Context: an optimization exercise on an open-source flow, tuned for small area, a short achievable clock period and few clock cycles. The choices shown serve that exercise and are no tape-out recipe. At most, simulation tests tie the RTL to the original design; equivalence was not proved. Not every run is shown, and edits may drop behaviour that the tests do not exercise. Only the layout flow was run in runs 2 to 4, 11 to 13 and 16; the RTL was not checked for function there.

Figure 1. The metal 1 layer (run 1).
Supply wires on this layer in grey.
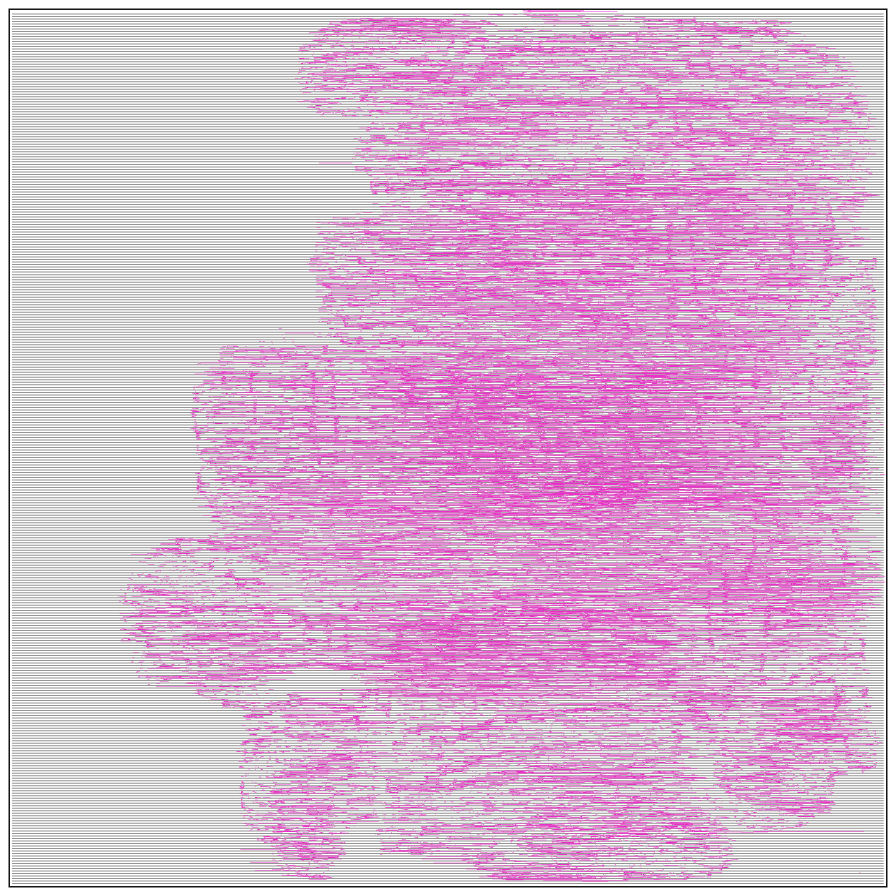
Figure 2. Track usage over the die (run 1).
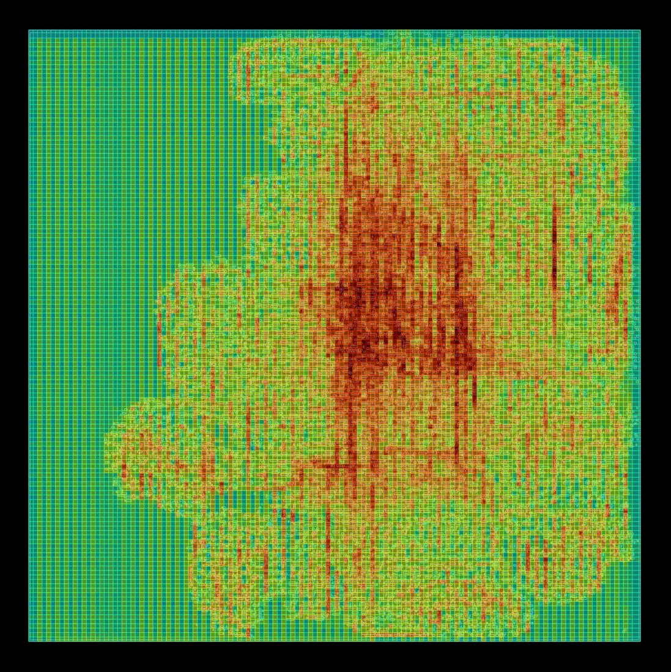
Figure 3. Worst path highlighted (run 1).
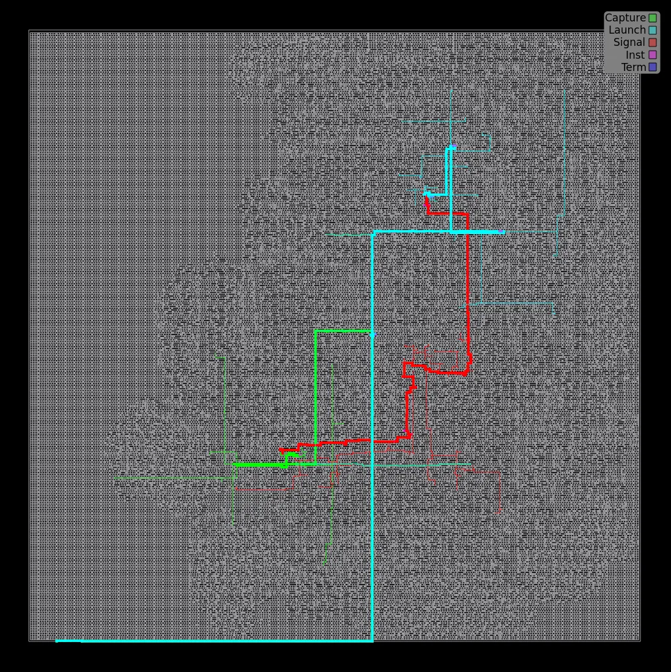
===== flow/config.mk =====
export PLATFORM = sky130hd
export DESIGN_NAME = FFT16_stream
export DESIGN_NICKNAME = FFT16_stream
export VERILOG_FILES = /design/flow/design.v
export SDC_FILE = /design/flow/constraint.sdc
export NUM_CORES = 8
export LEC_CHECK = 0
export CAP_MARGIN = 20
export CORE_MARGIN = 2
export CORE_UTILIZATION = 20
export PLACE_DENSITY = 0.3
export SLEW_MARGIN = 20

===== flow/constraint.sdc =====
create_clock -name core_clock -period 10.0 [get_ports {i_clk}]
set_input_delay 2.0000 -clock core_clock [delete_from_list [all_inputs] [get_ports {i_clk}]]
set_output_delay 2.0000 -clock core_clock [all_outputs]
set_load 0.01 [all_outputs]

===== flow/design.v =====
module get_negative #(parameter WORD_SIZE = 16)
(
	input 	[WORD_SIZE-1:0] in,
	output 	[WORD_SIZE-1:0] out
);
	assign out = ~in + 1'b1;
endmodule
module mux2in1 #( parameter WORD_SIZE = 16)
(
    input       [WORD_SIZE-1:0]    a,
    input       [WORD_SIZE-1:0]    b,
	 input 		 				sel,
    output reg  [WORD_SIZE-1:0]    out
);
	always @ (*) begin
		case (sel)
		1'b0    :   out = a;
		1'b1    :   out = b;
		default :   out = 0;
		endcase
	end
endmodule
module mux4in1 #(parameter WORD_SIZE = 16)
(
    input       [WORD_SIZE-1:0]    a,
    input       [WORD_SIZE-1:0]    b,
	 input       [WORD_SIZE-1:0]    c,
	 input       [WORD_SIZE-1:0]    d,
	 input 		 [1:0]		sel,
    output reg  [WORD_SIZE-1:0]    out
);
	always @ (*) begin
		case (sel)
		2'b00    :   out = a;
		2'b01    :   out = b;
		2'b10    :   out = c;
		2'b11    :   out = d;
		default  :   out = 0;
		endcase
	end
endmodule
module adder3 #(parameter WORD_SIZE = 16)
(
    input                   i_clk,
    input                   i_rst,
    input       [WORD_SIZE-1:0]     i_A,
    input       [WORD_SIZE-1:0]     i_B,
    input       [WORD_SIZE-1:0]     i_C,
    output reg  [WORD_SIZE-1:0]     o_sum
);
    always @(posedge i_clk or posedge i_rst) begin
        if(i_rst) begin
            o_sum <= 0;
        end
        else begin
				o_sum <= i_A + i_B + i_C;
        end
    end
endmodule
module multiplier #(parameter WORD_SIZE = 16, FRACTION = 8)
(
	input 						i_clk,
	input 						i_rst,
	input 		[WORD_SIZE-1:0] 		i_A,
	input 		[WORD_SIZE-1:0] 		i_B,
	output 		[WORD_SIZE-1:0] 		out
);
	reg [2*WORD_SIZE-1:0] 	P;
	reg [WORD_SIZE-1:0]		temp1;
	reg [WORD_SIZE-1:0]		temp2;
	reg [WORD_SIZE-1:0]    temp3;
	reg 						sign1;
	reg 						sign2;
	always @(posedge i_clk or posedge i_rst) begin
		if(i_rst) begin
			temp1 <= 0;
			temp2 <= 0;
			temp3 <= 0;
			P 		<= 0;
			sign1 <= 0;
			sign2 <= 0;
		end
		else begin
			temp1 <= i_A[WORD_SIZE-1] ? ~i_A + 1'b1 : i_A;
			temp2 <= i_B[WORD_SIZE-1] ? ~i_B + 1'b1 : i_B;
			sign1 <= i_A[WORD_SIZE-1] ^ i_B[WORD_SIZE-1];
			P <= temp1 * temp2;
			sign2 <= sign1;
			if(sign2)
				temp3 <= ~(P[WORD_SIZE - 1 + FRACTION:FRACTION]) + 1'b1;
			else
				temp3 <= P[WORD_SIZE - 1 + FRACTION:FRACTION];
		end
	end
	assign out = temp3;
endmodule
module flash #(parameter WORD_SIZE = 16)
(
	input 						i_clk,
	input 						i_we,
	input 			[WORD_SIZE-1:0] 	i_word,
	input				[1:0]		address,
	output 	reg 	[WORD_SIZE-1:0]	o_word0,
	output 	reg 	[WORD_SIZE-1:0]	o_word1,
	output 	reg 	[WORD_SIZE-1:0]	o_word2,
	output 	reg 	[WORD_SIZE-1:0]	o_word3
);
	always @(posedge i_clk) begin
		if(i_we) begin
			case(address)
			2'd0: o_word0 <= i_word;
			2'd1: o_word1 <= i_word;
			2'd2: o_word2 <= i_word;
			2'd3: o_word3 <= i_word;
			endcase
		end
	end
endmodule
module butterfly2 #(parameter WORD_SIZE = 16, FRACTION = 8) 
(
	input 					i_clk,
	input 					i_rst,
	input 					i_start,
	input 	[WORD_SIZE-1:0] 		i_in0_re,
	input 	[WORD_SIZE-1:0] 		i_in0_im,
	input 	[WORD_SIZE-1:0] 		i_in1_re,
	input 	[WORD_SIZE-1:0] 		i_in1_im,
	input 	[WORD_SIZE-1:0] 		i_twiddle_re,
	input 	[WORD_SIZE-1:0] 		i_twiddle_im,
	output 	[WORD_SIZE-1:0]			o_out0_re,
	output 	[WORD_SIZE-1:0]			o_out0_im,
	output 	[WORD_SIZE-1:0]			o_out1_re,
	output 	[WORD_SIZE-1:0]			o_out1_im,
	output 					o_butterfly_done
);
	wire 		[WORD_SIZE-1:0] 		current_factor1;
	wire 		[WORD_SIZE-1:0] 		current_factor2;
	wire		[WORD_SIZE-1:0]     	out_multiplier;
	wire		[WORD_SIZE-1:0]     	out_multiplier_negative;
	wire		[WORD_SIZE-1:0]			w_out_re0, w_out_re1, w_out_im0, w_out_im1;
	wire		[WORD_SIZE-1:0]			w_out_re0_neg, w_out_re1_neg, w_out_im0_neg, w_out_im1_neg;
	reg  						r_butterfly_done;
	reg 						r_busy;
	reg			[2:0]		counter;
	wire		[2:0]		w_flash_counter = counter - 3'd3;
	wire 						w_flash_we = r_busy && (counter >= 3) && (counter <= 6);
	assign o_butterfly_done = r_butterfly_done; 
	always @(posedge i_clk or posedge i_rst) begin
		if(i_rst) begin
			r_butterfly_done <= 0;
			r_busy <= 0;
			counter <= 0;
		end
		else begin
			r_butterfly_done <= 0;
			if(i_start) begin
				r_busy <= 1;
				counter <= 0;
			end
			else if(r_busy) begin
				counter <= counter + 1'b1;
				if(counter == 7) begin
					r_busy <= 0;
					r_butterfly_done <= 1;
				end
			end
		end
	end
	 flash #(.WORD_SIZE(WORD_SIZE)) flash1
	 ( 
		.i_clk(i_clk),
		.i_we(w_flash_we),
		.i_word(out_multiplier),
		.address(w_flash_counter[1:0]),
		.o_word0(w_out_re0),
		.o_word1(w_out_im0),
		.o_word2(w_out_im1),
		.o_word3(w_out_re1)
	 );
	 flash #(.WORD_SIZE(WORD_SIZE)) flash2
	 ( 
		.i_clk(i_clk),
		.i_we(w_flash_we),
		.i_word(out_multiplier_negative),
		.address(w_flash_counter[1:0]),
		.o_word0(w_out_re0_neg),
		.o_word1(w_out_im0_neg),
		.o_word2(w_out_im1_neg),
		.o_word3(w_out_re1_neg)
	 );
	  mux2in1 #(.WORD_SIZE(WORD_SIZE)) mux1
	 (
		  .a(i_in1_re),
		  .b(i_in1_im),
		  .sel(counter[0]),
		  .out(current_factor1)
	  );
     mux2in1 #(.WORD_SIZE(WORD_SIZE)) mux2
	 (
		  .a(i_twiddle_re),
		  .b(i_twiddle_im),
		  .sel(counter[1]),
		  .out(current_factor2)
	  );  
	  multiplier #(.WORD_SIZE(WORD_SIZE), .FRACTION(FRACTION)) M1
    (
        .i_clk(i_clk),
        .i_rst(i_rst),
        .i_A(current_factor1),
        .i_B(current_factor2),
        .out(out_multiplier)
    );
    get_negative #(.WORD_SIZE(WORD_SIZE)) neg1
    (
        .in(out_multiplier),
        .out(out_multiplier_negative)
    );
	 adder3 #(.WORD_SIZE(WORD_SIZE)) Add1
	 (
		.i_clk(i_clk),
		.i_rst(i_rst),
		.i_A(i_in0_re),
		.i_B(w_out_re0),
		.i_C(w_out_re1_neg),
		.o_sum(o_out0_re)
	 );
	 adder3 #(.WORD_SIZE(WORD_SIZE)) Add2
	 (
		.i_clk(i_clk),
		.i_rst(i_rst),
		.i_A(i_in0_im),
		.i_B(w_out_im0),
		.i_C(w_out_im1),
		.o_sum(o_out0_im)
	 );
	 adder3 #(.WORD_SIZE(WORD_SIZE)) Add3
	 (
		.i_clk(i_clk),
		.i_rst(i_rst),
		.i_A(i_in0_re),
		.i_B(w_out_re0_neg),
		.i_C(w_out_re1),
		.o_sum(o_out1_re)
	 );
	 adder3 #(.WORD_SIZE(WORD_SIZE)) Add4
	 (
		.i_clk(i_clk),
		.i_rst(i_rst),
		.i_A(i_in0_im),
		.i_B(w_out_im0_neg),
		.i_C(w_out_im1_neg),
		.o_sum(o_out1_im)
	 );
endmodule
module rom_twiddle #(parameter WORD_SIZE = 16)
(
	input 					i_clk,
	input						i_rst,
	input		  [1:0]		choose_twiddle,
	output reg [WORD_SIZE-1:0]	reg0_re,
	output reg [WORD_SIZE-1:0]	reg0_im,	
	output reg [WORD_SIZE-1:0]	reg1_re,
	output reg [WORD_SIZE-1:0]	reg1_im,
	output reg [WORD_SIZE-1:0]	reg2_re,
	output reg [WORD_SIZE-1:0]	reg2_im,
	output reg [WORD_SIZE-1:0]	reg3_re,
	output reg [WORD_SIZE-1:0]	reg3_im,
	output reg [WORD_SIZE-1:0]	reg4_re,
	output reg [WORD_SIZE-1:0]	reg4_im,
	output reg [WORD_SIZE-1:0]	reg5_re,
	output reg [WORD_SIZE-1:0]	reg5_im,
	output reg [WORD_SIZE-1:0]	reg6_re,
	output reg [WORD_SIZE-1:0]	reg6_im,
	output reg [WORD_SIZE-1:0]	reg7_re,
	output reg [WORD_SIZE-1:0]	reg7_im
);
	always @ (posedge i_clk or posedge i_rst) begin
		if(i_rst) begin
			reg0_re  <= 0;
			reg0_im  <= 0;
			reg1_re  <= 0;
			reg1_im  <= 0;
			reg2_re  <= 0;
			reg2_im  <= 0;
			reg3_re  <= 0;
			reg3_im  <= 0;
			reg4_re  <= 0;
			reg4_im  <= 0;
			reg5_re  <= 0;
			reg5_im  <= 0;
			reg6_re  <= 0;
			reg6_im  <= 0;
			reg7_re  <= 0;
			reg7_im  <= 0;
		end
		else begin
			if(choose_twiddle == 0 || choose_twiddle == 1) begin
				reg0_re  <= 16'b0000000100000000;  
				reg0_im  <= 16'b0000000000000000;  
				reg1_re  <= 16'b0000000011101101;  
				reg1_im  <= 16'b0000000001100010;  
				reg2_re  <= 16'b0000000010110101;  
				reg2_im  <= 16'b0000000010110101;  
				reg3_re  <= 16'b0000000001100010;  
				reg3_im  <= 16'b0000000011101101;  
				reg4_re  <= 16'b0000000000000000;  
				reg4_im  <= 16'b0000000100000000;  
				reg5_re  <= 16'b1111111110011110;  
				reg5_im  <= 16'b0000000011101101;  
				reg6_re  <= 16'b1111111101001011;  
				reg6_im  <= 16'b0000000010110101;  
				reg7_re  <= 16'b1111111100010011;  
				reg7_im  <= 16'b0000000001100010;  
			end
			else if(choose_twiddle == 2) begin
				reg0_re  <= 16'b0000000100000000;  
				reg0_im  <= 16'b0000000000000000;  
				reg1_re  <= 16'b0000000011111011;  
				reg1_im  <= 16'b0000000000110010;  
				reg2_re  <= 16'b0000000011101101;  
				reg2_im  <= 16'b0000000001100010;  
				reg3_re  <= 16'b0000000011010101;  
				reg3_im  <= 16'b0000000010001110;  
				reg4_re  <= 16'b0000000010110101;  
				reg4_im  <= 16'b0000000010110101;  
				reg5_re  <= 16'b0000000010001110;  
				reg5_im  <= 16'b0000000011010101;  
				reg6_re  <= 16'b0000000001100010;  
				reg6_im  <= 16'b0000000011101101;  
				reg7_re  <= 16'b0000000000110010;  
				reg7_im  <= 16'b0000000011111011;  
			end
			else begin
				reg0_re  <= 16'b0000000000000000;  
				reg0_im  <= 16'b0000000100000000;  
				reg1_re  <= 16'b1111111111001110;  
				reg1_im  <= 16'b0000000011111011;  
				reg2_re  <= 16'b1111111110011110;  
				reg2_im  <= 16'b0000000011101101;  
				reg3_re  <= 16'b1111111101110010;  
				reg3_im  <= 16'b0000000011010101;  
				reg4_re  <= 16'b1111111101001011;  
				reg4_im  <= 16'b0000000010110101;  
				reg5_re  <= 16'b1111111100101011;  
				reg5_im  <= 16'b0000000010001110;  
				reg6_re  <= 16'b1111111100010011;  
				reg6_im  <= 16'b0000000001100010;  
				reg7_re  <= 16'b1111111100000101;  
				reg7_im  <= 16'b0000000000110010;  
			end
		end
	end
endmodule
module control_unit
(
	input            i_clk, 
	input            i_rst,
	input            i_start,
	input            i_stage_done,
	input		[2:0]	  STAGES,
	output   [1:0]   o_mux_sel,
	output           o_next_stage,
	output 	        o_cycle_done
);
	reg [4:0] counter;
	reg 				  r_cycle_done;
	reg 				  r_next_stage;
	always @ (posedge i_clk or posedge i_rst) begin
		if(i_rst) begin
			counter <= 0;
			r_cycle_done <= 0;
			r_next_stage <= 0;
		end
		else begin
			r_cycle_done <= 1'b0;
			r_next_stage <= 1'b0;
			if(i_start)
				counter <= 0;
			else if(i_stage_done) begin
				counter <= counter + 1'b1;
				r_next_stage <= 1'b1;
				if(counter == STAGES - 1) begin
					counter <= 0;
					r_cycle_done <= 1'b1;
					r_next_stage <= 1'b0;
				end
			end
		end
	end
	assign o_mux_sel = counter [1:0];
	assign o_next_stage = r_next_stage;
	assign o_cycle_done = r_cycle_done;
endmodule
module ram_16_byte #(parameter WORD_SIZE = 16)
(
	input						i_clk,
	input						we,
	input				[WORD_SIZE-1:0]	in0_re,
	input				[WORD_SIZE-1:0]	in0_im,
	input				[WORD_SIZE-1:0]	in1_re,
	input				[WORD_SIZE-1:0]	in1_im,
	input				[WORD_SIZE-1:0]	in2_re,
	input				[WORD_SIZE-1:0]	in2_im,
	input				[WORD_SIZE-1:0]	in3_re,
	input				[WORD_SIZE-1:0]	in3_im,
	input				[WORD_SIZE-1:0]	in4_re,
	input				[WORD_SIZE-1:0]	in4_im,
	input				[WORD_SIZE-1:0]	in5_re,
	input				[WORD_SIZE-1:0]	in5_im,
	input				[WORD_SIZE-1:0]	in6_re,
	input				[WORD_SIZE-1:0]	in6_im,
	input				[WORD_SIZE-1:0]	in7_re,
	input				[WORD_SIZE-1:0]	in7_im,
	input				[WORD_SIZE-1:0]	in8_re,
	input				[WORD_SIZE-1:0]	in8_im,
	input				[WORD_SIZE-1:0]	in9_re,
	input				[WORD_SIZE-1:0]	in9_im,
	input				[WORD_SIZE-1:0]	in10_re,
	input				[WORD_SIZE-1:0]	in10_im,
	input				[WORD_SIZE-1:0]	in11_re,
	input				[WORD_SIZE-1:0]	in11_im,
	input				[WORD_SIZE-1:0]	in12_re,
	input				[WORD_SIZE-1:0]	in12_im,
	input				[WORD_SIZE-1:0]	in13_re,
	input				[WORD_SIZE-1:0]	in13_im,
	input				[WORD_SIZE-1:0]	in14_re,
	input				[WORD_SIZE-1:0]	in14_im,
	input				[WORD_SIZE-1:0]	in15_re,
	input				[WORD_SIZE-1:0]	in15_im,
	output		reg 	[WORD_SIZE-1:0]	out0_re,
	output		reg 	[WORD_SIZE-1:0]	out0_im,
	output		reg 	[WORD_SIZE-1:0]	out1_re,
	output		reg 	[WORD_SIZE-1:0]	out1_im,
	output		reg 	[WORD_SIZE-1:0]	out2_re,
	output		reg 	[WORD_SIZE-1:0]	out2_im,
	output		reg 	[WORD_SIZE-1:0]	out3_re,
	output		reg 	[WORD_SIZE-1:0]	out3_im,
	output		reg 	[WORD_SIZE-1:0]	out4_re,
	output		reg 	[WORD_SIZE-1:0]	out4_im,
	output		reg 	[WORD_SIZE-1:0]	out5_re,
	output		reg 	[WORD_SIZE-1:0]	out5_im,
	output		reg 	[WORD_SIZE-1:0]	out6_re,
	output		reg 	[WORD_SIZE-1:0]	out6_im,
	output		reg 	[WORD_SIZE-1:0]	out7_re,
	output		reg 	[WORD_SIZE-1:0]	out7_im,
	output		reg 	[WORD_SIZE-1:0]	out8_re,
	output		reg 	[WORD_SIZE-1:0]	out8_im,
	output		reg 	[WORD_SIZE-1:0]	out9_re,
	output		reg 	[WORD_SIZE-1:0]	out9_im,
	output		reg 	[WORD_SIZE-1:0]	out10_re,
	output		reg 	[WORD_SIZE-1:0]	out10_im,
	output		reg 	[WORD_SIZE-1:0]	out11_re,
	output		reg 	[WORD_SIZE-1:0]	out11_im,
	output		reg 	[WORD_SIZE-1:0]	out12_re,
	output		reg 	[WORD_SIZE-1:0]	out12_im,
	output		reg 	[WORD_SIZE-1:0]	out13_re,
	output		reg 	[WORD_SIZE-1:0]	out13_im,
	output		reg 	[WORD_SIZE-1:0]	out14_re,
	output		reg 	[WORD_SIZE-1:0]	out14_im,
	output		reg 	[WORD_SIZE-1:0]	out15_re,
	output		reg 	[WORD_SIZE-1:0]	out15_im
);
	always @(posedge i_clk) if(we) begin
		out0_re 	<= in0_re;
		out0_im 	<= in0_im;
		out1_re 	<= in1_re;
		out1_im 	<= in1_im;
		out2_re 	<= in2_re;
		out2_im 	<= in2_im;
		out3_re 	<= in3_re;
		out3_im 	<= in3_im;
		out4_re 	<= in4_re;
		out4_im 	<= in4_im;
		out5_re 	<= in5_re;
		out5_im 	<= in5_im;
		out6_re 	<= in6_re;
		out6_im 	<= in6_im;
		out7_re 	<= in7_re;
		out7_im 	<= in7_im;
		out8_re 	<= in8_re;
		out8_im 	<= in8_im;
		out9_re 	<= in9_re;
		out9_im 	<= in9_im;
		out10_re 	<= in10_re;
		out10_im 	<= in10_im;
		out11_re 	<= in11_re;
		out11_im 	<= in11_im;
		out12_re 	<= in12_re;
		out12_im 	<= in12_im;
		out13_re 	<= in13_re;
		out13_im 	<= in13_im;
		out14_re 	<= in14_re;
		out14_im 	<= in14_im;
		out15_re 	<= in15_re;
		out15_im 	<= in15_im;
	end
endmodule
module FFT16_top #(parameter WORD_SIZE = 16, parameter FRACTION = 8)
(
	input										  i_clk,
	input 									  i_rst,
	input 									  i_start,
	input				[2:0]					  STAGES,
	input				[1:0]					  choose_twiddle,
	input       	[WORD_SIZE-1:0]     in0_re,
	input       	[WORD_SIZE-1:0]     in0_im,
	input       	[WORD_SIZE-1:0]     in1_re,
	input       	[WORD_SIZE-1:0]     in1_im,
	input       	[WORD_SIZE-1:0]     in2_re,
	input       	[WORD_SIZE-1:0]     in2_im,
	input       	[WORD_SIZE-1:0]     in3_re,
	input       	[WORD_SIZE-1:0]     in3_im,
	input       	[WORD_SIZE-1:0]     in4_re,
	input       	[WORD_SIZE-1:0]     in4_im,
	input       	[WORD_SIZE-1:0]     in5_re,
	input       	[WORD_SIZE-1:0]     in5_im,
	input       	[WORD_SIZE-1:0]     in6_re,
	input       	[WORD_SIZE-1:0]     in6_im,
	input       	[WORD_SIZE-1:0]     in7_re,
	input       	[WORD_SIZE-1:0]     in7_im,
	input       	[WORD_SIZE-1:0]     in8_re,
	input       	[WORD_SIZE-1:0]     in8_im,
	input       	[WORD_SIZE-1:0]     in9_re,
	input       	[WORD_SIZE-1:0]     in9_im,
	input       	[WORD_SIZE-1:0]     in10_re,
	input       	[WORD_SIZE-1:0]     in10_im,
	input       	[WORD_SIZE-1:0]     in11_re,
	input       	[WORD_SIZE-1:0]     in11_im,
	input       	[WORD_SIZE-1:0]     in12_re,
	input       	[WORD_SIZE-1:0]     in12_im,
	input       	[WORD_SIZE-1:0]     in13_re,
	input       	[WORD_SIZE-1:0]     in13_im,
	input       	[WORD_SIZE-1:0]     in14_re,
	input       	[WORD_SIZE-1:0]     in14_im,
	input       	[WORD_SIZE-1:0]     in15_re,
	input       	[WORD_SIZE-1:0]     in15_im,
	output       	[WORD_SIZE-1:0]     out0_re,
	output       	[WORD_SIZE-1:0]     out0_im,
	output       	[WORD_SIZE-1:0]     out1_re,
	output       	[WORD_SIZE-1:0]     out1_im,
	output       	[WORD_SIZE-1:0]     out2_re,
	output       	[WORD_SIZE-1:0]     out2_im,
	output       	[WORD_SIZE-1:0]     out3_re,
	output       	[WORD_SIZE-1:0]     out3_im,
	output       	[WORD_SIZE-1:0]     out4_re,
	output       	[WORD_SIZE-1:0]     out4_im,
	output       	[WORD_SIZE-1:0]     out5_re,
	output       	[WORD_SIZE-1:0]     out5_im,
	output       	[WORD_SIZE-1:0]     out6_re,
	output       	[WORD_SIZE-1:0]     out6_im,
	output       	[WORD_SIZE-1:0]     out7_re,
	output       	[WORD_SIZE-1:0]     out7_im,
	output       	[WORD_SIZE-1:0]     out8_re,
	output       	[WORD_SIZE-1:0]     out8_im,
	output       	[WORD_SIZE-1:0]     out9_re,
	output       	[WORD_SIZE-1:0]     out9_im,
	output       	[WORD_SIZE-1:0]     out10_re,
	output       	[WORD_SIZE-1:0]     out10_im,
	output       	[WORD_SIZE-1:0]     out11_re,
	output       	[WORD_SIZE-1:0]     out11_im,
	output       	[WORD_SIZE-1:0]     out12_re,
	output       	[WORD_SIZE-1:0]     out12_im,
	output       	[WORD_SIZE-1:0]     out13_re,
	output       	[WORD_SIZE-1:0]     out13_im,
	output       	[WORD_SIZE-1:0]     out14_re,
	output       	[WORD_SIZE-1:0]     out14_im,
	output       	[WORD_SIZE-1:0]     out15_re,
	output       	[WORD_SIZE-1:0]     out15_im,
	output 									  o_FFT_cycle_done,
	output 									  o_butterfly_done
);	   
	wire        [WORD_SIZE-1:0]     w_twiddle0_re;
	wire        [WORD_SIZE-1:0]     w_twiddle0_im;
	wire        [WORD_SIZE-1:0]     w_twiddle1_re;
	wire        [WORD_SIZE-1:0]     w_twiddle1_im;
	wire        [WORD_SIZE-1:0]     w_twiddle2_re;
	wire        [WORD_SIZE-1:0]     w_twiddle2_im;
	wire        [WORD_SIZE-1:0]     w_twiddle3_re;
	wire        [WORD_SIZE-1:0]     w_twiddle3_im;
	wire        [WORD_SIZE-1:0]     w_twiddle4_re;
	wire        [WORD_SIZE-1:0]     w_twiddle4_im;
	wire        [WORD_SIZE-1:0]     w_twiddle5_re;
	wire        [WORD_SIZE-1:0]     w_twiddle5_im;
	wire        [WORD_SIZE-1:0]     w_twiddle6_re;
	wire        [WORD_SIZE-1:0]     w_twiddle6_im;
	wire        [WORD_SIZE-1:0]     w_twiddle7_re;
	wire        [WORD_SIZE-1:0]     w_twiddle7_im;
	wire       		[WORD_SIZE-1:0]     	w_Mux0_out0_re_butterfly_in;
	wire       		[WORD_SIZE-1:0]     	w_Mux0_out0_im_butterfly_in;
	wire       		[WORD_SIZE-1:0]     	w_Mux0_out1_re_butterfly_in;
	wire       		[WORD_SIZE-1:0]     	w_Mux0_out1_im_butterfly_in;
	wire       		[WORD_SIZE-1:0]     	w_Mux1_out0_re_butterfly_in;
	wire       		[WORD_SIZE-1:0]     	w_Mux1_out0_im_butterfly_in;
	wire       		[WORD_SIZE-1:0]     	w_Mux1_out1_re_butterfly_in;
	wire       		[WORD_SIZE-1:0]     	w_Mux1_out1_im_butterfly_in;
	wire       		[WORD_SIZE-1:0]     	w_Mux2_out0_re_butterfly_in;
	wire       		[WORD_SIZE-1:0]     	w_Mux2_out0_im_butterfly_in;
	wire       		[WORD_SIZE-1:0]     	w_Mux2_out1_re_butterfly_in;
	wire       		[WORD_SIZE-1:0]     	w_Mux2_out1_im_butterfly_in;
	wire       		[WORD_SIZE-1:0]     	w_Mux3_out0_re_butterfly_in;
	wire       		[WORD_SIZE-1:0]     	w_Mux3_out0_im_butterfly_in;
	wire       		[WORD_SIZE-1:0]     	w_Mux3_out1_re_butterfly_in;
	wire       		[WORD_SIZE-1:0]     	w_Mux3_out1_im_butterfly_in;
	wire       		[WORD_SIZE-1:0]     	w_Mux4_out0_re_butterfly_in;
	wire       		[WORD_SIZE-1:0]     	w_Mux4_out0_im_butterfly_in;
	wire       		[WORD_SIZE-1:0]     	w_Mux4_out1_re_butterfly_in;
	wire       		[WORD_SIZE-1:0]     	w_Mux4_out1_im_butterfly_in;
	wire       		[WORD_SIZE-1:0]     	w_Mux5_out0_re_butterfly_in;
	wire       		[WORD_SIZE-1:0]     	w_Mux5_out0_im_butterfly_in;
	wire       		[WORD_SIZE-1:0]     	w_Mux5_out1_re_butterfly_in;
	wire       		[WORD_SIZE-1:0]     	w_Mux5_out1_im_butterfly_in;
	wire       		[WORD_SIZE-1:0]     	w_Mux6_out0_re_butterfly_in;
	wire       		[WORD_SIZE-1:0]     	w_Mux6_out0_im_butterfly_in;
	wire       		[WORD_SIZE-1:0]     	w_Mux6_out1_re_butterfly_in;
	wire       		[WORD_SIZE-1:0]     	w_Mux6_out1_im_butterfly_in;
	wire       		[WORD_SIZE-1:0]     	w_Mux7_out0_re_butterfly_in;
	wire       		[WORD_SIZE-1:0]     	w_Mux7_out0_im_butterfly_in;
	wire       		[WORD_SIZE-1:0]     	w_Mux7_out1_re_butterfly_in;
	wire       		[WORD_SIZE-1:0]     	w_Mux7_out1_im_butterfly_in;
	wire        	[WORD_SIZE-1:0]     	w_out0_re_butterfly;
	wire        	[WORD_SIZE-1:0]     	w_out0_im_butterfly;
	wire        	[WORD_SIZE-1:0]     	w_out1_re_butterfly;
	wire        	[WORD_SIZE-1:0]     	w_out1_im_butterfly;
	wire        	[WORD_SIZE-1:0]     	w_out2_re_butterfly;
	wire        	[WORD_SIZE-1:0]     	w_out2_im_butterfly;
	wire        	[WORD_SIZE-1:0]     	w_out3_re_butterfly;
	wire        	[WORD_SIZE-1:0]     	w_out3_im_butterfly;
	wire        	[WORD_SIZE-1:0]     	w_out4_re_butterfly;
	wire        	[WORD_SIZE-1:0]     	w_out4_im_butterfly;
	wire        	[WORD_SIZE-1:0]     	w_out5_re_butterfly;
	wire        	[WORD_SIZE-1:0]     	w_out5_im_butterfly;
	wire        	[WORD_SIZE-1:0]     	w_out6_re_butterfly;
	wire        	[WORD_SIZE-1:0]     	w_out6_im_butterfly;
	wire        	[WORD_SIZE-1:0]     	w_out7_re_butterfly;
	wire        	[WORD_SIZE-1:0]     	w_out7_im_butterfly;
	wire        	[WORD_SIZE-1:0]     	w_out8_re_butterfly;
	wire        	[WORD_SIZE-1:0]     	w_out8_im_butterfly;
	wire        	[WORD_SIZE-1:0]     	w_out9_re_butterfly;
	wire        	[WORD_SIZE-1:0]     	w_out9_im_butterfly;
	wire        	[WORD_SIZE-1:0]     	w_out10_re_butterfly;
	wire        	[WORD_SIZE-1:0]     	w_out10_im_butterfly;
	wire        	[WORD_SIZE-1:0]     	w_out11_re_butterfly;
	wire        	[WORD_SIZE-1:0]     	w_out11_im_butterfly;
	wire        	[WORD_SIZE-1:0]     	w_out12_re_butterfly;
	wire        	[WORD_SIZE-1:0]     	w_out12_im_butterfly;
	wire        	[WORD_SIZE-1:0]     	w_out13_re_butterfly;
	wire        	[WORD_SIZE-1:0]     	w_out13_im_butterfly;
	wire        	[WORD_SIZE-1:0]     	w_out14_re_butterfly;
	wire        	[WORD_SIZE-1:0]     	w_out14_im_butterfly;
	wire        	[WORD_SIZE-1:0]     	w_out15_re_butterfly;
	wire        	[WORD_SIZE-1:0]     	w_out15_im_butterfly;
	wire    		[WORD_SIZE-1:0] 		w_Mux0_out_twiddle_re;
	wire    		[WORD_SIZE-1:0] 		w_Mux0_out_twiddle_im;
	wire    		[WORD_SIZE-1:0] 		w_Mux1_out_twiddle_re;
	wire    		[WORD_SIZE-1:0] 		w_Mux1_out_twiddle_im;
	wire    		[WORD_SIZE-1:0] 		w_Mux2_out_twiddle_re;
	wire    		[WORD_SIZE-1:0] 		w_Mux2_out_twiddle_im;
	wire    		[WORD_SIZE-1:0] 		w_Mux3_out_twiddle_re;
	wire    		[WORD_SIZE-1:0] 		w_Mux3_out_twiddle_im;
	wire    		[WORD_SIZE-1:0] 		w_Mux4_out_twiddle_re;
	wire    		[WORD_SIZE-1:0] 		w_Mux4_out_twiddle_im;
	wire    		[WORD_SIZE-1:0] 		w_Mux5_out_twiddle_re;
	wire    		[WORD_SIZE-1:0] 		w_Mux5_out_twiddle_im;
	wire    		[WORD_SIZE-1:0] 		w_Mux6_out_twiddle_re;
	wire    		[WORD_SIZE-1:0] 		w_Mux6_out_twiddle_im;
	wire    		[WORD_SIZE-1:0] 		w_Mux7_out_twiddle_re;
	wire    		[WORD_SIZE-1:0] 		w_Mux7_out_twiddle_im;
	wire 			[1:0]			Mux_switcher_butterfly;
	reg 							buffer;
	wire 							w_FFT_cycle_done;
	assign 						o_FFT_cycle_done = buffer;
	wire w_change_twiddle;
	assign w_change_twiddle = (STAGES == 1 ? 1'b1 : 1'b0);
	always @(posedge i_clk or posedge i_rst)
		if(i_rst)
			buffer <= 1'b0;
		else
			buffer <= w_FFT_cycle_done;
	wire 							w_next_stage;
	wire 							w_butterfly_start = i_start | w_next_stage;
	control_unit my_control_unit 
	(
		.i_clk(i_clk),    
		.i_rst(i_rst),
		.i_start(i_start),
		.i_stage_done(o_butterfly_done),
		.o_next_stage(w_next_stage),
		.STAGES(STAGES),
		.o_mux_sel(Mux_switcher_butterfly),
		.o_cycle_done(w_FFT_cycle_done)
	);
	rom_twiddle #(.WORD_SIZE(WORD_SIZE)) twiddle_rom 
	(
		.i_clk(i_clk),
		.i_rst(i_rst),
		.choose_twiddle(choose_twiddle),
		.reg0_re(w_twiddle0_re),
		.reg0_im(w_twiddle0_im),	
		.reg1_re(w_twiddle1_re),
		.reg1_im(w_twiddle1_im),
		.reg2_re(w_twiddle2_re),
		.reg2_im(w_twiddle2_im),
		.reg3_re(w_twiddle3_re),
		.reg3_im(w_twiddle3_im),
		.reg4_re(w_twiddle4_re),
		.reg4_im(w_twiddle4_im),
		.reg5_re(w_twiddle5_re),
		.reg5_im(w_twiddle5_im),
		.reg6_re(w_twiddle6_re),
		.reg6_im(w_twiddle6_im),
		.reg7_re(w_twiddle7_re),
		.reg7_im(w_twiddle7_im)
	);
	 mux4in1 #(.WORD_SIZE(WORD_SIZE)) mux_butterfly0_in0_re 
	(
		.a(in0_re),
		.b(out0_re),
		.c(out0_re),
		.d(out0_re),
		.sel(Mux_switcher_butterfly),
		.out(w_Mux0_out0_re_butterfly_in)
	);
	mux4in1 #(.WORD_SIZE(WORD_SIZE)) mux_butterfly0_in0_im
	(
		.a(in0_im),
		.b(out0_im),
		.c(out0_im),
		.d(out0_im),
		.sel(Mux_switcher_butterfly),
		.out(w_Mux0_out0_im_butterfly_in)
	);
	mux4in1 #(.WORD_SIZE(WORD_SIZE)) mux_butterfly0_in1_re
	(
		.a(in8_re),
		.b(out2_re),
		.c(out4_re),
		.d(out8_re),
		.sel(Mux_switcher_butterfly),
		.out(w_Mux0_out1_re_butterfly_in)
	);
	mux4in1 #(.WORD_SIZE(WORD_SIZE)) mux_butterfly0_in1_im
	(
		.a(in8_im),
		.b(out2_im),
		.c(out4_im),
		.d(out8_im),
		.sel(Mux_switcher_butterfly),
		.out(w_Mux0_out1_im_butterfly_in)
	);
	mux4in1 #(.WORD_SIZE(WORD_SIZE)) mux_butterfly0_twi_re 
	(
		.a((w_change_twiddle == 1 ? w_twiddle0_re: w_twiddle0_re)),
		.b(w_twiddle0_re),
		.c(w_twiddle0_re),
		.d(w_twiddle0_re),
		.sel(Mux_switcher_butterfly),
		.out(w_Mux0_out_twiddle_re)
	);
	mux4in1 #(.WORD_SIZE(WORD_SIZE)) mux_butterfly0_twi_im
	(
		.a((w_change_twiddle == 1 ? w_twiddle0_im: w_twiddle0_im)),
		.b(w_twiddle0_im),
		.c(w_twiddle0_im),
		.d(w_twiddle0_im),
		.sel(Mux_switcher_butterfly),
		.out(w_Mux0_out_twiddle_im)
	);
	butterfly2 #(.WORD_SIZE(WORD_SIZE), .FRACTION(FRACTION)) butterfly0
	(
		.i_clk(i_clk),
		.i_rst(i_rst),
		.i_start(w_butterfly_start),
		.i_in0_re(w_Mux0_out0_re_butterfly_in),
		.i_in0_im(w_Mux0_out0_im_butterfly_in),
		.i_in1_re(w_Mux0_out1_re_butterfly_in),
		.i_in1_im(w_Mux0_out1_im_butterfly_in),
		.i_twiddle_re(w_Mux0_out_twiddle_re),
		.i_twiddle_im(w_Mux0_out_twiddle_im),
		.o_out0_re(w_out0_re_butterfly),
		.o_out0_im(w_out0_im_butterfly),
		.o_out1_re(w_out1_re_butterfly),
		.o_out1_im(w_out1_im_butterfly),
		.o_butterfly_done(o_butterfly_done)
	);
	 mux4in1 #(.WORD_SIZE(WORD_SIZE)) mux_butterfly1_in0_re 
	(
		.a(in4_re),
		.b(out1_re),
		.c(out2_re),
		.d(out2_re),
		.sel(Mux_switcher_butterfly),
		.out(w_Mux1_out0_re_butterfly_in)
	);
	mux4in1 #(.WORD_SIZE(WORD_SIZE)) mux_butterfly1_in0_im
	(
		.a(in4_im),
		.b(out1_im),
		.c(out2_im),
		.d(out2_im),
		.sel(Mux_switcher_butterfly),
		.out(w_Mux1_out0_im_butterfly_in)
	);
	mux4in1 #(.WORD_SIZE(WORD_SIZE)) mux_butterfly1_in1_re
	(
		.a(in12_re),
		.b(out3_re),
		.c(out6_re),
		.d(out10_re),
		.sel(Mux_switcher_butterfly),
		.out(w_Mux1_out1_re_butterfly_in)
	);
	mux4in1 #(.WORD_SIZE(WORD_SIZE)) mux_butterfly1_in1_im
	(
		.a(in12_im),
		.b(out3_im),
		.c(out6_im),
		.d(out10_im),
		.sel(Mux_switcher_butterfly),
		.out(w_Mux1_out1_im_butterfly_in)
	);
	mux4in1 #(.WORD_SIZE(WORD_SIZE)) mux_butterfly1_twi_re 
	(
		.a((w_change_twiddle == 1 ? w_twiddle1_re: w_twiddle0_re)),
		.b(w_twiddle4_re),
		.c(w_twiddle2_re),
		.d(w_twiddle1_re),
		.sel(Mux_switcher_butterfly),
		.out(w_Mux1_out_twiddle_re)
	);
	mux4in1 #(.WORD_SIZE(WORD_SIZE)) mux_butterfly1_twi_im
	(
		.a((w_change_twiddle == 1 ? w_twiddle1_im: w_twiddle0_im)),
		.b(w_twiddle4_im),
		.c(w_twiddle2_im),
		.d(w_twiddle1_im),
		.sel(Mux_switcher_butterfly),
		.out(w_Mux1_out_twiddle_im)
	);
	butterfly2 #(.WORD_SIZE(WORD_SIZE), .FRACTION(FRACTION)) butterfly1
	(
		.i_clk(i_clk),
		.i_rst(i_rst),
		.i_start(w_butterfly_start),
		.i_in0_re(w_Mux1_out0_re_butterfly_in),
		.i_in0_im(w_Mux1_out0_im_butterfly_in),
		.i_in1_re(w_Mux1_out1_re_butterfly_in),
		.i_in1_im(w_Mux1_out1_im_butterfly_in),
		.i_twiddle_re(w_Mux1_out_twiddle_re),
		.i_twiddle_im(w_Mux1_out_twiddle_im),
		.o_out0_re(w_out2_re_butterfly),
		.o_out0_im(w_out2_im_butterfly),
		.o_out1_re(w_out3_re_butterfly),
		.o_out1_im(w_out3_im_butterfly)
	);
	 mux4in1 #(.WORD_SIZE(WORD_SIZE)) mux_butterfly2_in0_re 
	(
		.a(in2_re),
		.b(out4_re),
		.c(out1_re),
		.d(out4_re),
		.sel(Mux_switcher_butterfly),
		.out(w_Mux2_out0_re_butterfly_in)
	);
	mux4in1 #(.WORD_SIZE(WORD_SIZE)) mux_butterfly2_in0_im
	(
		.a(in2_im),
		.b(out4_im),
		.c(out1_im),
		.d(out4_im),
		.sel(Mux_switcher_butterfly),
		.out(w_Mux2_out0_im_butterfly_in)
	);
	mux4in1 #(.WORD_SIZE(WORD_SIZE)) mux_butterfly2_in1_re
	(
		.a(in10_re),
		.b(out6_re),
		.c(out5_re),
		.d(out12_re),
		.sel(Mux_switcher_butterfly),
		.out(w_Mux2_out1_re_butterfly_in)
	);
	mux4in1 #(.WORD_SIZE(WORD_SIZE)) mux_butterfly2_in1_im
	(
		.a(in10_im),
		.b(out6_im),
		.c(out5_im),
		.d(out12_im),
		.sel(Mux_switcher_butterfly),
		.out(w_Mux2_out1_im_butterfly_in)
	);
	mux4in1 #(.WORD_SIZE(WORD_SIZE)) mux_butterfly2_twi_re 
	(
		.a((w_change_twiddle == 1 ? w_twiddle2_re: w_twiddle0_re)),
		.b(w_twiddle0_re),
		.c(w_twiddle4_re),
		.d(w_twiddle2_re),
		.sel(Mux_switcher_butterfly),
		.out(w_Mux2_out_twiddle_re)
	);
	mux4in1 #(.WORD_SIZE(WORD_SIZE)) mux_butterfly2_twi_im
	(
		.a((w_change_twiddle == 1 ? w_twiddle2_im: w_twiddle0_im)),
		.b(w_twiddle0_im),
		.c(w_twiddle4_im),
		.d(w_twiddle2_im),
		.sel(Mux_switcher_butterfly),
		.out(w_Mux2_out_twiddle_im)
	);
	butterfly2 #(.WORD_SIZE(WORD_SIZE), .FRACTION(FRACTION)) butterfly2
	(
		.i_clk(i_clk),
		.i_rst(i_rst),
		.i_start(w_butterfly_start),
		.i_in0_re(w_Mux2_out0_re_butterfly_in),
		.i_in0_im(w_Mux2_out0_im_butterfly_in),
		.i_in1_re(w_Mux2_out1_re_butterfly_in),
		.i_in1_im(w_Mux2_out1_im_butterfly_in),
		.i_twiddle_re(w_Mux2_out_twiddle_re),
		.i_twiddle_im(w_Mux2_out_twiddle_im),
		.o_out0_re(w_out4_re_butterfly),
		.o_out0_im(w_out4_im_butterfly),
		.o_out1_re(w_out5_re_butterfly),
		.o_out1_im(w_out5_im_butterfly)
	);
	 mux4in1 #(.WORD_SIZE(WORD_SIZE)) mux_butterfly3_in0_re 
	(
		.a(in6_re),
		.b(out5_re),
		.c(out3_re),
		.d(out6_re),
		.sel(Mux_switcher_butterfly),
		.out(w_Mux3_out0_re_butterfly_in)
	);
	mux4in1 #(.WORD_SIZE(WORD_SIZE)) mux_butterfly3_in0_im
	(
		.a(in6_im),
		.b(out5_im),
		.c(out3_im),
		.d(out6_im),
		.sel(Mux_switcher_butterfly),
		.out(w_Mux3_out0_im_butterfly_in)
	);
	mux4in1 #(.WORD_SIZE(WORD_SIZE)) mux_butterfly3_in1_re
	(
		.a(in14_re),
		.b(out7_re),
		.c(out7_re),
		.d(out14_re),
		.sel(Mux_switcher_butterfly),
		.out(w_Mux3_out1_re_butterfly_in)
	);
	mux4in1 #(.WORD_SIZE(WORD_SIZE)) mux_butterfly3_in1_im
	(
		.a(in14_im),
		.b(out7_im),
		.c(out7_im),
		.d(out14_im),
		.sel(Mux_switcher_butterfly),
		.out(w_Mux3_out1_im_butterfly_in)
	);
	mux4in1 #(.WORD_SIZE(WORD_SIZE)) mux_butterfly3_twi_re 
	(
		.a((w_change_twiddle == 1 ? w_twiddle3_re: w_twiddle0_re)),
		.b(w_twiddle4_re),
		.c(w_twiddle6_re),
		.d(w_twiddle3_re),
		.sel(Mux_switcher_butterfly),
		.out(w_Mux3_out_twiddle_re)
	);
	mux4in1 #(.WORD_SIZE(WORD_SIZE)) mux_butterfly3_twi_im
	(
		.a((w_change_twiddle == 1 ? w_twiddle3_im: w_twiddle0_im)),
		.b(w_twiddle4_im),
		.c(w_twiddle6_im),
		.d(w_twiddle3_im),
		.sel(Mux_switcher_butterfly),
		.out(w_Mux3_out_twiddle_im)
	);
	butterfly2 #(.WORD_SIZE(WORD_SIZE), .FRACTION(FRACTION)) butterfly3
	(
		.i_clk(i_clk),
		.i_rst(i_rst),
		.i_start(w_butterfly_start),
		.i_in0_re(w_Mux3_out0_re_butterfly_in),
		.i_in0_im(w_Mux3_out0_im_butterfly_in),
		.i_in1_re(w_Mux3_out1_re_butterfly_in),
		.i_in1_im(w_Mux3_out1_im_butterfly_in),
		.i_twiddle_re(w_Mux3_out_twiddle_re),
		.i_twiddle_im(w_Mux3_out_twiddle_im),
		.o_out0_re(w_out6_re_butterfly),
		.o_out0_im(w_out6_im_butterfly),
		.o_out1_re(w_out7_re_butterfly),
		.o_out1_im(w_out7_im_butterfly)
	);
	 mux4in1 #(.WORD_SIZE(WORD_SIZE)) mux_butterfly4_in0_re 
	(
		.a(in1_re),
		.b(out8_re),
		.c(out8_re),
		.d(out1_re),
		.sel(Mux_switcher_butterfly),
		.out(w_Mux4_out0_re_butterfly_in)
	);
	mux4in1 #(.WORD_SIZE(WORD_SIZE)) mux_butterfly4_in0_im
	(
		.a(in1_im),
		.b(out8_im),
		.c(out8_im),
		.d(out1_im),
		.sel(Mux_switcher_butterfly),
		.out(w_Mux4_out0_im_butterfly_in)
	);
	mux4in1 #(.WORD_SIZE(WORD_SIZE)) mux_butterfly4_in1_re
	(
		.a(in9_re),
		.b(out10_re),
		.c(out12_re),
		.d(out9_re),
		.sel(Mux_switcher_butterfly),
		.out(w_Mux4_out1_re_butterfly_in)
	);
	mux4in1 #(.WORD_SIZE(WORD_SIZE)) mux_butterfly4_in1_im
	(
		.a(in9_im),
		.b(out10_im),
		.c(out12_im),
		.d(out9_im),
		.sel(Mux_switcher_butterfly),
		.out(w_Mux4_out1_im_butterfly_in)
	);
	mux4in1 #(.WORD_SIZE(WORD_SIZE)) mux_butterfly4_twi_re 
	(
		.a((w_change_twiddle == 1 ? w_twiddle4_re: w_twiddle0_re)),
		.b(w_twiddle0_re),
		.c(w_twiddle0_re),
		.d(w_twiddle4_re),
		.sel(Mux_switcher_butterfly),
		.out(w_Mux4_out_twiddle_re)
	);
	mux4in1 #(.WORD_SIZE(WORD_SIZE)) mux_butterfly4_twi_im
	(
		.a((w_change_twiddle == 1 ? w_twiddle4_im: w_twiddle0_im)),
		.b(w_twiddle0_im),
		.c(w_twiddle0_im),
		.d(w_twiddle4_im),
		.sel(Mux_switcher_butterfly),
		.out(w_Mux4_out_twiddle_im)
	);
	butterfly2 #(.WORD_SIZE(WORD_SIZE), .FRACTION(FRACTION)) butterfly4
	(
		.i_clk(i_clk),
		.i_rst(i_rst),
		.i_start(w_butterfly_start),
		.i_in0_re(w_Mux4_out0_re_butterfly_in),
		.i_in0_im(w_Mux4_out0_im_butterfly_in),
		.i_in1_re(w_Mux4_out1_re_butterfly_in),
		.i_in1_im(w_Mux4_out1_im_butterfly_in),
		.i_twiddle_re(w_Mux4_out_twiddle_re),
		.i_twiddle_im(w_Mux4_out_twiddle_im),
		.o_out0_re(w_out8_re_butterfly),
		.o_out0_im(w_out8_im_butterfly),
		.o_out1_re(w_out9_re_butterfly),
		.o_out1_im(w_out9_im_butterfly)
	);
	 mux4in1 #(.WORD_SIZE(WORD_SIZE)) mux_butterfly5_in0_re 
	(
		.a(in5_re),
		.b(out9_re),
		.c(out10_re),
		.d(out3_re),
		.sel(Mux_switcher_butterfly),
		.out(w_Mux5_out0_re_butterfly_in)
	);
	mux4in1 #(.WORD_SIZE(WORD_SIZE)) mux_butterfly5_in0_im
	(
		.a(in5_im),
		.b(out9_im),
		.c(out10_im),
		.d(out3_im),
		.sel(Mux_switcher_butterfly),
		.out(w_Mux5_out0_im_butterfly_in)
	);
	mux4in1 #(.WORD_SIZE(WORD_SIZE)) mux_butterfly5_in1_re
	(
		.a(in13_re),
		.b(out11_re),
		.c(out14_re),
		.d(out11_re),
		.sel(Mux_switcher_butterfly),
		.out(w_Mux5_out1_re_butterfly_in)
	);
	mux4in1 #(.WORD_SIZE(WORD_SIZE)) mux_butterfly5_in1_im
	(
		.a(in13_im),
		.b(out11_im),
		.c(out14_im),
		.d(out11_im),
		.sel(Mux_switcher_butterfly),
		.out(w_Mux5_out1_im_butterfly_in)
	);
	mux4in1 #(.WORD_SIZE(WORD_SIZE)) mux_butterfly5_twi_re 
	(
		.a((w_change_twiddle == 1 ? w_twiddle5_re: w_twiddle0_re)),
		.b(w_twiddle4_re),
		.c(w_twiddle2_re),
		.d(w_twiddle5_re),
		.sel(Mux_switcher_butterfly),
		.out(w_Mux5_out_twiddle_re)
	);
	mux4in1 #(.WORD_SIZE(WORD_SIZE)) mux_butterfly5_twi_im
	(
		.a((w_change_twiddle == 1 ? w_twiddle5_im: w_twiddle0_im)),
		.b(w_twiddle4_im),
		.c(w_twiddle2_im),
		.d(w_twiddle5_im),
		.sel(Mux_switcher_butterfly),
		.out(w_Mux5_out_twiddle_im)
	);
	butterfly2 #(.WORD_SIZE(WORD_SIZE), .FRACTION(FRACTION)) butterfly5
	(
		.i_clk(i_clk),
		.i_rst(i_rst),
		.i_start(w_butterfly_start),
		.i_in0_re(w_Mux5_out0_re_butterfly_in),
		.i_in0_im(w_Mux5_out0_im_butterfly_in),
		.i_in1_re(w_Mux5_out1_re_butterfly_in),
		.i_in1_im(w_Mux5_out1_im_butterfly_in),
		.i_twiddle_re(w_Mux5_out_twiddle_re),
		.i_twiddle_im(w_Mux5_out_twiddle_im),
		.o_out0_re(w_out10_re_butterfly),
		.o_out0_im(w_out10_im_butterfly),
		.o_out1_re(w_out11_re_butterfly),
		.o_out1_im(w_out11_im_butterfly)
	);
	 mux4in1 #(.WORD_SIZE(WORD_SIZE)) mux_butterfly6_in0_re 
	(
		.a(in3_re),
		.b(out12_re),
		.c(out9_re),
		.d(out5_re),
		.sel(Mux_switcher_butterfly),
		.out(w_Mux6_out0_re_butterfly_in)
	);
	mux4in1 #(.WORD_SIZE(WORD_SIZE)) mux_butterfly6_in0_im
	(
		.a(in3_im),
		.b(out12_im),
		.c(out9_im),
		.d(out5_im),
		.sel(Mux_switcher_butterfly),
		.out(w_Mux6_out0_im_butterfly_in)
	);
	mux4in1 #(.WORD_SIZE(WORD_SIZE)) mux_butterfly6_in1_re
	(
		.a(in11_re),
		.b(out14_re),
		.c(out13_re),
		.d(out13_re),
		.sel(Mux_switcher_butterfly),
		.out(w_Mux6_out1_re_butterfly_in)
	);
	mux4in1 #(.WORD_SIZE(WORD_SIZE)) mux_butterfly6_in1_im
	(
		.a(in11_im),
		.b(out14_im),
		.c(out13_im),
		.d(out13_im),
		.sel(Mux_switcher_butterfly),
		.out(w_Mux6_out1_im_butterfly_in)
	);
	mux4in1 #(.WORD_SIZE(WORD_SIZE)) mux_butterfly6_twi_re 
	(
		.a((w_change_twiddle == 1 ? w_twiddle6_re: w_twiddle0_re)),
		.b(w_twiddle0_re),
		.c(w_twiddle4_re),
		.d(w_twiddle6_re),
		.sel(Mux_switcher_butterfly),
		.out(w_Mux6_out_twiddle_re)
	);
	mux4in1 #(.WORD_SIZE(WORD_SIZE)) mux_butterfly6_twi_im
	(
		.a((w_change_twiddle == 1 ? w_twiddle6_im: w_twiddle0_im)),
		.b(w_twiddle0_im),
		.c(w_twiddle4_im),
		.d(w_twiddle6_im),
		.sel(Mux_switcher_butterfly),
		.out(w_Mux6_out_twiddle_im)
	);
	butterfly2 #(.WORD_SIZE(WORD_SIZE), .FRACTION(FRACTION)) butterfly6
	(
		.i_clk(i_clk),
		.i_rst(i_rst),
		.i_start(w_butterfly_start),
		.i_in0_re(w_Mux6_out0_re_butterfly_in),
		.i_in0_im(w_Mux6_out0_im_butterfly_in),
		.i_in1_re(w_Mux6_out1_re_butterfly_in),
		.i_in1_im(w_Mux6_out1_im_butterfly_in),
		.i_twiddle_re(w_Mux6_out_twiddle_re),
		.i_twiddle_im(w_Mux6_out_twiddle_im),
		.o_out0_re(w_out12_re_butterfly),
		.o_out0_im(w_out12_im_butterfly),
		.o_out1_re(w_out13_re_butterfly),
		.o_out1_im(w_out13_im_butterfly)
	);
	 mux4in1 #(.WORD_SIZE(WORD_SIZE)) mux_butterfly7_in0_re 
	(
		.a(in7_re),
		.b(out13_re),
		.c(out11_re),
		.d(out7_re),
		.sel(Mux_switcher_butterfly),
		.out(w_Mux7_out0_re_butterfly_in)
	);
	mux4in1 #(.WORD_SIZE(WORD_SIZE)) mux_butterfly7_in0_im
	(
		.a(in7_im),
		.b(out13_im),
		.c(out11_im),
		.d(out7_im),
		.sel(Mux_switcher_butterfly),
		.out(w_Mux7_out0_im_butterfly_in)
	);
	mux4in1 #(.WORD_SIZE(WORD_SIZE)) mux_butterfly7_in1_re
	(
		.a(in15_re),
		.b(out15_re),
		.c(out15_re),
		.d(out15_re),
		.sel(Mux_switcher_butterfly),
		.out(w_Mux7_out1_re_butterfly_in)
	);
	mux4in1 #(.WORD_SIZE(WORD_SIZE)) mux_butterfly7_in1_im
	(
		.a(in15_im),
		.b(out15_im),
		.c(out15_im),
		.d(out15_im),
		.sel(Mux_switcher_butterfly),
		.out(w_Mux7_out1_im_butterfly_in)
	);
	mux4in1 #(.WORD_SIZE(WORD_SIZE)) mux_butterfly7_twi_re 
	(
		.a((w_change_twiddle == 1 ? w_twiddle7_re: w_twiddle0_re)),
		.b(w_twiddle4_re),
		.c(w_twiddle6_re),
		.d(w_twiddle7_re),
		.sel(Mux_switcher_butterfly),
		.out(w_Mux7_out_twiddle_re)
	);
	mux4in1 #(.WORD_SIZE(WORD_SIZE)) mux_butterfly7_twi_im
	(
		.a((w_change_twiddle == 1 ? w_twiddle7_im: w_twiddle0_im)),
		.b(w_twiddle4_im),
		.c(w_twiddle6_im),
		.d(w_twiddle7_im),
		.sel(Mux_switcher_butterfly),
		.out(w_Mux7_out_twiddle_im)
	);
	butterfly2 #(.WORD_SIZE(WORD_SIZE), .FRACTION(FRACTION)) butterfly7
	(
		.i_clk(i_clk),
		.i_rst(i_rst),
		.i_start(w_butterfly_start),
		.i_in0_re(w_Mux7_out0_re_butterfly_in),
		.i_in0_im(w_Mux7_out0_im_butterfly_in),
		.i_in1_re(w_Mux7_out1_re_butterfly_in),
		.i_in1_im(w_Mux7_out1_im_butterfly_in),
		.i_twiddle_re(w_Mux7_out_twiddle_re),
		.i_twiddle_im(w_Mux7_out_twiddle_im),
		.o_out0_re(w_out14_re_butterfly),
		.o_out0_im(w_out14_im_butterfly),
		.o_out1_re(w_out15_re_butterfly),
		.o_out1_im(w_out15_im_butterfly)
	);
	ram_16_byte #( .WORD_SIZE(WORD_SIZE)) ram_out
	(
		.i_clk(i_clk),
		.we(o_butterfly_done),
		.in0_re(w_out0_re_butterfly),
		.in0_im(w_out0_im_butterfly),
		.in1_re(w_out1_re_butterfly),
		.in1_im(w_out1_im_butterfly),
		.in2_re(w_out2_re_butterfly),
		.in2_im(w_out2_im_butterfly),
		.in3_re(w_out3_re_butterfly),
		.in3_im(w_out3_im_butterfly),
		.in4_re(w_out4_re_butterfly),
		.in4_im(w_out4_im_butterfly),
		.in5_re(w_out5_re_butterfly),
		.in5_im(w_out5_im_butterfly),
		.in6_re(w_out6_re_butterfly),
		.in6_im(w_out6_im_butterfly),
		.in7_re(w_out7_re_butterfly),
		.in7_im(w_out7_im_butterfly),
		.in8_re(w_out8_re_butterfly),
		.in8_im(w_out8_im_butterfly),
		.in9_re(w_out9_re_butterfly),
		.in9_im(w_out9_im_butterfly),
		.in10_re(w_out10_re_butterfly),
		.in10_im(w_out10_im_butterfly),
		.in11_re(w_out11_re_butterfly),
		.in11_im(w_out11_im_butterfly),
		.in12_re(w_out12_re_butterfly),
		.in12_im(w_out12_im_butterfly),
		.in13_re(w_out13_re_butterfly),
		.in13_im(w_out13_im_butterfly),
		.in14_re(w_out14_re_butterfly),
		.in14_im(w_out14_im_butterfly),
		.in15_re(w_out15_re_butterfly),
		.in15_im(w_out15_im_butterfly),
		.out0_re(out0_re),
		.out0_im(out0_im),
		.out1_re(out1_re),
		.out1_im(out1_im),
		.out2_re(out2_re),
		.out2_im(out2_im),
		.out3_re(out3_re),
		.out3_im(out3_im),
		.out4_re(out4_re),
		.out4_im(out4_im),
		.out5_re(out5_re),
		.out5_im(out5_im),
		.out6_re(out6_re),
		.out6_im(out6_im),
		.out7_re(out7_re),
		.out7_im(out7_im),
		.out8_re(out8_re),
		.out8_im(out8_im),
		.out9_re(out9_re),
		.out9_im(out9_im),
		.out10_re(out10_re),
		.out10_im(out10_im),
		.out11_re(out11_re),
		.out11_im(out11_im),
		.out12_re(out12_re),
		.out12_im(out12_im),
		.out13_re(out13_re),
		.out13_im(out13_im),
		.out14_re(out14_re),
		.out14_im(out14_im),
		.out15_re(out15_re),
		.out15_im(out15_im)
	);
endmodule
module FFT16_stream #(parameter WORD_SIZE = 16, FRACTION = 8)
(
	input 							i_clk,
	input 							i_rst,
	input 							i_valid,
	input 		[WORD_SIZE-1:0] 	i_re,
	input 		[WORD_SIZE-1:0] 	i_im,
	output 							o_ready,
	output reg 						o_valid,
	output reg 	[WORD_SIZE-1:0] 	o_re,
	output reg 	[WORD_SIZE-1:0] 	o_im
);
	localparam S_LOAD = 2'd0, S_FFT = 2'd1, S_OUT = 2'd2;
	reg 		[1:0] 			r_state;
	reg 		[3:0] 			r_index;
	reg 							r_start;
	wire 							w_FFT_cycle_done;
	reg 		[WORD_SIZE-1:0] 	r_in_re [0:15];
	reg 		[WORD_SIZE-1:0] 	r_in_im [0:15];
	wire 		[WORD_SIZE-1:0] 	w_out_re [0:15];
	wire 		[WORD_SIZE-1:0] 	w_out_im [0:15];
	assign o_ready = (r_state == S_LOAD);
	always @(posedge i_clk) begin
		if(o_ready && i_valid) begin
			r_in_re[r_index] <= i_re;
			r_in_im[r_index] <= i_im;
		end
	end
	wire 		[3:0] 			w_out_sel = {r_index[2:0], r_index[3]};
	always @(posedge i_clk or posedge i_rst) begin
		if(i_rst) begin
			r_state <= S_LOAD;
			r_index <= 0;
			r_start <= 0;
			o_valid <= 0;
		end
		else begin
			r_start <= 0;
			o_valid <= 0;
			case(r_state)
			S_LOAD: begin
				if(i_valid) begin
					r_index <= r_index + 1'b1;
					if(r_index == 15) begin
						r_start <= 1;
						r_state <= S_FFT;
					end
				end
			end
			S_FFT: begin
				if(w_FFT_cycle_done)
					r_state <= S_OUT;
			end
			default: begin
				o_valid <= 1;
				r_index <= r_index + 1'b1;
				if(r_index == 15)
					r_state <= S_LOAD;
			end
			endcase
		end
	end
	always @(posedge i_clk) begin
		o_re <= w_out_re[w_out_sel];
		o_im <= w_out_im[w_out_sel];
	end
	FFT16_top #(.WORD_SIZE(WORD_SIZE), .FRACTION(FRACTION)) my_FFT16_top
	(
		.i_clk(i_clk),
		.i_rst(i_rst),
		.i_start(r_start),
		.STAGES(3'd4),
		.choose_twiddle(2'd0),
		.in0_re(r_in_re[0]),
		.in0_im(r_in_im[0]),
		.in1_re(r_in_re[1]),
		.in1_im(r_in_im[1]),
		.in2_re(r_in_re[2]),
		.in2_im(r_in_im[2]),
		.in3_re(r_in_re[3]),
		.in3_im(r_in_im[3]),
		.in4_re(r_in_re[4]),
		.in4_im(r_in_im[4]),
		.in5_re(r_in_re[5]),
		.in5_im(r_in_im[5]),
		.in6_re(r_in_re[6]),
		.in6_im(r_in_im[6]),
		.in7_re(r_in_re[7]),
		.in7_im(r_in_im[7]),
		.in8_re(r_in_re[8]),
		.in8_im(r_in_im[8]),
		.in9_re(r_in_re[9]),
		.in9_im(r_in_im[9]),
		.in10_re(r_in_re[10]),
		.in10_im(r_in_im[10]),
		.in11_re(r_in_re[11]),
		.in11_im(r_in_im[11]),
		.in12_re(r_in_re[12]),
		.in12_im(r_in_im[12]),
		.in13_re(r_in_re[13]),
		.in13_im(r_in_im[13]),
		.in14_re(r_in_re[14]),
		.in14_im(r_in_im[14]),
		.in15_re(r_in_re[15]),
		.in15_im(r_in_im[15]),
		.out0_re(w_out_re[0]),
		.out0_im(w_out_im[0]),
		.out1_re(w_out_re[1]),
		.out1_im(w_out_im[1]),
		.out2_re(w_out_re[2]),
		.out2_im(w_out_im[2]),
		.out3_re(w_out_re[3]),
		.out3_im(w_out_im[3]),
		.out4_re(w_out_re[4]),
		.out4_im(w_out_im[4]),
		.out5_re(w_out_re[5]),
		.out5_im(w_out_im[5]),
		.out6_re(w_out_re[6]),
		.out6_im(w_out_im[6]),
		.out7_re(w_out_re[7]),
		.out7_im(w_out_im[7]),
		.out8_re(w_out_re[8]),
		.out8_im(w_out_im[8]),
		.out9_re(w_out_re[9]),
		.out9_im(w_out_im[9]),
		.out10_re(w_out_re[10]),
		.out10_im(w_out_im[10]),
		.out11_re(w_out_re[11]),
		.out11_im(w_out_im[11]),
		.out12_re(w_out_re[12]),
		.out12_im(w_out_im[12]),
		.out13_re(w_out_re[13]),
		.out13_im(w_out_im[13]),
		.out14_re(w_out_re[14]),
		.out14_im(w_out_im[14]),
		.out15_re(w_out_re[15]),
		.out15_im(w_out_im[15]),
		.o_FFT_cycle_done(w_FFT_cycle_done),
		.o_butterfly_done()
	);
endmodule

===== flow/run.sh =====
#!/bin/bash
# synth_recipe.tcl (not shown) runs the flow's synth.tcl, then flattens the netlist and writes it again
# the make line also repeats each setting of config.mk as NAME=value (left out here)
make -C /OpenROAD-flow-scripts/flow DESIGN_CONFIG=/design/flow/config.mk WORK_HOME=/design/flow/orfs CLKGATE_MAP_FILE= SYNTH_SCRIPT=/design/flow/synth_recipe.tcl finish

==> metrics.md, run 1 <==
| Metric | Value |
|---|---|
| Non-clk invs | 3073 |
| GR Overflow Total | 0 |
| Post-DP HPWL | 622000 um |
| Crit path capture | my_FFT16_top.butterfly5.Add4.o_sum[13] |
| Clock slew at reported path FFs | 0.07 ns |
| Largest family of logic cells by synthesized area | adder cells |
| Post-synth cell types | about 90 |
| Initial antenna violation count | 139 |
| Top class by area | sequential cells |
| Reg2reg end | my_FFT16_top.butterfly5.Add4.o_sum[13] |
| Gp weighted congestion | 0.901 |
| Most common cell after layout, fill and taps aside | inv_1 |
| IO buf count | 68 |
| Fraction of area in registers | 0.411 |
| HP Start | my_FFT16_top.butterfly3.Add1.o_sum[5] |
| Critical path endpoint category | flip-flop |
| Share of layout cells above drive strength 1 | 0.0770 |
| Ys async rst share | 0.332 |
| Residual DRC | 0 |
| Max Slew Vio Count | 0 |
| Drt via density | 4.27 |
| Post-layout nets | 17800 |
| Antenna diode count | 172 |
| Share of the synthesized area in the top cell type | 0.335 |
| FF+latch count, synth | between 3000 and 4000 |
| Die X | 951 um |
| Max layer used | met5 |
| CP peak stage delay | 0.69 ns |
| HP Class | reg -> reg |
| DR pass1 iterations | 15 |
| WS Path Type | reg -> reg |
| Worst-skew pair later-pin latency | 1.14 ns |
| Largest net degree at the start of global routing | 142 |
| Clock Skew | between 0.1 and 0.15 ns |
| Die Ht | 951 um |
| R2R Path Start | my_FFT16_top.my_control_unit.counter[0] |
| Post-synth EDFFs | 2000 |
| Hold Path End | my_FFT16_top.ram_out.out6_re[5] |
| Hold_ws | 0.318 ns |
| Initial Util | 0.201 |
| Global-route wire length before repair | 1090000 um |
| Final hold violations | 0 |
| M1 WL | 358000 um |
| # setup viols final | 0 |
| Clock buffers and inverters, area share | 0.0608 |
| CP Buf/Inv Count | 4 |
| Status | finished clean |
| Setup TNS | 0 ns |
| RSZ-0062 raised after global routing | false |
| Largest registers | r_in_im: 256 flops, r_in_re: 256 flops |
| Most frequent cell after synthesis | inv_1 |
| Sink Count | a little over 3000 |
| Fill count | 95000 |
| Top cells by instance count after synthesis | inv_1 (3070), edfxtp_1 (2000), fa_1 (1304) |
| Post-CTS Hold Fix Bufs | 0 |
| Final Cycle Share | 0.678 |
| Synth Area in Adders | 0.217 |
| Compound-Gate Fraction of Synth Area | 0.0841 |
| CP Max Fanout | 52 |
| Placed cells | about 27000 |
| Multi-input logic area | 80500 sq um |
| Htree depth | 5 |
| Post-CTS sizing | 0 |
| Max Cap Violations | 0 |
| Clock buf count | 550 |
| FF/Latch Area | 85900 sq um |
| CTS tree | yes |
| Crit path depth | 18 |
Testbench counts for the RTL of run 1, summed over its fixed seeds: cycles 14,216.
About Figure 1:
share of all routed wire: 44%
longest straight run: 353 um
main direction: horizontal
wire length on this layer: 358 mm
GR Util met1: 0.241
vias: 119000
drt total wl: 809000 um

About Figure 2:
M3 GR Usage: 0.0285
Avg WL per Cell: 29.1 um
met2 Resource Use GR: 0.276

About Figure 3:
Non-Filler Instances: 27800
Min Clock Period, post-route: 6.78 ns
fin util: 0.234
Final Worst Setup Slack: 3.22 ns

Figure 4. Port wiring (run 1).
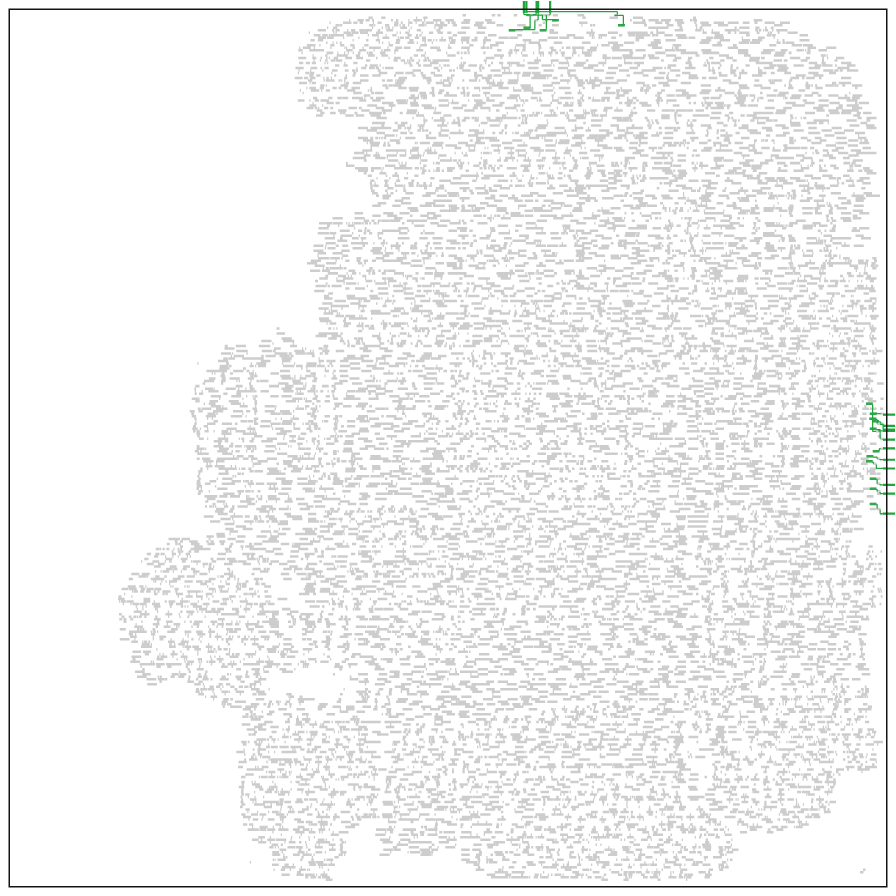

## Run 2: files that changed since run 1, shown whole
==> flow/design.v <==
module FFT16_stream (
	input             i_clk,
	input             i_rst,
	input             i_valid,
	input      [15:0] i_re,
	input      [15:0] i_im,
	output            o_ready,
	output reg        o_valid,
	output reg [15:0] o_re,
	output reg [15:0] o_im
);
	reg  [2:0] ph;
	reg  [3:0] wcnt;
	reg        rdy;
	wire       acc = i_valid & rdy;
	wire [3:0] wcnt_n = wcnt + {3'd0, acc};
	wire [2:0] ph_n = ph + 3'd1;
	assign o_ready = rdy;
	always @(posedge i_clk or posedge i_rst) begin
		if (i_rst) begin
			ph   <= 3'd0;
			wcnt <= 4'd0;
			rdy  <= 1'b1;
		end else begin
			ph   <= ph_n;
			wcnt <= wcnt_n;
			rdy  <= (ph_n == wcnt_n[2:0]);
		end
	end
	reg        x_v;
	reg [15:0] x_re, x_im;
	always @(posedge i_clk or posedge i_rst) begin
		if (i_rst) x_v <= 1'b0;
		else       x_v <= acc;
	end
	always @(posedge i_clk) begin
		x_re <= i_re;
		x_im <= i_im;
	end
	wire        s0_v;
	wire [15:0] s0_re, s0_im;
	sdf_stage #(.LD(3)) st0 (.i_clk(i_clk), .i_rst(i_rst), .i_v(x_v), .i_re(x_re), .i_im(x_im),
		.i_sw(1'b0), .i_nr(1'b0), .o_v(s0_v), .o_re(s0_re), .o_im(s0_im));
	reg  [3:0] q1;
	always @(posedge i_clk or posedge i_rst) begin
		if (i_rst) q1 <= 4'd0;
		else if (s0_v) q1 <= q1 + 4'd1;
	end
	wire        j1 = q1[3] & q1[2];
	wire        s1_v;
	wire [15:0] s1_re, s1_im;
	sdf_stage #(.LD(2)) st1 (.i_clk(i_clk), .i_rst(i_rst), .i_v(s0_v), .i_re(s0_re), .i_im(s0_im),
		.i_sw(j1), .i_nr(j1), .o_v(s1_v), .o_re(s1_re), .o_im(s1_im));
	wire        t2_v, t2_nr;
	wire [15:0] t2_re, t2_im;
	tw2 u_tw2 (.i_clk(i_clk), .i_rst(i_rst), .i_v(s1_v), .i_re(s1_re), .i_im(s1_im),
		.o_v(t2_v), .o_re(t2_re), .o_im(t2_im), .o_nr(t2_nr));
	wire        s2_v;
	wire [15:0] s2_re, s2_im;
	sdf_stage #(.LD(1)) st2 (.i_clk(i_clk), .i_rst(i_rst), .i_v(t2_v), .i_re(t2_re), .i_im(t2_im),
		.i_sw(1'b0), .i_nr(t2_nr), .o_v(s2_v), .o_re(s2_re), .o_im(s2_im));
	wire        t3_v, t3_nr;
	wire [15:0] t3_re, t3_im;
	tw3 u_tw3 (.i_clk(i_clk), .i_rst(i_rst), .i_v(s2_v), .i_re(s2_re), .i_im(s2_im),
		.o_v(t3_v), .o_re(t3_re), .o_im(t3_im), .o_nr(t3_nr));
	wire        s3_v;
	wire [15:0] s3_re, s3_im;
	sdf_stage #(.LD(0)) st3 (.i_clk(i_clk), .i_rst(i_rst), .i_v(t3_v), .i_re(t3_re), .i_im(t3_im),
		.i_sw(1'b0), .i_nr(t3_nr), .o_v(s3_v), .o_re(s3_re), .o_im(s3_im));
	wire        r0_v, r1_v;
	wire [15:0] r0_re, r0_im, r1_re, r1_im;
	bit_exchange #(.BI(0), .BJ(3)) ex0 (.i_clk(i_clk), .i_rst(i_rst), .i_v(s3_v), .i_re(s3_re), .i_im(s3_im),
		.o_v(r0_v), .o_re(r0_re), .o_im(r0_im));
	bit_exchange #(.BI(1), .BJ(2)) ex1 (.i_clk(i_clk), .i_rst(i_rst), .i_v(r0_v), .i_re(r0_re), .i_im(r0_im),
		.o_v(r1_v), .o_re(r1_re), .o_im(r1_im));
	always @(posedge i_clk or posedge i_rst) begin
		if (i_rst) o_valid <= 1'b0;
		else       o_valid <= r1_v;
	end
	always @(posedge i_clk) begin
		o_re <= r1_re;
		o_im <= r1_im;
	end
endmodule
module sdf_stage #(parameter LD = 0) (
	input             i_clk,
	input             i_rst,
	input             i_v,
	input      [15:0] i_re,
	input      [15:0] i_im,
	input             i_sw,
	input             i_nr,
	output reg        o_v,
	output reg [15:0] o_re,
	output reg [15:0] o_im
);
	localparam D = 1 << LD;
	reg  [3:0]  q;
	reg  [LD:0] pend;
	wire comb = i_v & q[LD];
	wire last = comb & (q[LD:0] == {(LD+1){1'b1}});
	always @(posedge i_clk or posedge i_rst) begin
		if (i_rst) begin
			q    <= 4'd0;
			pend <= 0;
			o_v  <= 1'b0;
		end else begin
			if (i_v) q <= q + 4'd1;
			if (last) pend <= D;
			else if (pend != 0) pend <= pend - 1'b1;
			o_v <= comb | (pend != 0);
		end
	end
	reg  [15:0] dl_re [0:D-1];
	reg  [15:0] dl_im [0:D-1];
	wire [15:0] x0_re = dl_re[D-1];
	wire [15:0] x0_im = dl_im[D-1];
	wire [15:0] t_re  = (i_sw ? i_im : i_re) ^ {16{i_nr}};
	wire [15:0] t_im  = i_sw ? i_re : i_im;
	wire [15:0] y0_re = x0_re + t_re + {15'd0, i_nr};
	wire [15:0] y1_re = x0_re + ~t_re + {15'd0, ~i_nr};
	wire [15:0] y0_im = x0_im + t_im;
	wire [15:0] y1_im = x0_im - t_im;
	integer j;
	always @(posedge i_clk) begin
		dl_re[0] <= comb ? y1_re : (i_v ? i_re : x0_re);
		dl_im[0] <= comb ? y1_im : (i_v ? i_im : x0_im);
		for (j = 1; j < D; j = j + 1) begin
			dl_re[j] <= dl_re[j-1];
			dl_im[j] <= dl_im[j-1];
		end
		o_re <= comb ? y0_re : x0_re;
		o_im <= comb ? y0_im : x0_im;
	end
endmodule
module cmul3 (
	input  [15:0] a,
	output [15:0] p_ed,
	output [15:0] p_62,
	output [15:0] p_b5
);
	wire signed [24:0] x  = {{9{a[15]}}, a};
	wire signed [24:0] x3 = (x <<< 1) + x;
	wire [24:0] bias = {17'd0, {8{a[15]}}};
	wire [24:0] f_ed = (x <<< 8) - (x <<< 4) - x3 + bias;
	wire [24:0] f_62 = (x3 <<< 5) + (x <<< 1) + bias;
	wire [24:0] f_b5 = (x3 <<< 6) - (x <<< 3) - x3 + bias;
	assign p_ed = f_ed[23:8];
	assign p_62 = f_62[23:8];
	assign p_b5 = f_b5[23:8];
endmodule
module cmul_b5 (
	input  [15:0] a,
	output [15:0] p
);
	wire signed [24:0] x  = {{9{a[15]}}, a};
	wire signed [24:0] x3 = (x <<< 1) + x;
	wire [24:0] bias = {17'd0, {8{a[15]}}};
	wire [24:0] f = (x3 <<< 6) - (x <<< 3) - x3 + bias;
	assign p = f[23:8];
endmodule
module tw2 (
	input             i_clk,
	input             i_rst,
	input             i_v,
	input      [15:0] i_re,
	input      [15:0] i_im,
	output reg        o_v,
	output reg [15:0] o_re,
	output reg [15:0] o_im,
	output reg        o_nr
);
	reg [3:0] q;
	always @(posedge i_clk or posedge i_rst) begin
		if (i_rst) begin
			q   <= 4'd0;
			o_v <= 1'b0;
		end else begin
			if (i_v) q <= q + 4'd1;
			o_v <= i_v;
		end
	end
	wire [15:0] mr, mi;
	cmul_b5 u_r (.a(i_re), .p(mr));
	cmul_b5 u_i (.a(i_im), .p(mi));
	wire [15:0] msum = mr + mi;
	wire [15:0] mdif = mr - mi;
	reg  [15:0] t_re, t_im;
	reg         nr;
	always @(*) begin
		t_re = i_re; t_im = i_im; nr = 1'b0;
		if (q[1]) begin
			case ({q[2], q[3]})
				2'd1: begin t_re = mdif; t_im = msum; end
				2'd2: begin t_re = i_im; t_im = i_re; nr = 1'b1; end
				2'd3: begin t_re = msum; t_im = mdif; nr = 1'b1; end
				default: ;
			endcase
		end
	end
	always @(posedge i_clk) begin
		o_re <= t_re;
		o_im <= t_im;
		o_nr <= nr;
	end
endmodule
module tw3 (
	input             i_clk,
	input             i_rst,
	input             i_v,
	input      [15:0] i_re,
	input      [15:0] i_im,
	output reg        o_v,
	output reg [15:0] o_re,
	output reg [15:0] o_im,
	output reg        o_nr
);
	reg [3:0] q;
	always @(posedge i_clk or posedge i_rst) begin
		if (i_rst) begin
			q   <= 4'd0;
			o_v <= 1'b0;
		end else begin
			if (i_v) q <= q + 4'd1;
			o_v <= i_v;
		end
	end
	wire [15:0] r_ed, r_62, r_b5, i_ed, i_62, i_b5;
	cmul3 u_r (.a(i_re), .p_ed(r_ed), .p_62(r_62), .p_b5(r_b5));
	cmul3 u_i (.a(i_im), .p_ed(i_ed), .p_62(i_62), .p_b5(i_b5));
	wire [2:0] k = {q[1], q[2], q[3]};
	wire       b5 = (k == 3'd2) | (k == 3'd6);
	wire [15:0] xa = b5 ? r_b5 : r_ed;
	wire [15:0] xb = b5 ? i_b5 : i_62;
	wire [15:0] ya = b5 ? r_b5 : r_62;
	wire [15:0] yb = b5 ? i_b5 : i_ed;
	reg         xs, ys, swp, nr;
	always @(*) begin
		case (k)
			3'd1: begin xs = 1; ys = 0; swp = 0; nr = 0; end
			3'd2: begin xs = 1; ys = 0; swp = 0; nr = 0; end
			3'd3: begin xs = 0; ys = 1; swp = 1; nr = 0; end
			3'd5: begin xs = 1; ys = 0; swp = 1; nr = 1; end
			3'd6: begin xs = 0; ys = 1; swp = 0; nr = 1; end
			3'd7: begin xs = 0; ys = 1; swp = 0; nr = 1; end
			default: begin xs = 0; ys = 0; swp = 0; nr = 0; end
		endcase
	end
	wire [15:0] X = xs ? xa - xb : xa + xb;
	wire [15:0] Y = ys ? ya - yb : ya + yb;
	reg  [15:0] t_re, t_im;
	reg         t_nr;
	always @(*) begin
		t_re = i_re; t_im = i_im; t_nr = 1'b0;
		if (q[0]) begin
			if (k == 3'd0) begin
				t_re = i_re; t_im = i_im;
			end else if (k == 3'd4) begin
				t_re = i_im; t_im = i_re; t_nr = 1'b1;
			end else begin
				t_re = swp ? Y : X;
				t_im = swp ? X : Y;
				t_nr = nr;
			end
		end
	end
	always @(posedge i_clk) begin
		o_re <= t_re;
		o_im <= t_im;
		o_nr <= t_nr;
	end
endmodule
module bit_exchange #(parameter BI = 0, BJ = 3) (
	input             i_clk,
	input             i_rst,
	input             i_v,
	input      [15:0] i_re,
	input      [15:0] i_im,
	output            o_v,
	output     [15:0] o_re,
	output     [15:0] o_im
);
	localparam L = (1 << BJ) - (1 << BI);
	reg [3:0] q;
	reg [L-1:0] vd;
	always @(posedge i_clk or posedge i_rst) begin
		if (i_rst) begin
			q  <= 4'd0;
			vd <= 0;
		end else begin
			if (i_v) q <= q + 4'd1;
			vd <= (L == 1) ? i_v : {vd, i_v};
		end
	end
	wire s = i_v & q[BJ] & ~q[BI];
	reg  [15:0] b_re [0:L-1];
	reg  [15:0] b_im [0:L-1];
	integer j;
	always @(posedge i_clk) begin
		b_re[0] <= s ? b_re[L-1] : i_re;
		b_im[0] <= s ? b_im[L-1] : i_im;
		for (j = 1; j < L; j = j + 1) begin
			b_re[j] <= b_re[j-1];
			b_im[j] <= b_im[j-1];
		end
	end
	assign o_re = s ? i_re : b_re[L-1];
	assign o_im = s ? i_im : b_im[L-1];
	assign o_v  = vd[L-1];
endmodule
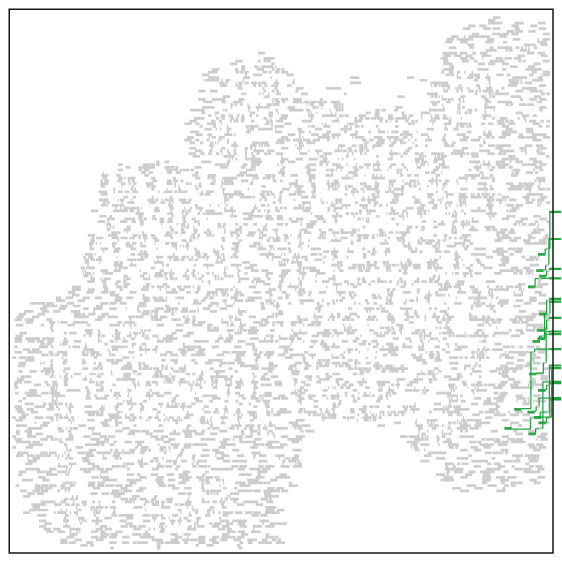
Figure 5: run 2, port wiring.
Scale: 1 px per um.
[o_im] green | bits: 16 | direction: output | edge: right | end cells: 16 | buffers: 16 | wire: 611 um
IO Pins: 69
IO buf count: 68

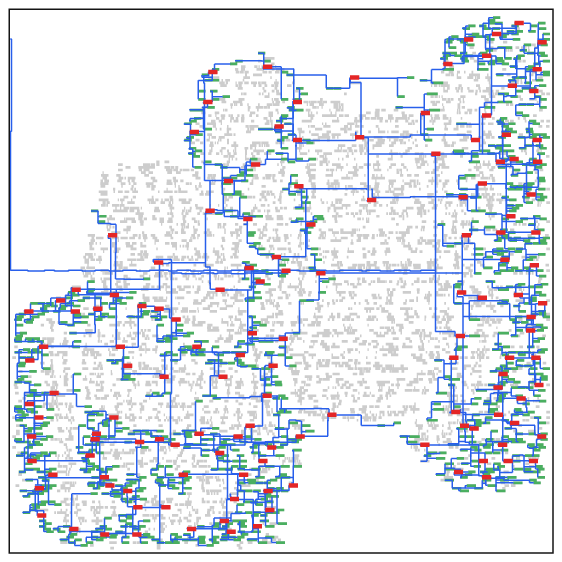
Figure 6: run 2, routed clock nets over the placement.
Scale: 1 px per um.
[cells driving clock nets] red | count: 140
[clock wires] blue | length: 17700 um
[flip-flops] green | count: 1089
routed clock nets: 141
flops lie: spread over the die
Clock Skew: 0.0486 ns

==> run 2 against run 1 <==
Still clean. Critical path depth increased by 19. Clock skew down 0.087 ns. Setup slack worse by 2.5 ns. Clock-buffer cell count down 346. Core utilization up 0.22 points. Register-to-register slack lost 2.5 ns. Global-route usage down 5.9 points. Non-clock buffer count is 218 lower. Fmax is 27% lower. Critical endpoint is now u_tw3.o_im[15].
==> metrics.md, run 2 <==
| Metric | Value |
|---|---|
| Final Cycle Share | 0.926 (+0.248) |
| Crit path depth | 37 (+19) |
| Largest family of logic cells by synthesized area | adder cells |
| Die X | 542 um (-43%) |
| FF/Latch Area | 22400 sq um (-74%) |
| Multi-input logic area | 32500 sq um (-60%) |
| WS Path Type | reg -> reg |
| Post-layout nets | 7068 (-60%) |
| Most common cell after layout, fill and taps aside | dfxtp_1 |
| Ys async rst share | 0.0579 (-0.274) |
| Status | finished clean |
| M3 GR Usage | 0.0149 (-0.0136) |
| CTS tree | yes |
| FF+latch count, synth | 1089 (-64%) |
| Synth Area in Adders | 0.187 (-0.0300) |
| Critical path endpoint category | flip-flop |
| Placed cells | 9880 (-63%) |
| Antenna diode count | 1 (-99%) |
| Max Cap Violations | 0 (unchanged) |
| Initial antenna violation count | 14 (-90%) |
| Largest registers | st0.dl_im: 128 flops, st0.dl_re: 128 flops |
| CP peak stage delay | 0.56 ns (-0.13 ns) |
| Met2 Resource Use GR | 0.204 (-0.0719) |
| Crit path capture | u_tw3.o_im[15] |
| DR pass1 iterations | 5 (-10) |
| Hold Path End | st2.dl_re[1][14] |
| Post-DP HPWL | 134000 um (-78%) |
| Die Ht | 542 um (-43%) |
| Initial Util | 0.201 (+0.000211) |
| HP Start | st2.dl_re[0][14] |
| Post-CTS Hold Fix Bufs | 0 (unchanged) |
| Post-CTS sizing | 0 (unchanged) |
| Share of the synthesized area in the top cell type | 0.344 (+0.00866) |
| R2R Path Start | st2.o_im[2] |
| Share of layout cells above drive strength 1 | 0.0677 (-0.00927) |
| GR Overflow Total | 0 (unchanged) |
| Top class by area | multi-input combinational cells |
| Global-route wire length before repair | 265000 um (-76%) |
| CP Max Fanout | 8 (-85%) |
| Final hold violations | 0 (unchanged) |
| Fill count | 31100 (-67%) |
| # setup viols final | 0 (unchanged) |
| Non-clk invs | 603 (-80%) |
| Gp weighted congestion | 0.810 (-10%) |
| Max Slew Vio Count | 0 (unchanged) |
| HP Class | reg -> reg |
| Post-synth EDFFs | 32 (-98%) |
| CP Buf/Inv Count | 1 (-3) |
| Worst-skew pair later-pin latency | 0.80 ns (-0.34 ns) |
| Clock slew at reported path FFs | 0.06 ns (about the same) |
| M1 WL | 81000 um (-77%) |
| Clock buffers and inverters, area share | 0.0721 (+0.0113) |
| Largest net degree at the start of global routing | 85 (-40%) |
| Max layer used | met4 |
| Drt via density | 4.13 (-3.3%) |
| Top cells by instance count after synthesis | dfxtp_1 (994), ha_1 (671), inv_1 (600) |
| Sink Count | 1089 (-64%) |
| Most frequent cell after synthesis | dfxtp_1 |
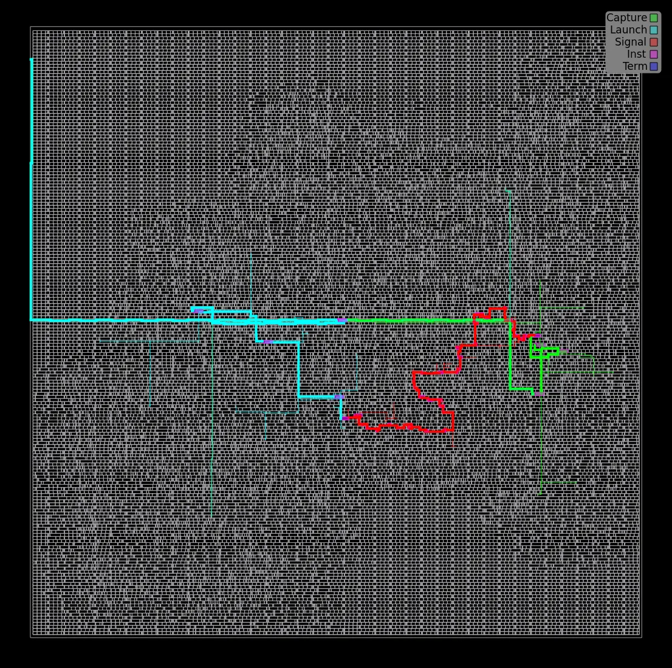
Figure 7: run 2, worst path highlighted.
Non-Filler Instances: 10100
Final Worst Setup Slack: 0.743 ns
Setup TNS: 0 ns
Min Clock Period, post-route: 9.26 ns

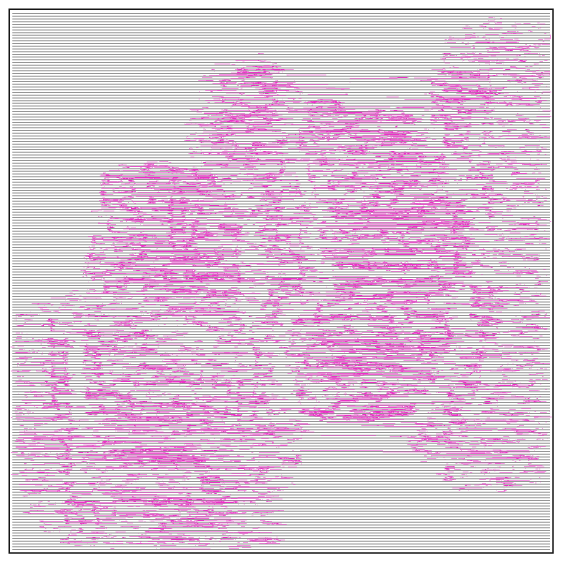
Figure 8: run 2, the metal 1 layer.
Scale: 1 px per um. Supply wires on this layer in grey.
vias: 41800
drt total wl: 174000 um
GR Util met1: 0.150

==> inputs of run 3 (changes only) <==
--- a/flow/design.v
+++ b/flow/design.v
@@ -13,7 +13,8 @@
 	reg  [3:0] wcnt;
 	reg        rdy;
 	wire       acc = i_valid & rdy;
-	wire [3:0] wcnt_n = wcnt + {3'd0, acc};
+	wire [3:0] wcnt_p1 = wcnt + 4'd1;
+	wire [3:0] wcnt_n = acc ? wcnt_p1 : wcnt;
 	wire [2:0] ph_n = ph + 3'd1;
 	assign o_ready = rdy;
 	always @(posedge i_clk or posedge i_rst) begin
@@ -24,7 +25,7 @@
 		end else begin
 			ph   <= ph_n;
 			wcnt <= wcnt_n;
-			rdy  <= (ph_n == wcnt_n[2:0]);
+			rdy  <= acc ? (ph_n == wcnt_p1[2:0]) : (ph_n == wcnt[2:0]);
 		end
 	end
 	reg        x_v;
@@ -133,30 +134,19 @@
 		o_im <= comb ? y0_im : x0_im;
 	end
 endmodule
-module cmul3 (
-	input  [15:0] a,
-	output [15:0] p_ed,
-	output [15:0] p_62,
-	output [15:0] p_b5
-);
-	wire signed [24:0] x  = {{9{a[15]}}, a};
-	wire signed [24:0] x3 = (x <<< 1) + x;
-	wire [24:0] bias = {17'd0, {8{a[15]}}};
-	wire [24:0] f_ed = (x <<< 8) - (x <<< 4) - x3 + bias;
-	wire [24:0] f_62 = (x3 <<< 5) + (x <<< 1) + bias;
-	wire [24:0] f_b5 = (x3 <<< 6) - (x <<< 3) - x3 + bias;
-	assign p_ed = f_ed[23:8];
-	assign p_62 = f_62[23:8];
-	assign p_b5 = f_b5[23:8];
+module cmul_ed (input [15:0] a, output [15:0] p);
+	wire [24:0] x = {{9{a[15]}}, a};
+	wire [24:0] f = (x << 8) - (x << 4) - (x << 2) + x + {17'd0, {8{a[15]}}};
+	assign p = f[23:8];
 endmodule
-module cmul_b5 (
-	input  [15:0] a,
-	output [15:0] p
-);
-	wire signed [24:0] x  = {{9{a[15]}}, a};
-	wire signed [24:0] x3 = (x <<< 1) + x;
-	wire [24:0] bias = {17'd0, {8{a[15]}}};
-	wire [24:0] f = (x3 <<< 6) - (x <<< 3) - x3 + bias;
+module cmul_62 (input [15:0] a, output [15:0] p);
+	wire [24:0] x = {{9{a[15]}}, a};
+	wire [24:0] f = (x << 6) + (x << 5) + (x << 1) + {17'd0, {8{a[15]}}};
+	assign p = f[23:8];
+endmodule
+module cmul_b5 (input [15:0] a, output [15:0] p);
+	wire [24:0] x = {{9{a[15]}}, a};
+	wire [24:0] f = (x << 8) - (x << 6) - (x << 4) + (x << 2) + x + {17'd0, {8{a[15]}}};
 	assign p = f[23:8];
 endmodule
 module tw2 (
@@ -171,37 +161,39 @@
 	output reg        o_nr
 );
 	reg [3:0] q;
+	reg       a_v;
+	reg [1:0] a_k;     
+	reg [15:0] a_re, a_im;
 	always @(posedge i_clk or posedge i_rst) begin
 		if (i_rst) begin
 			q   <= 4'd0;
+			a_v <= 1'b0;
 			o_v <= 1'b0;
 		end else begin
 			if (i_v) q <= q + 4'd1;
-			o_v <= i_v;
+			a_v <= i_v;
+			o_v <= a_v;
 		end
 	end
 	wire [15:0] mr, mi;
 	cmul_b5 u_r (.a(i_re), .p(mr));
 	cmul_b5 u_i (.a(i_im), .p(mi));
-	wire [15:0] msum = mr + mi;
-	wire [15:0] mdif = mr - mi;
-	reg  [15:0] t_re, t_im;
-	reg         nr;
-	always @(*) begin
-		t_re = i_re; t_im = i_im; nr = 1'b0;
-		if (q[1]) begin
-			case ({q[2], q[3]})
-				2'd1: begin t_re = mdif; t_im = msum; end
-				2'd2: begin t_re = i_im; t_im = i_re; nr = 1'b1; end
-				2'd3: begin t_re = msum; t_im = mdif; nr = 1'b1; end
-				default: ;
-			endcase
-		end
+	wire [1:0] k = q[1] ? {q[2], q[3]} : 2'd0;
+	wire       b5 = k[0];
+	always @(posedge i_clk) begin
+		a_k  <= k;
+		a_re <= b5 ? mr : i_re;
+		a_im <= b5 ? mi : i_im;
 	end
+	wire [15:0] msum = a_re + a_im;
+	wire [15:0] mdif = a_re - a_im;
 	always @(posedge i_clk) begin
-		o_re <= t_re;
-		o_im <= t_im;
-		o_nr <= nr;
+		case (a_k)
+			2'd1: begin o_re <= mdif; o_im <= msum; o_nr <= 1'b0; end
+			2'd2: begin o_re <= a_im; o_im <= a_re; o_nr <= 1'b1; end
+			2'd3: begin o_re <= msum; o_im <= mdif; o_nr <= 1'b1; end
+			default: begin o_re <= a_re; o_im <= a_im; o_nr <= 1'b0; end
+		endcase
 	end
 endmodule
 module tw3 (
@@ -216,58 +208,64 @@
 	output reg        o_nr
 );
 	reg [3:0] q;
+	reg       a_v;
 	always @(posedge i_clk or posedge i_rst) begin
 		if (i_rst) begin
 			q   <= 4'd0;
+			a_v <= 1'b0;
 			o_v <= 1'b0;
 		end else begin
 			if (i_v) q <= q + 4'd1;
-			o_v <= i_v;
+			a_v <= i_v;
+			o_v <= a_v;
 		end
 	end
 	wire [15:0] r_ed, r_62, r_b5, i_ed, i_62, i_b5;
-	cmul3 u_r (.a(i_re), .p_ed(r_ed), .p_62(r_62), .p_b5(r_b5));
-	cmul3 u_i (.a(i_im), .p_ed(i_ed), .p_62(i_62), .p_b5(i_b5));
-	wire [2:0] k = {q[1], q[2], q[3]};
+	cmul_ed u0 (.a(i_re), .p(r_ed));
+	cmul_62 u1 (.a(i_re), .p(r_62));
+	cmul_b5 u2 (.a(i_re), .p(r_b5));
+	cmul_ed u3 (.a(i_im), .p(i_ed));
+	cmul_62 u4 (.a(i_im), .p(i_62));
+	cmul_b5 u5 (.a(i_im), .p(i_b5));
+	wire [2:0] k  = {q[1], q[2], q[3]};
+	wire       x1 = q[0];
 	wire       b5 = (k == 3'd2) | (k == 3'd6);
-	wire [15:0] xa = b5 ? r_b5 : r_ed;
-	wire [15:0] xb = b5 ? i_b5 : i_62;
-	wire [15:0] ya = b5 ? r_b5 : r_62;
-	wire [15:0] yb = b5 ? i_b5 : i_ed;
+	wire       tr = (k == 3'd0) | (k == 3'd4);    
 	reg         xs, ys, swp, nr;
 	always @(*) begin
 		case (k)
 			3'd1: begin xs = 1; ys = 0; swp = 0; nr = 0; end
 			3'd2: begin xs = 1; ys = 0; swp = 0; nr = 0; end
 			3'd3: begin xs = 0; ys = 1; swp = 1; nr = 0; end
+			3'd4: begin xs = 0; ys = 0; swp = 1; nr = 1; end
 			3'd5: begin xs = 1; ys = 0; swp = 1; nr = 1; end
 			3'd6: begin xs = 0; ys = 1; swp = 0; nr = 1; end
 			3'd7: begin xs = 0; ys = 1; swp = 0; nr = 1; end
 			default: begin xs = 0; ys = 0; swp = 0; nr = 0; end
 		endcase
 	end
-	wire [15:0] X = xs ? xa - xb : xa + xb;
-	wire [15:0] Y = ys ? ya - yb : ya + yb;
-	reg  [15:0] t_re, t_im;
-	reg         t_nr;
-	always @(*) begin
-		t_re = i_re; t_im = i_im; t_nr = 1'b0;
-		if (q[0]) begin
-			if (k == 3'd0) begin
-				t_re = i_re; t_im = i_im;
-			end else if (k == 3'd4) begin
-				t_re = i_im; t_im = i_re; t_nr = 1'b1;
-			end else begin
-				t_re = swp ? Y : X;
-				t_im = swp ? X : Y;
-				t_nr = nr;
-			end
+	reg  [15:0] a_xa, a_xb, a_ya, a_yb;
+	reg         a_xs, a_ys, a_swp, a_nr;
+	always @(posedge i_clk) begin
+		if (x1 & ~tr) begin
+			a_xa <= b5 ? r_b5 : r_ed;
+			a_xb <= b5 ? i_b5 : i_62;
+			a_ya <= b5 ? r_b5 : r_62;
+			a_yb <= b5 ? i_b5 : i_ed;
+			a_xs <= xs; a_ys <= ys; a_swp <= swp; a_nr <= nr;
+		end else begin
+			a_xa <= i_re; a_xb <= 16'd0;
+			a_ya <= i_im; a_yb <= 16'd0;
+			a_xs <= 1'b0; a_ys <= 1'b0;
+			a_swp <= x1 & swp; a_nr <= x1 & nr;
 		end
 	end
+	wire [15:0] X = a_xs ? a_xa - a_xb : a_xa + a_xb;
+	wire [15:0] Y = a_ys ? a_ya - a_yb : a_ya + a_yb;
 	always @(posedge i_clk) begin
-		o_re <= t_re;
-		o_im <= t_im;
-		o_nr <= t_nr;
+		o_re <= a_swp ? Y : X;
+		o_im <= a_swp ? X : Y;
+		o_nr <= a_nr;
 	end
 endmodule
 module bit_exchange #(parameter BI = 0, BJ = 3) (
--- a/flow/config.mk
+++ b/flow/config.mk
@@ -7,6 +7,7 @@
 export LEC_CHECK = 0
 export CAP_MARGIN = 20
 export CORE_MARGIN = 2
-export CORE_UTILIZATION = 20
-export PLACE_DENSITY = 0.3
+export CORE_UTILIZATION = 50
+export PLACE_DENSITY = 0.6
+export SETUP_SLACK_MARGIN = 5
 export SLEW_MARGIN = 20
==> run 3 against run 2 <==
Fmax grew 93%. Flip-flop and latch count grew 104. Synthesized cell count is 1.9% higher. Sequential share of layout area rose by 3.0 points. Critical path type unchanged. Largest cell class unchanged.
==> metrics.md, run 3 <==
| Metric | Value |
|---|---|
| Worst-skew pair later-pin latency | 0.76 ns (-0.04 ns) |
| IO Pins | 69 (unchanged) |
| FF+latch count, synth | 1193 (+9.6%) |
| CP Max Fanout | 6 (-2) |
| Critical path endpoint category | flip-flop |
| Multi-input logic area | 33700 sq um (+3.7%) |
| Crit path capture | u_tw3.a_ya[15] |
| Initial Util | 0.505 (+0.304) |
| Clock Skew | 0.0888 ns (+0.0402 ns) |
| Synth Area in Adders | 0.215 (+0.0287) |
| Die Ht | 355 um (-34%) |
| Most common cell after layout, fill and taps aside | dfxtp_1 |
| Drt via density | 5.19 (+26%) |
| CP peak stage delay | 0.61 ns (+0.05 ns) |
| GR Overflow Total | 0 (unchanged) |
| DR pass1 iterations | 5 (unchanged) |
| Post-synth EDFFs | 32 (unchanged) |
| Setup TNS | 0 ns (unchanged) |
| Top cells by instance count after synthesis | dfxtp_1 (1096), inv_1 (725), ha_1 (593) |
| CP Buf/Inv Count | 2 (+1) |
| Die X | 355 um (-34%) |
| Share of the synthesized area in the top cell type | 0.355 (+0.0117) |
| Placed cells | 7793 (-21%) |
| R2R Path Start | st2.o_re[0] |
| Non-clk invs | 730 (+21%) |
| Crit path depth | 16 (-57%) |
| Sink Count | 1193 (+9.6%) |
| HP Start | ex0.b_im[2][0] |
| Post-CTS Hold Fix Bufs | 0 (unchanged) |
| Post-CTS sizing | 11 (+11) |
| Final Cycle Share | 0.478 (-0.447) |
| IO buf count | 68 (unchanged) |
| Largest registers | st0.dl_im: 128 flops, st0.dl_re: 128 flops |
| Status | finished clean |
| HP Class | reg -> reg |
| Hold Path End | ex0.b_im[3][0] |
| Max Cap Violations | 0 (unchanged) |
| Clock buffers and inverters, area share | 0.0624 (-0.00970) |
| WS Path Type | reg -> reg |
| CTS tree | yes |
| # setup viols final | 0 (unchanged) |
| Antenna diode count | 0 (-1) |
| Top class by area | multi-input combinational cells |
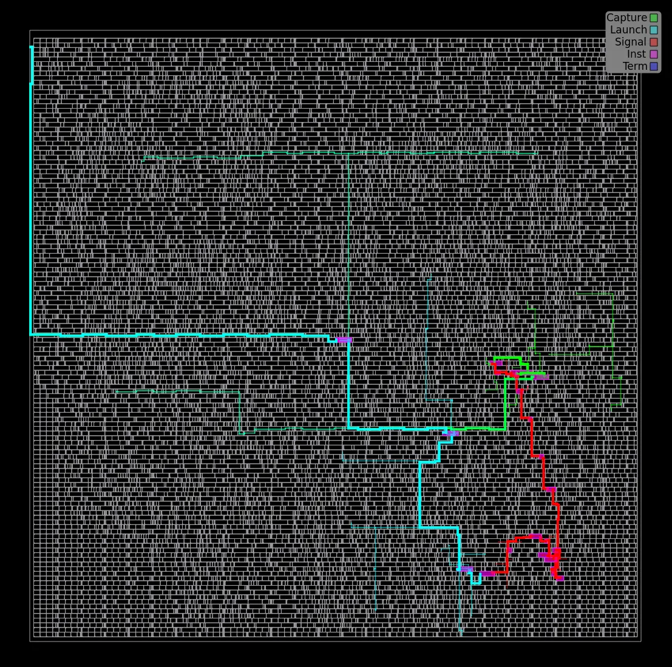
Figure 9: run 3, worst path highlighted.
Min Clock Period, post-route: 4.78 ns
Non-Filler Instances: 8021
fin util: 0.559
Final Worst Setup Slack: 5.22 ns

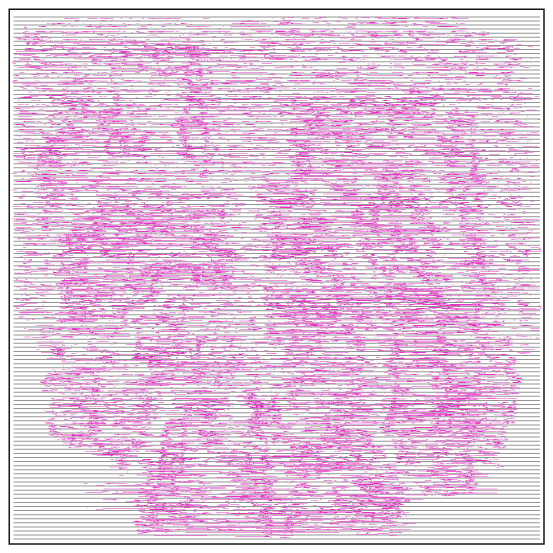
Figure 10: run 3, the metal 1 layer.
Scale: 1.5 px per um. Supply wires on this layer in grey.
main direction: horizontal
share of all routed wire: 46%
nets with wire on the layer: 6793
drt total wl: 134000 um
vias: 41600
GR Util met1: 0.284

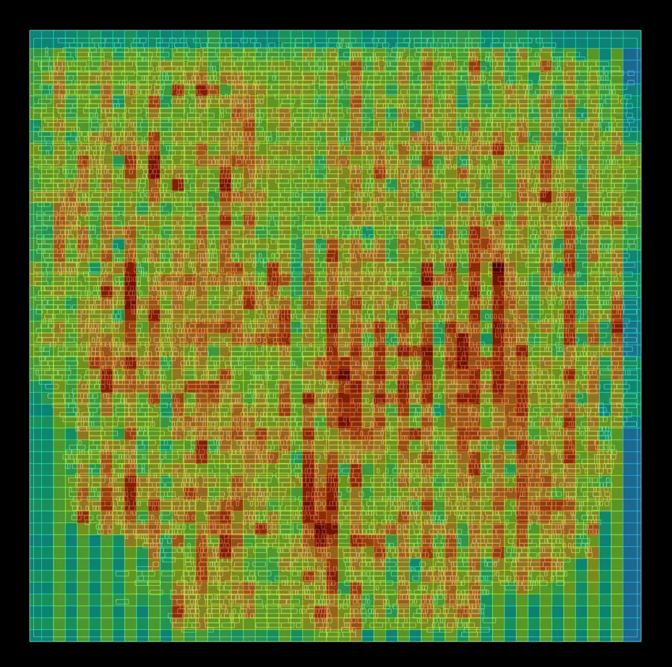
Figure 11: run 3, track usage over the die.
Avg WL per Cell: 16.7 um
met2 Resource Use GR: 0.360

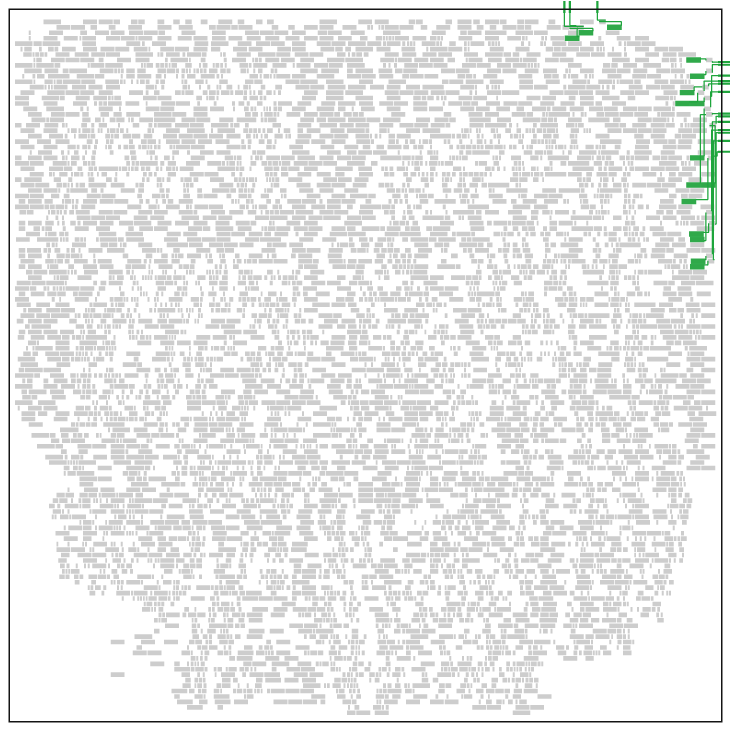
Figure 12: run 3, port wiring.
Scale: 2 px per um.

==> inputs of run 4 (changes only) <==
--- a/flow/config.mk
+++ b/flow/config.mk
@@ -7,7 +7,7 @@
 export LEC_CHECK = 0
 export CAP_MARGIN = 20
 export CORE_MARGIN = 2
-export CORE_UTILIZATION = 50
-export PLACE_DENSITY = 0.6
+export CORE_UTILIZATION = 20
+export PLACE_DENSITY = 0.3
 export SETUP_SLACK_MARGIN = 5
 export SLEW_MARGIN = 20
==> run 4 against run 3 <==
Sequential share of layout area down 2.0 points. Final area up 6.0%. Via count up 0.15%. Register-to-register slack about the same.
==> metrics.md, run 4 <==
| Metric | Value |
|---|---|
| HP Class | reg -> reg |
| Critical path endpoint category | flip-flop |
| Clock buffers and inverters, area share | 0.0695 (+0.00707) |
| Post-CTS sizing | 22 (+11) |
| Post-DP HPWL | ~130000 um |
| CTS tree | yes |
| CP Max Fanout | 6 (unchanged) |
| Post-synth EDFFs | 32 (unchanged) |
| IO buf count | 68 (unchanged) |
| Synth Area in Adders | 0.215 (unchanged) |
| Top class by area | multi-input combinational cells |
| Status | finished clean |
| Non-clk invs | 730 (unchanged) |
| Drt total wl | 173000 um (+29%) |
| Global-route wire length before repair | about 270000 um |
| Worst-skew pair later-pin latency | 0.81 ns (+0.05 ns) |
| Post-synth cell types | 85 |
| HP Start | st1.dl_im[2][2] |
| CP peak stage delay | 0.62 ns (about the same) |
| Avg WL per Cell | 16.3 um (-2.1%) |
| Antenna diode count | 1 (+1) |
| Share of the synthesized area in the top cell type | 0.355 (unchanged) |
| Top cells by instance count after synthesis | dfxtp_1 (1096), inv_1 (725), ha_1 (593) |
| DR pass1 iterations | 5 (unchanged) |
| Crit path capture | u_tw3.a_ya[15] |
| Drt via density | 3.94 (-24%) |
| CP Buf/Inv Count | 2 (unchanged) |
| Fraction of area in multi-input gates | 0.467 |
| GR Overflow Total | 0 (unchanged) |
| Sink Count | 1193 (unchanged) |
| Site Rows | slightly above 200 |
| # setup viols final | 0 (unchanged) |
| Final Cycle Share | 0.477 (-0.00106) |
| Final hold violations | 0 |
| Max Slew Vio Count | 0 |
| Placed cells | 10300 (+32%) |
| Setup TNS | 0 ns (unchanged) |
| Fill count | 33200 |
| IO Pins | 69 (unchanged) |
| Flop2flop setup slack | roughly 5.2 ns |
| Largest registers | st0.dl_im: 128 flops, st0.dl_re: 128 flops |
| Most common cell after layout, fill and taps aside | dfxtp_1 |
| Hold Path End | st1.dl_im[3][2] |
| Crit path depth | 16 (unchanged) |
| Die X | 560 um (+57%) |
| WS Path Type | reg -> reg |
| Area after DPL | 67100 sq um |
| Crit-path slowest cell | fa_2 |
| Die Ht | 560 um (+57%) |
| Max Cap Violations | 0 (unchanged) |
| FF+latch count, synth | 1193 (unchanged) |
| Multi-input logic area | 33800 sq um (+0.16%) |
| R2R Path Start | st2.o_re[0] |
| Initial Util | 0.200 (-0.305) |
| Clock Skew | 0.0635 ns (-0.0253 ns) |
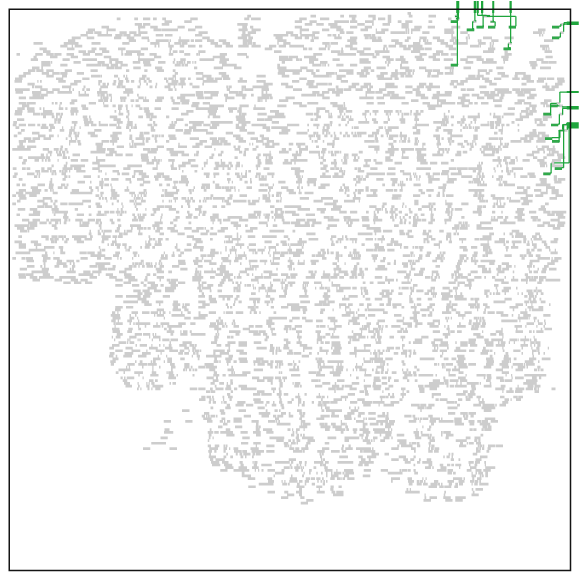
Figure 13: run 4, port wiring.
Scale: 1 px per um.

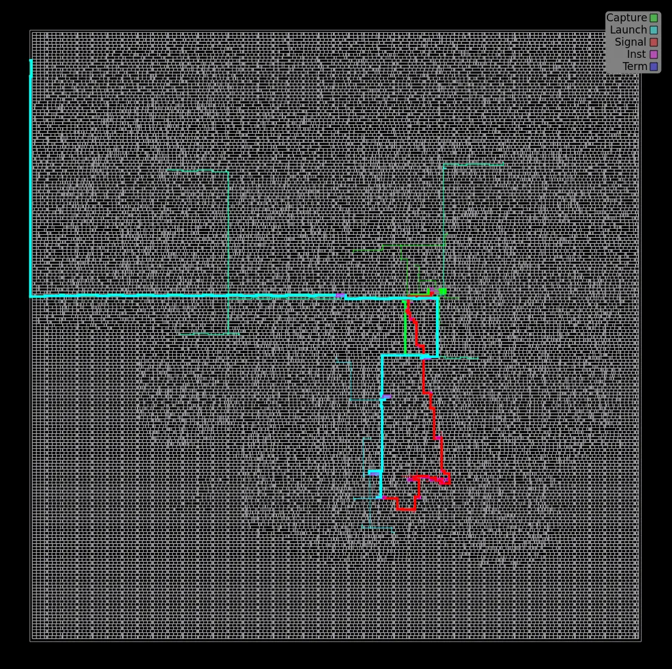
Figure 14: run 4, worst path highlighted.
fin util: 0.235
Non-Filler Instances: 10600
Min Clock Period, post-route: 4.77 ns
Final Worst Setup Slack: 5.23 ns

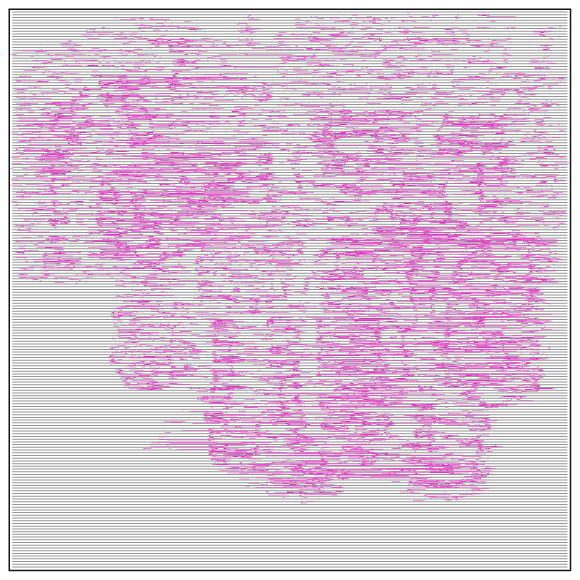
Figure 15: run 4, the metal 1 layer.
Scale: 1 px per um. Supply wires on this layer in grey.
longest straight run: 153 um
share of all routed wire: 49%
vias: 41700
GR Util met1: 0.148

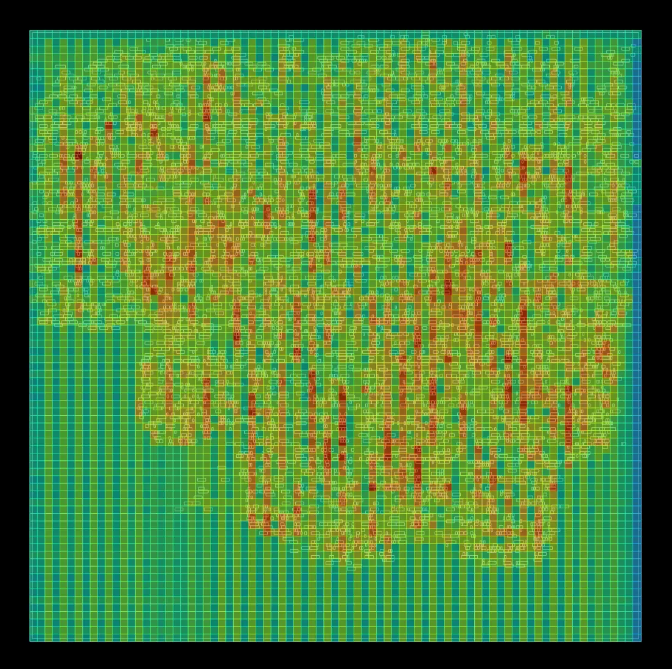
Figure 16: run 4, track usage over the die.
M3 GR Usage: 0.0142
GR Util All Layers: 0.110
met2 Resource Use GR: 0.186

--- run 5 (changed files replaced; the others as in run 4) ---
==> flow/design.v <==
module FFT16_stream (
	input             i_clk,
	input             i_rst,
	input             i_valid,
	input      [15:0] i_re,
	input      [15:0] i_im,
	output            o_ready,
	output reg        o_valid,
	output reg [15:0] o_re,
	output reg [15:0] o_im
);
	reg  [2:0] ph;
	reg  [3:0] wcnt;
	reg        rdy;
	wire       acc = i_valid & rdy;
	wire [3:0] wcnt_p1 = wcnt + 4'd1;
	wire [2:0] ph_n = ph + 3'd1;
	assign o_ready = rdy;
	always @(posedge i_clk or posedge i_rst) begin
		if (i_rst) begin
			ph   <= 3'd0;
			wcnt <= 4'd0;
			rdy  <= 1'b1;
		end else begin
			ph   <= ph_n;
			if (acc) wcnt <= wcnt_p1;
			rdy  <= acc ? (ph_n == wcnt_p1[2:0]) : (ph_n == wcnt[2:0]);
		end
	end
	reg        x_v;
	reg [15:0] x_re, x_im;
	always @(posedge i_clk or posedge i_rst) begin
		if (i_rst) x_v <= 1'b0;
		else       x_v <= acc;
	end
	always @(posedge i_clk) begin
		x_re <= i_re;
		x_im <= i_im;
	end
	wire        s0_v, s0_nr;
	wire [15:0] s0_re, s0_im;
	sdf_stage #(.LD(3), .JOUT(1), .OREG(1)) st0 (.i_clk(i_clk), .i_rst(i_rst), .i_v(x_v), .i_re(x_re), .i_im(x_im),
		.i_nr(1'b0), .o_v(s0_v), .o_re(s0_re), .o_im(s0_im), .o_nr(s0_nr));
	wire        s1_v;
	wire [15:0] s1_re, s1_im;
	sdf_stage #(.LD(2), .JOUT(0), .OREG(1)) st1 (.i_clk(i_clk), .i_rst(i_rst), .i_v(s0_v), .i_re(s0_re), .i_im(s0_im),
		.i_nr(s0_nr), .o_v(s1_v), .o_re(s1_re), .o_im(s1_im), .o_nr());
	wire        t2_v, t2_nr;
	wire [15:0] t2_re, t2_im;
	tw2 u_tw2 (.i_clk(i_clk), .i_rst(i_rst), .i_v(s1_v), .i_re(s1_re), .i_im(s1_im),
		.o_v(t2_v), .o_re(t2_re), .o_im(t2_im), .o_nr(t2_nr));
	wire        s2_v;
	wire [15:0] s2_re, s2_im;
	wire        s2_vn;
	wire [15:0] s2_ren;
	sdf_stage #(.LD(1), .JOUT(0), .OREG(1)) st2 (.i_clk(i_clk), .i_rst(i_rst), .i_v(t2_v), .i_re(t2_re), .i_im(t2_im),
		.i_nr(t2_nr), .o_v(s2_v), .o_re(s2_re), .o_im(s2_im), .o_nr(), .o_vn(s2_vn), .o_ren(s2_ren));
	wire        t3_v, t3_nr;
	wire [15:0] t3_re, t3_im;
	tw3 u_tw3 (.i_clk(i_clk), .i_rst(i_rst), .i_v(s2_v), .i_re(s2_re), .i_im(s2_im),
		.i_vn(s2_vn), .i_ren(s2_ren),
		.o_v(t3_v), .o_re(t3_re), .o_im(t3_im), .o_nr(t3_nr));
	wire        s3_v;
	wire [15:0] s3_re, s3_im;
	sdf_stage #(.LD(0), .JOUT(0), .OREG(0)) st3 (.i_clk(i_clk), .i_rst(i_rst), .i_v(t3_v), .i_re(t3_re), .i_im(t3_im),
		.i_nr(t3_nr), .o_v(s3_v), .o_re(s3_re), .o_im(s3_im), .o_nr());
	wire        r0_v, r1_v;
	wire [15:0] r0_re, r0_im, r1_re, r1_im;
	bit_exchange #(.BI(0), .BJ(3)) ex0 (.i_clk(i_clk), .i_rst(i_rst), .i_v(s3_v), .i_re(s3_re), .i_im(s3_im),
		.o_v(r0_v), .o_re(r0_re), .o_im(r0_im));
	bit_exchange #(.BI(1), .BJ(2)) ex1 (.i_clk(i_clk), .i_rst(i_rst), .i_v(r0_v), .i_re(r0_re), .i_im(r0_im),
		.o_v(r1_v), .o_re(r1_re), .o_im(r1_im));
	always @(posedge i_clk or posedge i_rst) begin
		if (i_rst) o_valid <= 1'b0;
		else       o_valid <= r1_v;
	end
	always @(posedge i_clk) begin
		o_re <= r1_re;
		o_im <= r1_im;
	end
endmodule
module sdf_stage #(parameter LD = 0, JOUT = 0, OREG = 1) (
	input             i_clk,
	input             i_rst,
	input             i_v,
	input      [15:0] i_re,
	input      [15:0] i_im,
	input             i_nr,
	output            o_v,
	output     [15:0] o_re,
	output     [15:0] o_im,
	output            o_nr,
	output            o_vn,
	output     [15:0] o_ren
);
	localparam D = 1 << LD;
	reg  [3:0]  q;
	reg  [LD:0] pend;
	wire comb = i_v & q[LD];
	wire last = comb & (q[LD:0] == {(LD+1){1'b1}});
	wire vn   = comb | (pend != 0);
	reg  [3:0]  oq;      
	always @(posedge i_clk or posedge i_rst) begin
		if (i_rst) begin
			q    <= 4'd0;
			pend <= 0;
			oq   <= 4'd0;
		end else begin
			if (i_v) q <= q + 4'd1;
			if (last) pend <= D;
			else if (pend != 0) pend <= pend - 1'b1;
			if (vn) oq <= oq + 4'd1;
		end
	end
	reg  [15:0] dl_re [0:D-1];
	reg  [15:0] dl_im [0:D-1];
	wire [15:0] x0_re = dl_re[D-1];
	wire [15:0] x0_im = dl_im[D-1];
	wire [15:0] y0_re = x0_re + i_re + {15'd0, i_nr};
	wire [15:0] y1_re = x0_re + ~i_re + {15'd0, ~i_nr};
	wire [15:0] y0_im = x0_im + i_im;
	wire [15:0] y1_im = x0_im - i_im;
	wire [15:0] u_re  = comb ? y0_re : x0_re;
	wire [15:0] u_im  = comb ? y0_im : x0_im;
	integer j;
	always @(posedge i_clk) begin
		dl_re[0] <= comb ? y1_re : (i_v ? i_re : x0_re);
		dl_im[0] <= comb ? y1_im : (i_v ? i_im : x0_im);
		for (j = 1; j < D; j = j + 1) begin
			dl_re[j] <= dl_re[j-1];
			dl_im[j] <= dl_im[j-1];
		end
	end
	assign o_vn  = vn;
	assign o_ren = u_re;
	generate if (OREG) begin : g_oreg
		reg        r_v, r_nr;
		reg [15:0] r_re, r_im;
		wire       sw = (JOUT != 0) & oq[3] & oq[2];
		always @(posedge i_clk or posedge i_rst) begin
			if (i_rst) r_v <= 1'b0;
			else       r_v <= vn;
		end
		always @(posedge i_clk) begin
			r_re <= sw ? ~u_im : u_re;
			r_im <= sw ? u_re : u_im;
			r_nr <= sw;
		end
		assign o_v = r_v;  assign o_re = r_re;  assign o_im = r_im;  assign o_nr = r_nr;
	end else begin : g_comb
		assign o_v = vn;   assign o_re = u_re;  assign o_im = u_im;  assign o_nr = 1'b0;
	end endgenerate
endmodule
module cmul_b5 (input [15:0] a, output [15:0] p);
	wire [23:0] x = {{8{a[15]}}, a};
	wire [23:0] f = {a, {8{a[15]}}} - (x << 6) - (x << 4) + (x << 2) + x;
	assign p = f[23:8];
endmodule
module cmul_ed_b5 (input [15:0] a, input g, output [15:0] p);
	wire [23:0] x  = {{8{a[15]}}, a};
	wire [23:0] x4 = (x << 2) ^ {24{~g}};
	wire [23:0] f  = {a, {8{a[15]}}} - (x << 4) + x + x4 + {23'd0, ~g} - ((x << 6) & {24{g}});
	assign p = f[23:8];
endmodule
module cmul_62 (input [15:0] a, output [15:0] p);
	wire [23:0] x = {{8{a[15]}}, a};
	wire [23:0] f = (x << 6) + (x << 5) + (x << 1) + {16'd0, {8{a[15]}}};
	assign p = f[23:8];
endmodule
module tw2 (
	input             i_clk,
	input             i_rst,
	input             i_v,
	input      [15:0] i_re,
	input      [15:0] i_im,
	output reg        o_v,
	output reg [15:0] o_re,
	output reg [15:0] o_im,
	output reg        o_nr
);
	reg [3:0] q;
	reg       a_v;
	reg [1:0] a_k;     
	reg [15:0] a_re, a_im;
	always @(posedge i_clk or posedge i_rst) begin
		if (i_rst) begin
			q   <= 4'd0;
			a_v <= 1'b0;
			o_v <= 1'b0;
		end else begin
			if (i_v) q <= q + 4'd1;
			a_v <= i_v;
			o_v <= a_v;
		end
	end
	wire [15:0] mr, mi;
	cmul_b5 u_r (.a(i_re), .p(mr));
	cmul_b5 u_i (.a(i_im), .p(mi));
	wire [1:0] k = q[1] ? {q[2], q[3]} : 2'd0;
	wire       b5 = k[0];
	always @(posedge i_clk) begin
		a_k  <= k;
		a_re <= b5 ? mr : i_re;
		a_im <= b5 ? mi : i_im;
	end
	wire [15:0] msum = a_re + a_im;
	wire [15:0] mdif = a_re - a_im;
	always @(posedge i_clk) begin
		case (a_k)
			2'd1: begin o_re <= mdif;  o_im <= msum; o_nr <= 1'b0; end
			2'd2: begin o_re <= ~a_im; o_im <= a_re; o_nr <= 1'b1; end
			2'd3: begin o_re <= ~msum; o_im <= mdif; o_nr <= 1'b1; end
			default: begin o_re <= a_re; o_im <= a_im; o_nr <= 1'b0; end
		endcase
	end
endmodule
module tw3 (
	input             i_clk,
	input             i_rst,
	input             i_v,
	input      [15:0] i_re,
	input      [15:0] i_im,
	input             i_vn,      
	input      [15:0] i_ren,
	output reg        o_v,
	output reg [15:0] o_re,
	output reg [15:0] o_im,
	output reg        o_nr
);
	reg  [3:0] q;
	reg        a_v, b_v;
	always @(posedge i_clk or posedge i_rst) begin
		if (i_rst) begin
			q   <= 4'd0;
			a_v <= 1'b0;
			b_v <= 1'b0;
			o_v <= 1'b0;
		end else begin
			if (i_v) q <= q + 4'd1;
			a_v <= i_v;
			b_v <= a_v;
			o_v <= b_v;
		end
	end
	wire [3:0] qn = i_v ? q + 4'd1 : q;
	wire [2:0] kn = {qn[1], qn[2], qn[3]};
	wire       ntn = i_vn & qn[0] & (kn[1:0] != 2'd0);    
	wire [2:0] k  = {q[1], q[2], q[3]};
	wire       x1 = i_v & q[0];
	wire       nt = x1 & (k[1:0] != 2'd0);
	reg  [15:0] e_op;
	reg         e_b5;
	always @(posedge i_clk) begin
		e_op <= ntn ? i_ren : i_im;
		e_b5 <= ntn ? (kn[1:0] == 2'd2) : e_b5;
	end
	wire [15:0] pa, pb;
	cmul_ed_b5 u_a (.a(e_op), .g(e_b5), .p(pa));
	cmul_62    u_b (.a(e_op), .p(pb));
	reg  [15:0] eo_a, eo_b, eh_a, eh_b;
	always @(posedge i_clk) begin
		eo_a <= pa;   eo_b <= pb;
		eh_a <= eo_a; eh_b <= eo_b;
	end
	reg  [15:0] p1_re, p1_im, p2_re, p2_im;
	reg  [2:0]  a_k, b_k;
	reg         a_nt, b_nt, a_x1, b_x1;
	always @(posedge i_clk) begin
		p1_re <= i_re;  p1_im <= i_im;
		p2_re <= p1_re; p2_im <= p1_im;
		a_k <= k;   a_nt <= nt;   a_x1 <= x1;
		b_k <= a_k; b_nt <= a_nt; b_x1 <= a_x1;
	end
	wire        b5 = (b_k[1:0] == 2'd2);
	reg         xs, ys, swp, nr;
	always @(*) begin
		case (b_k)
			3'd1: begin xs = 1; ys = 0; swp = 0; nr = 0; end
			3'd2: begin xs = 1; ys = 0; swp = 0; nr = 0; end
			3'd3: begin xs = 0; ys = 1; swp = 1; nr = 0; end
			3'd4: begin xs = 0; ys = 0; swp = 1; nr = 1; end
			3'd5: begin xs = 1; ys = 0; swp = 1; nr = 1; end
			3'd6: begin xs = 0; ys = 1; swp = 0; nr = 1; end
			3'd7: begin xs = 0; ys = 1; swp = 0; nr = 1; end
			default: begin xs = 0; ys = 0; swp = 0; nr = 0; end
		endcase
	end
	wire [15:0] xb = b5 ? eo_a : eo_b;
	wire [15:0] ya = b5 ? eh_a : eh_b;
	wire [15:0] X  = xs ? eh_a - xb : eh_a + xb;
	wire [15:0] Y  = ys ? ya - eo_a : ya + eo_a;
	wire [15:0] ar = b_nt ? X : p2_re;
	wire [15:0] ai = b_nt ? Y : p2_im;
	wire        sw = b_x1 & swp;
	wire        ng = b_x1 & nr;
	always @(posedge i_clk) begin
		o_re <= (sw ? ai : ar) ^ {16{ng}};
		o_im <= sw ? ar : ai;
		o_nr <= ng;
	end
endmodule
module bit_exchange #(parameter BI = 0, BJ = 3) (
	input             i_clk,
	input             i_rst,
	input             i_v,
	input      [15:0] i_re,
	input      [15:0] i_im,
	output            o_v,
	output     [15:0] o_re,
	output     [15:0] o_im
);
	localparam L = (1 << BJ) - (1 << BI);
	reg [3:0] q;
	reg [L-1:0] vd;
	always @(posedge i_clk or posedge i_rst) begin
		if (i_rst) begin
			q  <= 4'd0;
			vd <= 0;
		end else begin
			if (i_v) q <= q + 4'd1;
			vd <= (L == 1) ? i_v : {vd, i_v};
		end
	end
	wire s = i_v & q[BJ] & ~q[BI];
	reg  [15:0] b_re [0:L-1];
	reg  [15:0] b_im [0:L-1];
	integer j;
	always @(posedge i_clk) begin
		b_re[0] <= s ? b_re[L-1] : i_re;
		b_im[0] <= s ? b_im[L-1] : i_im;
		for (j = 1; j < L; j = j + 1) begin
			b_re[j] <= b_re[j-1];
			b_im[j] <= b_im[j-1];
		end
	end
	assign o_re = s ? i_re : b_re[L-1];
	assign o_im = s ? i_im : b_im[L-1];
	assign o_v  = vd[L-1];
endmodule
==> flow/config.mk <==
export PLATFORM = sky130hd
export DESIGN_NAME = FFT16_stream
export DESIGN_NICKNAME = FFT16_stream
export VERILOG_FILES = /design/flow/design.v
export SDC_FILE = /design/flow/constraint.sdc
export NUM_CORES = 8
export LEC_CHECK = 0
export ABC_CLOCK_PERIOD_IN_PS = 3500
export CAP_MARGIN = 20
export CORE_MARGIN = 2
export CORE_UTILIZATION = 50
export PLACE_DENSITY = 0.6
export SETUP_SLACK_MARGIN = 5
export SLEW_MARGIN = 20
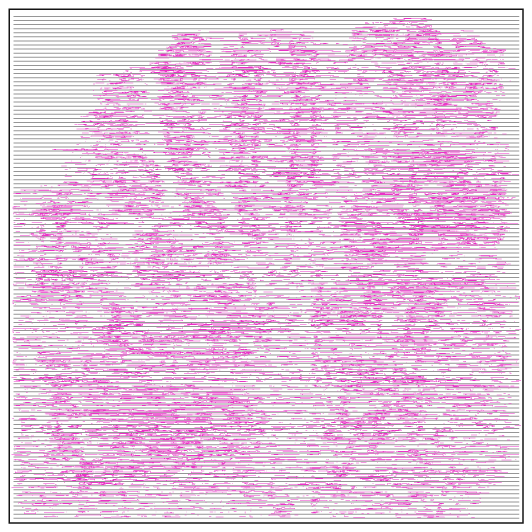
Figure 17: run 5, the metal 1 layer.
Scale: 1.5 px per um. Supply wires on this layer in grey.
wire length on this layer: 56.6 mm
nets with wire on the layer: 6084
longest straight run: 99.4 um
share of all routed wire: 48%
main direction: horizontal
drt total wl: 118000 um
vias: 37400
GR Util met1: 0.273

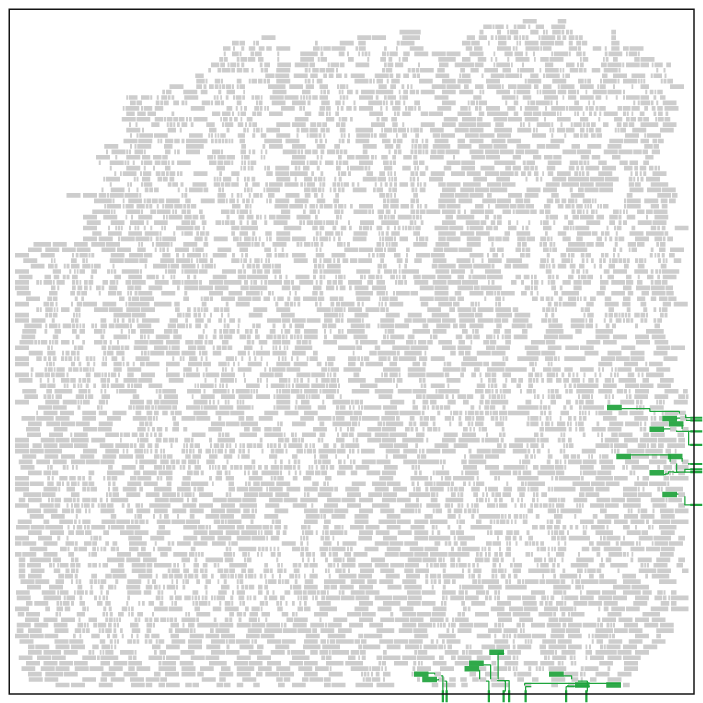
Figure 18: run 5, port wiring.
Scale: 2 px per um.
[o_im] green | bits: 16 | direction: output | edge: 8 bottom, 8 right | end cells: 16 | buffers: 16 | wire: 294 um

==> run 5 against run 4 <==
Core utilization is 33 points higher. Wire length decreased by 31%. Synthesized cell count down 8.5%. Die area shrank 63%. Hold slack gained 0.0082 ns. Cell count down 30%. Critical path depth is the same. Final area fell by 12%. Flip-flop and latch count up 56. Setup slack worse by 0.038 ns. Critical endpoint is now u_tw3.o_re[15]. Largest cell class unchanged. Highest routed layer unchanged.
==> metrics.md, run 5 <==
| Metric | Value |
|---|---|
| Status | finished clean |
| Post-CTS sizing | 0 (-100%) |
| Post-synth EDFFs | 33 (+3.1%) |
| Max Cap Violations | 0 (unchanged) |
| DR pass1 iterations | 5 (unchanged) |
| Final hold violations | 0 (unchanged) |
| Post-synth cell types | 86 (+1.2%) |
| Placed cells | 7126 (-31%) |
| CTS tree | yes |
| Top class by area | multi-input combinational cells |
| Final Cycle Share | 0.481 (+0.00382) |
| CP Max Fanout | 50 (+44) |
| Drt via density | 5.08 (+29%) |
| Fill count | 9843 (-70%) |
| FF+latch count, synth | 1249 (+4.7%) |
| Sink Count | 1249 (+4.7%) |
| CP Buf/Inv Count | 1 (-1) |
| Global-route wire length before repair | 192000 um (-29%) |
| Area after DPL | 58900 sq um (-12%) |
| Crit path capture | u_tw3.o_re[15] |
| Flop2flop setup slack | 5.19 ns (-0.04 ns) |
| Largest registers | st0.dl_im: 128 flops, st0.dl_re: 128 flops |
| Die Ht | 342 um (-39%) |
| Share of the synthesized area in the top cell type | 0.404 (+0.0492) |
| Crit-path slowest cell | mux4_2 |
| Die X | 342 um (-39%) |
| Crit path depth | 16 (unchanged) |
| IO buf count | 68 (unchanged) |
| WS Path Type | reg -> reg |
| CP peak stage delay | 0.50 ns (-0.12 ns) |
| Hold Path End | st1.dl_re[3][10] |
| Non-clk invs | 587 (-20%) |
| Crit path max-delay family | compound AO/OA/AOI/OAI gates |
| Clock buffers and inverters, area share | 0.0716 (+0.00212) |
| HP Start | st1.dl_re[2][10] |
| Post-DP HPWL | 87500 um (-33%) |
| Site Rows | 123 (-40%) |
| Hold_ws | 0.296 ns |
| GR Overflow Total | 0 (unchanged) |
| Setup TNS | 0 ns (unchanged) |
| Critical path endpoint category | flip-flop |
| Most common cell after layout, fill and taps aside | dfxtp_1 |
| Worst-skew pair later-pin latency | 0.73 ns (-0.08 ns) |
| Multi-input logic area | 28300 sq um (-16%) |
Testbench counts for the RTL of run 5, summed over its fixed seeds: cycles 3,344.
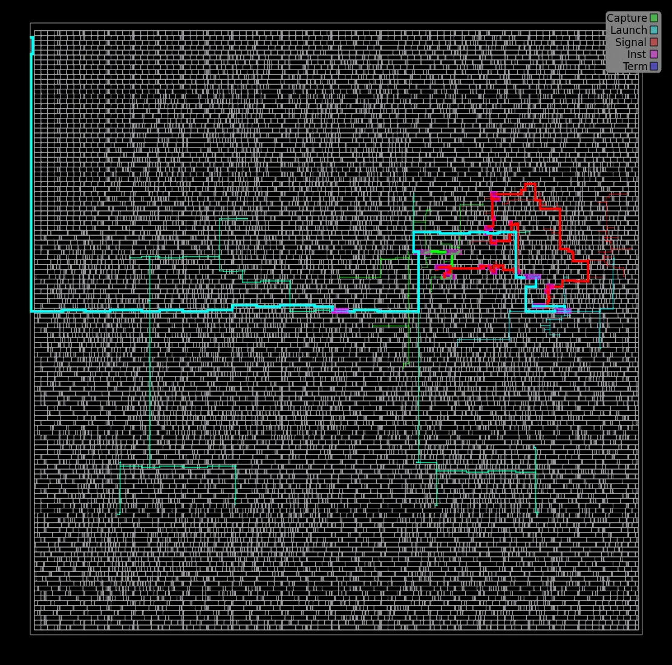
Figure 19: run 5, worst path highlighted.
Min Clock Period, post-route: 4.81 ns
Final Worst Setup Slack: 5.19 ns
Non-Filler Instances: 7375
fin util: 0.563

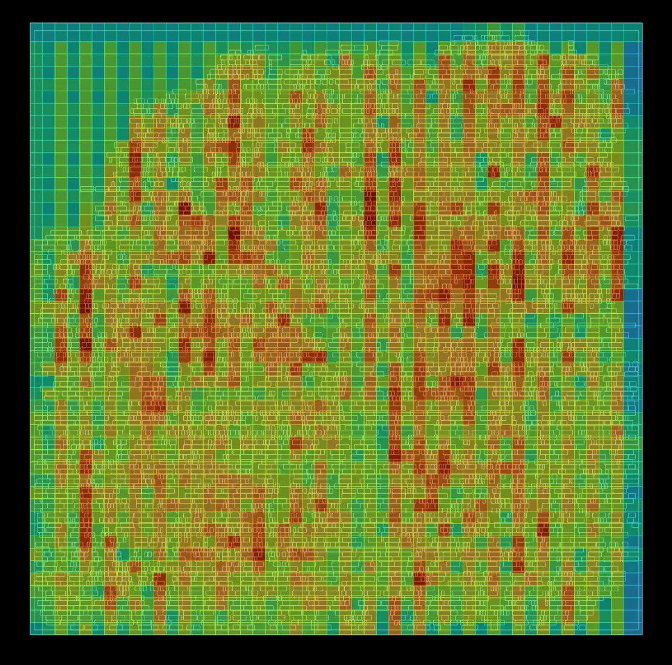
Figure 20: run 5, track usage over the die.
met2 Resource Use GR: 0.345
M3 GR Usage: 0.0246
GR Util All Layers: 0.204

==> inputs of run 6 (changes only) <==
--- a/flow/config.mk
+++ b/flow/config.mk
@@ -5,10 +5,10 @@
 export SDC_FILE = /design/flow/constraint.sdc
 export NUM_CORES = 8
 export LEC_CHECK = 0
-export ABC_CLOCK_PERIOD_IN_PS = 3500
 export CAP_MARGIN = 20
 export CORE_MARGIN = 2
 export CORE_UTILIZATION = 50
+export CTS_BUF_LIST = sky130_fd_sc_hd__clkbuf_8
 export PLACE_DENSITY = 0.6
 export SETUP_SLACK_MARGIN = 5
 export SLEW_MARGIN = 20
==> run 6 against run 5 <==
Flip-flop and latch count did not move. Final area fell by 0.42%. Global-route usage rose by 0.11 points. Setup slack improved by 0.017 ns. Fmax rose by 0.35%. Die area did not move. Core utilization fell by 0.24 points. Sequential share of layout area rose by 0.17 points. Wire length rose by 0.18%.
==> metrics.md, run 6 <==
| Metric | Value |
|---|---|
| Slew margin rel. | 0.291 |
| Flop2flop setup slack | 5.20 ns (+0.02 ns) |
| Final hold violations | 0 (unchanged) |
| Hold Path End | st2.dl_im[1][15] |
| Post-synth cell types | 86 (unchanged) |
| Inserted Clock Buffers | between 150 and 200 |
| Setup TNS | 0 ns (unchanged) |
| IO buf count | 68 (unchanged) |
| Sink Count | 1249 (unchanged) |
| Min Clock Period, post-route | 4.80 ns (-0.0166 ns) |
| Critical path data arrival time | around 5.5 ns |
| WHS Path Cells | 0 |
| CP Buf/Inv Count | 1 (unchanged) |
| Post-layout nets | approximately 6500 |
| Crit path depth | 16 (unchanged) |
| Final Cycle Share | 0.480 (-0.00166) |
| Post-synthesis simple-gate area fraction | 0.103 |
| FF+latch count, synth | 1249 (unchanged) |
| CTS tree | yes |
| Post-CTS sizing | 0 (unchanged) |
| Mux contribution to synthesized area | 0.0484 |
| Hold_ws | 0.309 ns (+0.0129 ns) |
| Critical path endpoint category | flip-flop |
| Drt via density | 5.04 (-0.67%) |
| Global-route wire length before repair | 192000 um (+0.28%) |
| Die X | 342 um (unchanged) |
| WS Path Type | reg -> reg |
| Crit path capture | u_tw3.o_re[15] |
| Initial Util | 0.505 |
| GR Util All Layers | 0.205 (+0.00111) |
| Site Rows | 123 (unchanged) |
| FF/Latch Area | 25700 sq um |
| Most common cell after layout, fill and taps aside | dfxtp_1 |
| RSZ-0062 raised after global routing | true |
| Final Worst Setup Slack | 5.20 ns (+0.0166 ns) |
| Top class by area | multi-input combinational cells |
| Post-synth EDFFs | 33 (unchanged) |
| Fin area | 63300 sq um |
| CP Max Fanout | 50 (unchanged) |
| Clock buffers and inverters, area share | 0.0677 (-0.00395) |
| Num sequential | ~1200 |
| Met3 WL | 3830 um |
| Largest registers | st0.dl_im: 128 flops, st0.dl_re: 128 flops |
| Status | finished clean |
| Max Cap Violations | 0 (unchanged) |
| CP peak stage delay | 0.50 ns (about the same) |
| Crit-path slowest cell | mux4_2 |
| Fill count | 9984 (+1.4%) |
| Die Ht | 342 um (unchanged) |
| DR pass1 iterations | 6 (+1) |
| Post-CTS Hold Fix Bufs | 0 |
| Crit path max-delay family | compound AO/OA/AOI/OAI gates |
| Non-clk invs | 587 (unchanged) |
| Reg2reg end | u_tw3.o_re[15] |
| GR Overflow Total | 0 (unchanged) |
| Placed cells | 7126 (unchanged) |
| Share of the synthesized area in the top cell type | 0.404 (unchanged) |
| Multi-input logic area | 28300 sq um (about the same) |
| Area after DPL | 58900 sq um (unchanged) |
| Post-DP HPWL | 87500 um (unchanged) |
| HP Start | st2.dl_im[0][15] |
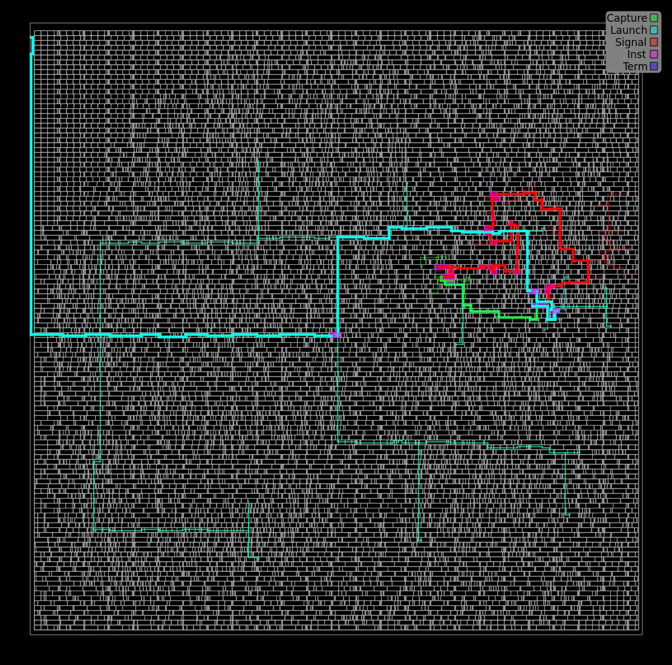
Figure 21: run 6, worst path highlighted.
fin util: 0.561
Non-Filler Instances: 7496

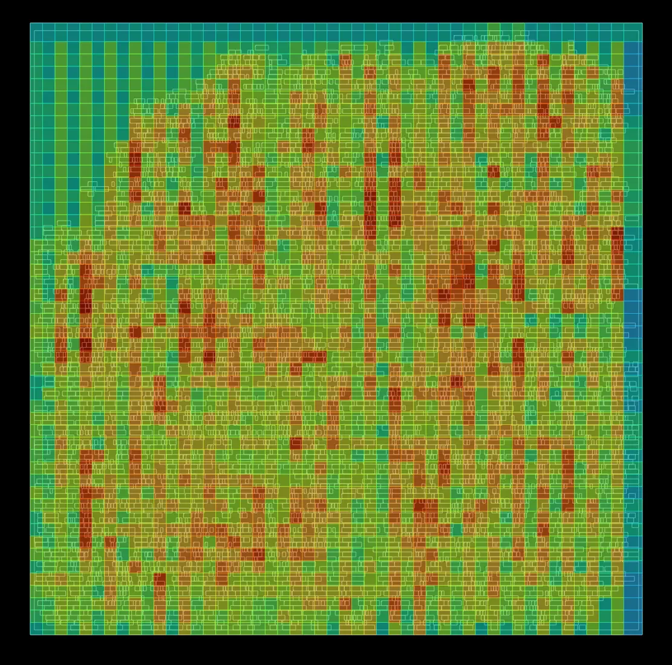
Figure 22: run 6, track usage over the die.
Avg WL per Cell: 15.8 um
M3 GR Usage: 0.0308
GR Util met1: 0.272
met2 Resource Use GR: 0.343

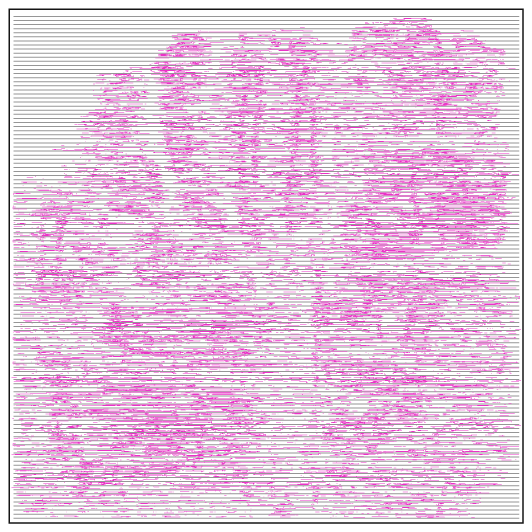
Figure 23: run 6, the metal 1 layer.
Scale: 1.5 px per um. Supply wires on this layer in grey.
nets with wire on the layer: 6143
main direction: horizontal
longest straight run: 82.8 um
wire length on this layer: 56.4 mm
share of all routed wire: 48%
vias: 37800
drt total wl: 119000 um

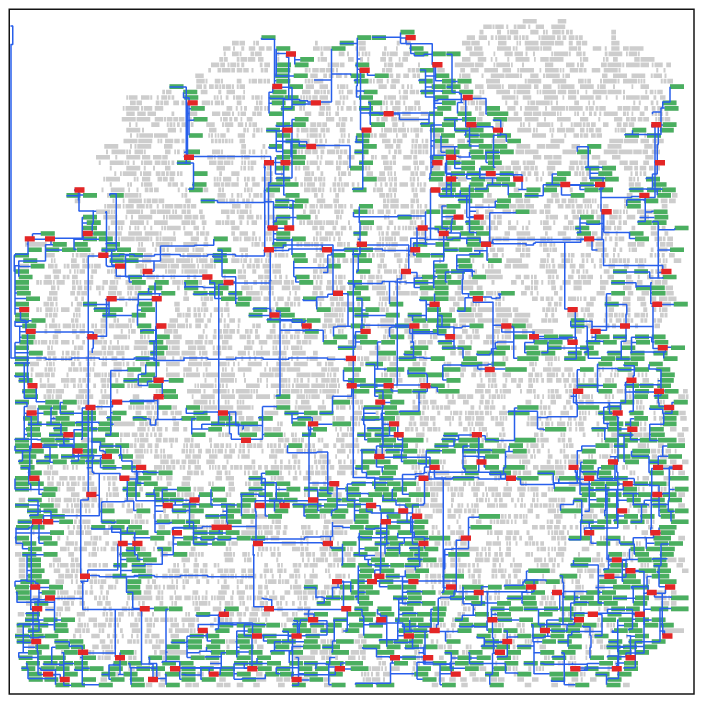
Figure 24: run 6, routed clock nets over the placement.
Scale: 2 px per um.
[flip-flops] green | count: 1249
[clock wires] blue | length: 15100 um
[cells driving clock nets] red | count: 195
routed clock nets: 196
Clock Skew: 0.0408 ns
worst-skew pair later-pin latency: 0.88 ns

==> inputs of run 7 (changes only) <==
--- a/flow/config.mk
+++ b/flow/config.mk
@@ -8,7 +8,6 @@
 export CAP_MARGIN = 20
 export CORE_MARGIN = 2
 export CORE_UTILIZATION = 50
-export CTS_BUF_LIST = sky130_fd_sc_hd__clkbuf_8
 export PLACE_DENSITY = 0.6
 export SETUP_SLACK_MARGIN = 5
 export SLEW_MARGIN = 20
==> run 7 against run 6 <==
Core utilization grew 0.24 points. Clock skew up 0.0042 ns. Fmax shrank 0.35%. Critical path type unchanged. Still clean.
==> metrics.md, run 7 <==
| Metric | Value |
|---|---|
| Critical path data arrival time | 5.39 ns (-0.13 ns) |
| Inserted Clock Buffers | 133 (-32%) |
| Multi-input logic area | 28300 sq um (about the same) |
| CTS tree | yes |
| Num sequential | 1249 (unchanged) |
| Placed cells | 7126 (unchanged) |
| Met3 WL | 3440 um (-10%) |
| M3 GR Usage | 0.0246 (-0.00622) |
| Share of the synthesized area in the top cell type | 0.404 (unchanged) |
| Post-layout nets | 6458 (-0.94%) |
| IO buf count | 68 (unchanged) |
| FF/Latch Area | 25700 sq um (unchanged) |
| Final Worst Setup Slack | 5.19 ns (-0.0166 ns) |
| Post-synth cell types | 86 (unchanged) |
| Post-CTS Hold Fix Bufs | 0 (unchanged) |
| Fin util | 0.563 (+0.00237) |
| Gp weighted congestion | 0.874 |
| Post-CTS sizing | 0 (unchanged) |
| RSZ-0062 raised after global routing | true |
| Final hold violations | 0 (unchanged) |
| Slew margin rel. | 0.348 (+0.0574) |
| # setup viols final | 0 |
| Setup TNS | 0 ns (unchanged) |
| Tightest Pin Transition | a little under 1 ns |
| Crit. Startpoint | u_tw3.b_k[1] |
| Status | finished clean |
| Drt total wl | 118000 um (-0.18%) |
| Vias | 37400 (-0.95%) |
| Most common cell after layout, fill and taps aside | dfxtp_1 |
| Clock buffers and inverters, area share | 0.0716 (+0.00395) |
| Fin area | 63600 sq um (+0.42%) |
| Critical path endpoint category | flip-flop |
| Initial Util | 0.505 (unchanged) |
| Die Ht | 342 um (unchanged) |
| Fill count | 9843 (-1.4%) |
| Hold Path End | st1.dl_re[3][10] |
| Met2 Resource Use GR | 0.345 (+0.00203) |
| Largest registers | st0.dl_im: 128 flops, st0.dl_re: 128 flops |
| GR Util met1 | 0.273 (+0.000747) |
| Flop2flop setup slack | 5.19 ns (-0.02 ns) |
| Post-synthesis simple-gate area fraction | 0.103 (unchanged) |
| Htree depth | 4 |
| CP Buf/Inv Count | 1 (unchanged) |
| Crit path depth | 16 (unchanged) |
| CP peak stage delay | 0.50 ns (about the same) |
| Met2 wire len | 55800 um |
| Max layer used | met4 |
| Non-Filler Instances | 7375 (-1.6%) |
| DR pass1 iterations | 5 (-1) |
| Crit path max-delay family | compound AO/OA/AOI/OAI gates |
| WS Path Type | reg -> reg |
| Post-DP HPWL | 87500 um (unchanged) |
| Avg WL per Cell | 16.1 um (+1.5%) |
| Top class by area | multi-input combinational cells |
| Die X | 342 um (unchanged) |
| Final Cycle Share | 0.481 (+0.00166) |
| CP Max Fanout | 50 (unchanged) |
| GR Overflow Total | 0 (unchanged) |
| HP Start | st1.dl_re[2][10] |
| Compound-Gate Fraction of Synth Area | 0.120 |
| WHS Path Cells | 0 (unchanged) |
| Clock Skew | 0.0451 ns (+0.00424 ns) |
| Site Rows | 123 (unchanged) |
| Drt via density | 5.08 (+0.68%) |
| Max Cap Violations | 0 (unchanged) |
| Sink Count | 1249 (unchanged) |
| Mux contribution to synthesized area | 0.0484 (unchanged) |
| Post-synth EDFFs | 33 (unchanged) |
| Min Clock Period, post-route | 4.81 ns (+0.0166 ns) |
| FF+latch count, synth | 1249 (unchanged) |
| Area after DPL | 58900 sq um (unchanged) |
| Share of layout cells above drive strength 1 | 0.0664 |
| Crit-path slowest cell | mux4_2 |
| GR Util All Layers | 0.204 (-0.00111) |
| Non-clk invs | 587 (unchanged) |
| Reg2reg end | u_tw3.o_re[15] |
| Hold_ws | 0.296 ns (-0.0129 ns) |
| Global-route wire length before repair | 192000 um (-0.28%) |
| Crit path capture | u_tw3.o_re[15] |
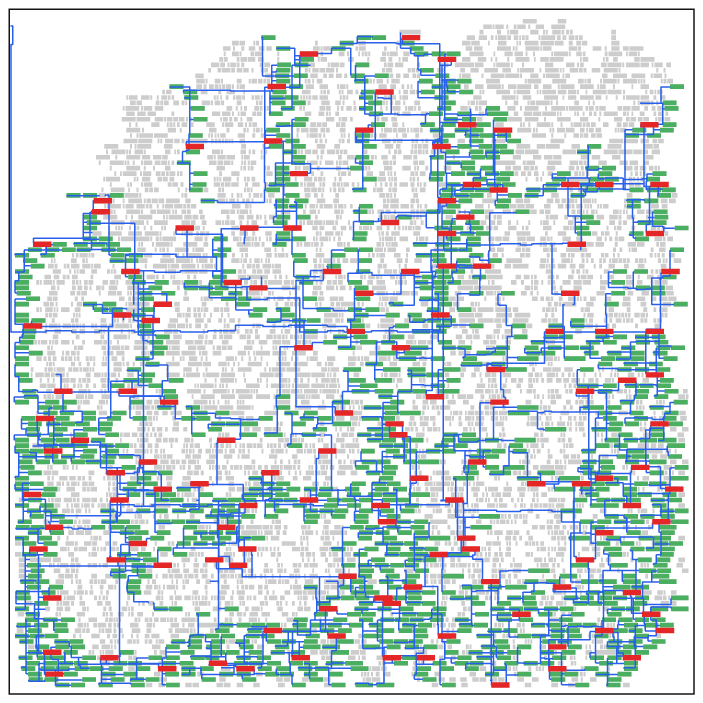
Figure 25: run 7, routed clock nets over the placement.
Scale: 2 px per um.
[clock wires] blue | length: 14400 um
[cells driving clock nets] red | count: 133
[flip-flops] green | count: 1249
routed clock nets: 134
worst-skew pair later-pin latency: 0.73 ns

==> inputs of run 8 (changes only) <==
--- a/flow/config.mk
+++ b/flow/config.mk
@@ -7,7 +7,7 @@
 export LEC_CHECK = 0
 export CAP_MARGIN = 20
 export CORE_MARGIN = 2
-export CORE_UTILIZATION = 50
-export PLACE_DENSITY = 0.6
+export CORE_UTILIZATION = 65
+export PLACE_DENSITY = 0.75
 export SETUP_SLACK_MARGIN = 5
 export SLEW_MARGIN = 20
==> run 8 against run 7 <==
Wire length shrank 1.4%. Die area shrank 23%. Sequential share of layout area grew 0.51 points. Clock-buffer cell count shrank 13. Final area shrank 1.2%. First-iteration DRC count grew 7.4%. Still clean.
==> metrics.md, run 8 <==
| Metric | Value |
|---|---|
| Fraction of area in multi-input gates | 0.451 |
| DR pass1 iterations | 8 (+3) |
| Post-synthesis simple-gate area fraction | 0.103 (unchanged) |
| Hold_ws | 0.282 ns (-0.0139 ns) |
| IO Pins | a little under 70 |
| Final hold violations | 0 (unchanged) |
| Most frequent cells in the layout | dfxtp_1 (1145), inv_1 (584), ha_1 (469) |
| Most common cell after layout, fill and taps aside | dfxtp_1 |
| Post-synth cell types | 86 (unchanged) |
| Fill count | 6220 (-37%) |
| WS Path Type | reg -> reg |
| Post-CTS sizing | 1 (+1) |
| Clock Tree Buf Depth | 3 |
| GR Overflow Total | 0 (unchanged) |
| Yosys warning total | 21 |
| Slew margin rel. | 0.322 (-0.0263) |
| Crit path capture | u_tw3.eo_a[15] |
| Mux contribution to synthesized area | 0.0484 (unchanged) |
| CP Buf/Inv Count | 1 (unchanged) |
| Largest registers | st0.dl_im: 128 flops, st0.dl_re: 128 flops |
| Post-CTS Hold Fix Bufs | 0 (unchanged) |
| Share of layout cells above drive strength 1 | 0.0635 (-0.00285) |
| Ys async rst share | 0.0520 |
| Synth Area in Adders | 0.168 |
| Num sequential | 1249 (unchanged) |
| Site Rows | 108 (-12%) |
| Reg2reg end | u_tw3.eo_a[15] |
| Top class by area | multi-input combinational cells |
| Setup TNS | 0 ns (unchanged) |
| Post-layout nets | 6440 (-0.28%) |
| Crit path depth | 16 (unchanged) |
| Status | finished clean |
| Clock buffers and inverters, area share | 0.0671 (-0.00454) |
| Htree depth | 3 (-1) |
| FF/Latch Area | 25700 sq um (about the same) |
| Area after DPL | 58500 sq um (-0.75%) |
| Drt via density | 5.44 (+7.1%) |
| CTS tree | yes |
| Gp weighted congestion | 0.925 (+5.9%) |
| Non-clk invs | 587 (unchanged) |
| Initial antenna violation count | 0 |
| RSZ-0062 raised after global routing | true |
| Largest family of logic cells by synthesized area | adder cells |
| Initial Util | 0.657 (+0.152) |
| Critical path endpoint category | flip-flop |
| Sink Count | 1249 (unchanged) |
| Syn Inst Count | between 5000 and 6000 |
| Inserted Clock Buffers | 117 (-12%) |
| Largest net degree at the start of global routing | 89 |
| Multi-input logic area | 28300 sq um (about the same) |
| CP Max Fanout | 6 (-88%) |
| Buffers excl. clock | 100 |
| Startpoint types | flip-flop |
| Required @ worst endpoint | 10.57 ns |
| Core ar. | 86800 sq um |
| Compound-Gate Fraction of Synth Area | 0.120 (unchanged) |
| Residual DRC | 0 |
| Global-route wire length before repair | 191000 um (-0.27%) |
| IO buf count | 68 (unchanged) |
| Placed cells | 6780 (-4.9%) |
| Flop2flop setup slack | 5.24 ns (+0.06 ns) |
| Share of the synthesized area in the top cell type | 0.404 (unchanged) |
| Clock slew at reported path FFs | 0.07 ns |
| Crit path max-delay family | adder cells |
| FF+latch count, synth | 1249 (unchanged) |
| GR Util All Layers | 0.261 (+0.0571) |
| # setup viols final | 0 (unchanged) |
| Tightest Pin Transition | 1.02 ns (+0.0394 ns) |
| Hold Path End | st1.dl_re[2][3] |
| Post-synth EDFFs | 33 (unchanged) |
| Fin area | 62800 sq um (-1.2%) |
| Die Ht | 300 um (-12%) |
| M3 GR Usage | 0.0308 (+0.00623) |
| Max Cap Violations | 0 (unchanged) |
| Max layer used | met4 |
| Post-DP HPWL | 84800 um (-3.1%) |
| Clock buf count | 162 |
| Met3 WL | 3690 um (+7.1%) |
| Grt peak-use layer | met2 |
| HP Class | reg -> reg |
| R2R Path Start | u_tw3.e_b5 |
| M1 WL | 52300 um |
| Max Slew Vio Count | 0 |
| Final Cycle Share | 0.476 (-0.00568) |
| HP Start | st1.dl_re[1][3] |
| Sequential element share of the synthesized area | 0.450 |
| Tap cells | between 1000 and 1500 |
| CP peak stage delay | 0.50 ns (about the same) |
| Avg WL per Cell | 16.7 um (+3.7%) |
| WHS Path Cells | 0 (unchanged) |
| Crit-path slowest cell | edfxtp_1 |
| Non-clock buffering overhead | 0.0147 |
| Crit. Startpoint | u_tw3.e_b5 |
| Synth Flop Type | dfxtp_1 |
| Fraction of area in registers | 0.409 |
| Most area-consuming cells after synthesis | dfxtp_1 (40%), ha_1 (10%), fa_1 (6.5%), xnor2_1 (4.4%), inv_1 (3.9%) |
| Die X | 300 um (-12%) |
| Met2 wire len | 57900 um (+3.6%) |
| Critical path data arrival time | 5.32 ns (-0.07 ns) |
| Postcts setup bufs | 4 |
| Vias in the first global route | 37400 |
| Most frequent cell after synthesis | dfxtp_1 |
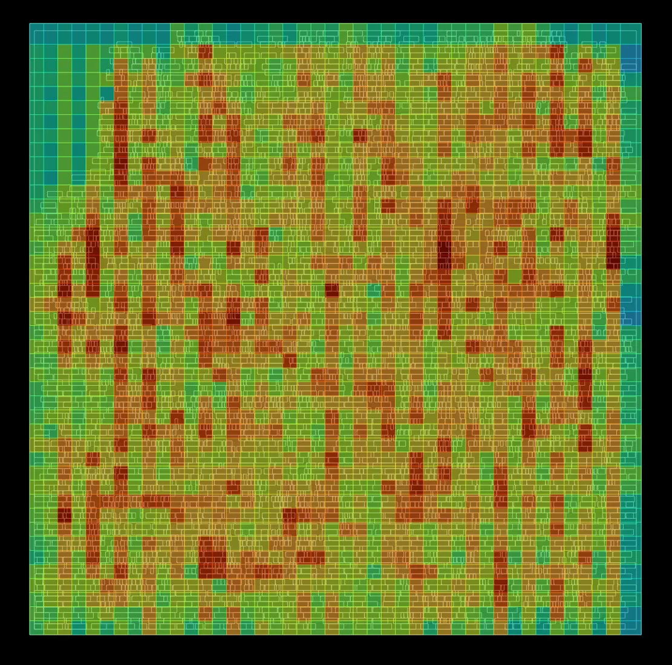
Figure 26: run 8, track usage over the die.
GR Util met1: 0.336
met2 Resource Use GR: 0.463

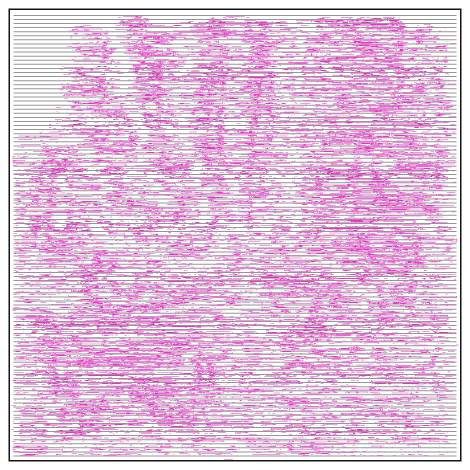
Figure 27: run 8, the metal 1 layer.
Scale: 1.5 px per um. Supply wires on this layer in grey.
wire length on this layer: 52.3 mm
main direction: horizontal
drt total wl: 117000 um
vias: 38100

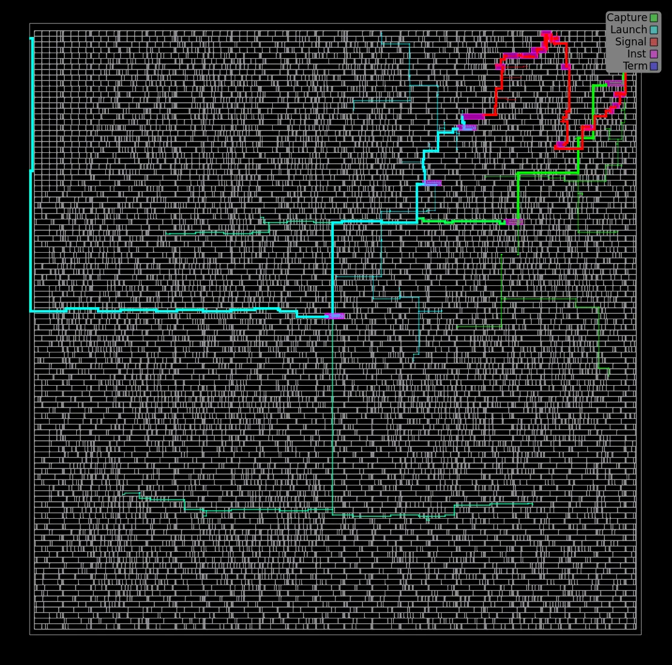
Figure 28: run 8, worst path highlighted.
Min Clock Period, post-route: 4.76 ns
Non-Filler Instances: 7010
Final Worst Setup Slack: 5.24 ns
fin util: 0.724

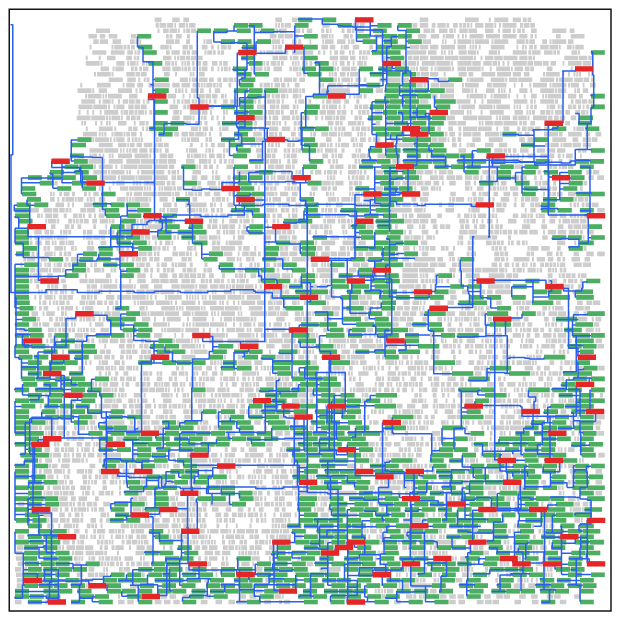
Figure 29: run 8, routed clock nets over the placement.
Scale: 2 px per um.
[flip-flops] green | count: 1249
[clock wires] blue | length: 12900 um
[cells driving clock nets] red | count: 117
routed clock nets: 118
worst-skew pair later-pin latency: 0.70 ns
Clock Skew: 0.0535 ns

Figure 30. Port wiring (run 8).
Scale: 2 px per um.
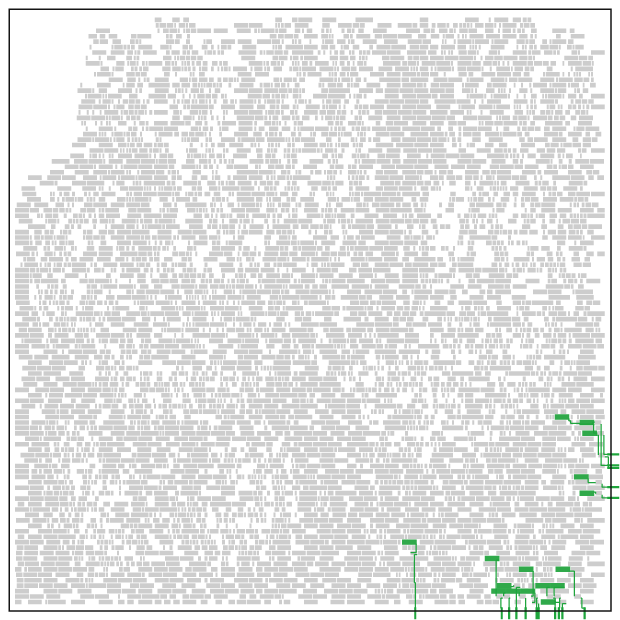

==> inputs of run 9 (changes only) <==
==> flow/flow/run.sh (new file) <==
#!/bin/bash
# standard flow with a larger setup-slack margin for timing repair
sed 's/SETUP_SLACK_MARGIN=5 /SETUP_SLACK_MARGIN=6.5 /' standard.sh > standard_m.sh
bash standard_m.sh > flow.log 2>&1
==> flow/standard.sh (new file) <==
#!/bin/bash
# synth_recipe.tcl (not shown) runs the flow's synth.tcl, then flattens the netlist and writes it again
# the make line also repeats each setting of config.mk as NAME=value (left out here)
make -C /OpenROAD-flow-scripts/flow DESIGN_CONFIG=/design/flow/config.mk WORK_HOME=/design/flow/orfs CLKGATE_MAP_FILE= SYNTH_SCRIPT=/design/flow/synth_recipe.tcl "${@:-finish}"
--- a/flow/config.mk
+++ b/flow/config.mk
@@ -7,7 +7,7 @@
 export LEC_CHECK = 0
 export CAP_MARGIN = 20
 export CORE_MARGIN = 2
-export CORE_UTILIZATION = 65
-export PLACE_DENSITY = 0.75
+export CORE_UTILIZATION = 50
+export PLACE_DENSITY = 0.6
 export SETUP_SLACK_MARGIN = 5
 export SLEW_MARGIN = 20
removed: flow/run.sh
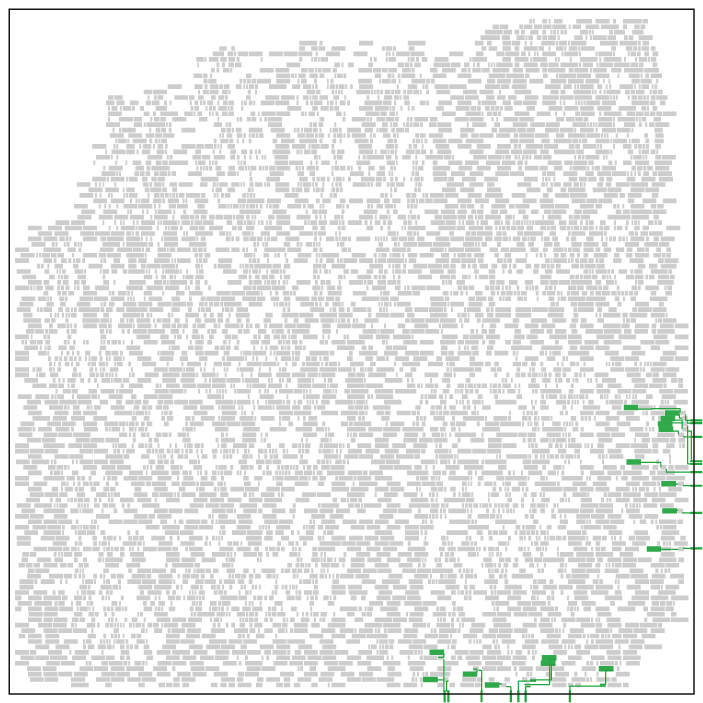
Figure 31: run 9, port wiring.
Scale: 2 px per um.
[o_im] green | bits: 16 | direction: output | edge: 9 right, 7 bottom | end cells: 16 | buffers: 16 | wire: 305 um

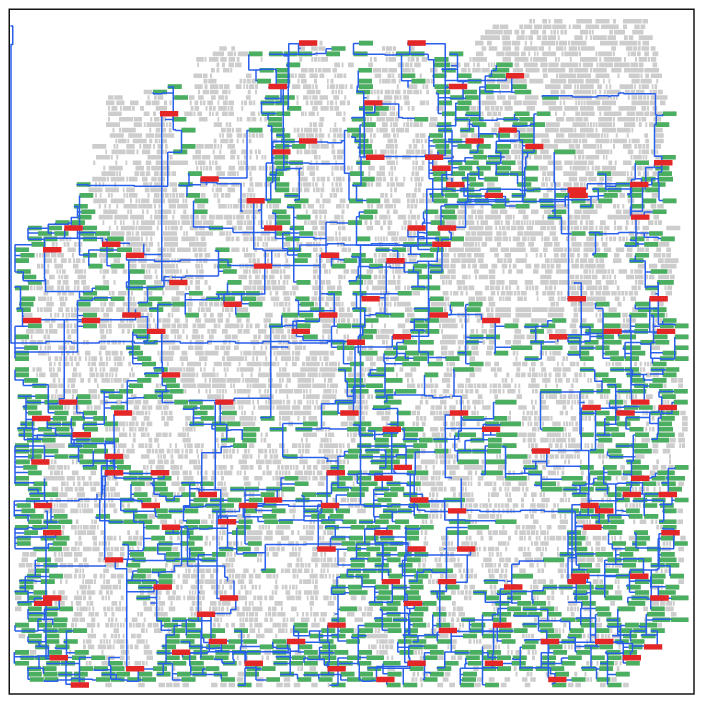
Figure 32: run 9, routed clock nets over the placement.
Scale: 2 px per um.
worst-skew pair later-pin latency: 0.75 ns
Clock Skew: 0.0451 ns

==> run 9 against run 8 <==
Synthesized cell count stayed put. Wire length is 4.5% higher. Sequential share of layout area is 1.9 points lower. Final area is 5.2% higher. Register-to-register slack better by 0.32 ns. Fmax is 7.3% higher. Critical path type unchanged.
==> metrics.md, run 9 <==
| Metric | Value |
|---|---|
| Startpoint types | flip-flop |
| M1 WL | 57400 um (+9.8%) |
| Crit path depth | 19 (+3) |
| Most common cell after layout, fill and taps aside | dfxtp_1 |
| GR Util met1 | 0.279 (-0.0566) |
| Fill count | 9576 (+54%) |
| Mux contribution to synthesized area | 0.0484 (unchanged) |
| Fraction of area in registers | 0.390 (-0.0191) |
| WHS Path Cells | 0 (unchanged) |
| Post-CTS sizing | 192 (+191) |
| Residual DRC | 0 (unchanged) |
| Sink Count | 1249 (unchanged) |
| Global-route wire length before repair | 197000 um (+3.0%) |
| Max layer used | met4 |
| Num sequential | 1249 (unchanged) |
| Critical path endpoint category | flip-flop |
| Die X | 342 um (+14%) |
| Met2 wire len | 57900 um (+0.12%) |
| IO buf count | 68 (unchanged) |
| Synth Flop Type | dfxtp_1 |
| # setup viols final | 0 (unchanged) |
| Core ar. | 113000 sq um (+30%) |
| Tightest Pin Transition | 1.03 ns (+0.0119 ns) |
| Tap cells | 1500 (+30%) |
| Sequential element share of the synthesized area | 0.450 (unchanged) |
| Required @ worst endpoint | 10.63 ns (+0.06 ns) |
| WS Path Type | reg -> reg |
| Crit path capture | u_tw3.eo_a[15] |
| Max Slew Vio Count | 0 (unchanged) |
| Post-CTS Hold Fix Bufs | 0 (unchanged) |
| Final Cycle Share | 0.443 (-0.0323) |
| Largest net degree at the start of global routing | 66 (-26%) |
| Buffers excl. clock | 208 (+110%) |
| Site Rows | 123 (+14%) |
| Most frequent cells in the layout | dfxtp_1 (1116), inv_1 (558), ha_1 (435) |
| Final Worst Setup Slack | 5.57 ns (+0.323 ns) |
| Drt via density | 5.10 (-6.2%) |
| Reg2reg end | u_tw3.eo_a[15] |
| Syn Inst Count | 5750 (unchanged) |
| Met3 WL | 3770 um (+2.4%) |
| Min Clock Period, post-route | 4.43 ns (-0.323 ns) |
| Status | finished clean |
| CP Max Fanout | 6 (unchanged) |
| Post-synth cell types | 86 (unchanged) |
| Synth Area in Adders | 0.168 (unchanged) |
| CP peak stage delay | 0.50 ns (about the same) |
| Avg WL per Cell | 16.3 um (-2.0%) |
| Clock buf count | 177 (+9.3%) |
| Compound-Gate Fraction of Synth Area | 0.120 (unchanged) |
| R2R Path Start | u_tw3.e_b5 |
| Placed cells | 7131 (+5.2%) |
| Slew margin rel. | 0.312 (-0.00957) |
| Ys async rst share | 0.0520 (unchanged) |
| DR pass1 iterations | 5 (-3) |
| Most area-consuming cells after synthesis | dfxtp_1 (40%), ha_1 (10%), fa_1 (6.5%), xnor2_1 (4.4%), inv_1 (3.9%) |
| Share of layout cells above drive strength 1 | 0.125 (+0.0619) |
| Share of the synthesized area in the top cell type | 0.404 (unchanged) |
| Postcts setup bufs | 59 (+55) |
| FF+latch count, synth | 1249 (unchanged) |
| Initial antenna violation count | 1 (+1) |
| Area after DPL | 59300 sq um (+1.4%) |
| Post-layout nets | 6560 (+1.9%) |
| Hold_ws | 0.286 ns (+0.00399 ns) |
| Final hold violations | 0 (unchanged) |
| Setup TNS | 0 ns (unchanged) |
| Largest family of logic cells by synthesized area | adder cells |
| Most frequent cell after synthesis | dfxtp_1 |
| FF/Latch Area | 25800 sq um (+0.32%) |
| Top class by area | multi-input combinational cells |
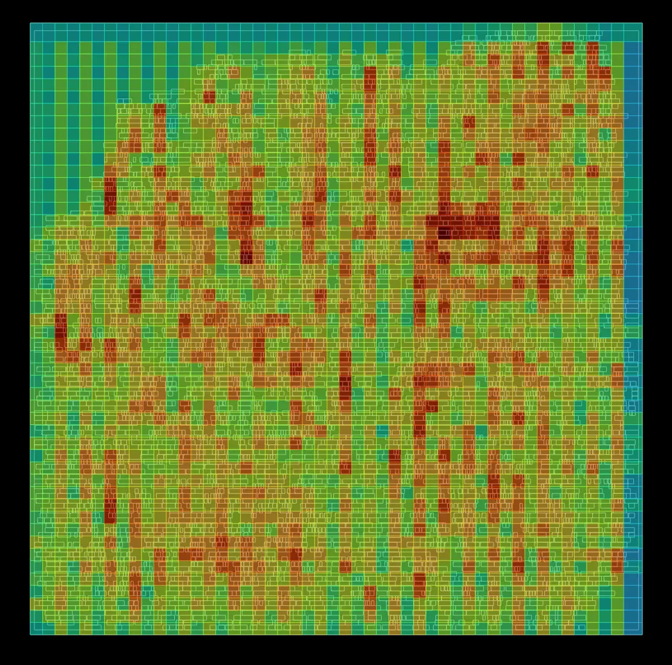
Figure 33: run 9, track usage over the die.
GR Util All Layers: 0.209
M3 GR Usage: 0.0278
met2 Resource Use GR: 0.354
grt peak-use layer: met2

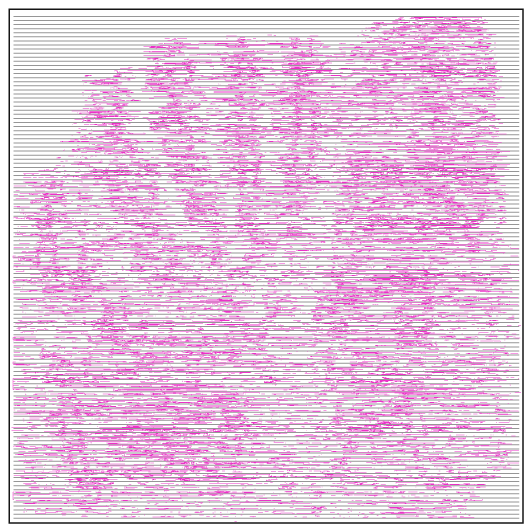
Figure 34: run 9, the metal 1 layer.
Scale: 1.5 px per um. Supply wires on this layer in grey.
wire length on this layer: 57.4 mm
share of all routed wire: 47%
nets with wire on the layer: 6184
main direction: horizontal
longest straight run: 71.8 um
drt total wl: 122000 um
vias: 38100

==> inputs of run 10 (changes only) <==
==> flow/flow/run.sh (replaced) <==
#!/bin/bash
# standard flow; timing repair aims at a larger setup-slack margin and may resize cells freely
sed 's/SETUP_SLACK_MARGIN=5 /SETUP_SLACK_MARGIN=6.7 MATCH_CELL_FOOTPRINT=0 /' standard.sh > standard_m.sh
bash standard_m.sh > flow.log 2>&1
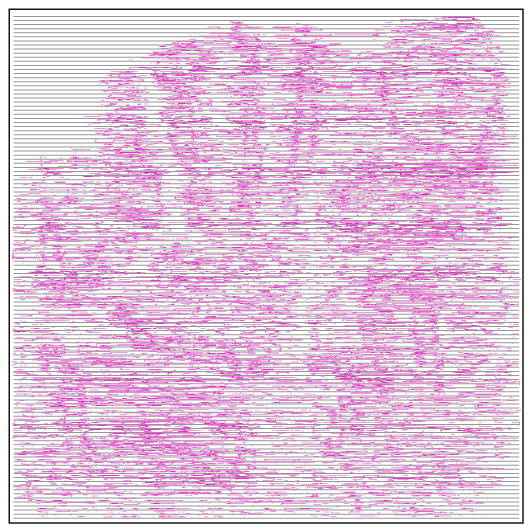
Figure 35: run 10, the metal 1 layer.
Scale: 1.5 px per um. Supply wires on this layer in grey.
GR Util met1: 0.280
vias: 38300
drt total wl: 124000 um

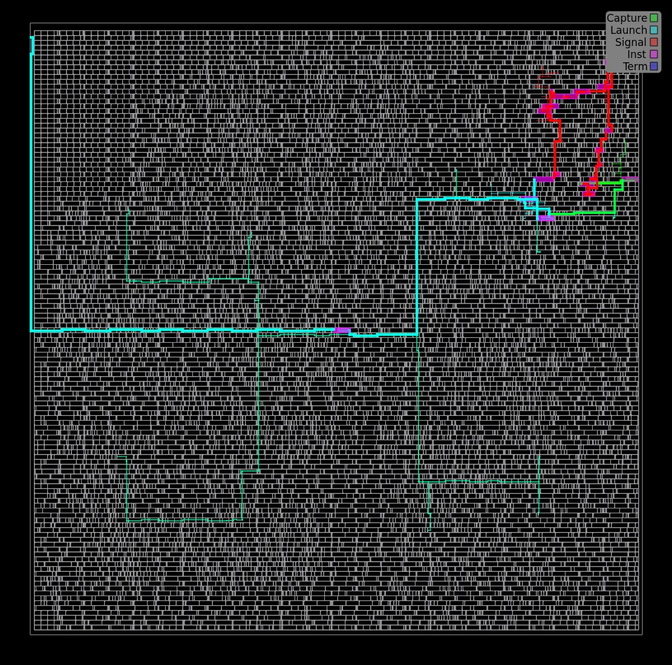
Figure 36: run 10, worst path highlighted.
Non-Filler Instances: 7521
fin util: 0.594
Min Clock Period, post-route: 4.40 ns
Final Worst Setup Slack: 5.60 ns

==> run 10 against run 9 <==
Wire length is 1.7% higher. First-iteration DRC count down 16%. Flip-flop and latch count unchanged. Still clean on timing, DRC and antenna. Via count rose by 0.31%. Clock skew is 0.0082 ns higher.
==> metrics.md, run 10 <==
| Metric | Value |
|---|---|
| Status | finished clean |
| Share of the synthesized area in the top cell type | 0.404 (unchanged) |
| Worst-skew pair later-pin latency | 0.75 ns (about the same) |
| Tap cells | 1500 (unchanged) |
| Final hold violations | 0 (unchanged) |
| Compound-Gate Fraction of Synth Area | 0.120 (unchanged) |
| Most common cell after layout, fill and taps aside | dfxtp_1 |
| Largest net degree at the start of global routing | 71 (+7.6%) |
| Global-route wire length before repair | 200000 um (+1.6%) |
| Top class by area | multi-input combinational cells |
| M1 WL | 58000 um (+1.0%) |
| M3 GR Usage | 0.0267 (-0.00106) |
| Core ar. | 113000 sq um (unchanged) |
| FF/Latch Area | 25800 sq um (about the same) |
| CP peak stage delay | 0.51 ns (about the same) |
| Max Slew Vio Count | 0 (unchanged) |
| Met2 Resource Use GR | 0.360 (+0.00663) |
| Setup TNS | 0 ns (unchanged) |
| IO buf count | 68 (unchanged) |
| Post-CTS Hold Fix Bufs | 0 (unchanged) |
| Area after DPL | 59300 sq um (about the same) |
| Slew margin rel. | 0.287 (-0.0255) |
| Critical path endpoint category | flip-flop |
| Fraction of area in registers | 0.385 (-0.00520) |
| Post-CTS sizing | 258 (+34%) |
| DR pass1 iterations | 5 (unchanged) |
| Fill count | 9557 (-0.20%) |
| Crit. Startpoint | u_tw3.e_b5 |
| Most frequent cells in the layout | dfxtp_1 (1108), inv_1 (558), ha_1 (434) |
| Yosys warning total | 21 |
| Buffers excl. clock | 247 (+19%) |
| Postcts setup bufs | 93 (+58%) |
| Max layer used | met4 |
| R2R Path Start | u_tw3.e_b5 |
| Synth Area in Adders | 0.168 (unchanged) |
| Tightest Pin Transition | 1.07 ns (+0.0382 ns) |
| Syn Inst Count | 5750 (unchanged) |
| Clock buf count | 189 (+6.8%) |
| Largest registers | st0.dl_im: 128 flops, st0.dl_re: 128 flops |
| WHS Path Cells | 0 (unchanged) |
| Final Cycle Share | 0.440 (-0.00287) |
| Met3 WL | 3480 um (-7.7%) |
| Grt peak-use layer | met2 |
| Crit path depth | 17 (-2) |
| Most area-consuming cells after synthesis | dfxtp_1 (40%), ha_1 (10%), fa_1 (6.5%), xnor2_1 (4.4%), inv_1 (3.9%) |
| Die X | 342 um (unchanged) |
| Startpoint types | flip-flop |
| Sink Count | 1249 (unchanged) |
| Most frequent cell after synthesis | dfxtp_1 |
| Crit path capture | u_tw3.eo_a[15] |
| Drt via density | 5.09 (-0.24%) |
| Initial antenna violation count | 4 (+3) |
| FF+latch count, synth | 1249 (unchanged) |
| GR Util All Layers | 0.213 (+0.00374) |
| WS Path Type | reg -> reg |
| Sequential element share of the synthesized area | 0.450 (unchanged) |
| Residual DRC | 0 (unchanged) |
| # setup viols final | 0 (unchanged) |
| Post-layout nets | 6601 (+0.63%) |
| Share of layout cells above drive strength 1 | 0.141 (+0.0159) |
| Largest family of logic cells by synthesized area | adder cells |
| Avg WL per Cell | 16.5 um (+1.2%) |
| Site Rows | 123 (unchanged) |
| Fin area | 67000 sq um |
| Required @ worst endpoint | 10.59 ns (-0.04 ns) |
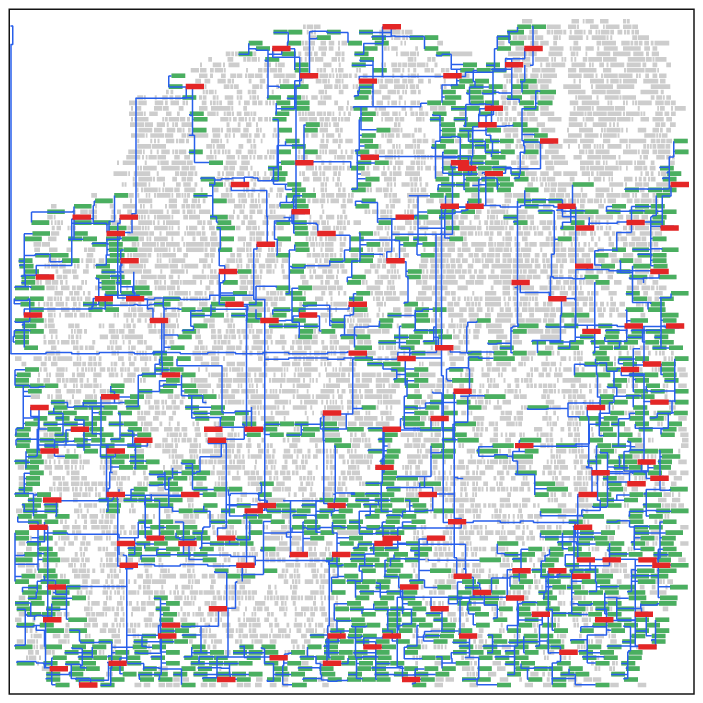
Figure 37: run 10, routed clock nets over the placement.
Scale: 2 px per um.
[flip-flops] green | count: 1249
[clock wires] blue | length: 14400 um
[cells driving clock nets] red | count: 132
flops lie: spread over the die
Clock Skew: 0.0533 ns

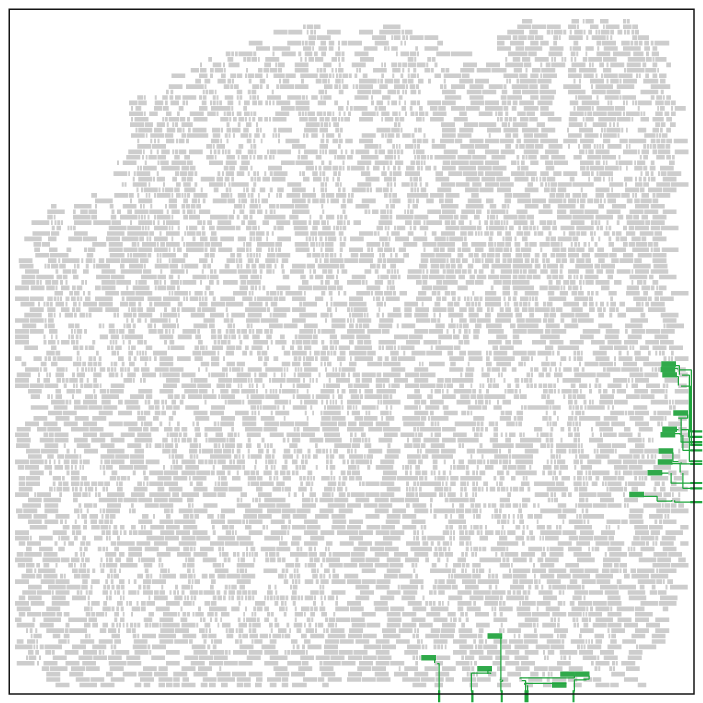
Figure 38: run 10, port wiring.
Scale: 2 px per um.

Figure 39. Track usage over the die (run 10).
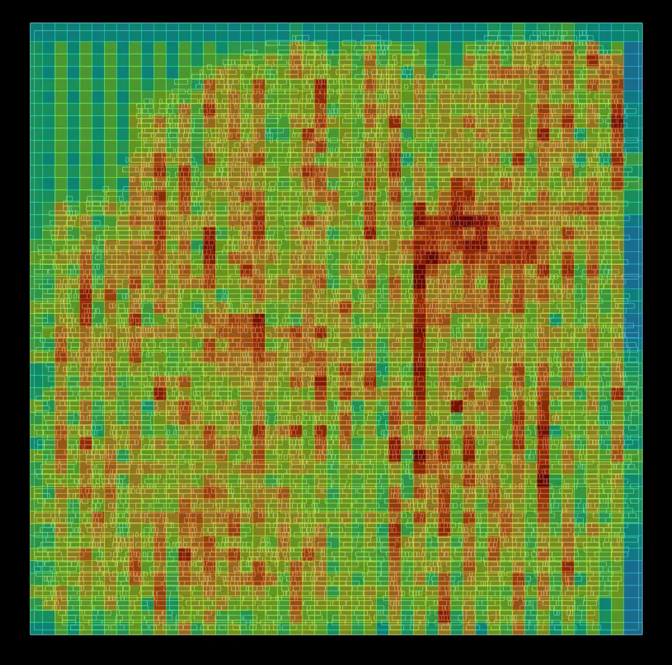

==> inputs of run 11 (changes only) <==
--- a/flow/design.v
+++ b/flow/design.v
@@ -58,7 +58,6 @@
 	wire        t3_v, t3_nr;
 	wire [15:0] t3_re, t3_im;
 	tw3 u_tw3 (.i_clk(i_clk), .i_rst(i_rst), .i_v(s2_v), .i_re(s2_re), .i_im(s2_im),
-		.i_vn(s2_vn), .i_ren(s2_ren),
 		.o_v(t3_v), .o_re(t3_re), .o_im(t3_im), .o_nr(t3_nr));
 	wire        s3_v;
 	wire [15:0] s3_re, s3_im;
@@ -151,20 +150,19 @@
 		assign o_v = vn;   assign o_re = u_re;  assign o_im = u_im;  assign o_nr = 1'b0;
 	end endgenerate
 endmodule
-module cmul_b5 (input [15:0] a, output [15:0] p);
-	wire [23:0] x = {{8{a[15]}}, a};
-	wire [23:0] f = {a, {8{a[15]}}} - (x << 6) - (x << 4) + (x << 2) + x;
-	assign p = f[23:8];
-endmodule
-module cmul_ed_b5 (input [15:0] a, input g, output [15:0] p);
+module cmul_a (input [15:0] a, input [17:0] a3, input ed, input b5, output [15:0] p);
 	wire [23:0] x  = {{8{a[15]}}, a};
-	wire [23:0] x4 = (x << 2) ^ {24{~g}};
-	wire [23:0] f  = {a, {8{a[15]}}} - (x << 4) + x + x4 + {23'd0, ~g} - ((x << 6) & {24{g}});
+	wire [23:0] x3 = {{6{a3[17]}}, a3};
+	wire [23:0] r1 = b5 ? (x3 << 6) : {a, 8'd0};
+	wire [23:0] r2 = ed ? (x << 4) : (b5 ? (x << 3) : 24'd0);
+	wire [23:0] r3 = (ed | b5) ? x3 : 24'd0;
+	wire [23:0] f  = r1 - r2 - r3 + {16'd0, {8{a[15]}}};
 	assign p = f[23:8];
 endmodule
-module cmul_62 (input [15:0] a, output [15:0] p);
-	wire [23:0] x = {{8{a[15]}}, a};
-	wire [23:0] f = (x << 6) + (x << 5) + (x << 1) + {16'd0, {8{a[15]}}};
+module cmul_b (input [15:0] a, input [17:0] a3, input en, output [15:0] p);
+	wire [23:0] x  = {{8{a[15]}}, a};
+	wire [23:0] x3 = {{6{a3[17]}}, a3};
+	wire [23:0] f  = ((x3 << 5) + (x << 1) + {16'd0, {8{a[15]}}}) & {24{en}};
 	assign p = f[23:8];
 endmodule
 module tw2 (
@@ -179,38 +177,48 @@
 	output reg        o_nr
 );
 	reg [3:0] q;
-	reg       a_v;
-	reg [1:0] a_k;     
-	reg [15:0] a_re, a_im;
+	reg       a_v, b_v;
 	always @(posedge i_clk or posedge i_rst) begin
 		if (i_rst) begin
 			q   <= 4'd0;
 			a_v <= 1'b0;
+			b_v <= 1'b0;
 			o_v <= 1'b0;
 		end else begin
 			if (i_v) q <= q + 4'd1;
 			a_v <= i_v;
-			o_v <= a_v;
+			b_v <= a_v;
+			o_v <= b_v;
 		end
 	end
+	wire [1:0]  k = q[1] ? {q[2], q[3]} : 2'd0;    
+	reg  [1:0]  a_k, b_k;
+	reg  [15:0] a_re, a_im;
+	reg  [17:0] a_re3, a_im3;
+	always @(posedge i_clk) begin
+		a_k   <= k;
+		a_re  <= i_re;
+		a_im  <= i_im;
+		a_re3 <= {{2{i_re[15]}}, i_re} + {i_re[15], i_re, 1'b0};
+		a_im3 <= {{2{i_im[15]}}, i_im} + {i_im[15], i_im, 1'b0};
+	end
 	wire [15:0] mr, mi;
-	cmul_b5 u_r (.a(i_re), .p(mr));
-	cmul_b5 u_i (.a(i_im), .p(mi));
-	wire [1:0] k = q[1] ? {q[2], q[3]} : 2'd0;
-	wire       b5 = k[0];
-	always @(posedge i_clk) begin
-		a_k  <= k;
-		a_re <= b5 ? mr : i_re;
-		a_im <= b5 ? mi : i_im;
+	cmul_a u_r (.a(a_re), .a3(a_re3), .ed(1'b0), .b5(a_k[0]), .p(mr));
+	cmul_a u_i (.a(a_im), .a3(a_im3), .ed(1'b0), .b5(a_k[0]), .p(mi));
+	reg  [15:0] b_re, b_im;
+	always @(posedge i_clk) begin
+		b_k  <= a_k;
+		b_re <= mr;
+		b_im <= mi;
 	end
-	wire [15:0] msum = a_re + a_im;
-	wire [15:0] mdif = a_re - a_im;
+	wire [15:0] msum = b_re + b_im;
+	wire [15:0] mdif = b_re - b_im;
 	always @(posedge i_clk) begin
-		case (a_k)
+		case (b_k)
 			2'd1: begin o_re <= mdif;  o_im <= msum; o_nr <= 1'b0; end
-			2'd2: begin o_re <= ~a_im; o_im <= a_re; o_nr <= 1'b1; end
+			2'd2: begin o_re <= ~b_im; o_im <= b_re; o_nr <= 1'b1; end
 			2'd3: begin o_re <= ~msum; o_im <= mdif; o_nr <= 1'b1; end
-			default: begin o_re <= a_re; o_im <= a_im; o_nr <= 1'b0; end
+			default: begin o_re <= b_re; o_im <= b_im; o_nr <= 1'b0; end
 		endcase
 	end
 endmodule
@@ -220,8 +228,6 @@
 	input             i_v,
 	input      [15:0] i_re,
 	input      [15:0] i_im,
-	input             i_vn,      
-	input      [15:0] i_ren,
 	output reg        o_v,
 	output reg [15:0] o_re,
 	output reg [15:0] o_im,
@@ -242,39 +248,14 @@
 			o_v <= b_v;
 		end
 	end
-	wire [3:0] qn = i_v ? q + 4'd1 : q;
-	wire [2:0] kn = {qn[1], qn[2], qn[3]};
-	wire       ntn = i_vn & qn[0] & (kn[1:0] != 2'd0);    
 	wire [2:0] k  = {q[1], q[2], q[3]};
-	wire       x1 = i_v & q[0];
-	wire       nt = x1 & (k[1:0] != 2'd0);
-	reg  [15:0] e_op;
-	reg         e_b5;
-	always @(posedge i_clk) begin
-		e_op <= ntn ? i_ren : i_im;
-		e_b5 <= ntn ? (kn[1:0] == 2'd2) : e_b5;
-	end
-	wire [15:0] pa, pb;
-	cmul_ed_b5 u_a (.a(e_op), .g(e_b5), .p(pa));
-	cmul_62    u_b (.a(e_op), .p(pb));
-	reg  [15:0] eo_a, eo_b, eh_a, eh_b;
-	always @(posedge i_clk) begin
-		eo_a <= pa;   eo_b <= pb;
-		eh_a <= eo_a; eh_b <= eo_b;
-	end
-	reg  [15:0] p1_re, p1_im, p2_re, p2_im;
-	reg  [2:0]  a_k, b_k;
-	reg         a_nt, b_nt, a_x1, b_x1;
-	always @(posedge i_clk) begin
-		p1_re <= i_re;  p1_im <= i_im;
-		p2_re <= p1_re; p2_im <= p1_im;
-		a_k <= k;   a_nt <= nt;   a_x1 <= x1;
-		b_k <= a_k; b_nt <= a_nt; b_x1 <= a_x1;
-	end
-	wire        b5 = (b_k[1:0] == 2'd2);
+	wire       x1 = q[0];
+	reg  [15:0] a_re, a_im;
+	reg  [17:0] a_re3, a_im3;
+	reg         a_ed, a_b5, a_xs, a_ys, a_sw, a_nr;
 	reg         xs, ys, swp, nr;
 	always @(*) begin
-		case (b_k)
+		case (k)
 			3'd1: begin xs = 1; ys = 0; swp = 0; nr = 0; end
 			3'd2: begin xs = 1; ys = 0; swp = 0; nr = 0; end
 			3'd3: begin xs = 0; ys = 1; swp = 1; nr = 0; end
@@ -285,18 +266,37 @@
 			default: begin xs = 0; ys = 0; swp = 0; nr = 0; end
 		endcase
 	end
-	wire [15:0] xb = b5 ? eo_a : eo_b;
-	wire [15:0] ya = b5 ? eh_a : eh_b;
-	wire [15:0] X  = xs ? eh_a - xb : eh_a + xb;
-	wire [15:0] Y  = ys ? ya - eo_a : ya + eo_a;
-	wire [15:0] ar = b_nt ? X : p2_re;
-	wire [15:0] ai = b_nt ? Y : p2_im;
-	wire        sw = b_x1 & swp;
-	wire        ng = b_x1 & nr;
-	always @(posedge i_clk) begin
-		o_re <= (sw ? ai : ar) ^ {16{ng}};
-		o_im <= sw ? ar : ai;
-		o_nr <= ng;
+	always @(posedge i_clk) begin
+		a_re  <= i_re;
+		a_im  <= i_im;
+		a_re3 <= {{2{i_re[15]}}, i_re} + {i_re[15], i_re, 1'b0};
+		a_im3 <= {{2{i_im[15]}}, i_im} + {i_im[15], i_im, 1'b0};
+		a_ed  <= x1 & k[0];
+		a_b5  <= x1 & (k[1:0] == 2'd2);
+		a_xs  <= x1 & xs;
+		a_ys  <= x1 & ys;
+		a_sw  <= x1 & swp;
+		a_nr  <= x1 & nr;
+	end
+	wire [15:0] ra, rb, ia, ib;
+	cmul_a u_ra (.a(a_re), .a3(a_re3), .ed(a_ed), .b5(a_b5), .p(ra));
+	cmul_b u_rb (.a(a_re), .a3(a_re3), .en(a_ed), .p(rb));
+	cmul_a u_ia (.a(a_im), .a3(a_im3), .ed(a_ed), .b5(a_b5), .p(ia));
+	cmul_b u_ib (.a(a_im), .a3(a_im3), .en(a_ed), .p(ib));
+	reg  [15:0] b_ra, b_rb, b_ia, b_ib;
+	reg         b_b5, b_xs, b_ys, b_sw, b_nr;
+	always @(posedge i_clk) begin
+		b_ra <= ra; b_rb <= rb; b_ia <= ia; b_ib <= ib;
+		b_b5 <= a_b5; b_xs <= a_xs; b_ys <= a_ys; b_sw <= a_sw; b_nr <= a_nr;
+	end
+	wire [15:0] xb = b_b5 ? b_ia : b_ib;
+	wire [15:0] ya = b_b5 ? b_ra : b_rb;
+	wire [15:0] X  = b_xs ? b_ra - xb : b_ra + xb;
+	wire [15:0] Y  = b_ys ? ya - b_ia : ya + b_ia;
+	always @(posedge i_clk) begin
+		o_re <= (b_sw ? Y : X) ^ {16{b_nr}};
+		o_im <= b_sw ? X : Y;
+		o_nr <= b_nr;
 	end
 endmodule
 module bit_exchange #(parameter BI = 0, BJ = 3) (
==> flow/run.sh (new file) <==
#!/bin/bash
# synth_recipe.tcl (not shown) runs the flow's synth.tcl, then flattens the netlist and writes it again
# the make line also repeats each setting of config.mk as NAME=value (left out here)
make -C /OpenROAD-flow-scripts/flow DESIGN_CONFIG=/design/flow/config.mk WORK_HOME=/design/flow/orfs CLKGATE_MAP_FILE= SYNTH_SCRIPT=/design/flow/synth_recipe.tcl finish
removed: flow/flow/run.sh
removed: flow/standard.sh
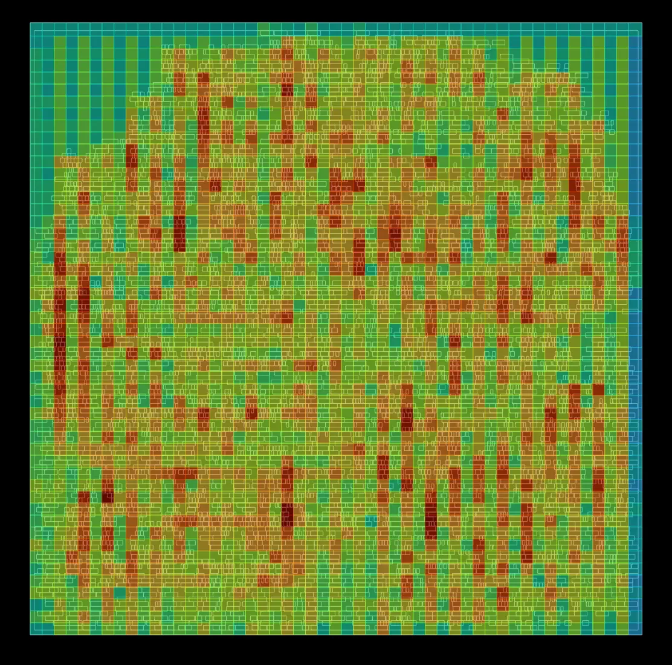
Figure 40: run 11, track usage over the die.
fin util: 0.561
Avg WL per Cell: 16.5 um

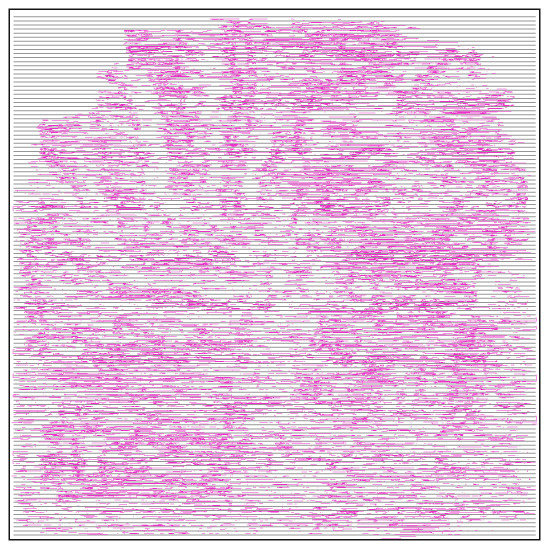
Figure 41: run 11, the metal 1 layer.
Scale: 1.5 px per um. Supply wires on this layer in grey.
wire length on this layer: 62.9 mm
share of all routed wire: 48%
nets with wire on the layer: 6626
GR Util met1: 0.282
vias: 41900
drt total wl: 131000 um

==> run 11 against run 10 <==
Final area up 0.76%.
==> metrics.md, run 11 <==
| Metric | Value |
|---|---|
| Startpoint types | flip-flop |
| Crit path capture | u_tw3.b_ra[14] |
| Most common cell after layout, fill and taps aside | dfxtp_1 |
| Share of layout cells above drive strength 1 | 0.0622 (-0.0791) |
| Post-CTS Hold Fix Bufs | 0 (unchanged) |
| Most frequent cells in the layout | dfxtp_1 (1198), ha_1 (602), nand2_1 (479) |
| Area after DPL | 62900 sq um (+6.1%) |
| Most frequent cell after synthesis | dfxtp_1 |
| Yosys warning total | 21 (unchanged) |
| Postcts setup bufs | 1 (-99%) |
| Clock buf count | 190 (+0.53%) |
| Final Cycle Share | 0.467 (+0.0263) |
| Buffers excl. clock | 101 (-59%) |
| Tap cells | 1612 (+7.5%) |
| Site Rows | 127 (+3.3%) |
| DR pass1 iterations | 6 (+1) |
| Post-CTS sizing | 3 (-99%) |
| WHS Path Cells | 0 (unchanged) |
| FF/Latch Area | 26700 sq um (+3.5%) |
| Global-route wire length before repair | 211000 um (+5.6%) |
| Share of the synthesized area in the top cell type | 0.396 (-0.00861) |
| Grt peak-use layer | met2 |
| Final hold violations | 0 (unchanged) |
| Met3 WL | 4450 um (+28%) |
| Largest net degree at the start of global routing | 113 (+59%) |
| Clock Skew | 0.0254 ns (-0.0280 ns) |
| Compound-Gate Fraction of Synth Area | 0.142 (+0.0218) |
| Status | finished clean |
| Crit path depth | 16 (-1) |
| Die X | 353 um (+3.3%) |
| Largest family of logic cells by synthesized area | adder cells |
| Drt via density | 5.26 (+3.3%) |
| Top class by area | multi-input combinational cells |
| Max layer used | met5 |
| Tightest Pin Transition | 1.06 ns (-0.00535 ns) |
| Fraction of area in registers | 0.395 (+0.0106) |
| Max Slew Vio Count | 0 (unchanged) |
| Sequential element share of the synthesized area | 0.439 (-0.0116) |
| R2R Path Start | u_tw3.a_b5 |
| GR Util All Layers | 0.208 (-0.00444) |
| Syn Inst Count | 6235 (+8.4%) |
| Most area-consuming cells after synthesis | dfxtp_1 (40%), ha_1 (12%), xnor2_1 (4.2%), fa_1 (3.8%), a21oi_1 (3.2%) |
| CP peak stage delay | 0.52 ns (about the same) |
| Required @ worst endpoint | 10.67 ns (+0.08 ns) |
| FF+latch count, synth | 1300 (+4.1%) |
| IO buf count | 68 (unchanged) |
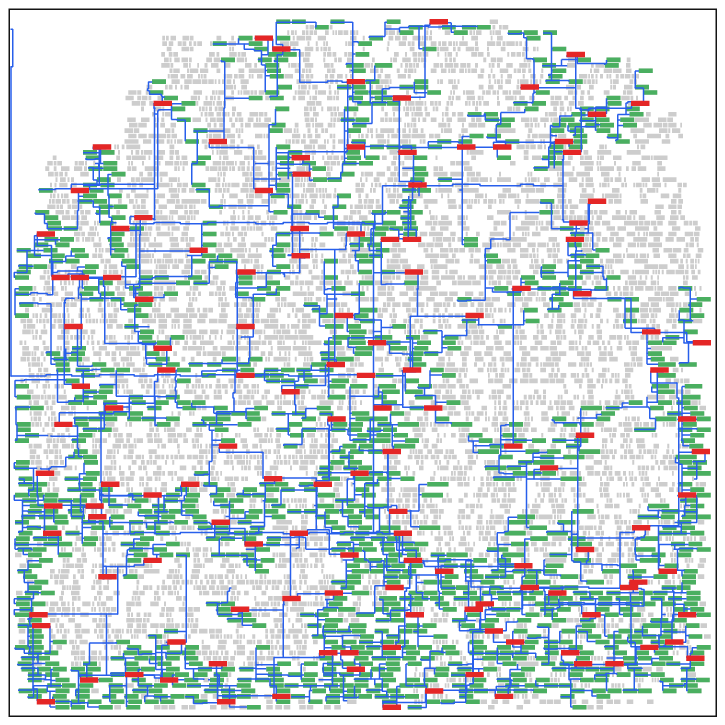
Figure 42: run 11, routed clock nets over the placement.
Scale: 2 px per um.
[flip-flops] green | count: 1300
[cells driving clock nets] red | count: 136
[clock wires] blue | length: 15100 um
flops lie: spread over the die
worst-skew pair later-pin latency: 0.76 ns

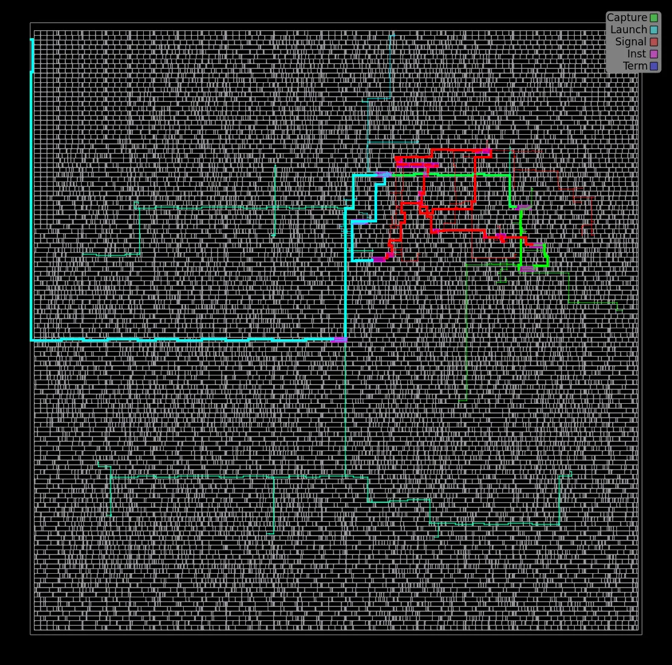
Figure 43: run 11, worst path highlighted.
Min Clock Period, post-route: 4.67 ns
Non-Filler Instances: 7978

Figure 44. Port wiring (run 11).
Scale: 2 px per um.
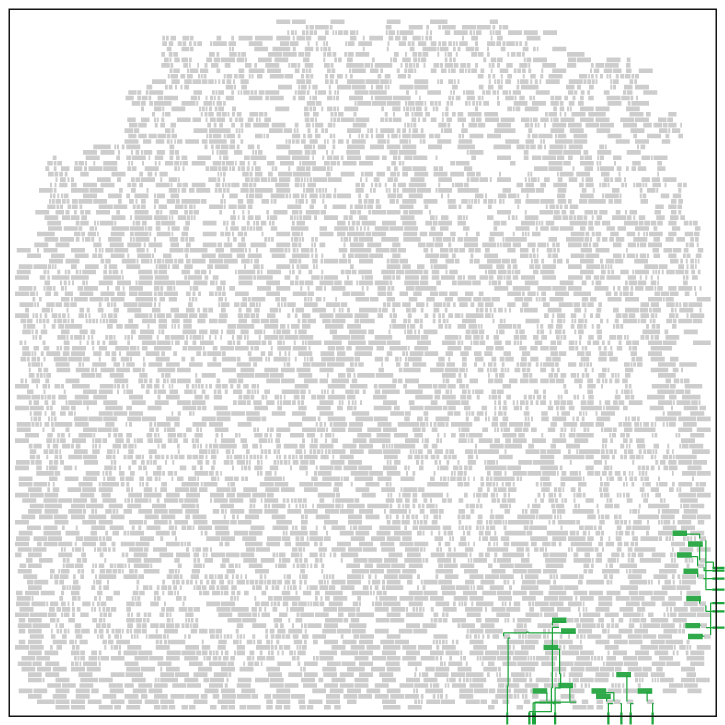

==> inputs of run 12 (changes only) <==
==> flow/flow/run.sh (new file) <==
#!/bin/bash
# standard flow; timing repair aims at a larger setup-slack margin and may resize cells freely
sed 's/SETUP_SLACK_MARGIN=5 /SETUP_SLACK_MARGIN=6.7 MATCH_CELL_FOOTPRINT=0 /' standard.sh > standard_m.sh
bash standard_m.sh > flow.log 2>&1
==> flow/standard.sh (new file) <==
#!/bin/bash
# synth_recipe.tcl (not shown) runs the flow's synth.tcl, then flattens the netlist and writes it again
# the make line also repeats each setting of config.mk as NAME=value (left out here)
make -C /OpenROAD-flow-scripts/flow DESIGN_CONFIG=/design/flow/config.mk WORK_HOME=/design/flow/orfs CLKGATE_MAP_FILE= SYNTH_SCRIPT=/design/flow/synth_recipe.tcl "${@:-finish}"
removed: flow/run.sh
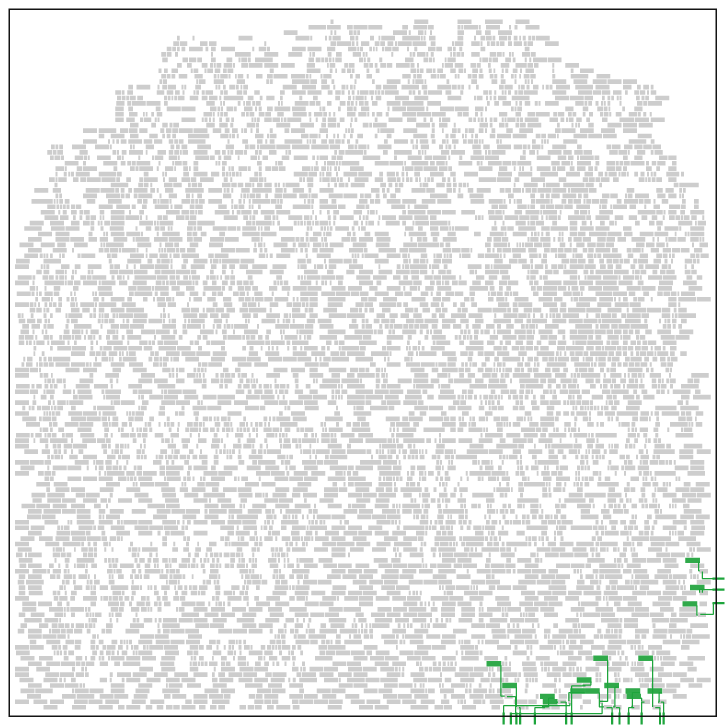
Figure 45: run 12, port wiring.
Scale: 2 px per um.
[o_im] green | bits: 16 | direction: output | edge: 13 bottom, 3 right | end cells: 16 | buffers: 16 | wire: 375 um

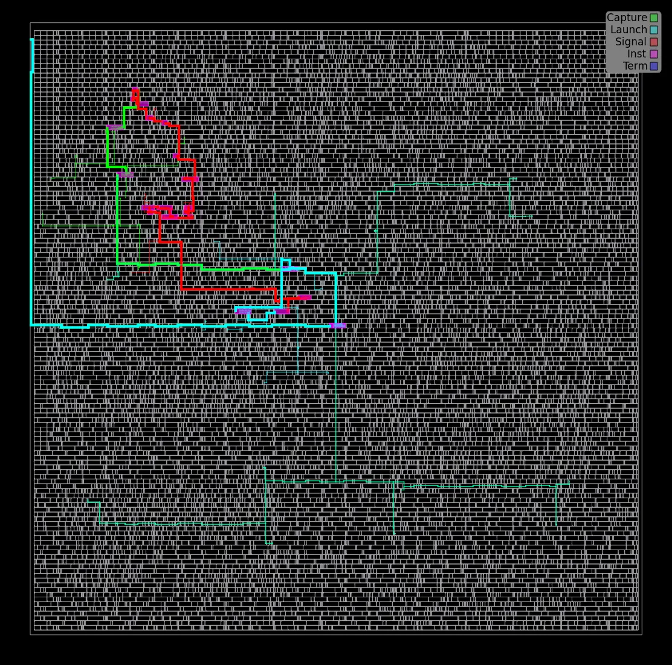
Figure 46: run 12, worst path highlighted.
Final Worst Setup Slack: 5.92 ns
fin util: 0.585
Min Clock Period, post-route: 4.08 ns
Non-Filler Instances: 8103

==> run 12 against run 11 <==
Non-clock buffer count is 139 higher. Critical path type unchanged. Still clean on timing, DRC and antenna. Register-to-register slack better by 0.59 ns. Highest routed layer is now met4. Clock-buffer cell count is 11 lower.
==> metrics.md, run 12 <==
| Metric | Value |
|---|---|
| Status | finished clean |
| Tap cells | 1612 (unchanged) |
| Required @ worst endpoint | 10.69 ns (+0.02 ns) |
| Post-CTS Hold Fix Bufs | 0 (unchanged) |
| Clock buf count | 179 (-5.8%) |
| Post-CTS sizing | 230 (+227) |
| Die X | 353 um (unchanged) |
| Worst-skew pair later-pin latency | 0.76 ns (about the same) |
| Most frequent cell after synthesis | dfxtp_1 |
| Most common cell after layout, fill and taps aside | dfxtp_1 |
| FF/Latch Area | 26700 sq um (+0.16%) |
| IO buf count | 68 (unchanged) |
| FF+latch count, synth | 1300 (unchanged) |
| Yosys warning total | 21 (unchanged) |
| Compound-Gate Fraction of Synth Area | 0.142 (unchanged) |
| Most frequent cells in the layout | dfxtp_1 (1182), ha_1 (580), nand2_1 (471) |
| Crit path depth | 16 (unchanged) |
| R2R Path Start | u_tw2.a_k[0] |
| Clock slew at reported path FFs | 0.06 ns |
| Site Rows | 127 (unchanged) |
| Sequential element share of the synthesized area | 0.439 (unchanged) |
| Global-route wire length before repair | 217000 um (+2.8%) |
| Fraction of area in registers | 0.380 (-0.0151) |
| Share of the synthesized area in the top cell type | 0.396 (unchanged) |
| Crit path capture | u_tw2.b_re[15] |
| Area after DPL | 63200 sq um (+0.42%) |
| Top class by area | multi-input combinational cells |
| Tightest Pin Transition | 0.943 ns (-0.118 ns) |
| Most area-consuming cells after synthesis | dfxtp_1 (40%), ha_1 (12%), xnor2_1 (4.2%), fa_1 (3.8%), a21oi_1 (3.2%) |
| Syn Inst Count | 6235 (unchanged) |
| Startpoint types | flip-flop |
| Clock Skew | 0.0283 ns (+0.00298 ns) |
| Share of layout cells above drive strength 1 | 0.121 (+0.0584) |
| DR pass1 iterations | 5 (-1) |
| Final Cycle Share | 0.408 (-0.0589) |
| FMAX | 245 MHz |
| Max Slew Vio Count | 0 (unchanged) |
| Post-synth cell types | 83 |
| Final hold violations | 0 (unchanged) |
| WHS Path Cells | 0 (unchanged) |
| Drt total wl | 135000 um (+2.7%) |
| Root Driver | clkbuf_16 |
| Met3 WL | 5250 um (+18%) |
| Largest net degree at the start of global routing | 99 (-12%) |
| Postcts setup bufs | 79 (+78) |
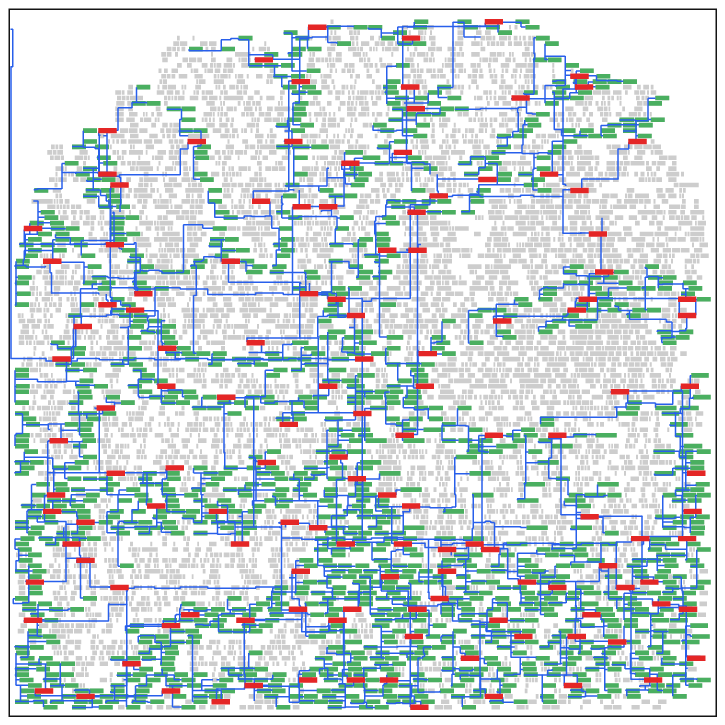
Figure 47: run 12, routed clock nets over the placement.
Scale: 2 px per um.

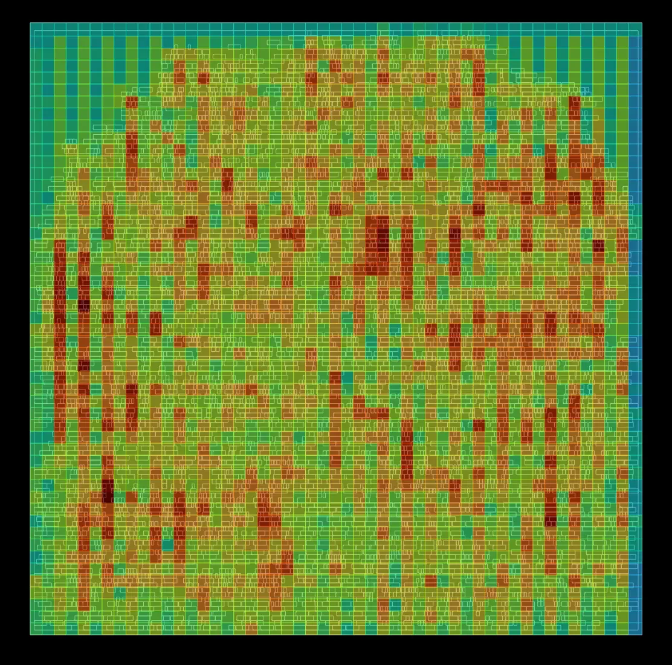
Figure 48: run 12, track usage over the die.
met2 Resource Use GR: 0.354
GR Util All Layers: 0.214
Avg WL per Cell: 16.6 um
GR Util met1: 0.283

Figure 49. The metal 1 layer (run 12).
Scale: 1.5 px per um. Supply wires on this layer in grey.
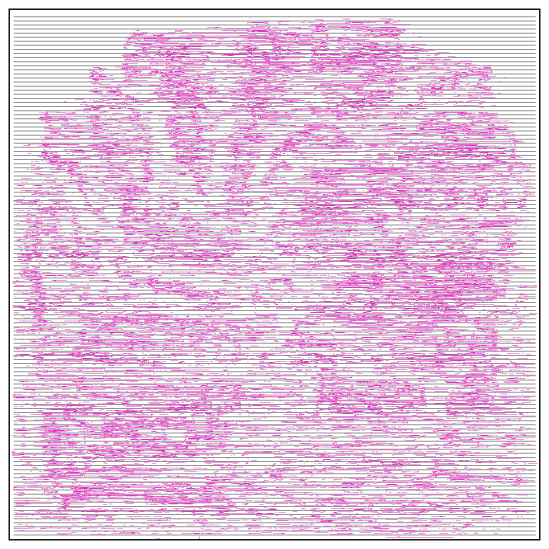

==> inputs of run 13 (changes only) <==
==> flow/flow/run.sh (replaced) <==
#!/bin/bash
# standard flow with a larger setup-slack margin for timing repair
sed 's/SETUP_SLACK_MARGIN=5 /SETUP_SLACK_MARGIN=6.7 /' standard.sh > standard_m.sh
bash standard_m.sh > flow.log 2>&1
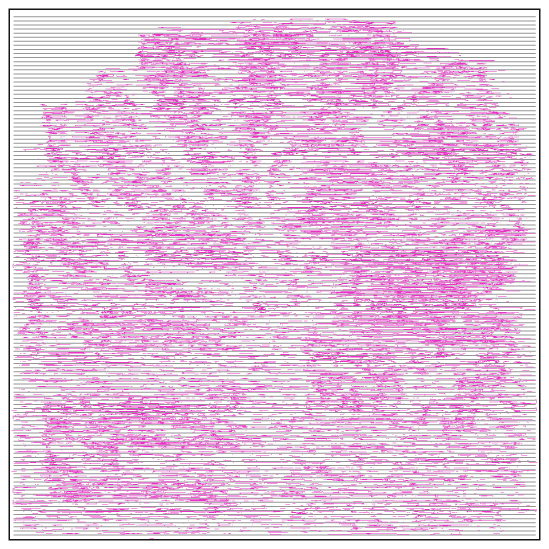
Figure 50: run 13, the metal 1 layer.
Scale: 1.5 px per um. Supply wires on this layer in grey.
wire length on this layer: 64.3 mm
share of all routed wire: 48%
longest straight run: 75.9 um
nets with wire on the layer: 6748
main direction: horizontal
GR Util met1: 0.287
drt total wl: 135000 um
vias: 42800

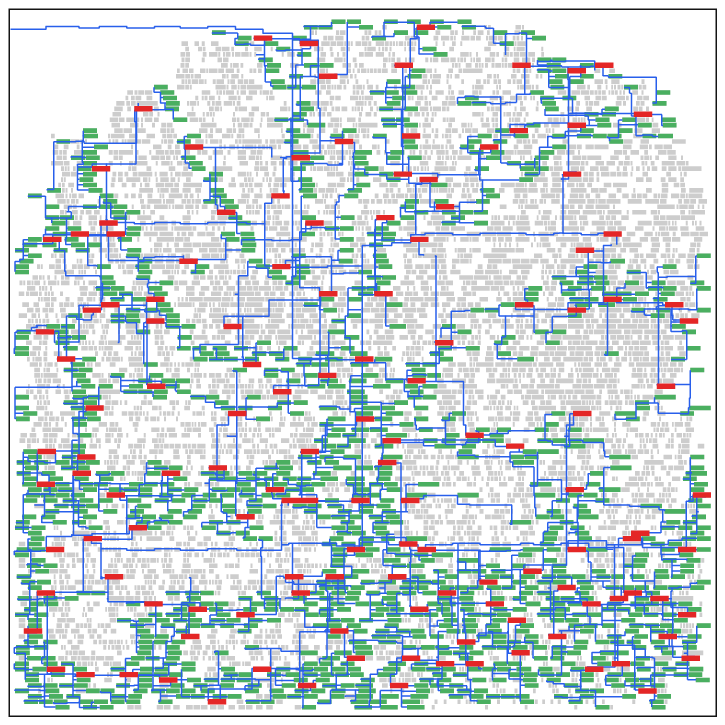
Figure 51: run 13, routed clock nets over the placement.
Scale: 2 px per um.
Clock Skew: 0.0229 ns

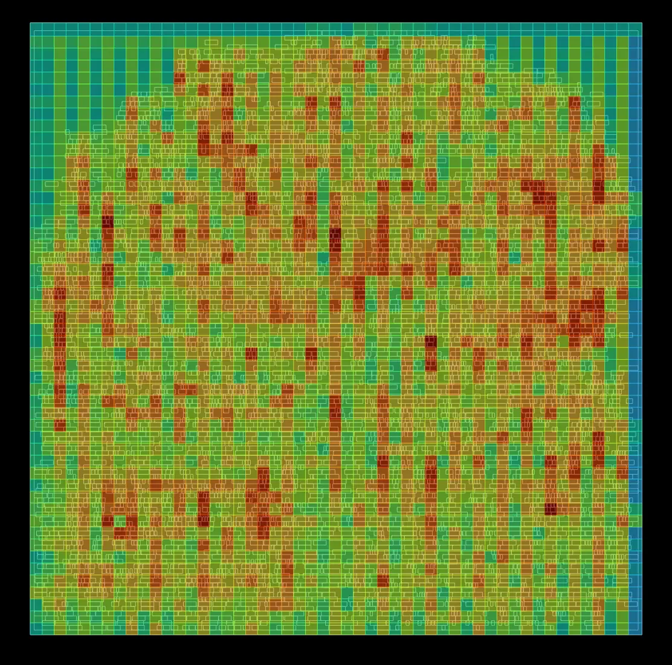
Figure 52: run 13, track usage over the die.
Avg WL per Cell: 16.7 um
met2 Resource Use GR: 0.360

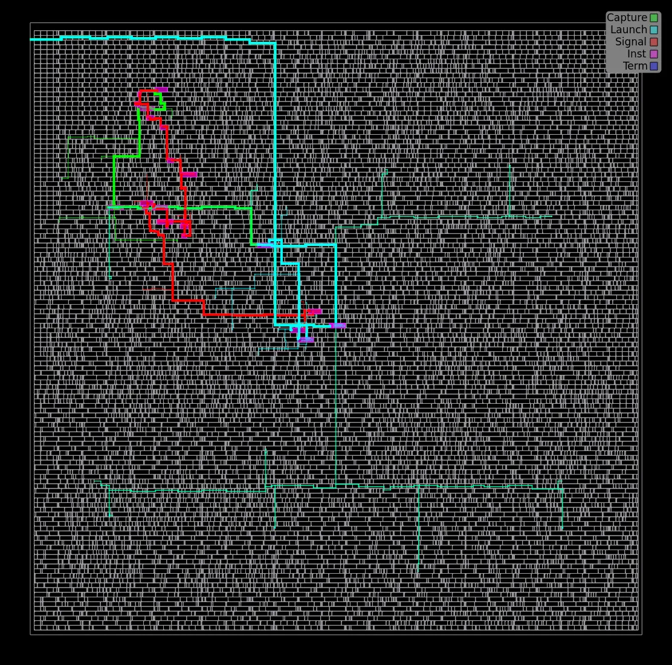
Figure 53: run 13, worst path highlighted.
fin util: 0.591
Non-Filler Instances: 8109

==> run 13 against run 12 <==
Critical path type unchanged. Setup slack lost 0.025 ns. Area after synthesis is the same. Global-route usage is essentially flat. Register-to-register slack lost 0.03 ns. Critical path depth is the same. Sequential share of layout area shrank 0.42 points. Largest cell class unchanged. Critical endpoint unchanged.
==> metrics.md, run 13 <==
| Metric | Value |
|---|---|
| Root Driver | clkbuf_16 |
| Multi-input logic area | roughly 34000 sq um |
| Final Worst Setup Slack | 5.90 ns (-0.0251 ns) |
| HP Start | ex0.b_re[3][14] |
| FF+latch count, synth | 1300 (unchanged) |
| Crit path capture | u_tw2.b_re[15] |
| R2R Path Start | u_tw2.a_k[0] |
| Die X | 353 um (unchanged) |
| GR Util All Layers | 0.214 (about the same) |
| Postcts setup bufs | 89 (+13%) |
| Post-synth cell types | 83 (unchanged) |
| FF/Latch Area | 26700 sq um (unchanged) |
| Mux contribution to synthesized area | 0.0376 |
| Post-synth EDFFs | 32 |
| Most common cell after layout, fill and taps aside | dfxtp_1 |
| Largest net degree at the start of global routing | 113 (+14%) |
| CTS tree | yes |
| Fin area | approximately 71000 sq um |
| Top cells by instance count after synthesis | dfxtp_1 (1202), ha_1 (602), nand2_1 (482) |
| CP peak stage delay | 0.53 ns |
| Post-synthesis simple-gate area fraction | 0.122 |
| Crit-path slowest cell | fa_1 |
| Most area-consuming cells after synthesis | dfxtp_1 (40%), ha_1 (12%), xnor2_1 (4.2%), fa_1 (3.8%), a21oi_1 (3.2%) |
| Yosys warning total | 21 (unchanged) |
| CP Buf/Inv Count | 3 |
| Num sequential | 1300 |
| Clock slew at reported path FFs | 0.07 ns (about the same) |
| Sink Count | 1300 |
| Htree depth | 4 |
| HP Class | reg -> reg |
| WS Path Type | reg -> reg |
| Global-route wire length before repair | 218000 um (+0.32%) |
| Share of the synthesized area in the top cell type | 0.396 (unchanged) |
| Met2 wire len | 63800 um |
| Syn Inst Count | 6235 (unchanged) |
| Most frequent cell after synthesis | dfxtp_1 |
| Grt peak-use layer | met2 |
| Place WS | 4.94 ns |
| Crit path depth | 16 (unchanged) |
| Mapped Avg Cell Area | 9.75 sq um |
| Most frequent cells in the layout | dfxtp_1 (1180), ha_1 (570), nand2_1 (467) |
| Final hold violations | 0 (unchanged) |
| Crit-path cells | buf_12, and2_4, fa_1, inv_1, fa_1, inv_2, ha_4, a21o_1, a211oi_2, o21ai_2, a311oi_4, nor3_2, o31a_1, o41a_1, or4_1, nand3_1 |
| Placed cells | between 7000 and 8000 |
| Post-CTS sizing | 351 (+53%) |
| Tightest Pin Transition | 1.01 ns (+0.0713 ns) |
| RSZ-0062 raised after global routing | true |
| Max Cap Violations | 0 |
| Compound-Gate Fraction of Synth Area | 0.142 (unchanged) |
| Worst-skew pair later-pin latency | 0.76 ns (about the same) |
| Fraction of area in registers | 0.376 (-0.00416) |
| Share of layout cells above drive strength 1 | 0.135 (+0.0145) |
| Crit. Startpoint | u_tw2.a_k[0] |
| Status | finished clean |
| Min Clock Period, post-route | 4.10 ns (+0.0251 ns) |
| Startpoint types | flip-flop |
| M3 GR Usage | 0.0299 |
| Area Overhead vs Synth | 17.0% |
| Clock buf count | 187 (+4.5%) |
| Sequential element share of the synthesized area | 0.439 (unchanged) |
| Top class by area | multi-input combinational cells |
| FMAX | 244 MHz (-0.61%) |
| Die Ht | 353 um |
| GR Overflow Total | 0 |
| Site Rows | 127 (unchanged) |
| Required @ worst endpoint | 10.69 ns (about the same) |
| DR pass1 iterations | 5 (unchanged) |
| Post-layout nets | 7142 |
| Clock buffers and inverters, area share | 0.0669 |
| Final Cycle Share | 0.410 (+0.00251) |
| WHS Path Cells | 0 (unchanged) |
| Vias in the first global route | 41500 |
| Post-CTS Hold Fix Bufs | 0 (unchanged) |
| Max Slew Vio Count | 0 (unchanged) |
| XOR/XNOR Fraction of Synth Area | 0.0570 |
| Non-clk invs | approximately 440 |
| Initial Util | 0.505 |
| Met3 WL | 4240 um (-19%) |
| Area after DPL | 63200 sq um (about the same) |
| IO buf count | 68 (unchanged) |
| Initial antenna violation count | 1 |
| Tap cells | 1612 (unchanged) |
| Critical path endpoint category | flip-flop |
| Max layer used | met4 |
| Core ar. | 120000 sq um |
==> inputs of run 14 (changes only) <==
--- a/flow/design.v
+++ b/flow/design.v
@@ -115,16 +115,18 @@
 	reg  [15:0] dl_im [0:D-1];
 	wire [15:0] x0_re = dl_re[D-1];
 	wire [15:0] x0_im = dl_im[D-1];
-	wire [15:0] y0_re = x0_re + i_re + {15'd0, i_nr};
-	wire [15:0] y1_re = x0_re + ~i_re + {15'd0, ~i_nr};
-	wire [15:0] y0_im = x0_im + i_im;
-	wire [15:0] y1_im = x0_im - i_im;
-	wire [15:0] u_re  = comb ? y0_re : x0_re;
-	wire [15:0] u_im  = comb ? y0_im : x0_im;
+	wire [15:0] t_re  = i_re & {16{comb}};
+	wire [15:0] t_im  = i_im & {16{comb}};
+	wire        t_nr  = i_nr & comb;
+	wire [15:0] u_re  = x0_re + t_re + {15'd0, t_nr};
+	wire [15:0] y1_re = x0_re + ~t_re + {15'd0, ~t_nr};
+	wire [15:0] u_im  = x0_im + t_im;
+	wire [15:0] y1_im = x0_im - t_im;
+	wire        load  = i_v & ~comb;
 	integer j;
 	always @(posedge i_clk) begin
-		dl_re[0] <= comb ? y1_re : (i_v ? i_re : x0_re);
-		dl_im[0] <= comb ? y1_im : (i_v ? i_im : x0_im);
+		dl_re[0] <= load ? i_re : y1_re;
+		dl_im[0] <= load ? i_im : y1_im;
 		for (j = 1; j < D; j = j + 1) begin
 			dl_re[j] <= dl_re[j-1];
 			dl_im[j] <= dl_im[j-1];
@@ -150,20 +152,37 @@
 		assign o_v = vn;   assign o_re = u_re;  assign o_im = u_im;  assign o_nr = 1'b0;
 	end endgenerate
 endmodule
-module cmul_a (input [15:0] a, input [17:0] a3, input ed, input b5, output [15:0] p);
+module cmul_lo (
+	input  [15:0] a,
+	input  [17:0] a3,
+	output [1:0]  c_ed,
+	output [1:0]  c_b5,
+	output [1:0]  c_62
+);
+	wire [7:0] bias = {8{a[15]}};
+	wire [9:0] l_ed = {2'b0, ~a[3:0], 4'hF} + {2'b0, ~a3[7:0]} + 10'd2 + {2'b0, bias};
+	wire [9:0] l_b5 = {2'b0, a3[1:0], 6'd0} + {2'b0, ~a[4:0], 3'b111} + {2'b0, ~a3[7:0]} + 10'd2 + {2'b0, bias};
+	wire [9:0] l_62 = {2'b0, a3[2:0], 5'd0} + {2'b0, a[6:0], 1'b0} + {2'b0, bias};
+	assign c_ed = l_ed[9:8];
+	assign c_b5 = l_b5[9:8];
+	assign c_62 = l_62[9:8];
+endmodule
+module cmul_a_hi (input [15:0] a, input [17:0] a3, input ed, input b5, input [1:0] c, output [15:0] p);
 	wire [23:0] x  = {{8{a[15]}}, a};
 	wire [23:0] x3 = {{6{a3[17]}}, a3};
-	wire [23:0] r1 = b5 ? (x3 << 6) : {a, 8'd0};
-	wire [23:0] r2 = ed ? (x << 4) : (b5 ? (x << 3) : 24'd0);
-	wire [23:0] r3 = (ed | b5) ? x3 : 24'd0;
-	wire [23:0] f  = r1 - r2 - r3 + {16'd0, {8{a[15]}}};
-	assign p = f[23:8];
+	wire [15:0] r1 = b5 ? x3[17:2] : a;
+	wire [15:0] r2 = ed ? ~x[19:4] : (b5 ? ~x[20:5] : 16'd0);
+	wire [15:0] r3 = (ed | b5) ? ~x3[23:8] : 16'd0;
+	assign p = r1 + r2 + r3 + {14'd0, c};
 endmodule
-module cmul_b (input [15:0] a, input [17:0] a3, input en, output [15:0] p);
+module cmul_b_hi (input [15:0] a, input [17:0] a3, input en, input [1:0] c, output [15:0] p);
 	wire [23:0] x  = {{8{a[15]}}, a};
 	wire [23:0] x3 = {{6{a3[17]}}, a3};
-	wire [23:0] f  = ((x3 << 5) + (x << 1) + {16'd0, {8{a[15]}}}) & {24{en}};
-	assign p = f[23:8];
+	wire [15:0] f  = x3[18:3] + x[22:7] + {14'd0, c};
+	assign p = f & {16{en}};
+endmodule
+module times3 (input [15:0] a, output [17:0] a3);
+	assign a3 = {{2{a[15]}}, a} + {a[15], a, 1'b0};
 endmodule
 module tw2 (
 	input             i_clk,
@@ -192,19 +211,30 @@
 		end
 	end
 	wire [1:0]  k = q[1] ? {q[2], q[3]} : 2'd0;    
+	wire [17:0] re3, im3;
+	wire [1:0]  rc, ic, unused0, unused1, unused2, unused3;
+	times3  u_r3 (.a(i_re), .a3(re3));
+	times3  u_i3 (.a(i_im), .a3(im3));
+	cmul_lo u_rl (.a(i_re), .a3(re3), .c_ed(unused0), .c_b5(rc), .c_62(unused1));
+	cmul_lo u_il (.a(i_im), .a3(im3), .c_ed(unused2), .c_b5(ic), .c_62(unused3));
 	reg  [1:0]  a_k, b_k;
 	reg  [15:0] a_re, a_im;
 	reg  [17:0] a_re3, a_im3;
+	reg  [1:0]  a_rc, a_ic;
+	reg         a_b5;
 	always @(posedge i_clk) begin
 		a_k   <= k;
+		a_b5  <= k[0];
 		a_re  <= i_re;
 		a_im  <= i_im;
-		a_re3 <= {{2{i_re[15]}}, i_re} + {i_re[15], i_re, 1'b0};
-		a_im3 <= {{2{i_im[15]}}, i_im} + {i_im[15], i_im, 1'b0};
+		a_re3 <= re3;
+		a_im3 <= im3;
+		a_rc  <= k[0] ? rc : 2'd0;
+		a_ic  <= k[0] ? ic : 2'd0;
 	end
 	wire [15:0] mr, mi;
-	cmul_a u_r (.a(a_re), .a3(a_re3), .ed(1'b0), .b5(a_k[0]), .p(mr));
-	cmul_a u_i (.a(a_im), .a3(a_im3), .ed(1'b0), .b5(a_k[0]), .p(mi));
+	cmul_a_hi u_r (.a(a_re), .a3(a_re3), .ed(1'b0), .b5(a_b5), .c(a_rc), .p(mr));
+	cmul_a_hi u_i (.a(a_im), .a3(a_im3), .ed(1'b0), .b5(a_b5), .c(a_ic), .p(mi));
 	reg  [15:0] b_re, b_im;
 	always @(posedge i_clk) begin
 		b_k  <= a_k;
@@ -250,10 +280,9 @@
 	end
 	wire [2:0] k  = {q[1], q[2], q[3]};
 	wire       x1 = q[0];
-	reg  [15:0] a_re, a_im;
-	reg  [17:0] a_re3, a_im3;
-	reg         a_ed, a_b5, a_xs, a_ys, a_sw, a_nr;
-	reg         xs, ys, swp, nr;
+	wire       ed = x1 & k[0];
+	wire       b5 = x1 & (k[1:0] == 2'd2);
+	reg        xs, ys, swp, nr;
 	always @(*) begin
 		case (k)
 			3'd1: begin xs = 1; ys = 0; swp = 0; nr = 0; end
@@ -266,23 +295,37 @@
 			default: begin xs = 0; ys = 0; swp = 0; nr = 0; end
 		endcase
 	end
+	wire [17:0] re3, im3;
+	wire [1:0]  r_ed, r_b5, r_62, i_ed, i_b5, i_62;
+	times3  u_r3 (.a(i_re), .a3(re3));
+	times3  u_i3 (.a(i_im), .a3(im3));
+	cmul_lo u_rl (.a(i_re), .a3(re3), .c_ed(r_ed), .c_b5(r_b5), .c_62(r_62));
+	cmul_lo u_il (.a(i_im), .a3(im3), .c_ed(i_ed), .c_b5(i_b5), .c_62(i_62));
+	reg  [15:0] a_re, a_im;
+	reg  [17:0] a_re3, a_im3;
+	reg  [1:0]  a_rca, a_rcb, a_ica, a_icb;
+	reg         a_ed, a_b5, a_xs, a_ys, a_sw, a_nr;
 	always @(posedge i_clk) begin
 		a_re  <= i_re;
 		a_im  <= i_im;
-		a_re3 <= {{2{i_re[15]}}, i_re} + {i_re[15], i_re, 1'b0};
-		a_im3 <= {{2{i_im[15]}}, i_im} + {i_im[15], i_im, 1'b0};
-		a_ed  <= x1 & k[0];
-		a_b5  <= x1 & (k[1:0] == 2'd2);
+		a_re3 <= re3;
+		a_im3 <= im3;
+		a_rca <= ed ? r_ed : (b5 ? r_b5 : 2'd0);
+		a_ica <= ed ? i_ed : (b5 ? i_b5 : 2'd0);
+		a_rcb <= r_62;
+		a_icb <= i_62;
+		a_ed  <= ed;
+		a_b5  <= b5;
 		a_xs  <= x1 & xs;
 		a_ys  <= x1 & ys;
 		a_sw  <= x1 & swp;
 		a_nr  <= x1 & nr;
 	end
 	wire [15:0] ra, rb, ia, ib;
-	cmul_a u_ra (.a(a_re), .a3(a_re3), .ed(a_ed), .b5(a_b5), .p(ra));
-	cmul_b u_rb (.a(a_re), .a3(a_re3), .en(a_ed), .p(rb));
-	cmul_a u_ia (.a(a_im), .a3(a_im3), .ed(a_ed), .b5(a_b5), .p(ia));
-	cmul_b u_ib (.a(a_im), .a3(a_im3), .en(a_ed), .p(ib));
+	cmul_a_hi u_ra (.a(a_re), .a3(a_re3), .ed(a_ed), .b5(a_b5), .c(a_rca), .p(ra));
+	cmul_b_hi u_rb (.a(a_re), .a3(a_re3), .en(a_ed), .c(a_rcb), .p(rb));
+	cmul_a_hi u_ia (.a(a_im), .a3(a_im3), .ed(a_ed), .b5(a_b5), .c(a_ica), .p(ia));
+	cmul_b_hi u_ib (.a(a_im), .a3(a_im3), .en(a_ed), .c(a_icb), .p(ib));
 	reg  [15:0] b_ra, b_rb, b_ia, b_ib;
 	reg         b_b5, b_xs, b_ys, b_sw, b_nr;
 	always @(posedge i_clk) begin
==> flow/run.sh (new file) <==
#!/bin/bash
# synth_recipe.tcl (not shown) runs the flow's synth.tcl, then flattens the netlist and writes it again
# the make line also repeats each setting of config.mk as NAME=value (left out here)
make -C /OpenROAD-flow-scripts/flow DESIGN_CONFIG=/design/flow/config.mk WORK_HOME=/design/flow/orfs CLKGATE_MAP_FILE= SYNTH_SCRIPT=/design/flow/synth_recipe.tcl finish
removed: flow/flow/run.sh
removed: flow/standard.sh
==> run 14 against run 13 <==
Still clean on timing, DRC and antenna. Wire length shrank 5.8%. Clock-buffer cell count decreased by 15. Hold slack worse by 0.010 ns. Fmax shrank 12%. Sequential share of layout area grew 2.3 points.
==> metrics.md, run 14 <==
| Metric | Value |
|---|---|
| Tap cells | 1536 (-4.7%) |
| Largest net degree at the start of global routing | 81 (-28%) |
| Most frequent cells in the layout | dfxtp_1 (1239), ha_1 (639), inv_1 (498) |
| Post-CTS sizing | 1 (-99.7%) |
| Placed cells | 7461 (-3.4%) |
| CTS tree | yes |
| Initial Util | 0.504 (-0.000942) |
| Top class by area | multi-input combinational cells |
| FF/Latch Area | 26500 sq um (-0.78%) |
| Crit path capture | u_tw3.b_ia[15] |
| Met3 WL | 4090 um (-3.5%) |
| Postcts setup bufs | 0 (-100%) |
| Status | finished clean |
| Crit. Startpoint | u_tw3.a_b5 |
| R2R Path Start | u_tw3.a_b5 |
| Final Cycle Share | 0.465 (+0.0543) |
| Post-synthesis simple-gate area fraction | 0.110 (-0.0119) |
| Die Ht | 349 um (-1.0%) |
| Max Cap Violations | 0 (unchanged) |
| XOR/XNOR Fraction of Synth Area | 0.0686 (+0.0116) |
| Drt total wl | 127000 um (-5.8%) |
| GR Overflow Total | 0 (unchanged) |
| Yosys warning total | 21 (unchanged) |
| RSZ-0062 raised after global routing | false |
| Max layer used | met5 |
| Required @ worst endpoint | 10.68 ns (about the same) |
| Multi-input logic area | 30500 sq um (-9.5%) |
| Top cells by instance count after synthesis | dfxtp_1 (1242), ha_1 (639), inv_1 (499) |
| Post-synth EDFFs | 0 (-100%) |
| CP Buf/Inv Count | 3 (unchanged) |
| Grt peak-use layer | met2 |
| Vias in the first global route | 39300 (-5.3%) |
| Met2 wire len | 58600 um (-8.2%) |
| FF+latch count, synth | 1308 (+0.62%) |
| Share of the synthesized area in the top cell type | 0.417 (+0.0216) |
| GR Util met1 | 0.284 (-0.00333) |
| Crit-path slowest cell | fa_1 |
| Sequential element share of the synthesized area | 0.445 (+0.00635) |
| Syn Inst Count | 6018 (-3.5%) |
| Fin area | 66400 sq um (-6.6%) |
| Mapped Avg Cell Area | 9.90 sq um (+1.5%) |
| Initial antenna violation count | 4 (+3) |
| WS Path Type | reg -> reg |
| FMAX | 215 MHz (-12%) |
| HP Class | reg -> reg |
Testbench counts for the RTL of run 14, summed over its fixed seeds: cycles 3,352.
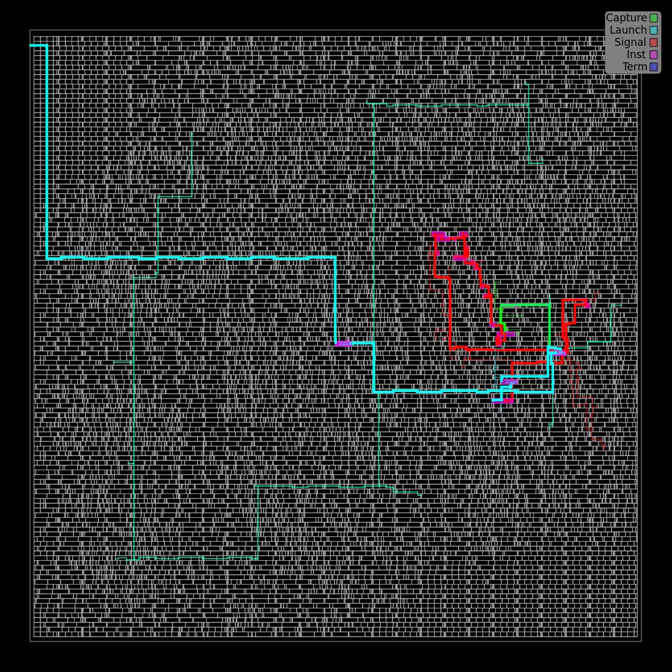
Figure 54: run 14, worst path highlighted.
Min Clock Period, post-route: 4.65 ns
Non-Filler Instances: 7703
fin util: 0.562
Final Worst Setup Slack: 5.35 ns

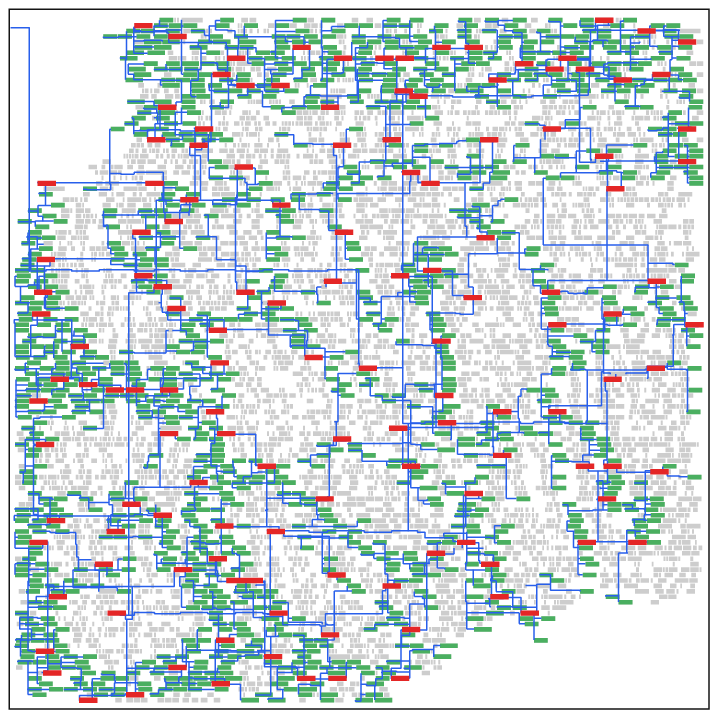
Figure 55: run 14, routed clock nets over the placement.
Scale: 2 px per um.
[cells driving clock nets] red | count: 136
[flip-flops] green | count: 1308
[clock wires] blue | length: 15100 um
flops lie: spread over the die
routed clock nets: 137
worst-skew pair later-pin latency: 0.78 ns
Clock Skew: 0.0430 ns

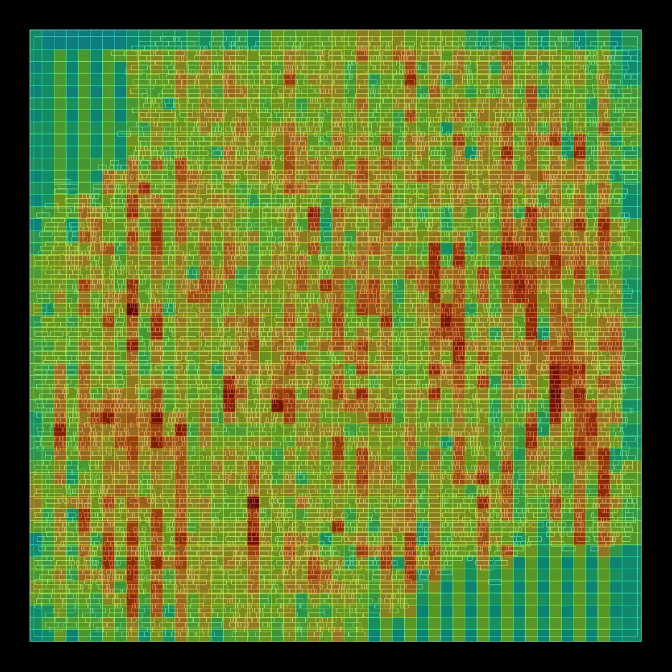
Figure 56: run 14, track usage over the die.
GR Util All Layers: 0.212
Avg WL per Cell: 16.5 um

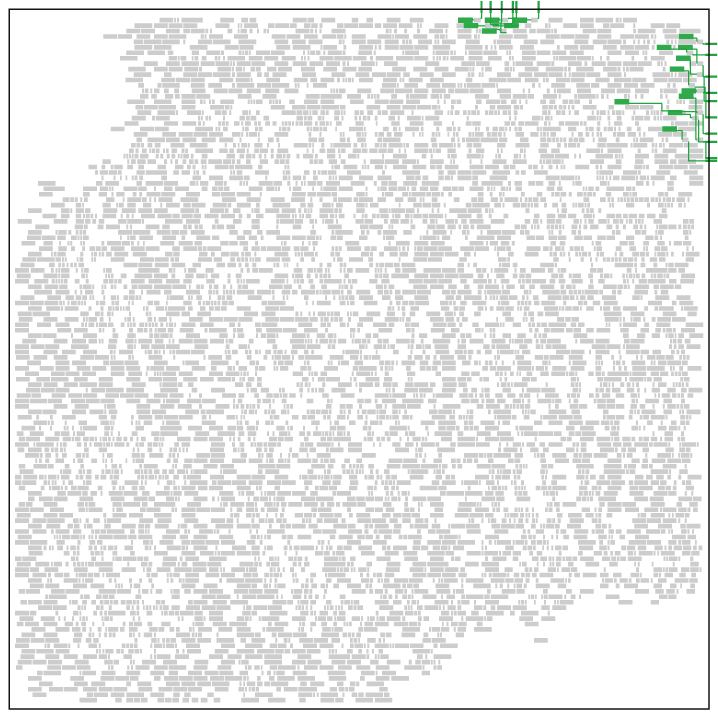
Figure 57: run 14, port wiring.
Scale: 2 px per um.
[o_im] green | bits: 16 | direction: output | edge: 10 right, 6 top | end cells: 16 | buffers: 16 | wire: 318 um

==> inputs of run 15 (changes only) <==
==> flow/flow/run.sh (new file) <==
#!/bin/bash
# standard flow with a larger setup-slack margin for timing repair
sed 's/SETUP_SLACK_MARGIN=5 /SETUP_SLACK_MARGIN=6.7 /' standard.sh > standard_m.sh
bash standard_m.sh > flow.log 2>&1
==> flow/standard.sh (new file) <==
#!/bin/bash
# synth_recipe.tcl (not shown) runs the flow's synth.tcl, then flattens the netlist and writes it again
# the make line also repeats each setting of config.mk as NAME=value (left out here)
make -C /OpenROAD-flow-scripts/flow DESIGN_CONFIG=/design/flow/config.mk WORK_HOME=/design/flow/orfs CLKGATE_MAP_FILE= SYNTH_SCRIPT=/design/flow/synth_recipe.tcl "${@:-finish}"
removed: flow/run.sh
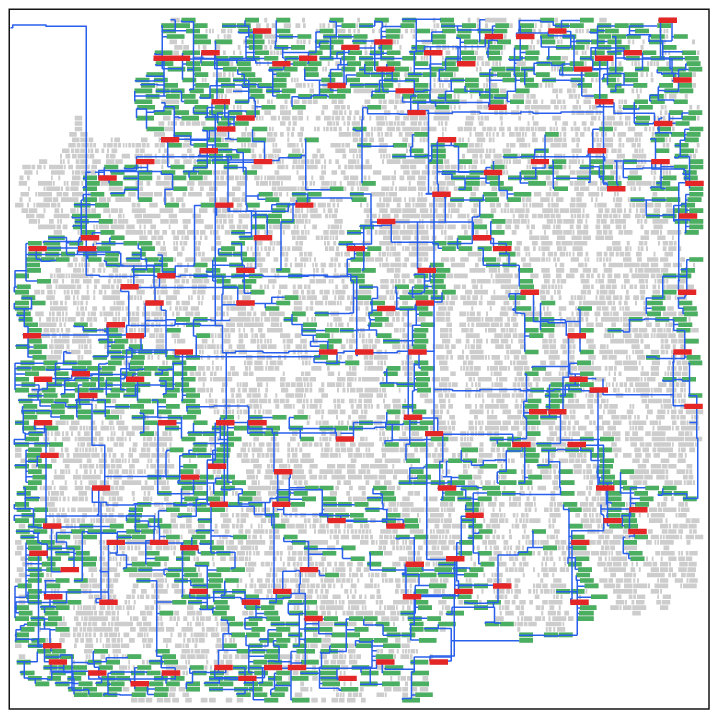
Figure 58: run 15, routed clock nets over the placement.
Scale: 2 px per um.
[cells driving clock nets] red | count: 136
[clock wires] blue | length: 15000 um
[flip-flops] green | count: 1308
routed clock nets: 137
flops lie: spread over the die
Clock Skew: 0.0323 ns

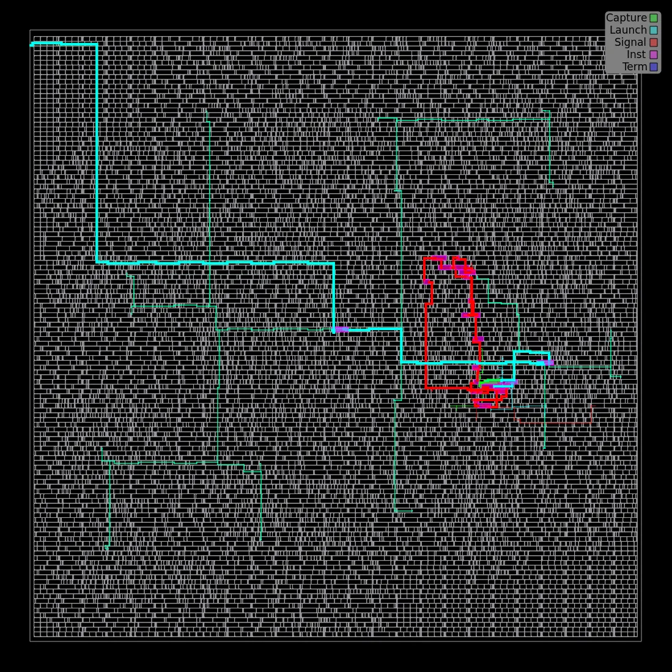
Figure 59: run 15, worst path highlighted.
fin util: 0.598
Final Worst Setup Slack: 6.07 ns
Non-Filler Instances: 7900
Min Clock Period, post-route: 3.93 ns

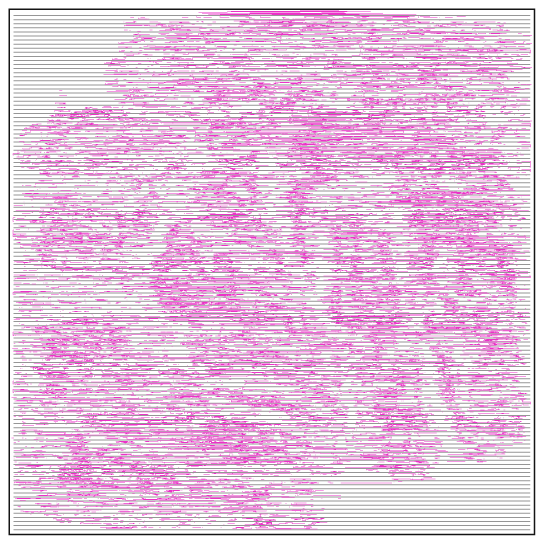
Figure 60: run 15, the metal 1 layer.
Scale: 1.5 px per um. Supply wires on this layer in grey.
wire length on this layer: 65.5 mm
main direction: horizontal
share of all routed wire: 48%
longest straight run: 95.4 um
nets with wire on the layer: 6672
drt total wl: 137000 um
GR Util met1: 0.299

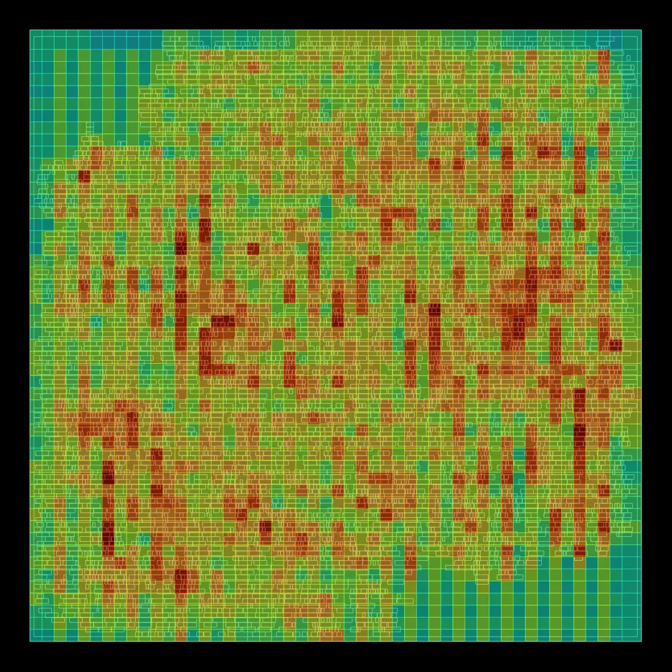
Figure 61: run 15, track usage over the die.
met2 Resource Use GR: 0.367
M3 GR Usage: 0.0293

==> run 15 against run 14 <==
Still clean on timing, DRC and antenna. Hold slack got worse by 0.0010 ns. First-iteration DRC count decreased by 4.4%. Fmax is 18% higher. Clock-buffer cell count up 18. Critical path type unchanged.
==> metrics.md, run 15 <==
| Metric | Value |
|---|---|
| Top cells by instance count after synthesis | dfxtp_1 (1242), ha_1 (639), inv_1 (499) |
| Worst-skew pair later-pin latency | 0.78 ns (about the same) |
| Required @ worst endpoint | 10.68 ns (about the same) |
| Top class by area | multi-input combinational cells |
| Status | finished clean |
| CP Buf/Inv Count | 4 (+1) |
| Post-CTS sizing | 385 (+384) |
| Routed Antenna Nets | 0 |
| HP Class | reg -> reg |
| Most common cell after layout, fill and taps aside | dfxtp_1 |
| Multi-input logic area | 32800 sq um (+7.6%) |
| Htree depth | 4 |
| WS Path Type | reg -> reg |
| Tap cells | 1536 (unchanged) |
| RSZ-0062 raised after global routing | true |
| Postcts setup bufs | 104 (+104) |
| Avg WL per Cell | 17.3 um (+4.6%) |
| Fin area | 70600 sq um (+6.3%) |
| Die Ht | 349 um (unchanged) |
| Max layer used | met4 |
| FMAX | 255 MHz (+18%) |
| Post-synth EDFFs | 0 (unchanged) |
| Sequential element share of the synthesized area | 0.445 (unchanged) |
| XOR/XNOR Fraction of Synth Area | 0.0686 (unchanged) |
| Vias in the first global route | 40000 (+1.9%) |
| FF+latch count, synth | 1308 (unchanged) |
| Crit. Startpoint | u_tw3.a_ed |
| Yosys warning total | 21 (unchanged) |
| Most frequent cells in the layout | dfxtp_1 (1213), ha_1 (585), inv_1 (482) |
| Share of the synthesized area in the top cell type | 0.417 (unchanged) |
| Grt peak-use layer | met2 |
| CTS tree | yes |
| Crit-path slowest cell | fa_1 |
| FF/Latch Area | 26600 sq um (+0.33%) |
| Max Cap Violations | 0 (unchanged) |
| R2R Path Start | u_tw3.a_ed |
| Crit path capture | u_tw3.b_ia[15] |
| Setup TNS | 0 ns |
| Placed cells | 7461 (unchanged) |
| Met3 WL | 4520 um (+10%) |
| Post-synthesis simple-gate area fraction | 0.110 (unchanged) |
| Met2 wire len | 63200 um (+7.9%) |
| Largest net degree at the start of global routing | 81 (unchanged) |
| Compound-Gate Fraction of Synth Area | 0.124 |
| GR Util All Layers | 0.221 (+0.00918) |
| Post-Syn Area | 59600 sq um |
| GR Overflow Total | 0 (unchanged) |
| Initial antenna violation count | 3 (-1) |
| Final Cycle Share | 0.393 (-0.0719) |
| DR pass1 iterations | 5 |
| Core ar. | about 120000 sq um |
Figure 62. Port wiring (run 15).
Scale: 2 px per um.
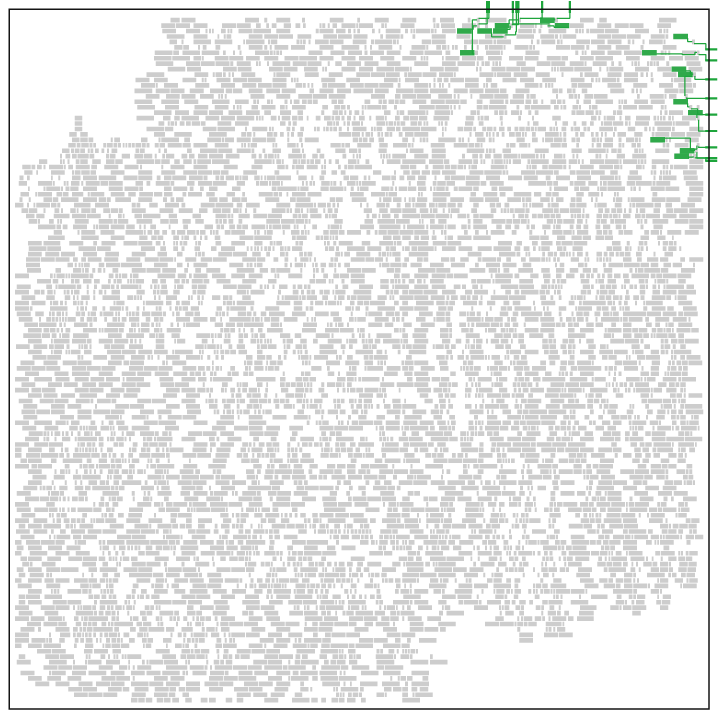

==> inputs of run 16 (changes only) <==
--- a/flow/design.v
+++ b/flow/design.v
@@ -58,6 +58,7 @@
 	wire        t3_v, t3_nr;
 	wire [15:0] t3_re, t3_im;
 	tw3 u_tw3 (.i_clk(i_clk), .i_rst(i_rst), .i_v(s2_v), .i_re(s2_re), .i_im(s2_im),
+		.i_vn(s2_vn), .i_ren(s2_ren),
 		.o_v(t3_v), .o_re(t3_re), .o_im(t3_im), .o_nr(t3_nr));
 	wire        s3_v;
 	wire [15:0] s3_re, s3_im;
@@ -258,33 +259,82 @@
 	input             i_v,
 	input      [15:0] i_re,
 	input      [15:0] i_im,
+	input             i_vn,      
+	input      [15:0] i_ren,
 	output reg        o_v,
 	output reg [15:0] o_re,
 	output reg [15:0] o_im,
 	output reg        o_nr
 );
 	reg  [3:0] q;
-	reg        a_v, b_v;
+	reg        a_v, b_v, c_v;
 	always @(posedge i_clk or posedge i_rst) begin
 		if (i_rst) begin
 			q   <= 4'd0;
 			a_v <= 1'b0;
 			b_v <= 1'b0;
+			c_v <= 1'b0;
 			o_v <= 1'b0;
 		end else begin
 			if (i_v) q <= q + 4'd1;
 			a_v <= i_v;
 			b_v <= a_v;
-			o_v <= b_v;
+			c_v <= b_v;
+			o_v <= c_v;
 		end
 	end
-	wire [2:0] k  = {q[1], q[2], q[3]};
-	wire       x1 = q[0];
-	wire       ed = x1 & k[0];
-	wire       b5 = x1 & (k[1:0] == 2'd2);
-	reg        xs, ys, swp, nr;
+	wire [3:0] qn  = i_v ? q + 4'd1 : q;
+	wire [2:0] kn  = {qn[1], qn[2], qn[3]};
+	wire       ntn = i_vn & qn[0] & (kn[1:0] != 2'd0);    
+	wire [2:0] k   = {q[1], q[2], q[3]};
+	wire       x1  = q[0];
+	wire       nt  = i_v & x1 & (k[1:0] != 2'd0);
+	reg  [15:0] e_op;
+	reg         e_ed, e_b5;
+	always @(posedge i_clk) begin
+		e_op <= ntn ? i_ren : i_im;
+		e_ed <= ntn ? kn[0] : e_ed & nt;
+		e_b5 <= ntn ? (kn[1:0] == 2'd2) : e_b5 & nt;
+	end
+	wire [17:0] e3;
+	wire [1:0]  c_ed, c_b5, c_62;
+	times3  u_3 (.a(e_op), .a3(e3));
+	cmul_lo u_l (.a(e_op), .a3(e3), .c_ed(c_ed), .c_b5(c_b5), .c_62(c_62));
+	reg  [15:0] f_op;
+	reg  [17:0] f_3;
+	reg  [1:0]  f_ca, f_cb;
+	reg         f_ed, f_b5;
+	always @(posedge i_clk) begin
+		f_op <= e_op;
+		f_3  <= e3;
+		f_ca <= e_ed ? c_ed : (e_b5 ? c_b5 : 2'd0);
+		f_cb <= c_62;
+		f_ed <= e_ed;
+		f_b5 <= e_b5;
+	end
+	wire [15:0] pa, pb;
+	cmul_a_hi u_a (.a(f_op), .a3(f_3), .ed(f_ed), .b5(f_b5), .c(f_ca), .p(pa));
+	cmul_b_hi u_b (.a(f_op), .a3(f_3), .en(f_ed), .c(f_cb), .p(pb));
+	reg  [15:0] g_a, g_b, h_a, h_b;
+	always @(posedge i_clk) begin
+		g_a <= pa;  g_b <= pb;
+		h_a <= g_a; h_b <= g_b;
+	end
+	reg  [15:0] p1_re, p1_im, p2_re, p2_im, p3_re, p3_im;
+	reg  [2:0]  a_k, b_k, c_k;
+	reg         a_nt, b_nt, c_nt, a_x1, b_x1, c_x1;
+	always @(posedge i_clk) begin
+		p1_re <= i_re;  p1_im <= i_im;
+		p2_re <= p1_re; p2_im <= p1_im;
+		p3_re <= p2_re; p3_im <= p2_im;
+		a_k <= k;   a_nt <= nt;   a_x1 <= x1;
+		b_k <= a_k; b_nt <= a_nt; b_x1 <= a_x1;
+		c_k <= b_k; c_nt <= b_nt; c_x1 <= b_x1;
+	end
+	wire        b5 = (c_k[1:0] == 2'd2);
+	reg         xs, ys, swp, nr;
 	always @(*) begin
-		case (k)
+		case (c_k)
 			3'd1: begin xs = 1; ys = 0; swp = 0; nr = 0; end
 			3'd2: begin xs = 1; ys = 0; swp = 0; nr = 0; end
 			3'd3: begin xs = 0; ys = 1; swp = 1; nr = 0; end
@@ -295,51 +345,18 @@
 			default: begin xs = 0; ys = 0; swp = 0; nr = 0; end
 		endcase
 	end
-	wire [17:0] re3, im3;
-	wire [1:0]  r_ed, r_b5, r_62, i_ed, i_b5, i_62;
-	times3  u_r3 (.a(i_re), .a3(re3));
-	times3  u_i3 (.a(i_im), .a3(im3));
-	cmul_lo u_rl (.a(i_re), .a3(re3), .c_ed(r_ed), .c_b5(r_b5), .c_62(r_62));
-	cmul_lo u_il (.a(i_im), .a3(im3), .c_ed(i_ed), .c_b5(i_b5), .c_62(i_62));
-	reg  [15:0] a_re, a_im;
-	reg  [17:0] a_re3, a_im3;
-	reg  [1:0]  a_rca, a_rcb, a_ica, a_icb;
-	reg         a_ed, a_b5, a_xs, a_ys, a_sw, a_nr;
-	always @(posedge i_clk) begin
-		a_re  <= i_re;
-		a_im  <= i_im;
-		a_re3 <= re3;
-		a_im3 <= im3;
-		a_rca <= ed ? r_ed : (b5 ? r_b5 : 2'd0);
-		a_ica <= ed ? i_ed : (b5 ? i_b5 : 2'd0);
-		a_rcb <= r_62;
-		a_icb <= i_62;
-		a_ed  <= ed;
-		a_b5  <= b5;
-		a_xs  <= x1 & xs;
-		a_ys  <= x1 & ys;
-		a_sw  <= x1 & swp;
-		a_nr  <= x1 & nr;
-	end
-	wire [15:0] ra, rb, ia, ib;
-	cmul_a_hi u_ra (.a(a_re), .a3(a_re3), .ed(a_ed), .b5(a_b5), .c(a_rca), .p(ra));
-	cmul_b_hi u_rb (.a(a_re), .a3(a_re3), .en(a_ed), .c(a_rcb), .p(rb));
-	cmul_a_hi u_ia (.a(a_im), .a3(a_im3), .ed(a_ed), .b5(a_b5), .c(a_ica), .p(ia));
-	cmul_b_hi u_ib (.a(a_im), .a3(a_im3), .en(a_ed), .c(a_icb), .p(ib));
-	reg  [15:0] b_ra, b_rb, b_ia, b_ib;
-	reg         b_b5, b_xs, b_ys, b_sw, b_nr;
-	always @(posedge i_clk) begin
-		b_ra <= ra; b_rb <= rb; b_ia <= ia; b_ib <= ib;
-		b_b5 <= a_b5; b_xs <= a_xs; b_ys <= a_ys; b_sw <= a_sw; b_nr <= a_nr;
-	end
-	wire [15:0] xb = b_b5 ? b_ia : b_ib;
-	wire [15:0] ya = b_b5 ? b_ra : b_rb;
-	wire [15:0] X  = b_xs ? b_ra - xb : b_ra + xb;
-	wire [15:0] Y  = b_ys ? ya - b_ia : ya + b_ia;
+	wire [15:0] xb = b5 ? g_a : g_b;
+	wire [15:0] ya = b5 ? h_a : h_b;
+	wire [15:0] X  = xs ? h_a - xb : h_a + xb;
+	wire [15:0] Y  = ys ? ya - g_a : ya + g_a;
+	wire [15:0] ar = c_nt ? X : p3_re;
+	wire [15:0] ai = c_nt ? Y : p3_im;
+	wire        sw = c_x1 & swp;
+	wire        ng = c_x1 & nr;
 	always @(posedge i_clk) begin
-		o_re <= (b_sw ? Y : X) ^ {16{b_nr}};
-		o_im <= b_sw ? X : Y;
-		o_nr <= b_nr;
+		o_re <= (sw ? ai : ar) ^ {16{ng}};
+		o_im <= sw ? ar : ai;
+		o_nr <= ng;
 	end
 endmodule
 module bit_exchange #(parameter BI = 0, BJ = 3) (
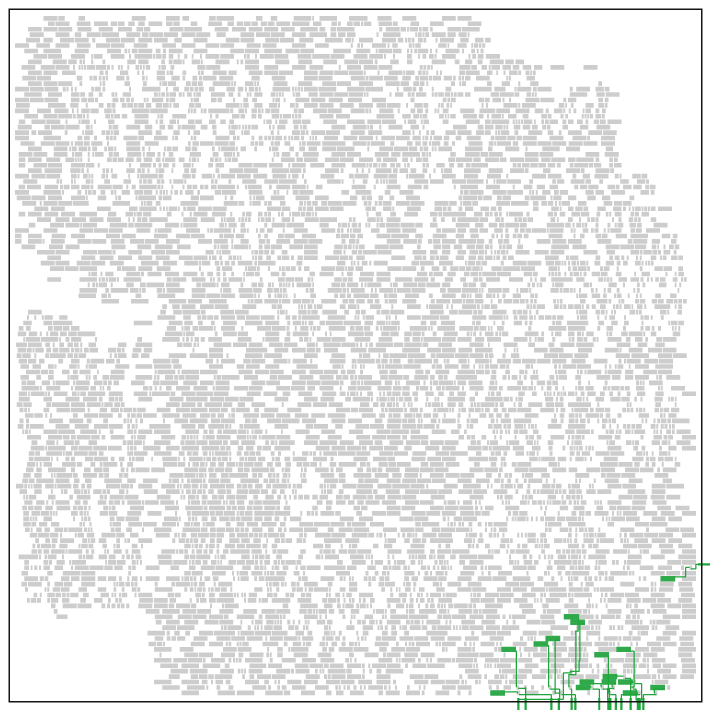
Figure 63: run 16, port wiring.
Scale: 2 px per um.

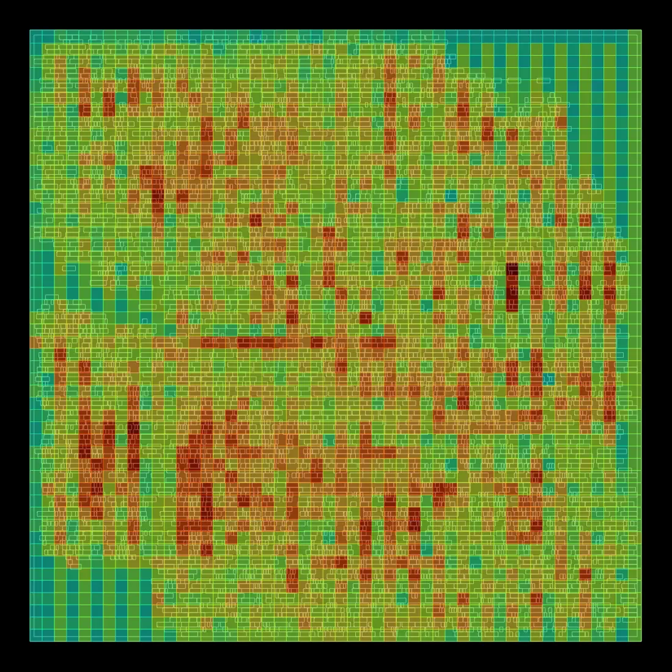
Figure 64: run 16, track usage over the die.
grt peak-use layer: met1
fin util: 0.600

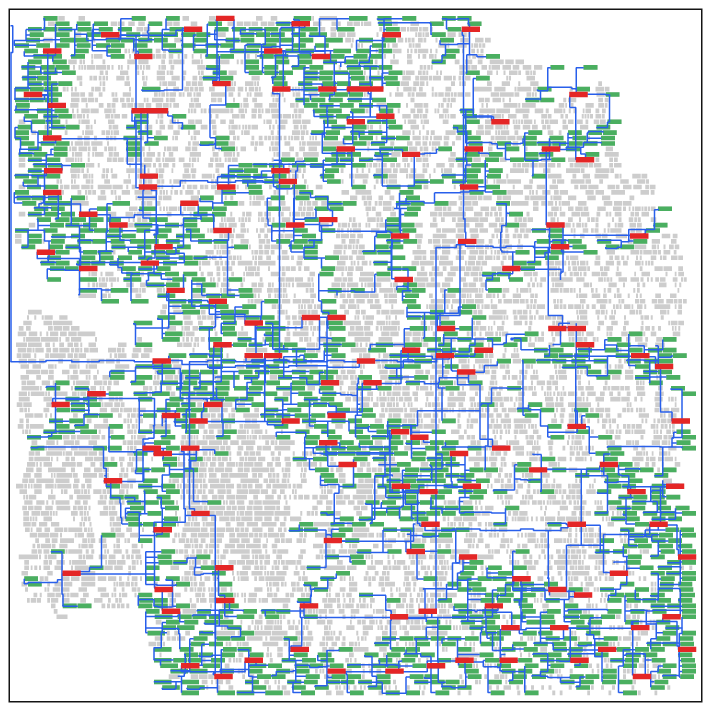
Figure 65: run 16, routed clock nets over the placement.
Scale: 2 px per um.
[clock wires] blue | length: 15600 um
[flip-flops] green | count: 1394
[cells driving clock nets] red | count: 141
flops lie: spread over the die
worst-skew pair later-pin latency: 0.76 ns
Clock Skew: 0.0387 ns

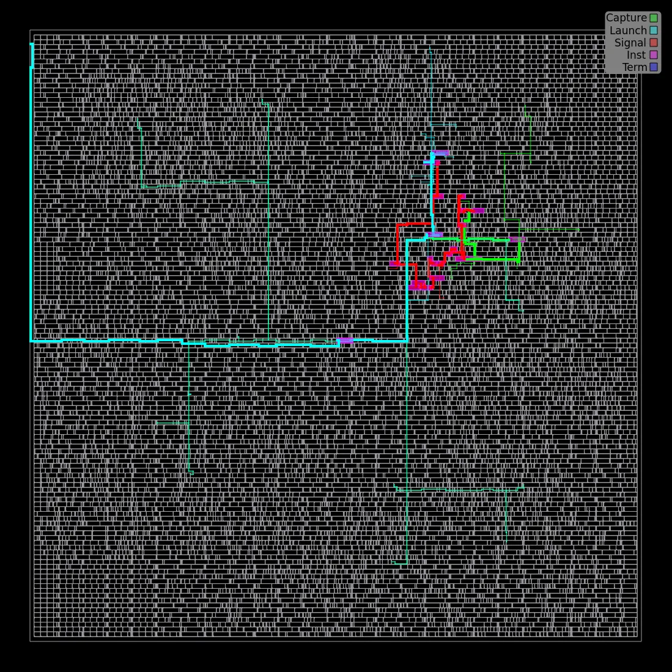
Figure 66: run 16, worst path highlighted.
Min Clock Period, post-route: 3.76 ns
Non-Filler Instances: 7697
Final Worst Setup Slack: 6.24 ns

==> run 16 against run 15 <==
Still clean on timing, DRC and antenna. Clock skew up 0.0064 ns. Global-route usage down 1.2 points. First-iteration DRC count up 5.5%. Fmax up 4.3%. Wire length down 5.2%.
==> metrics.md, run 16 <==
| Metric | Value |
|---|---|
| XOR/XNOR Fraction of Synth Area | 0.0550 (-0.0137) |
| Top cells by instance count after synthesis | dfxtp_1 (1327), ha_1 (534), inv_1 (457) |
| Vias in the first global route | 38300 (-4.3%) |
| CP Buf/Inv Count | 3 (-1) |
| Drt total wl | 130000 um (-5.2%) |
| FMAX | 266 MHz (+4.3%) |
| Area Overhead vs Synth | 19.1% |
| Most common cell after layout, fill and taps aside | dfxtp_1 |
| Postcts setup bufs | 152 (+46%) |
| Required @ worst endpoint | 10.68 ns (about the same) |
| Max Cap Violations | 0 (unchanged) |
| Status | finished clean |
| Avg WL per Cell | 16.8 um (-2.7%) |
| CTS tree | yes |
| GR Util All Layers | 0.209 (-0.0123) |
| Met2 wire len | 55400 um (-12%) |
| Crit-path slowest cell | fa_1 |
| FF/Latch Area | 28300 sq um (+6.4%) |
| Most frequent cells in the layout | dfxtp_1 (1299), ha_1 (502), inv_1 (440) |
| Post-synthesis simple-gate area fraction | 0.117 (+0.00747) |
| Compound-Gate Fraction of Synth Area | 0.119 (-0.00450) |
| GR Overflow Total | 0 (unchanged) |
| RSZ-0062 raised after global routing | true |
| Initial antenna violation count | 3 (unchanged) |
| Routed Antenna Nets | 0 (unchanged) |
| Setup TNS | 0 ns (unchanged) |
| Crit. Startpoint | u_tw2.a_k[0] |
| Core ar. | 116000 sq um (-1.9%) |
| Hold_ws | 0.311 ns |
| Share of the synthesized area in the top cell type | 0.455 (+0.0381) |
| Met3 WL | 5740 um (+27%) |
| M3 GR Usage | 0.0340 (+0.00467) |
| Yosys warning total | 21 (unchanged) |
| WS Path Type | reg -> reg |
| Largest net degree at the start of global routing | 77 (-4.9%) |
| HP Class | reg -> reg |
| Top class by area | multi-input combinational cells |
| Final Cycle Share | 0.376 (-0.0163) |
| Tap cells | 1524 (-0.78%) |
| Placed cells | 7211 (-3.4%) |
| FF+latch count, synth | 1394 (+6.6%) |
| Post-Syn Area | 58300 sq um (-2.1%) |

==> port drivers added, routing unchanged <==
Ports are ideal in the flow. The routed layouts listed here were re-timed in OpenROAD. Step 1: set_driving_cell puts a clkbuf_16 on i_clk and a buf_2 on each other input, an assumption about the parent block. Step 2 adds t to the input delays and takes it off the output delays; t is the mean of the earliest and latest rising clock arrival at the registers after step 1. Input paths then give back, and output paths get back, about the clock's delay inside the block. Slacks: ideal / step 1 / step 2; pairs: ideal / step 1.
| run | t (ns) | slack for setup (ns) | hold WS [ns] | slew at the worst register clock pin (ns) | cell pins on the clock port's net |
|---|---|---|---|---|---|
| run 1 | 1.218 | 3.221 / 3.221 / 3.221 | 0.318 / 0.318 / 0.318 | 0.08 / 0.08 | 1 |
| run 2 | 0.863 | 0.743 / 0.743 / 0.743 | 0.299 / 0.299 / 0.299 | 0.06 / 0.06 | 1 |
| run 3 | 0.786 | 5.215 / 5.215 / 5.215 | 0.255 / 0.255 / 0.255 | 0.07 / 0.07 | 1 |
| run 4 | 0.876 | 5.226 / 5.226 / 5.226 | 0.288 / 0.288 / 0.288 | 0.07 / 0.07 | 1 |
| run 5 | 0.780 | 5.188 / 5.188 / 5.188 | 0.296 / 0.296 / 0.296 | 0.07 / 0.07 | 1 |
| run 6 | 0.936 | 5.204 / 5.204 / 5.204 | 0.309 / 0.309 / 0.309 | 0.07 / 0.07 | 1 |
| run 7 | 0.780 | 5.188 / 5.188 / 5.188 | 0.296 / 0.296 / 0.296 | 0.07 / 0.07 | 1 |
| run 8 | 0.742 | 5.245 / 5.245 / 5.245 | 0.282 / 0.282 / 0.282 | 0.07 / 0.07 | 1 |
| run 9 | 0.798 | 5.567 / 5.567 / 5.567 | 0.286 / 0.286 / 0.286 | 0.07 / 0.07 | 1 |
| run 10 | 0.794 | 5.596 / 5.596 / 5.596 | 0.305 / 0.305 / 0.305 | 0.07 / 0.07 | 1 |
| run 11 | 0.810 | 5.333 / 5.333 / 5.333 | 0.315 / 0.315 / 0.315 | 0.07 / 0.07 | 1 |
| run 12 | 0.810 | 5.922 / 5.922 / 5.922 | 0.313 / 0.313 / 0.313 | 0.07 / 0.07 | 1 |
| run 13 | 0.824 | 5.897 / 5.897 / 5.897 | 0.315 / 0.315 / 0.315 | 0.07 / 0.07 | 1 |
| run 14 | 0.829 | 5.354 / 5.354 / 5.354 | 0.305 / 0.305 / 0.305 | 0.08 / 0.08 | 1 |
| run 15 | 0.842 | 6.073 / 6.073 / 6.073 | 0.304 / 0.304 / 0.304 | 0.07 / 0.07 | 1 |
| run 16 | 0.812 | 6.236 / 6.236 / 6.236 | 0.311 / 0.311 / 0.311 | 0.07 / 0.07 | 1 |
After both steps setup and hold are still met in every run listed.
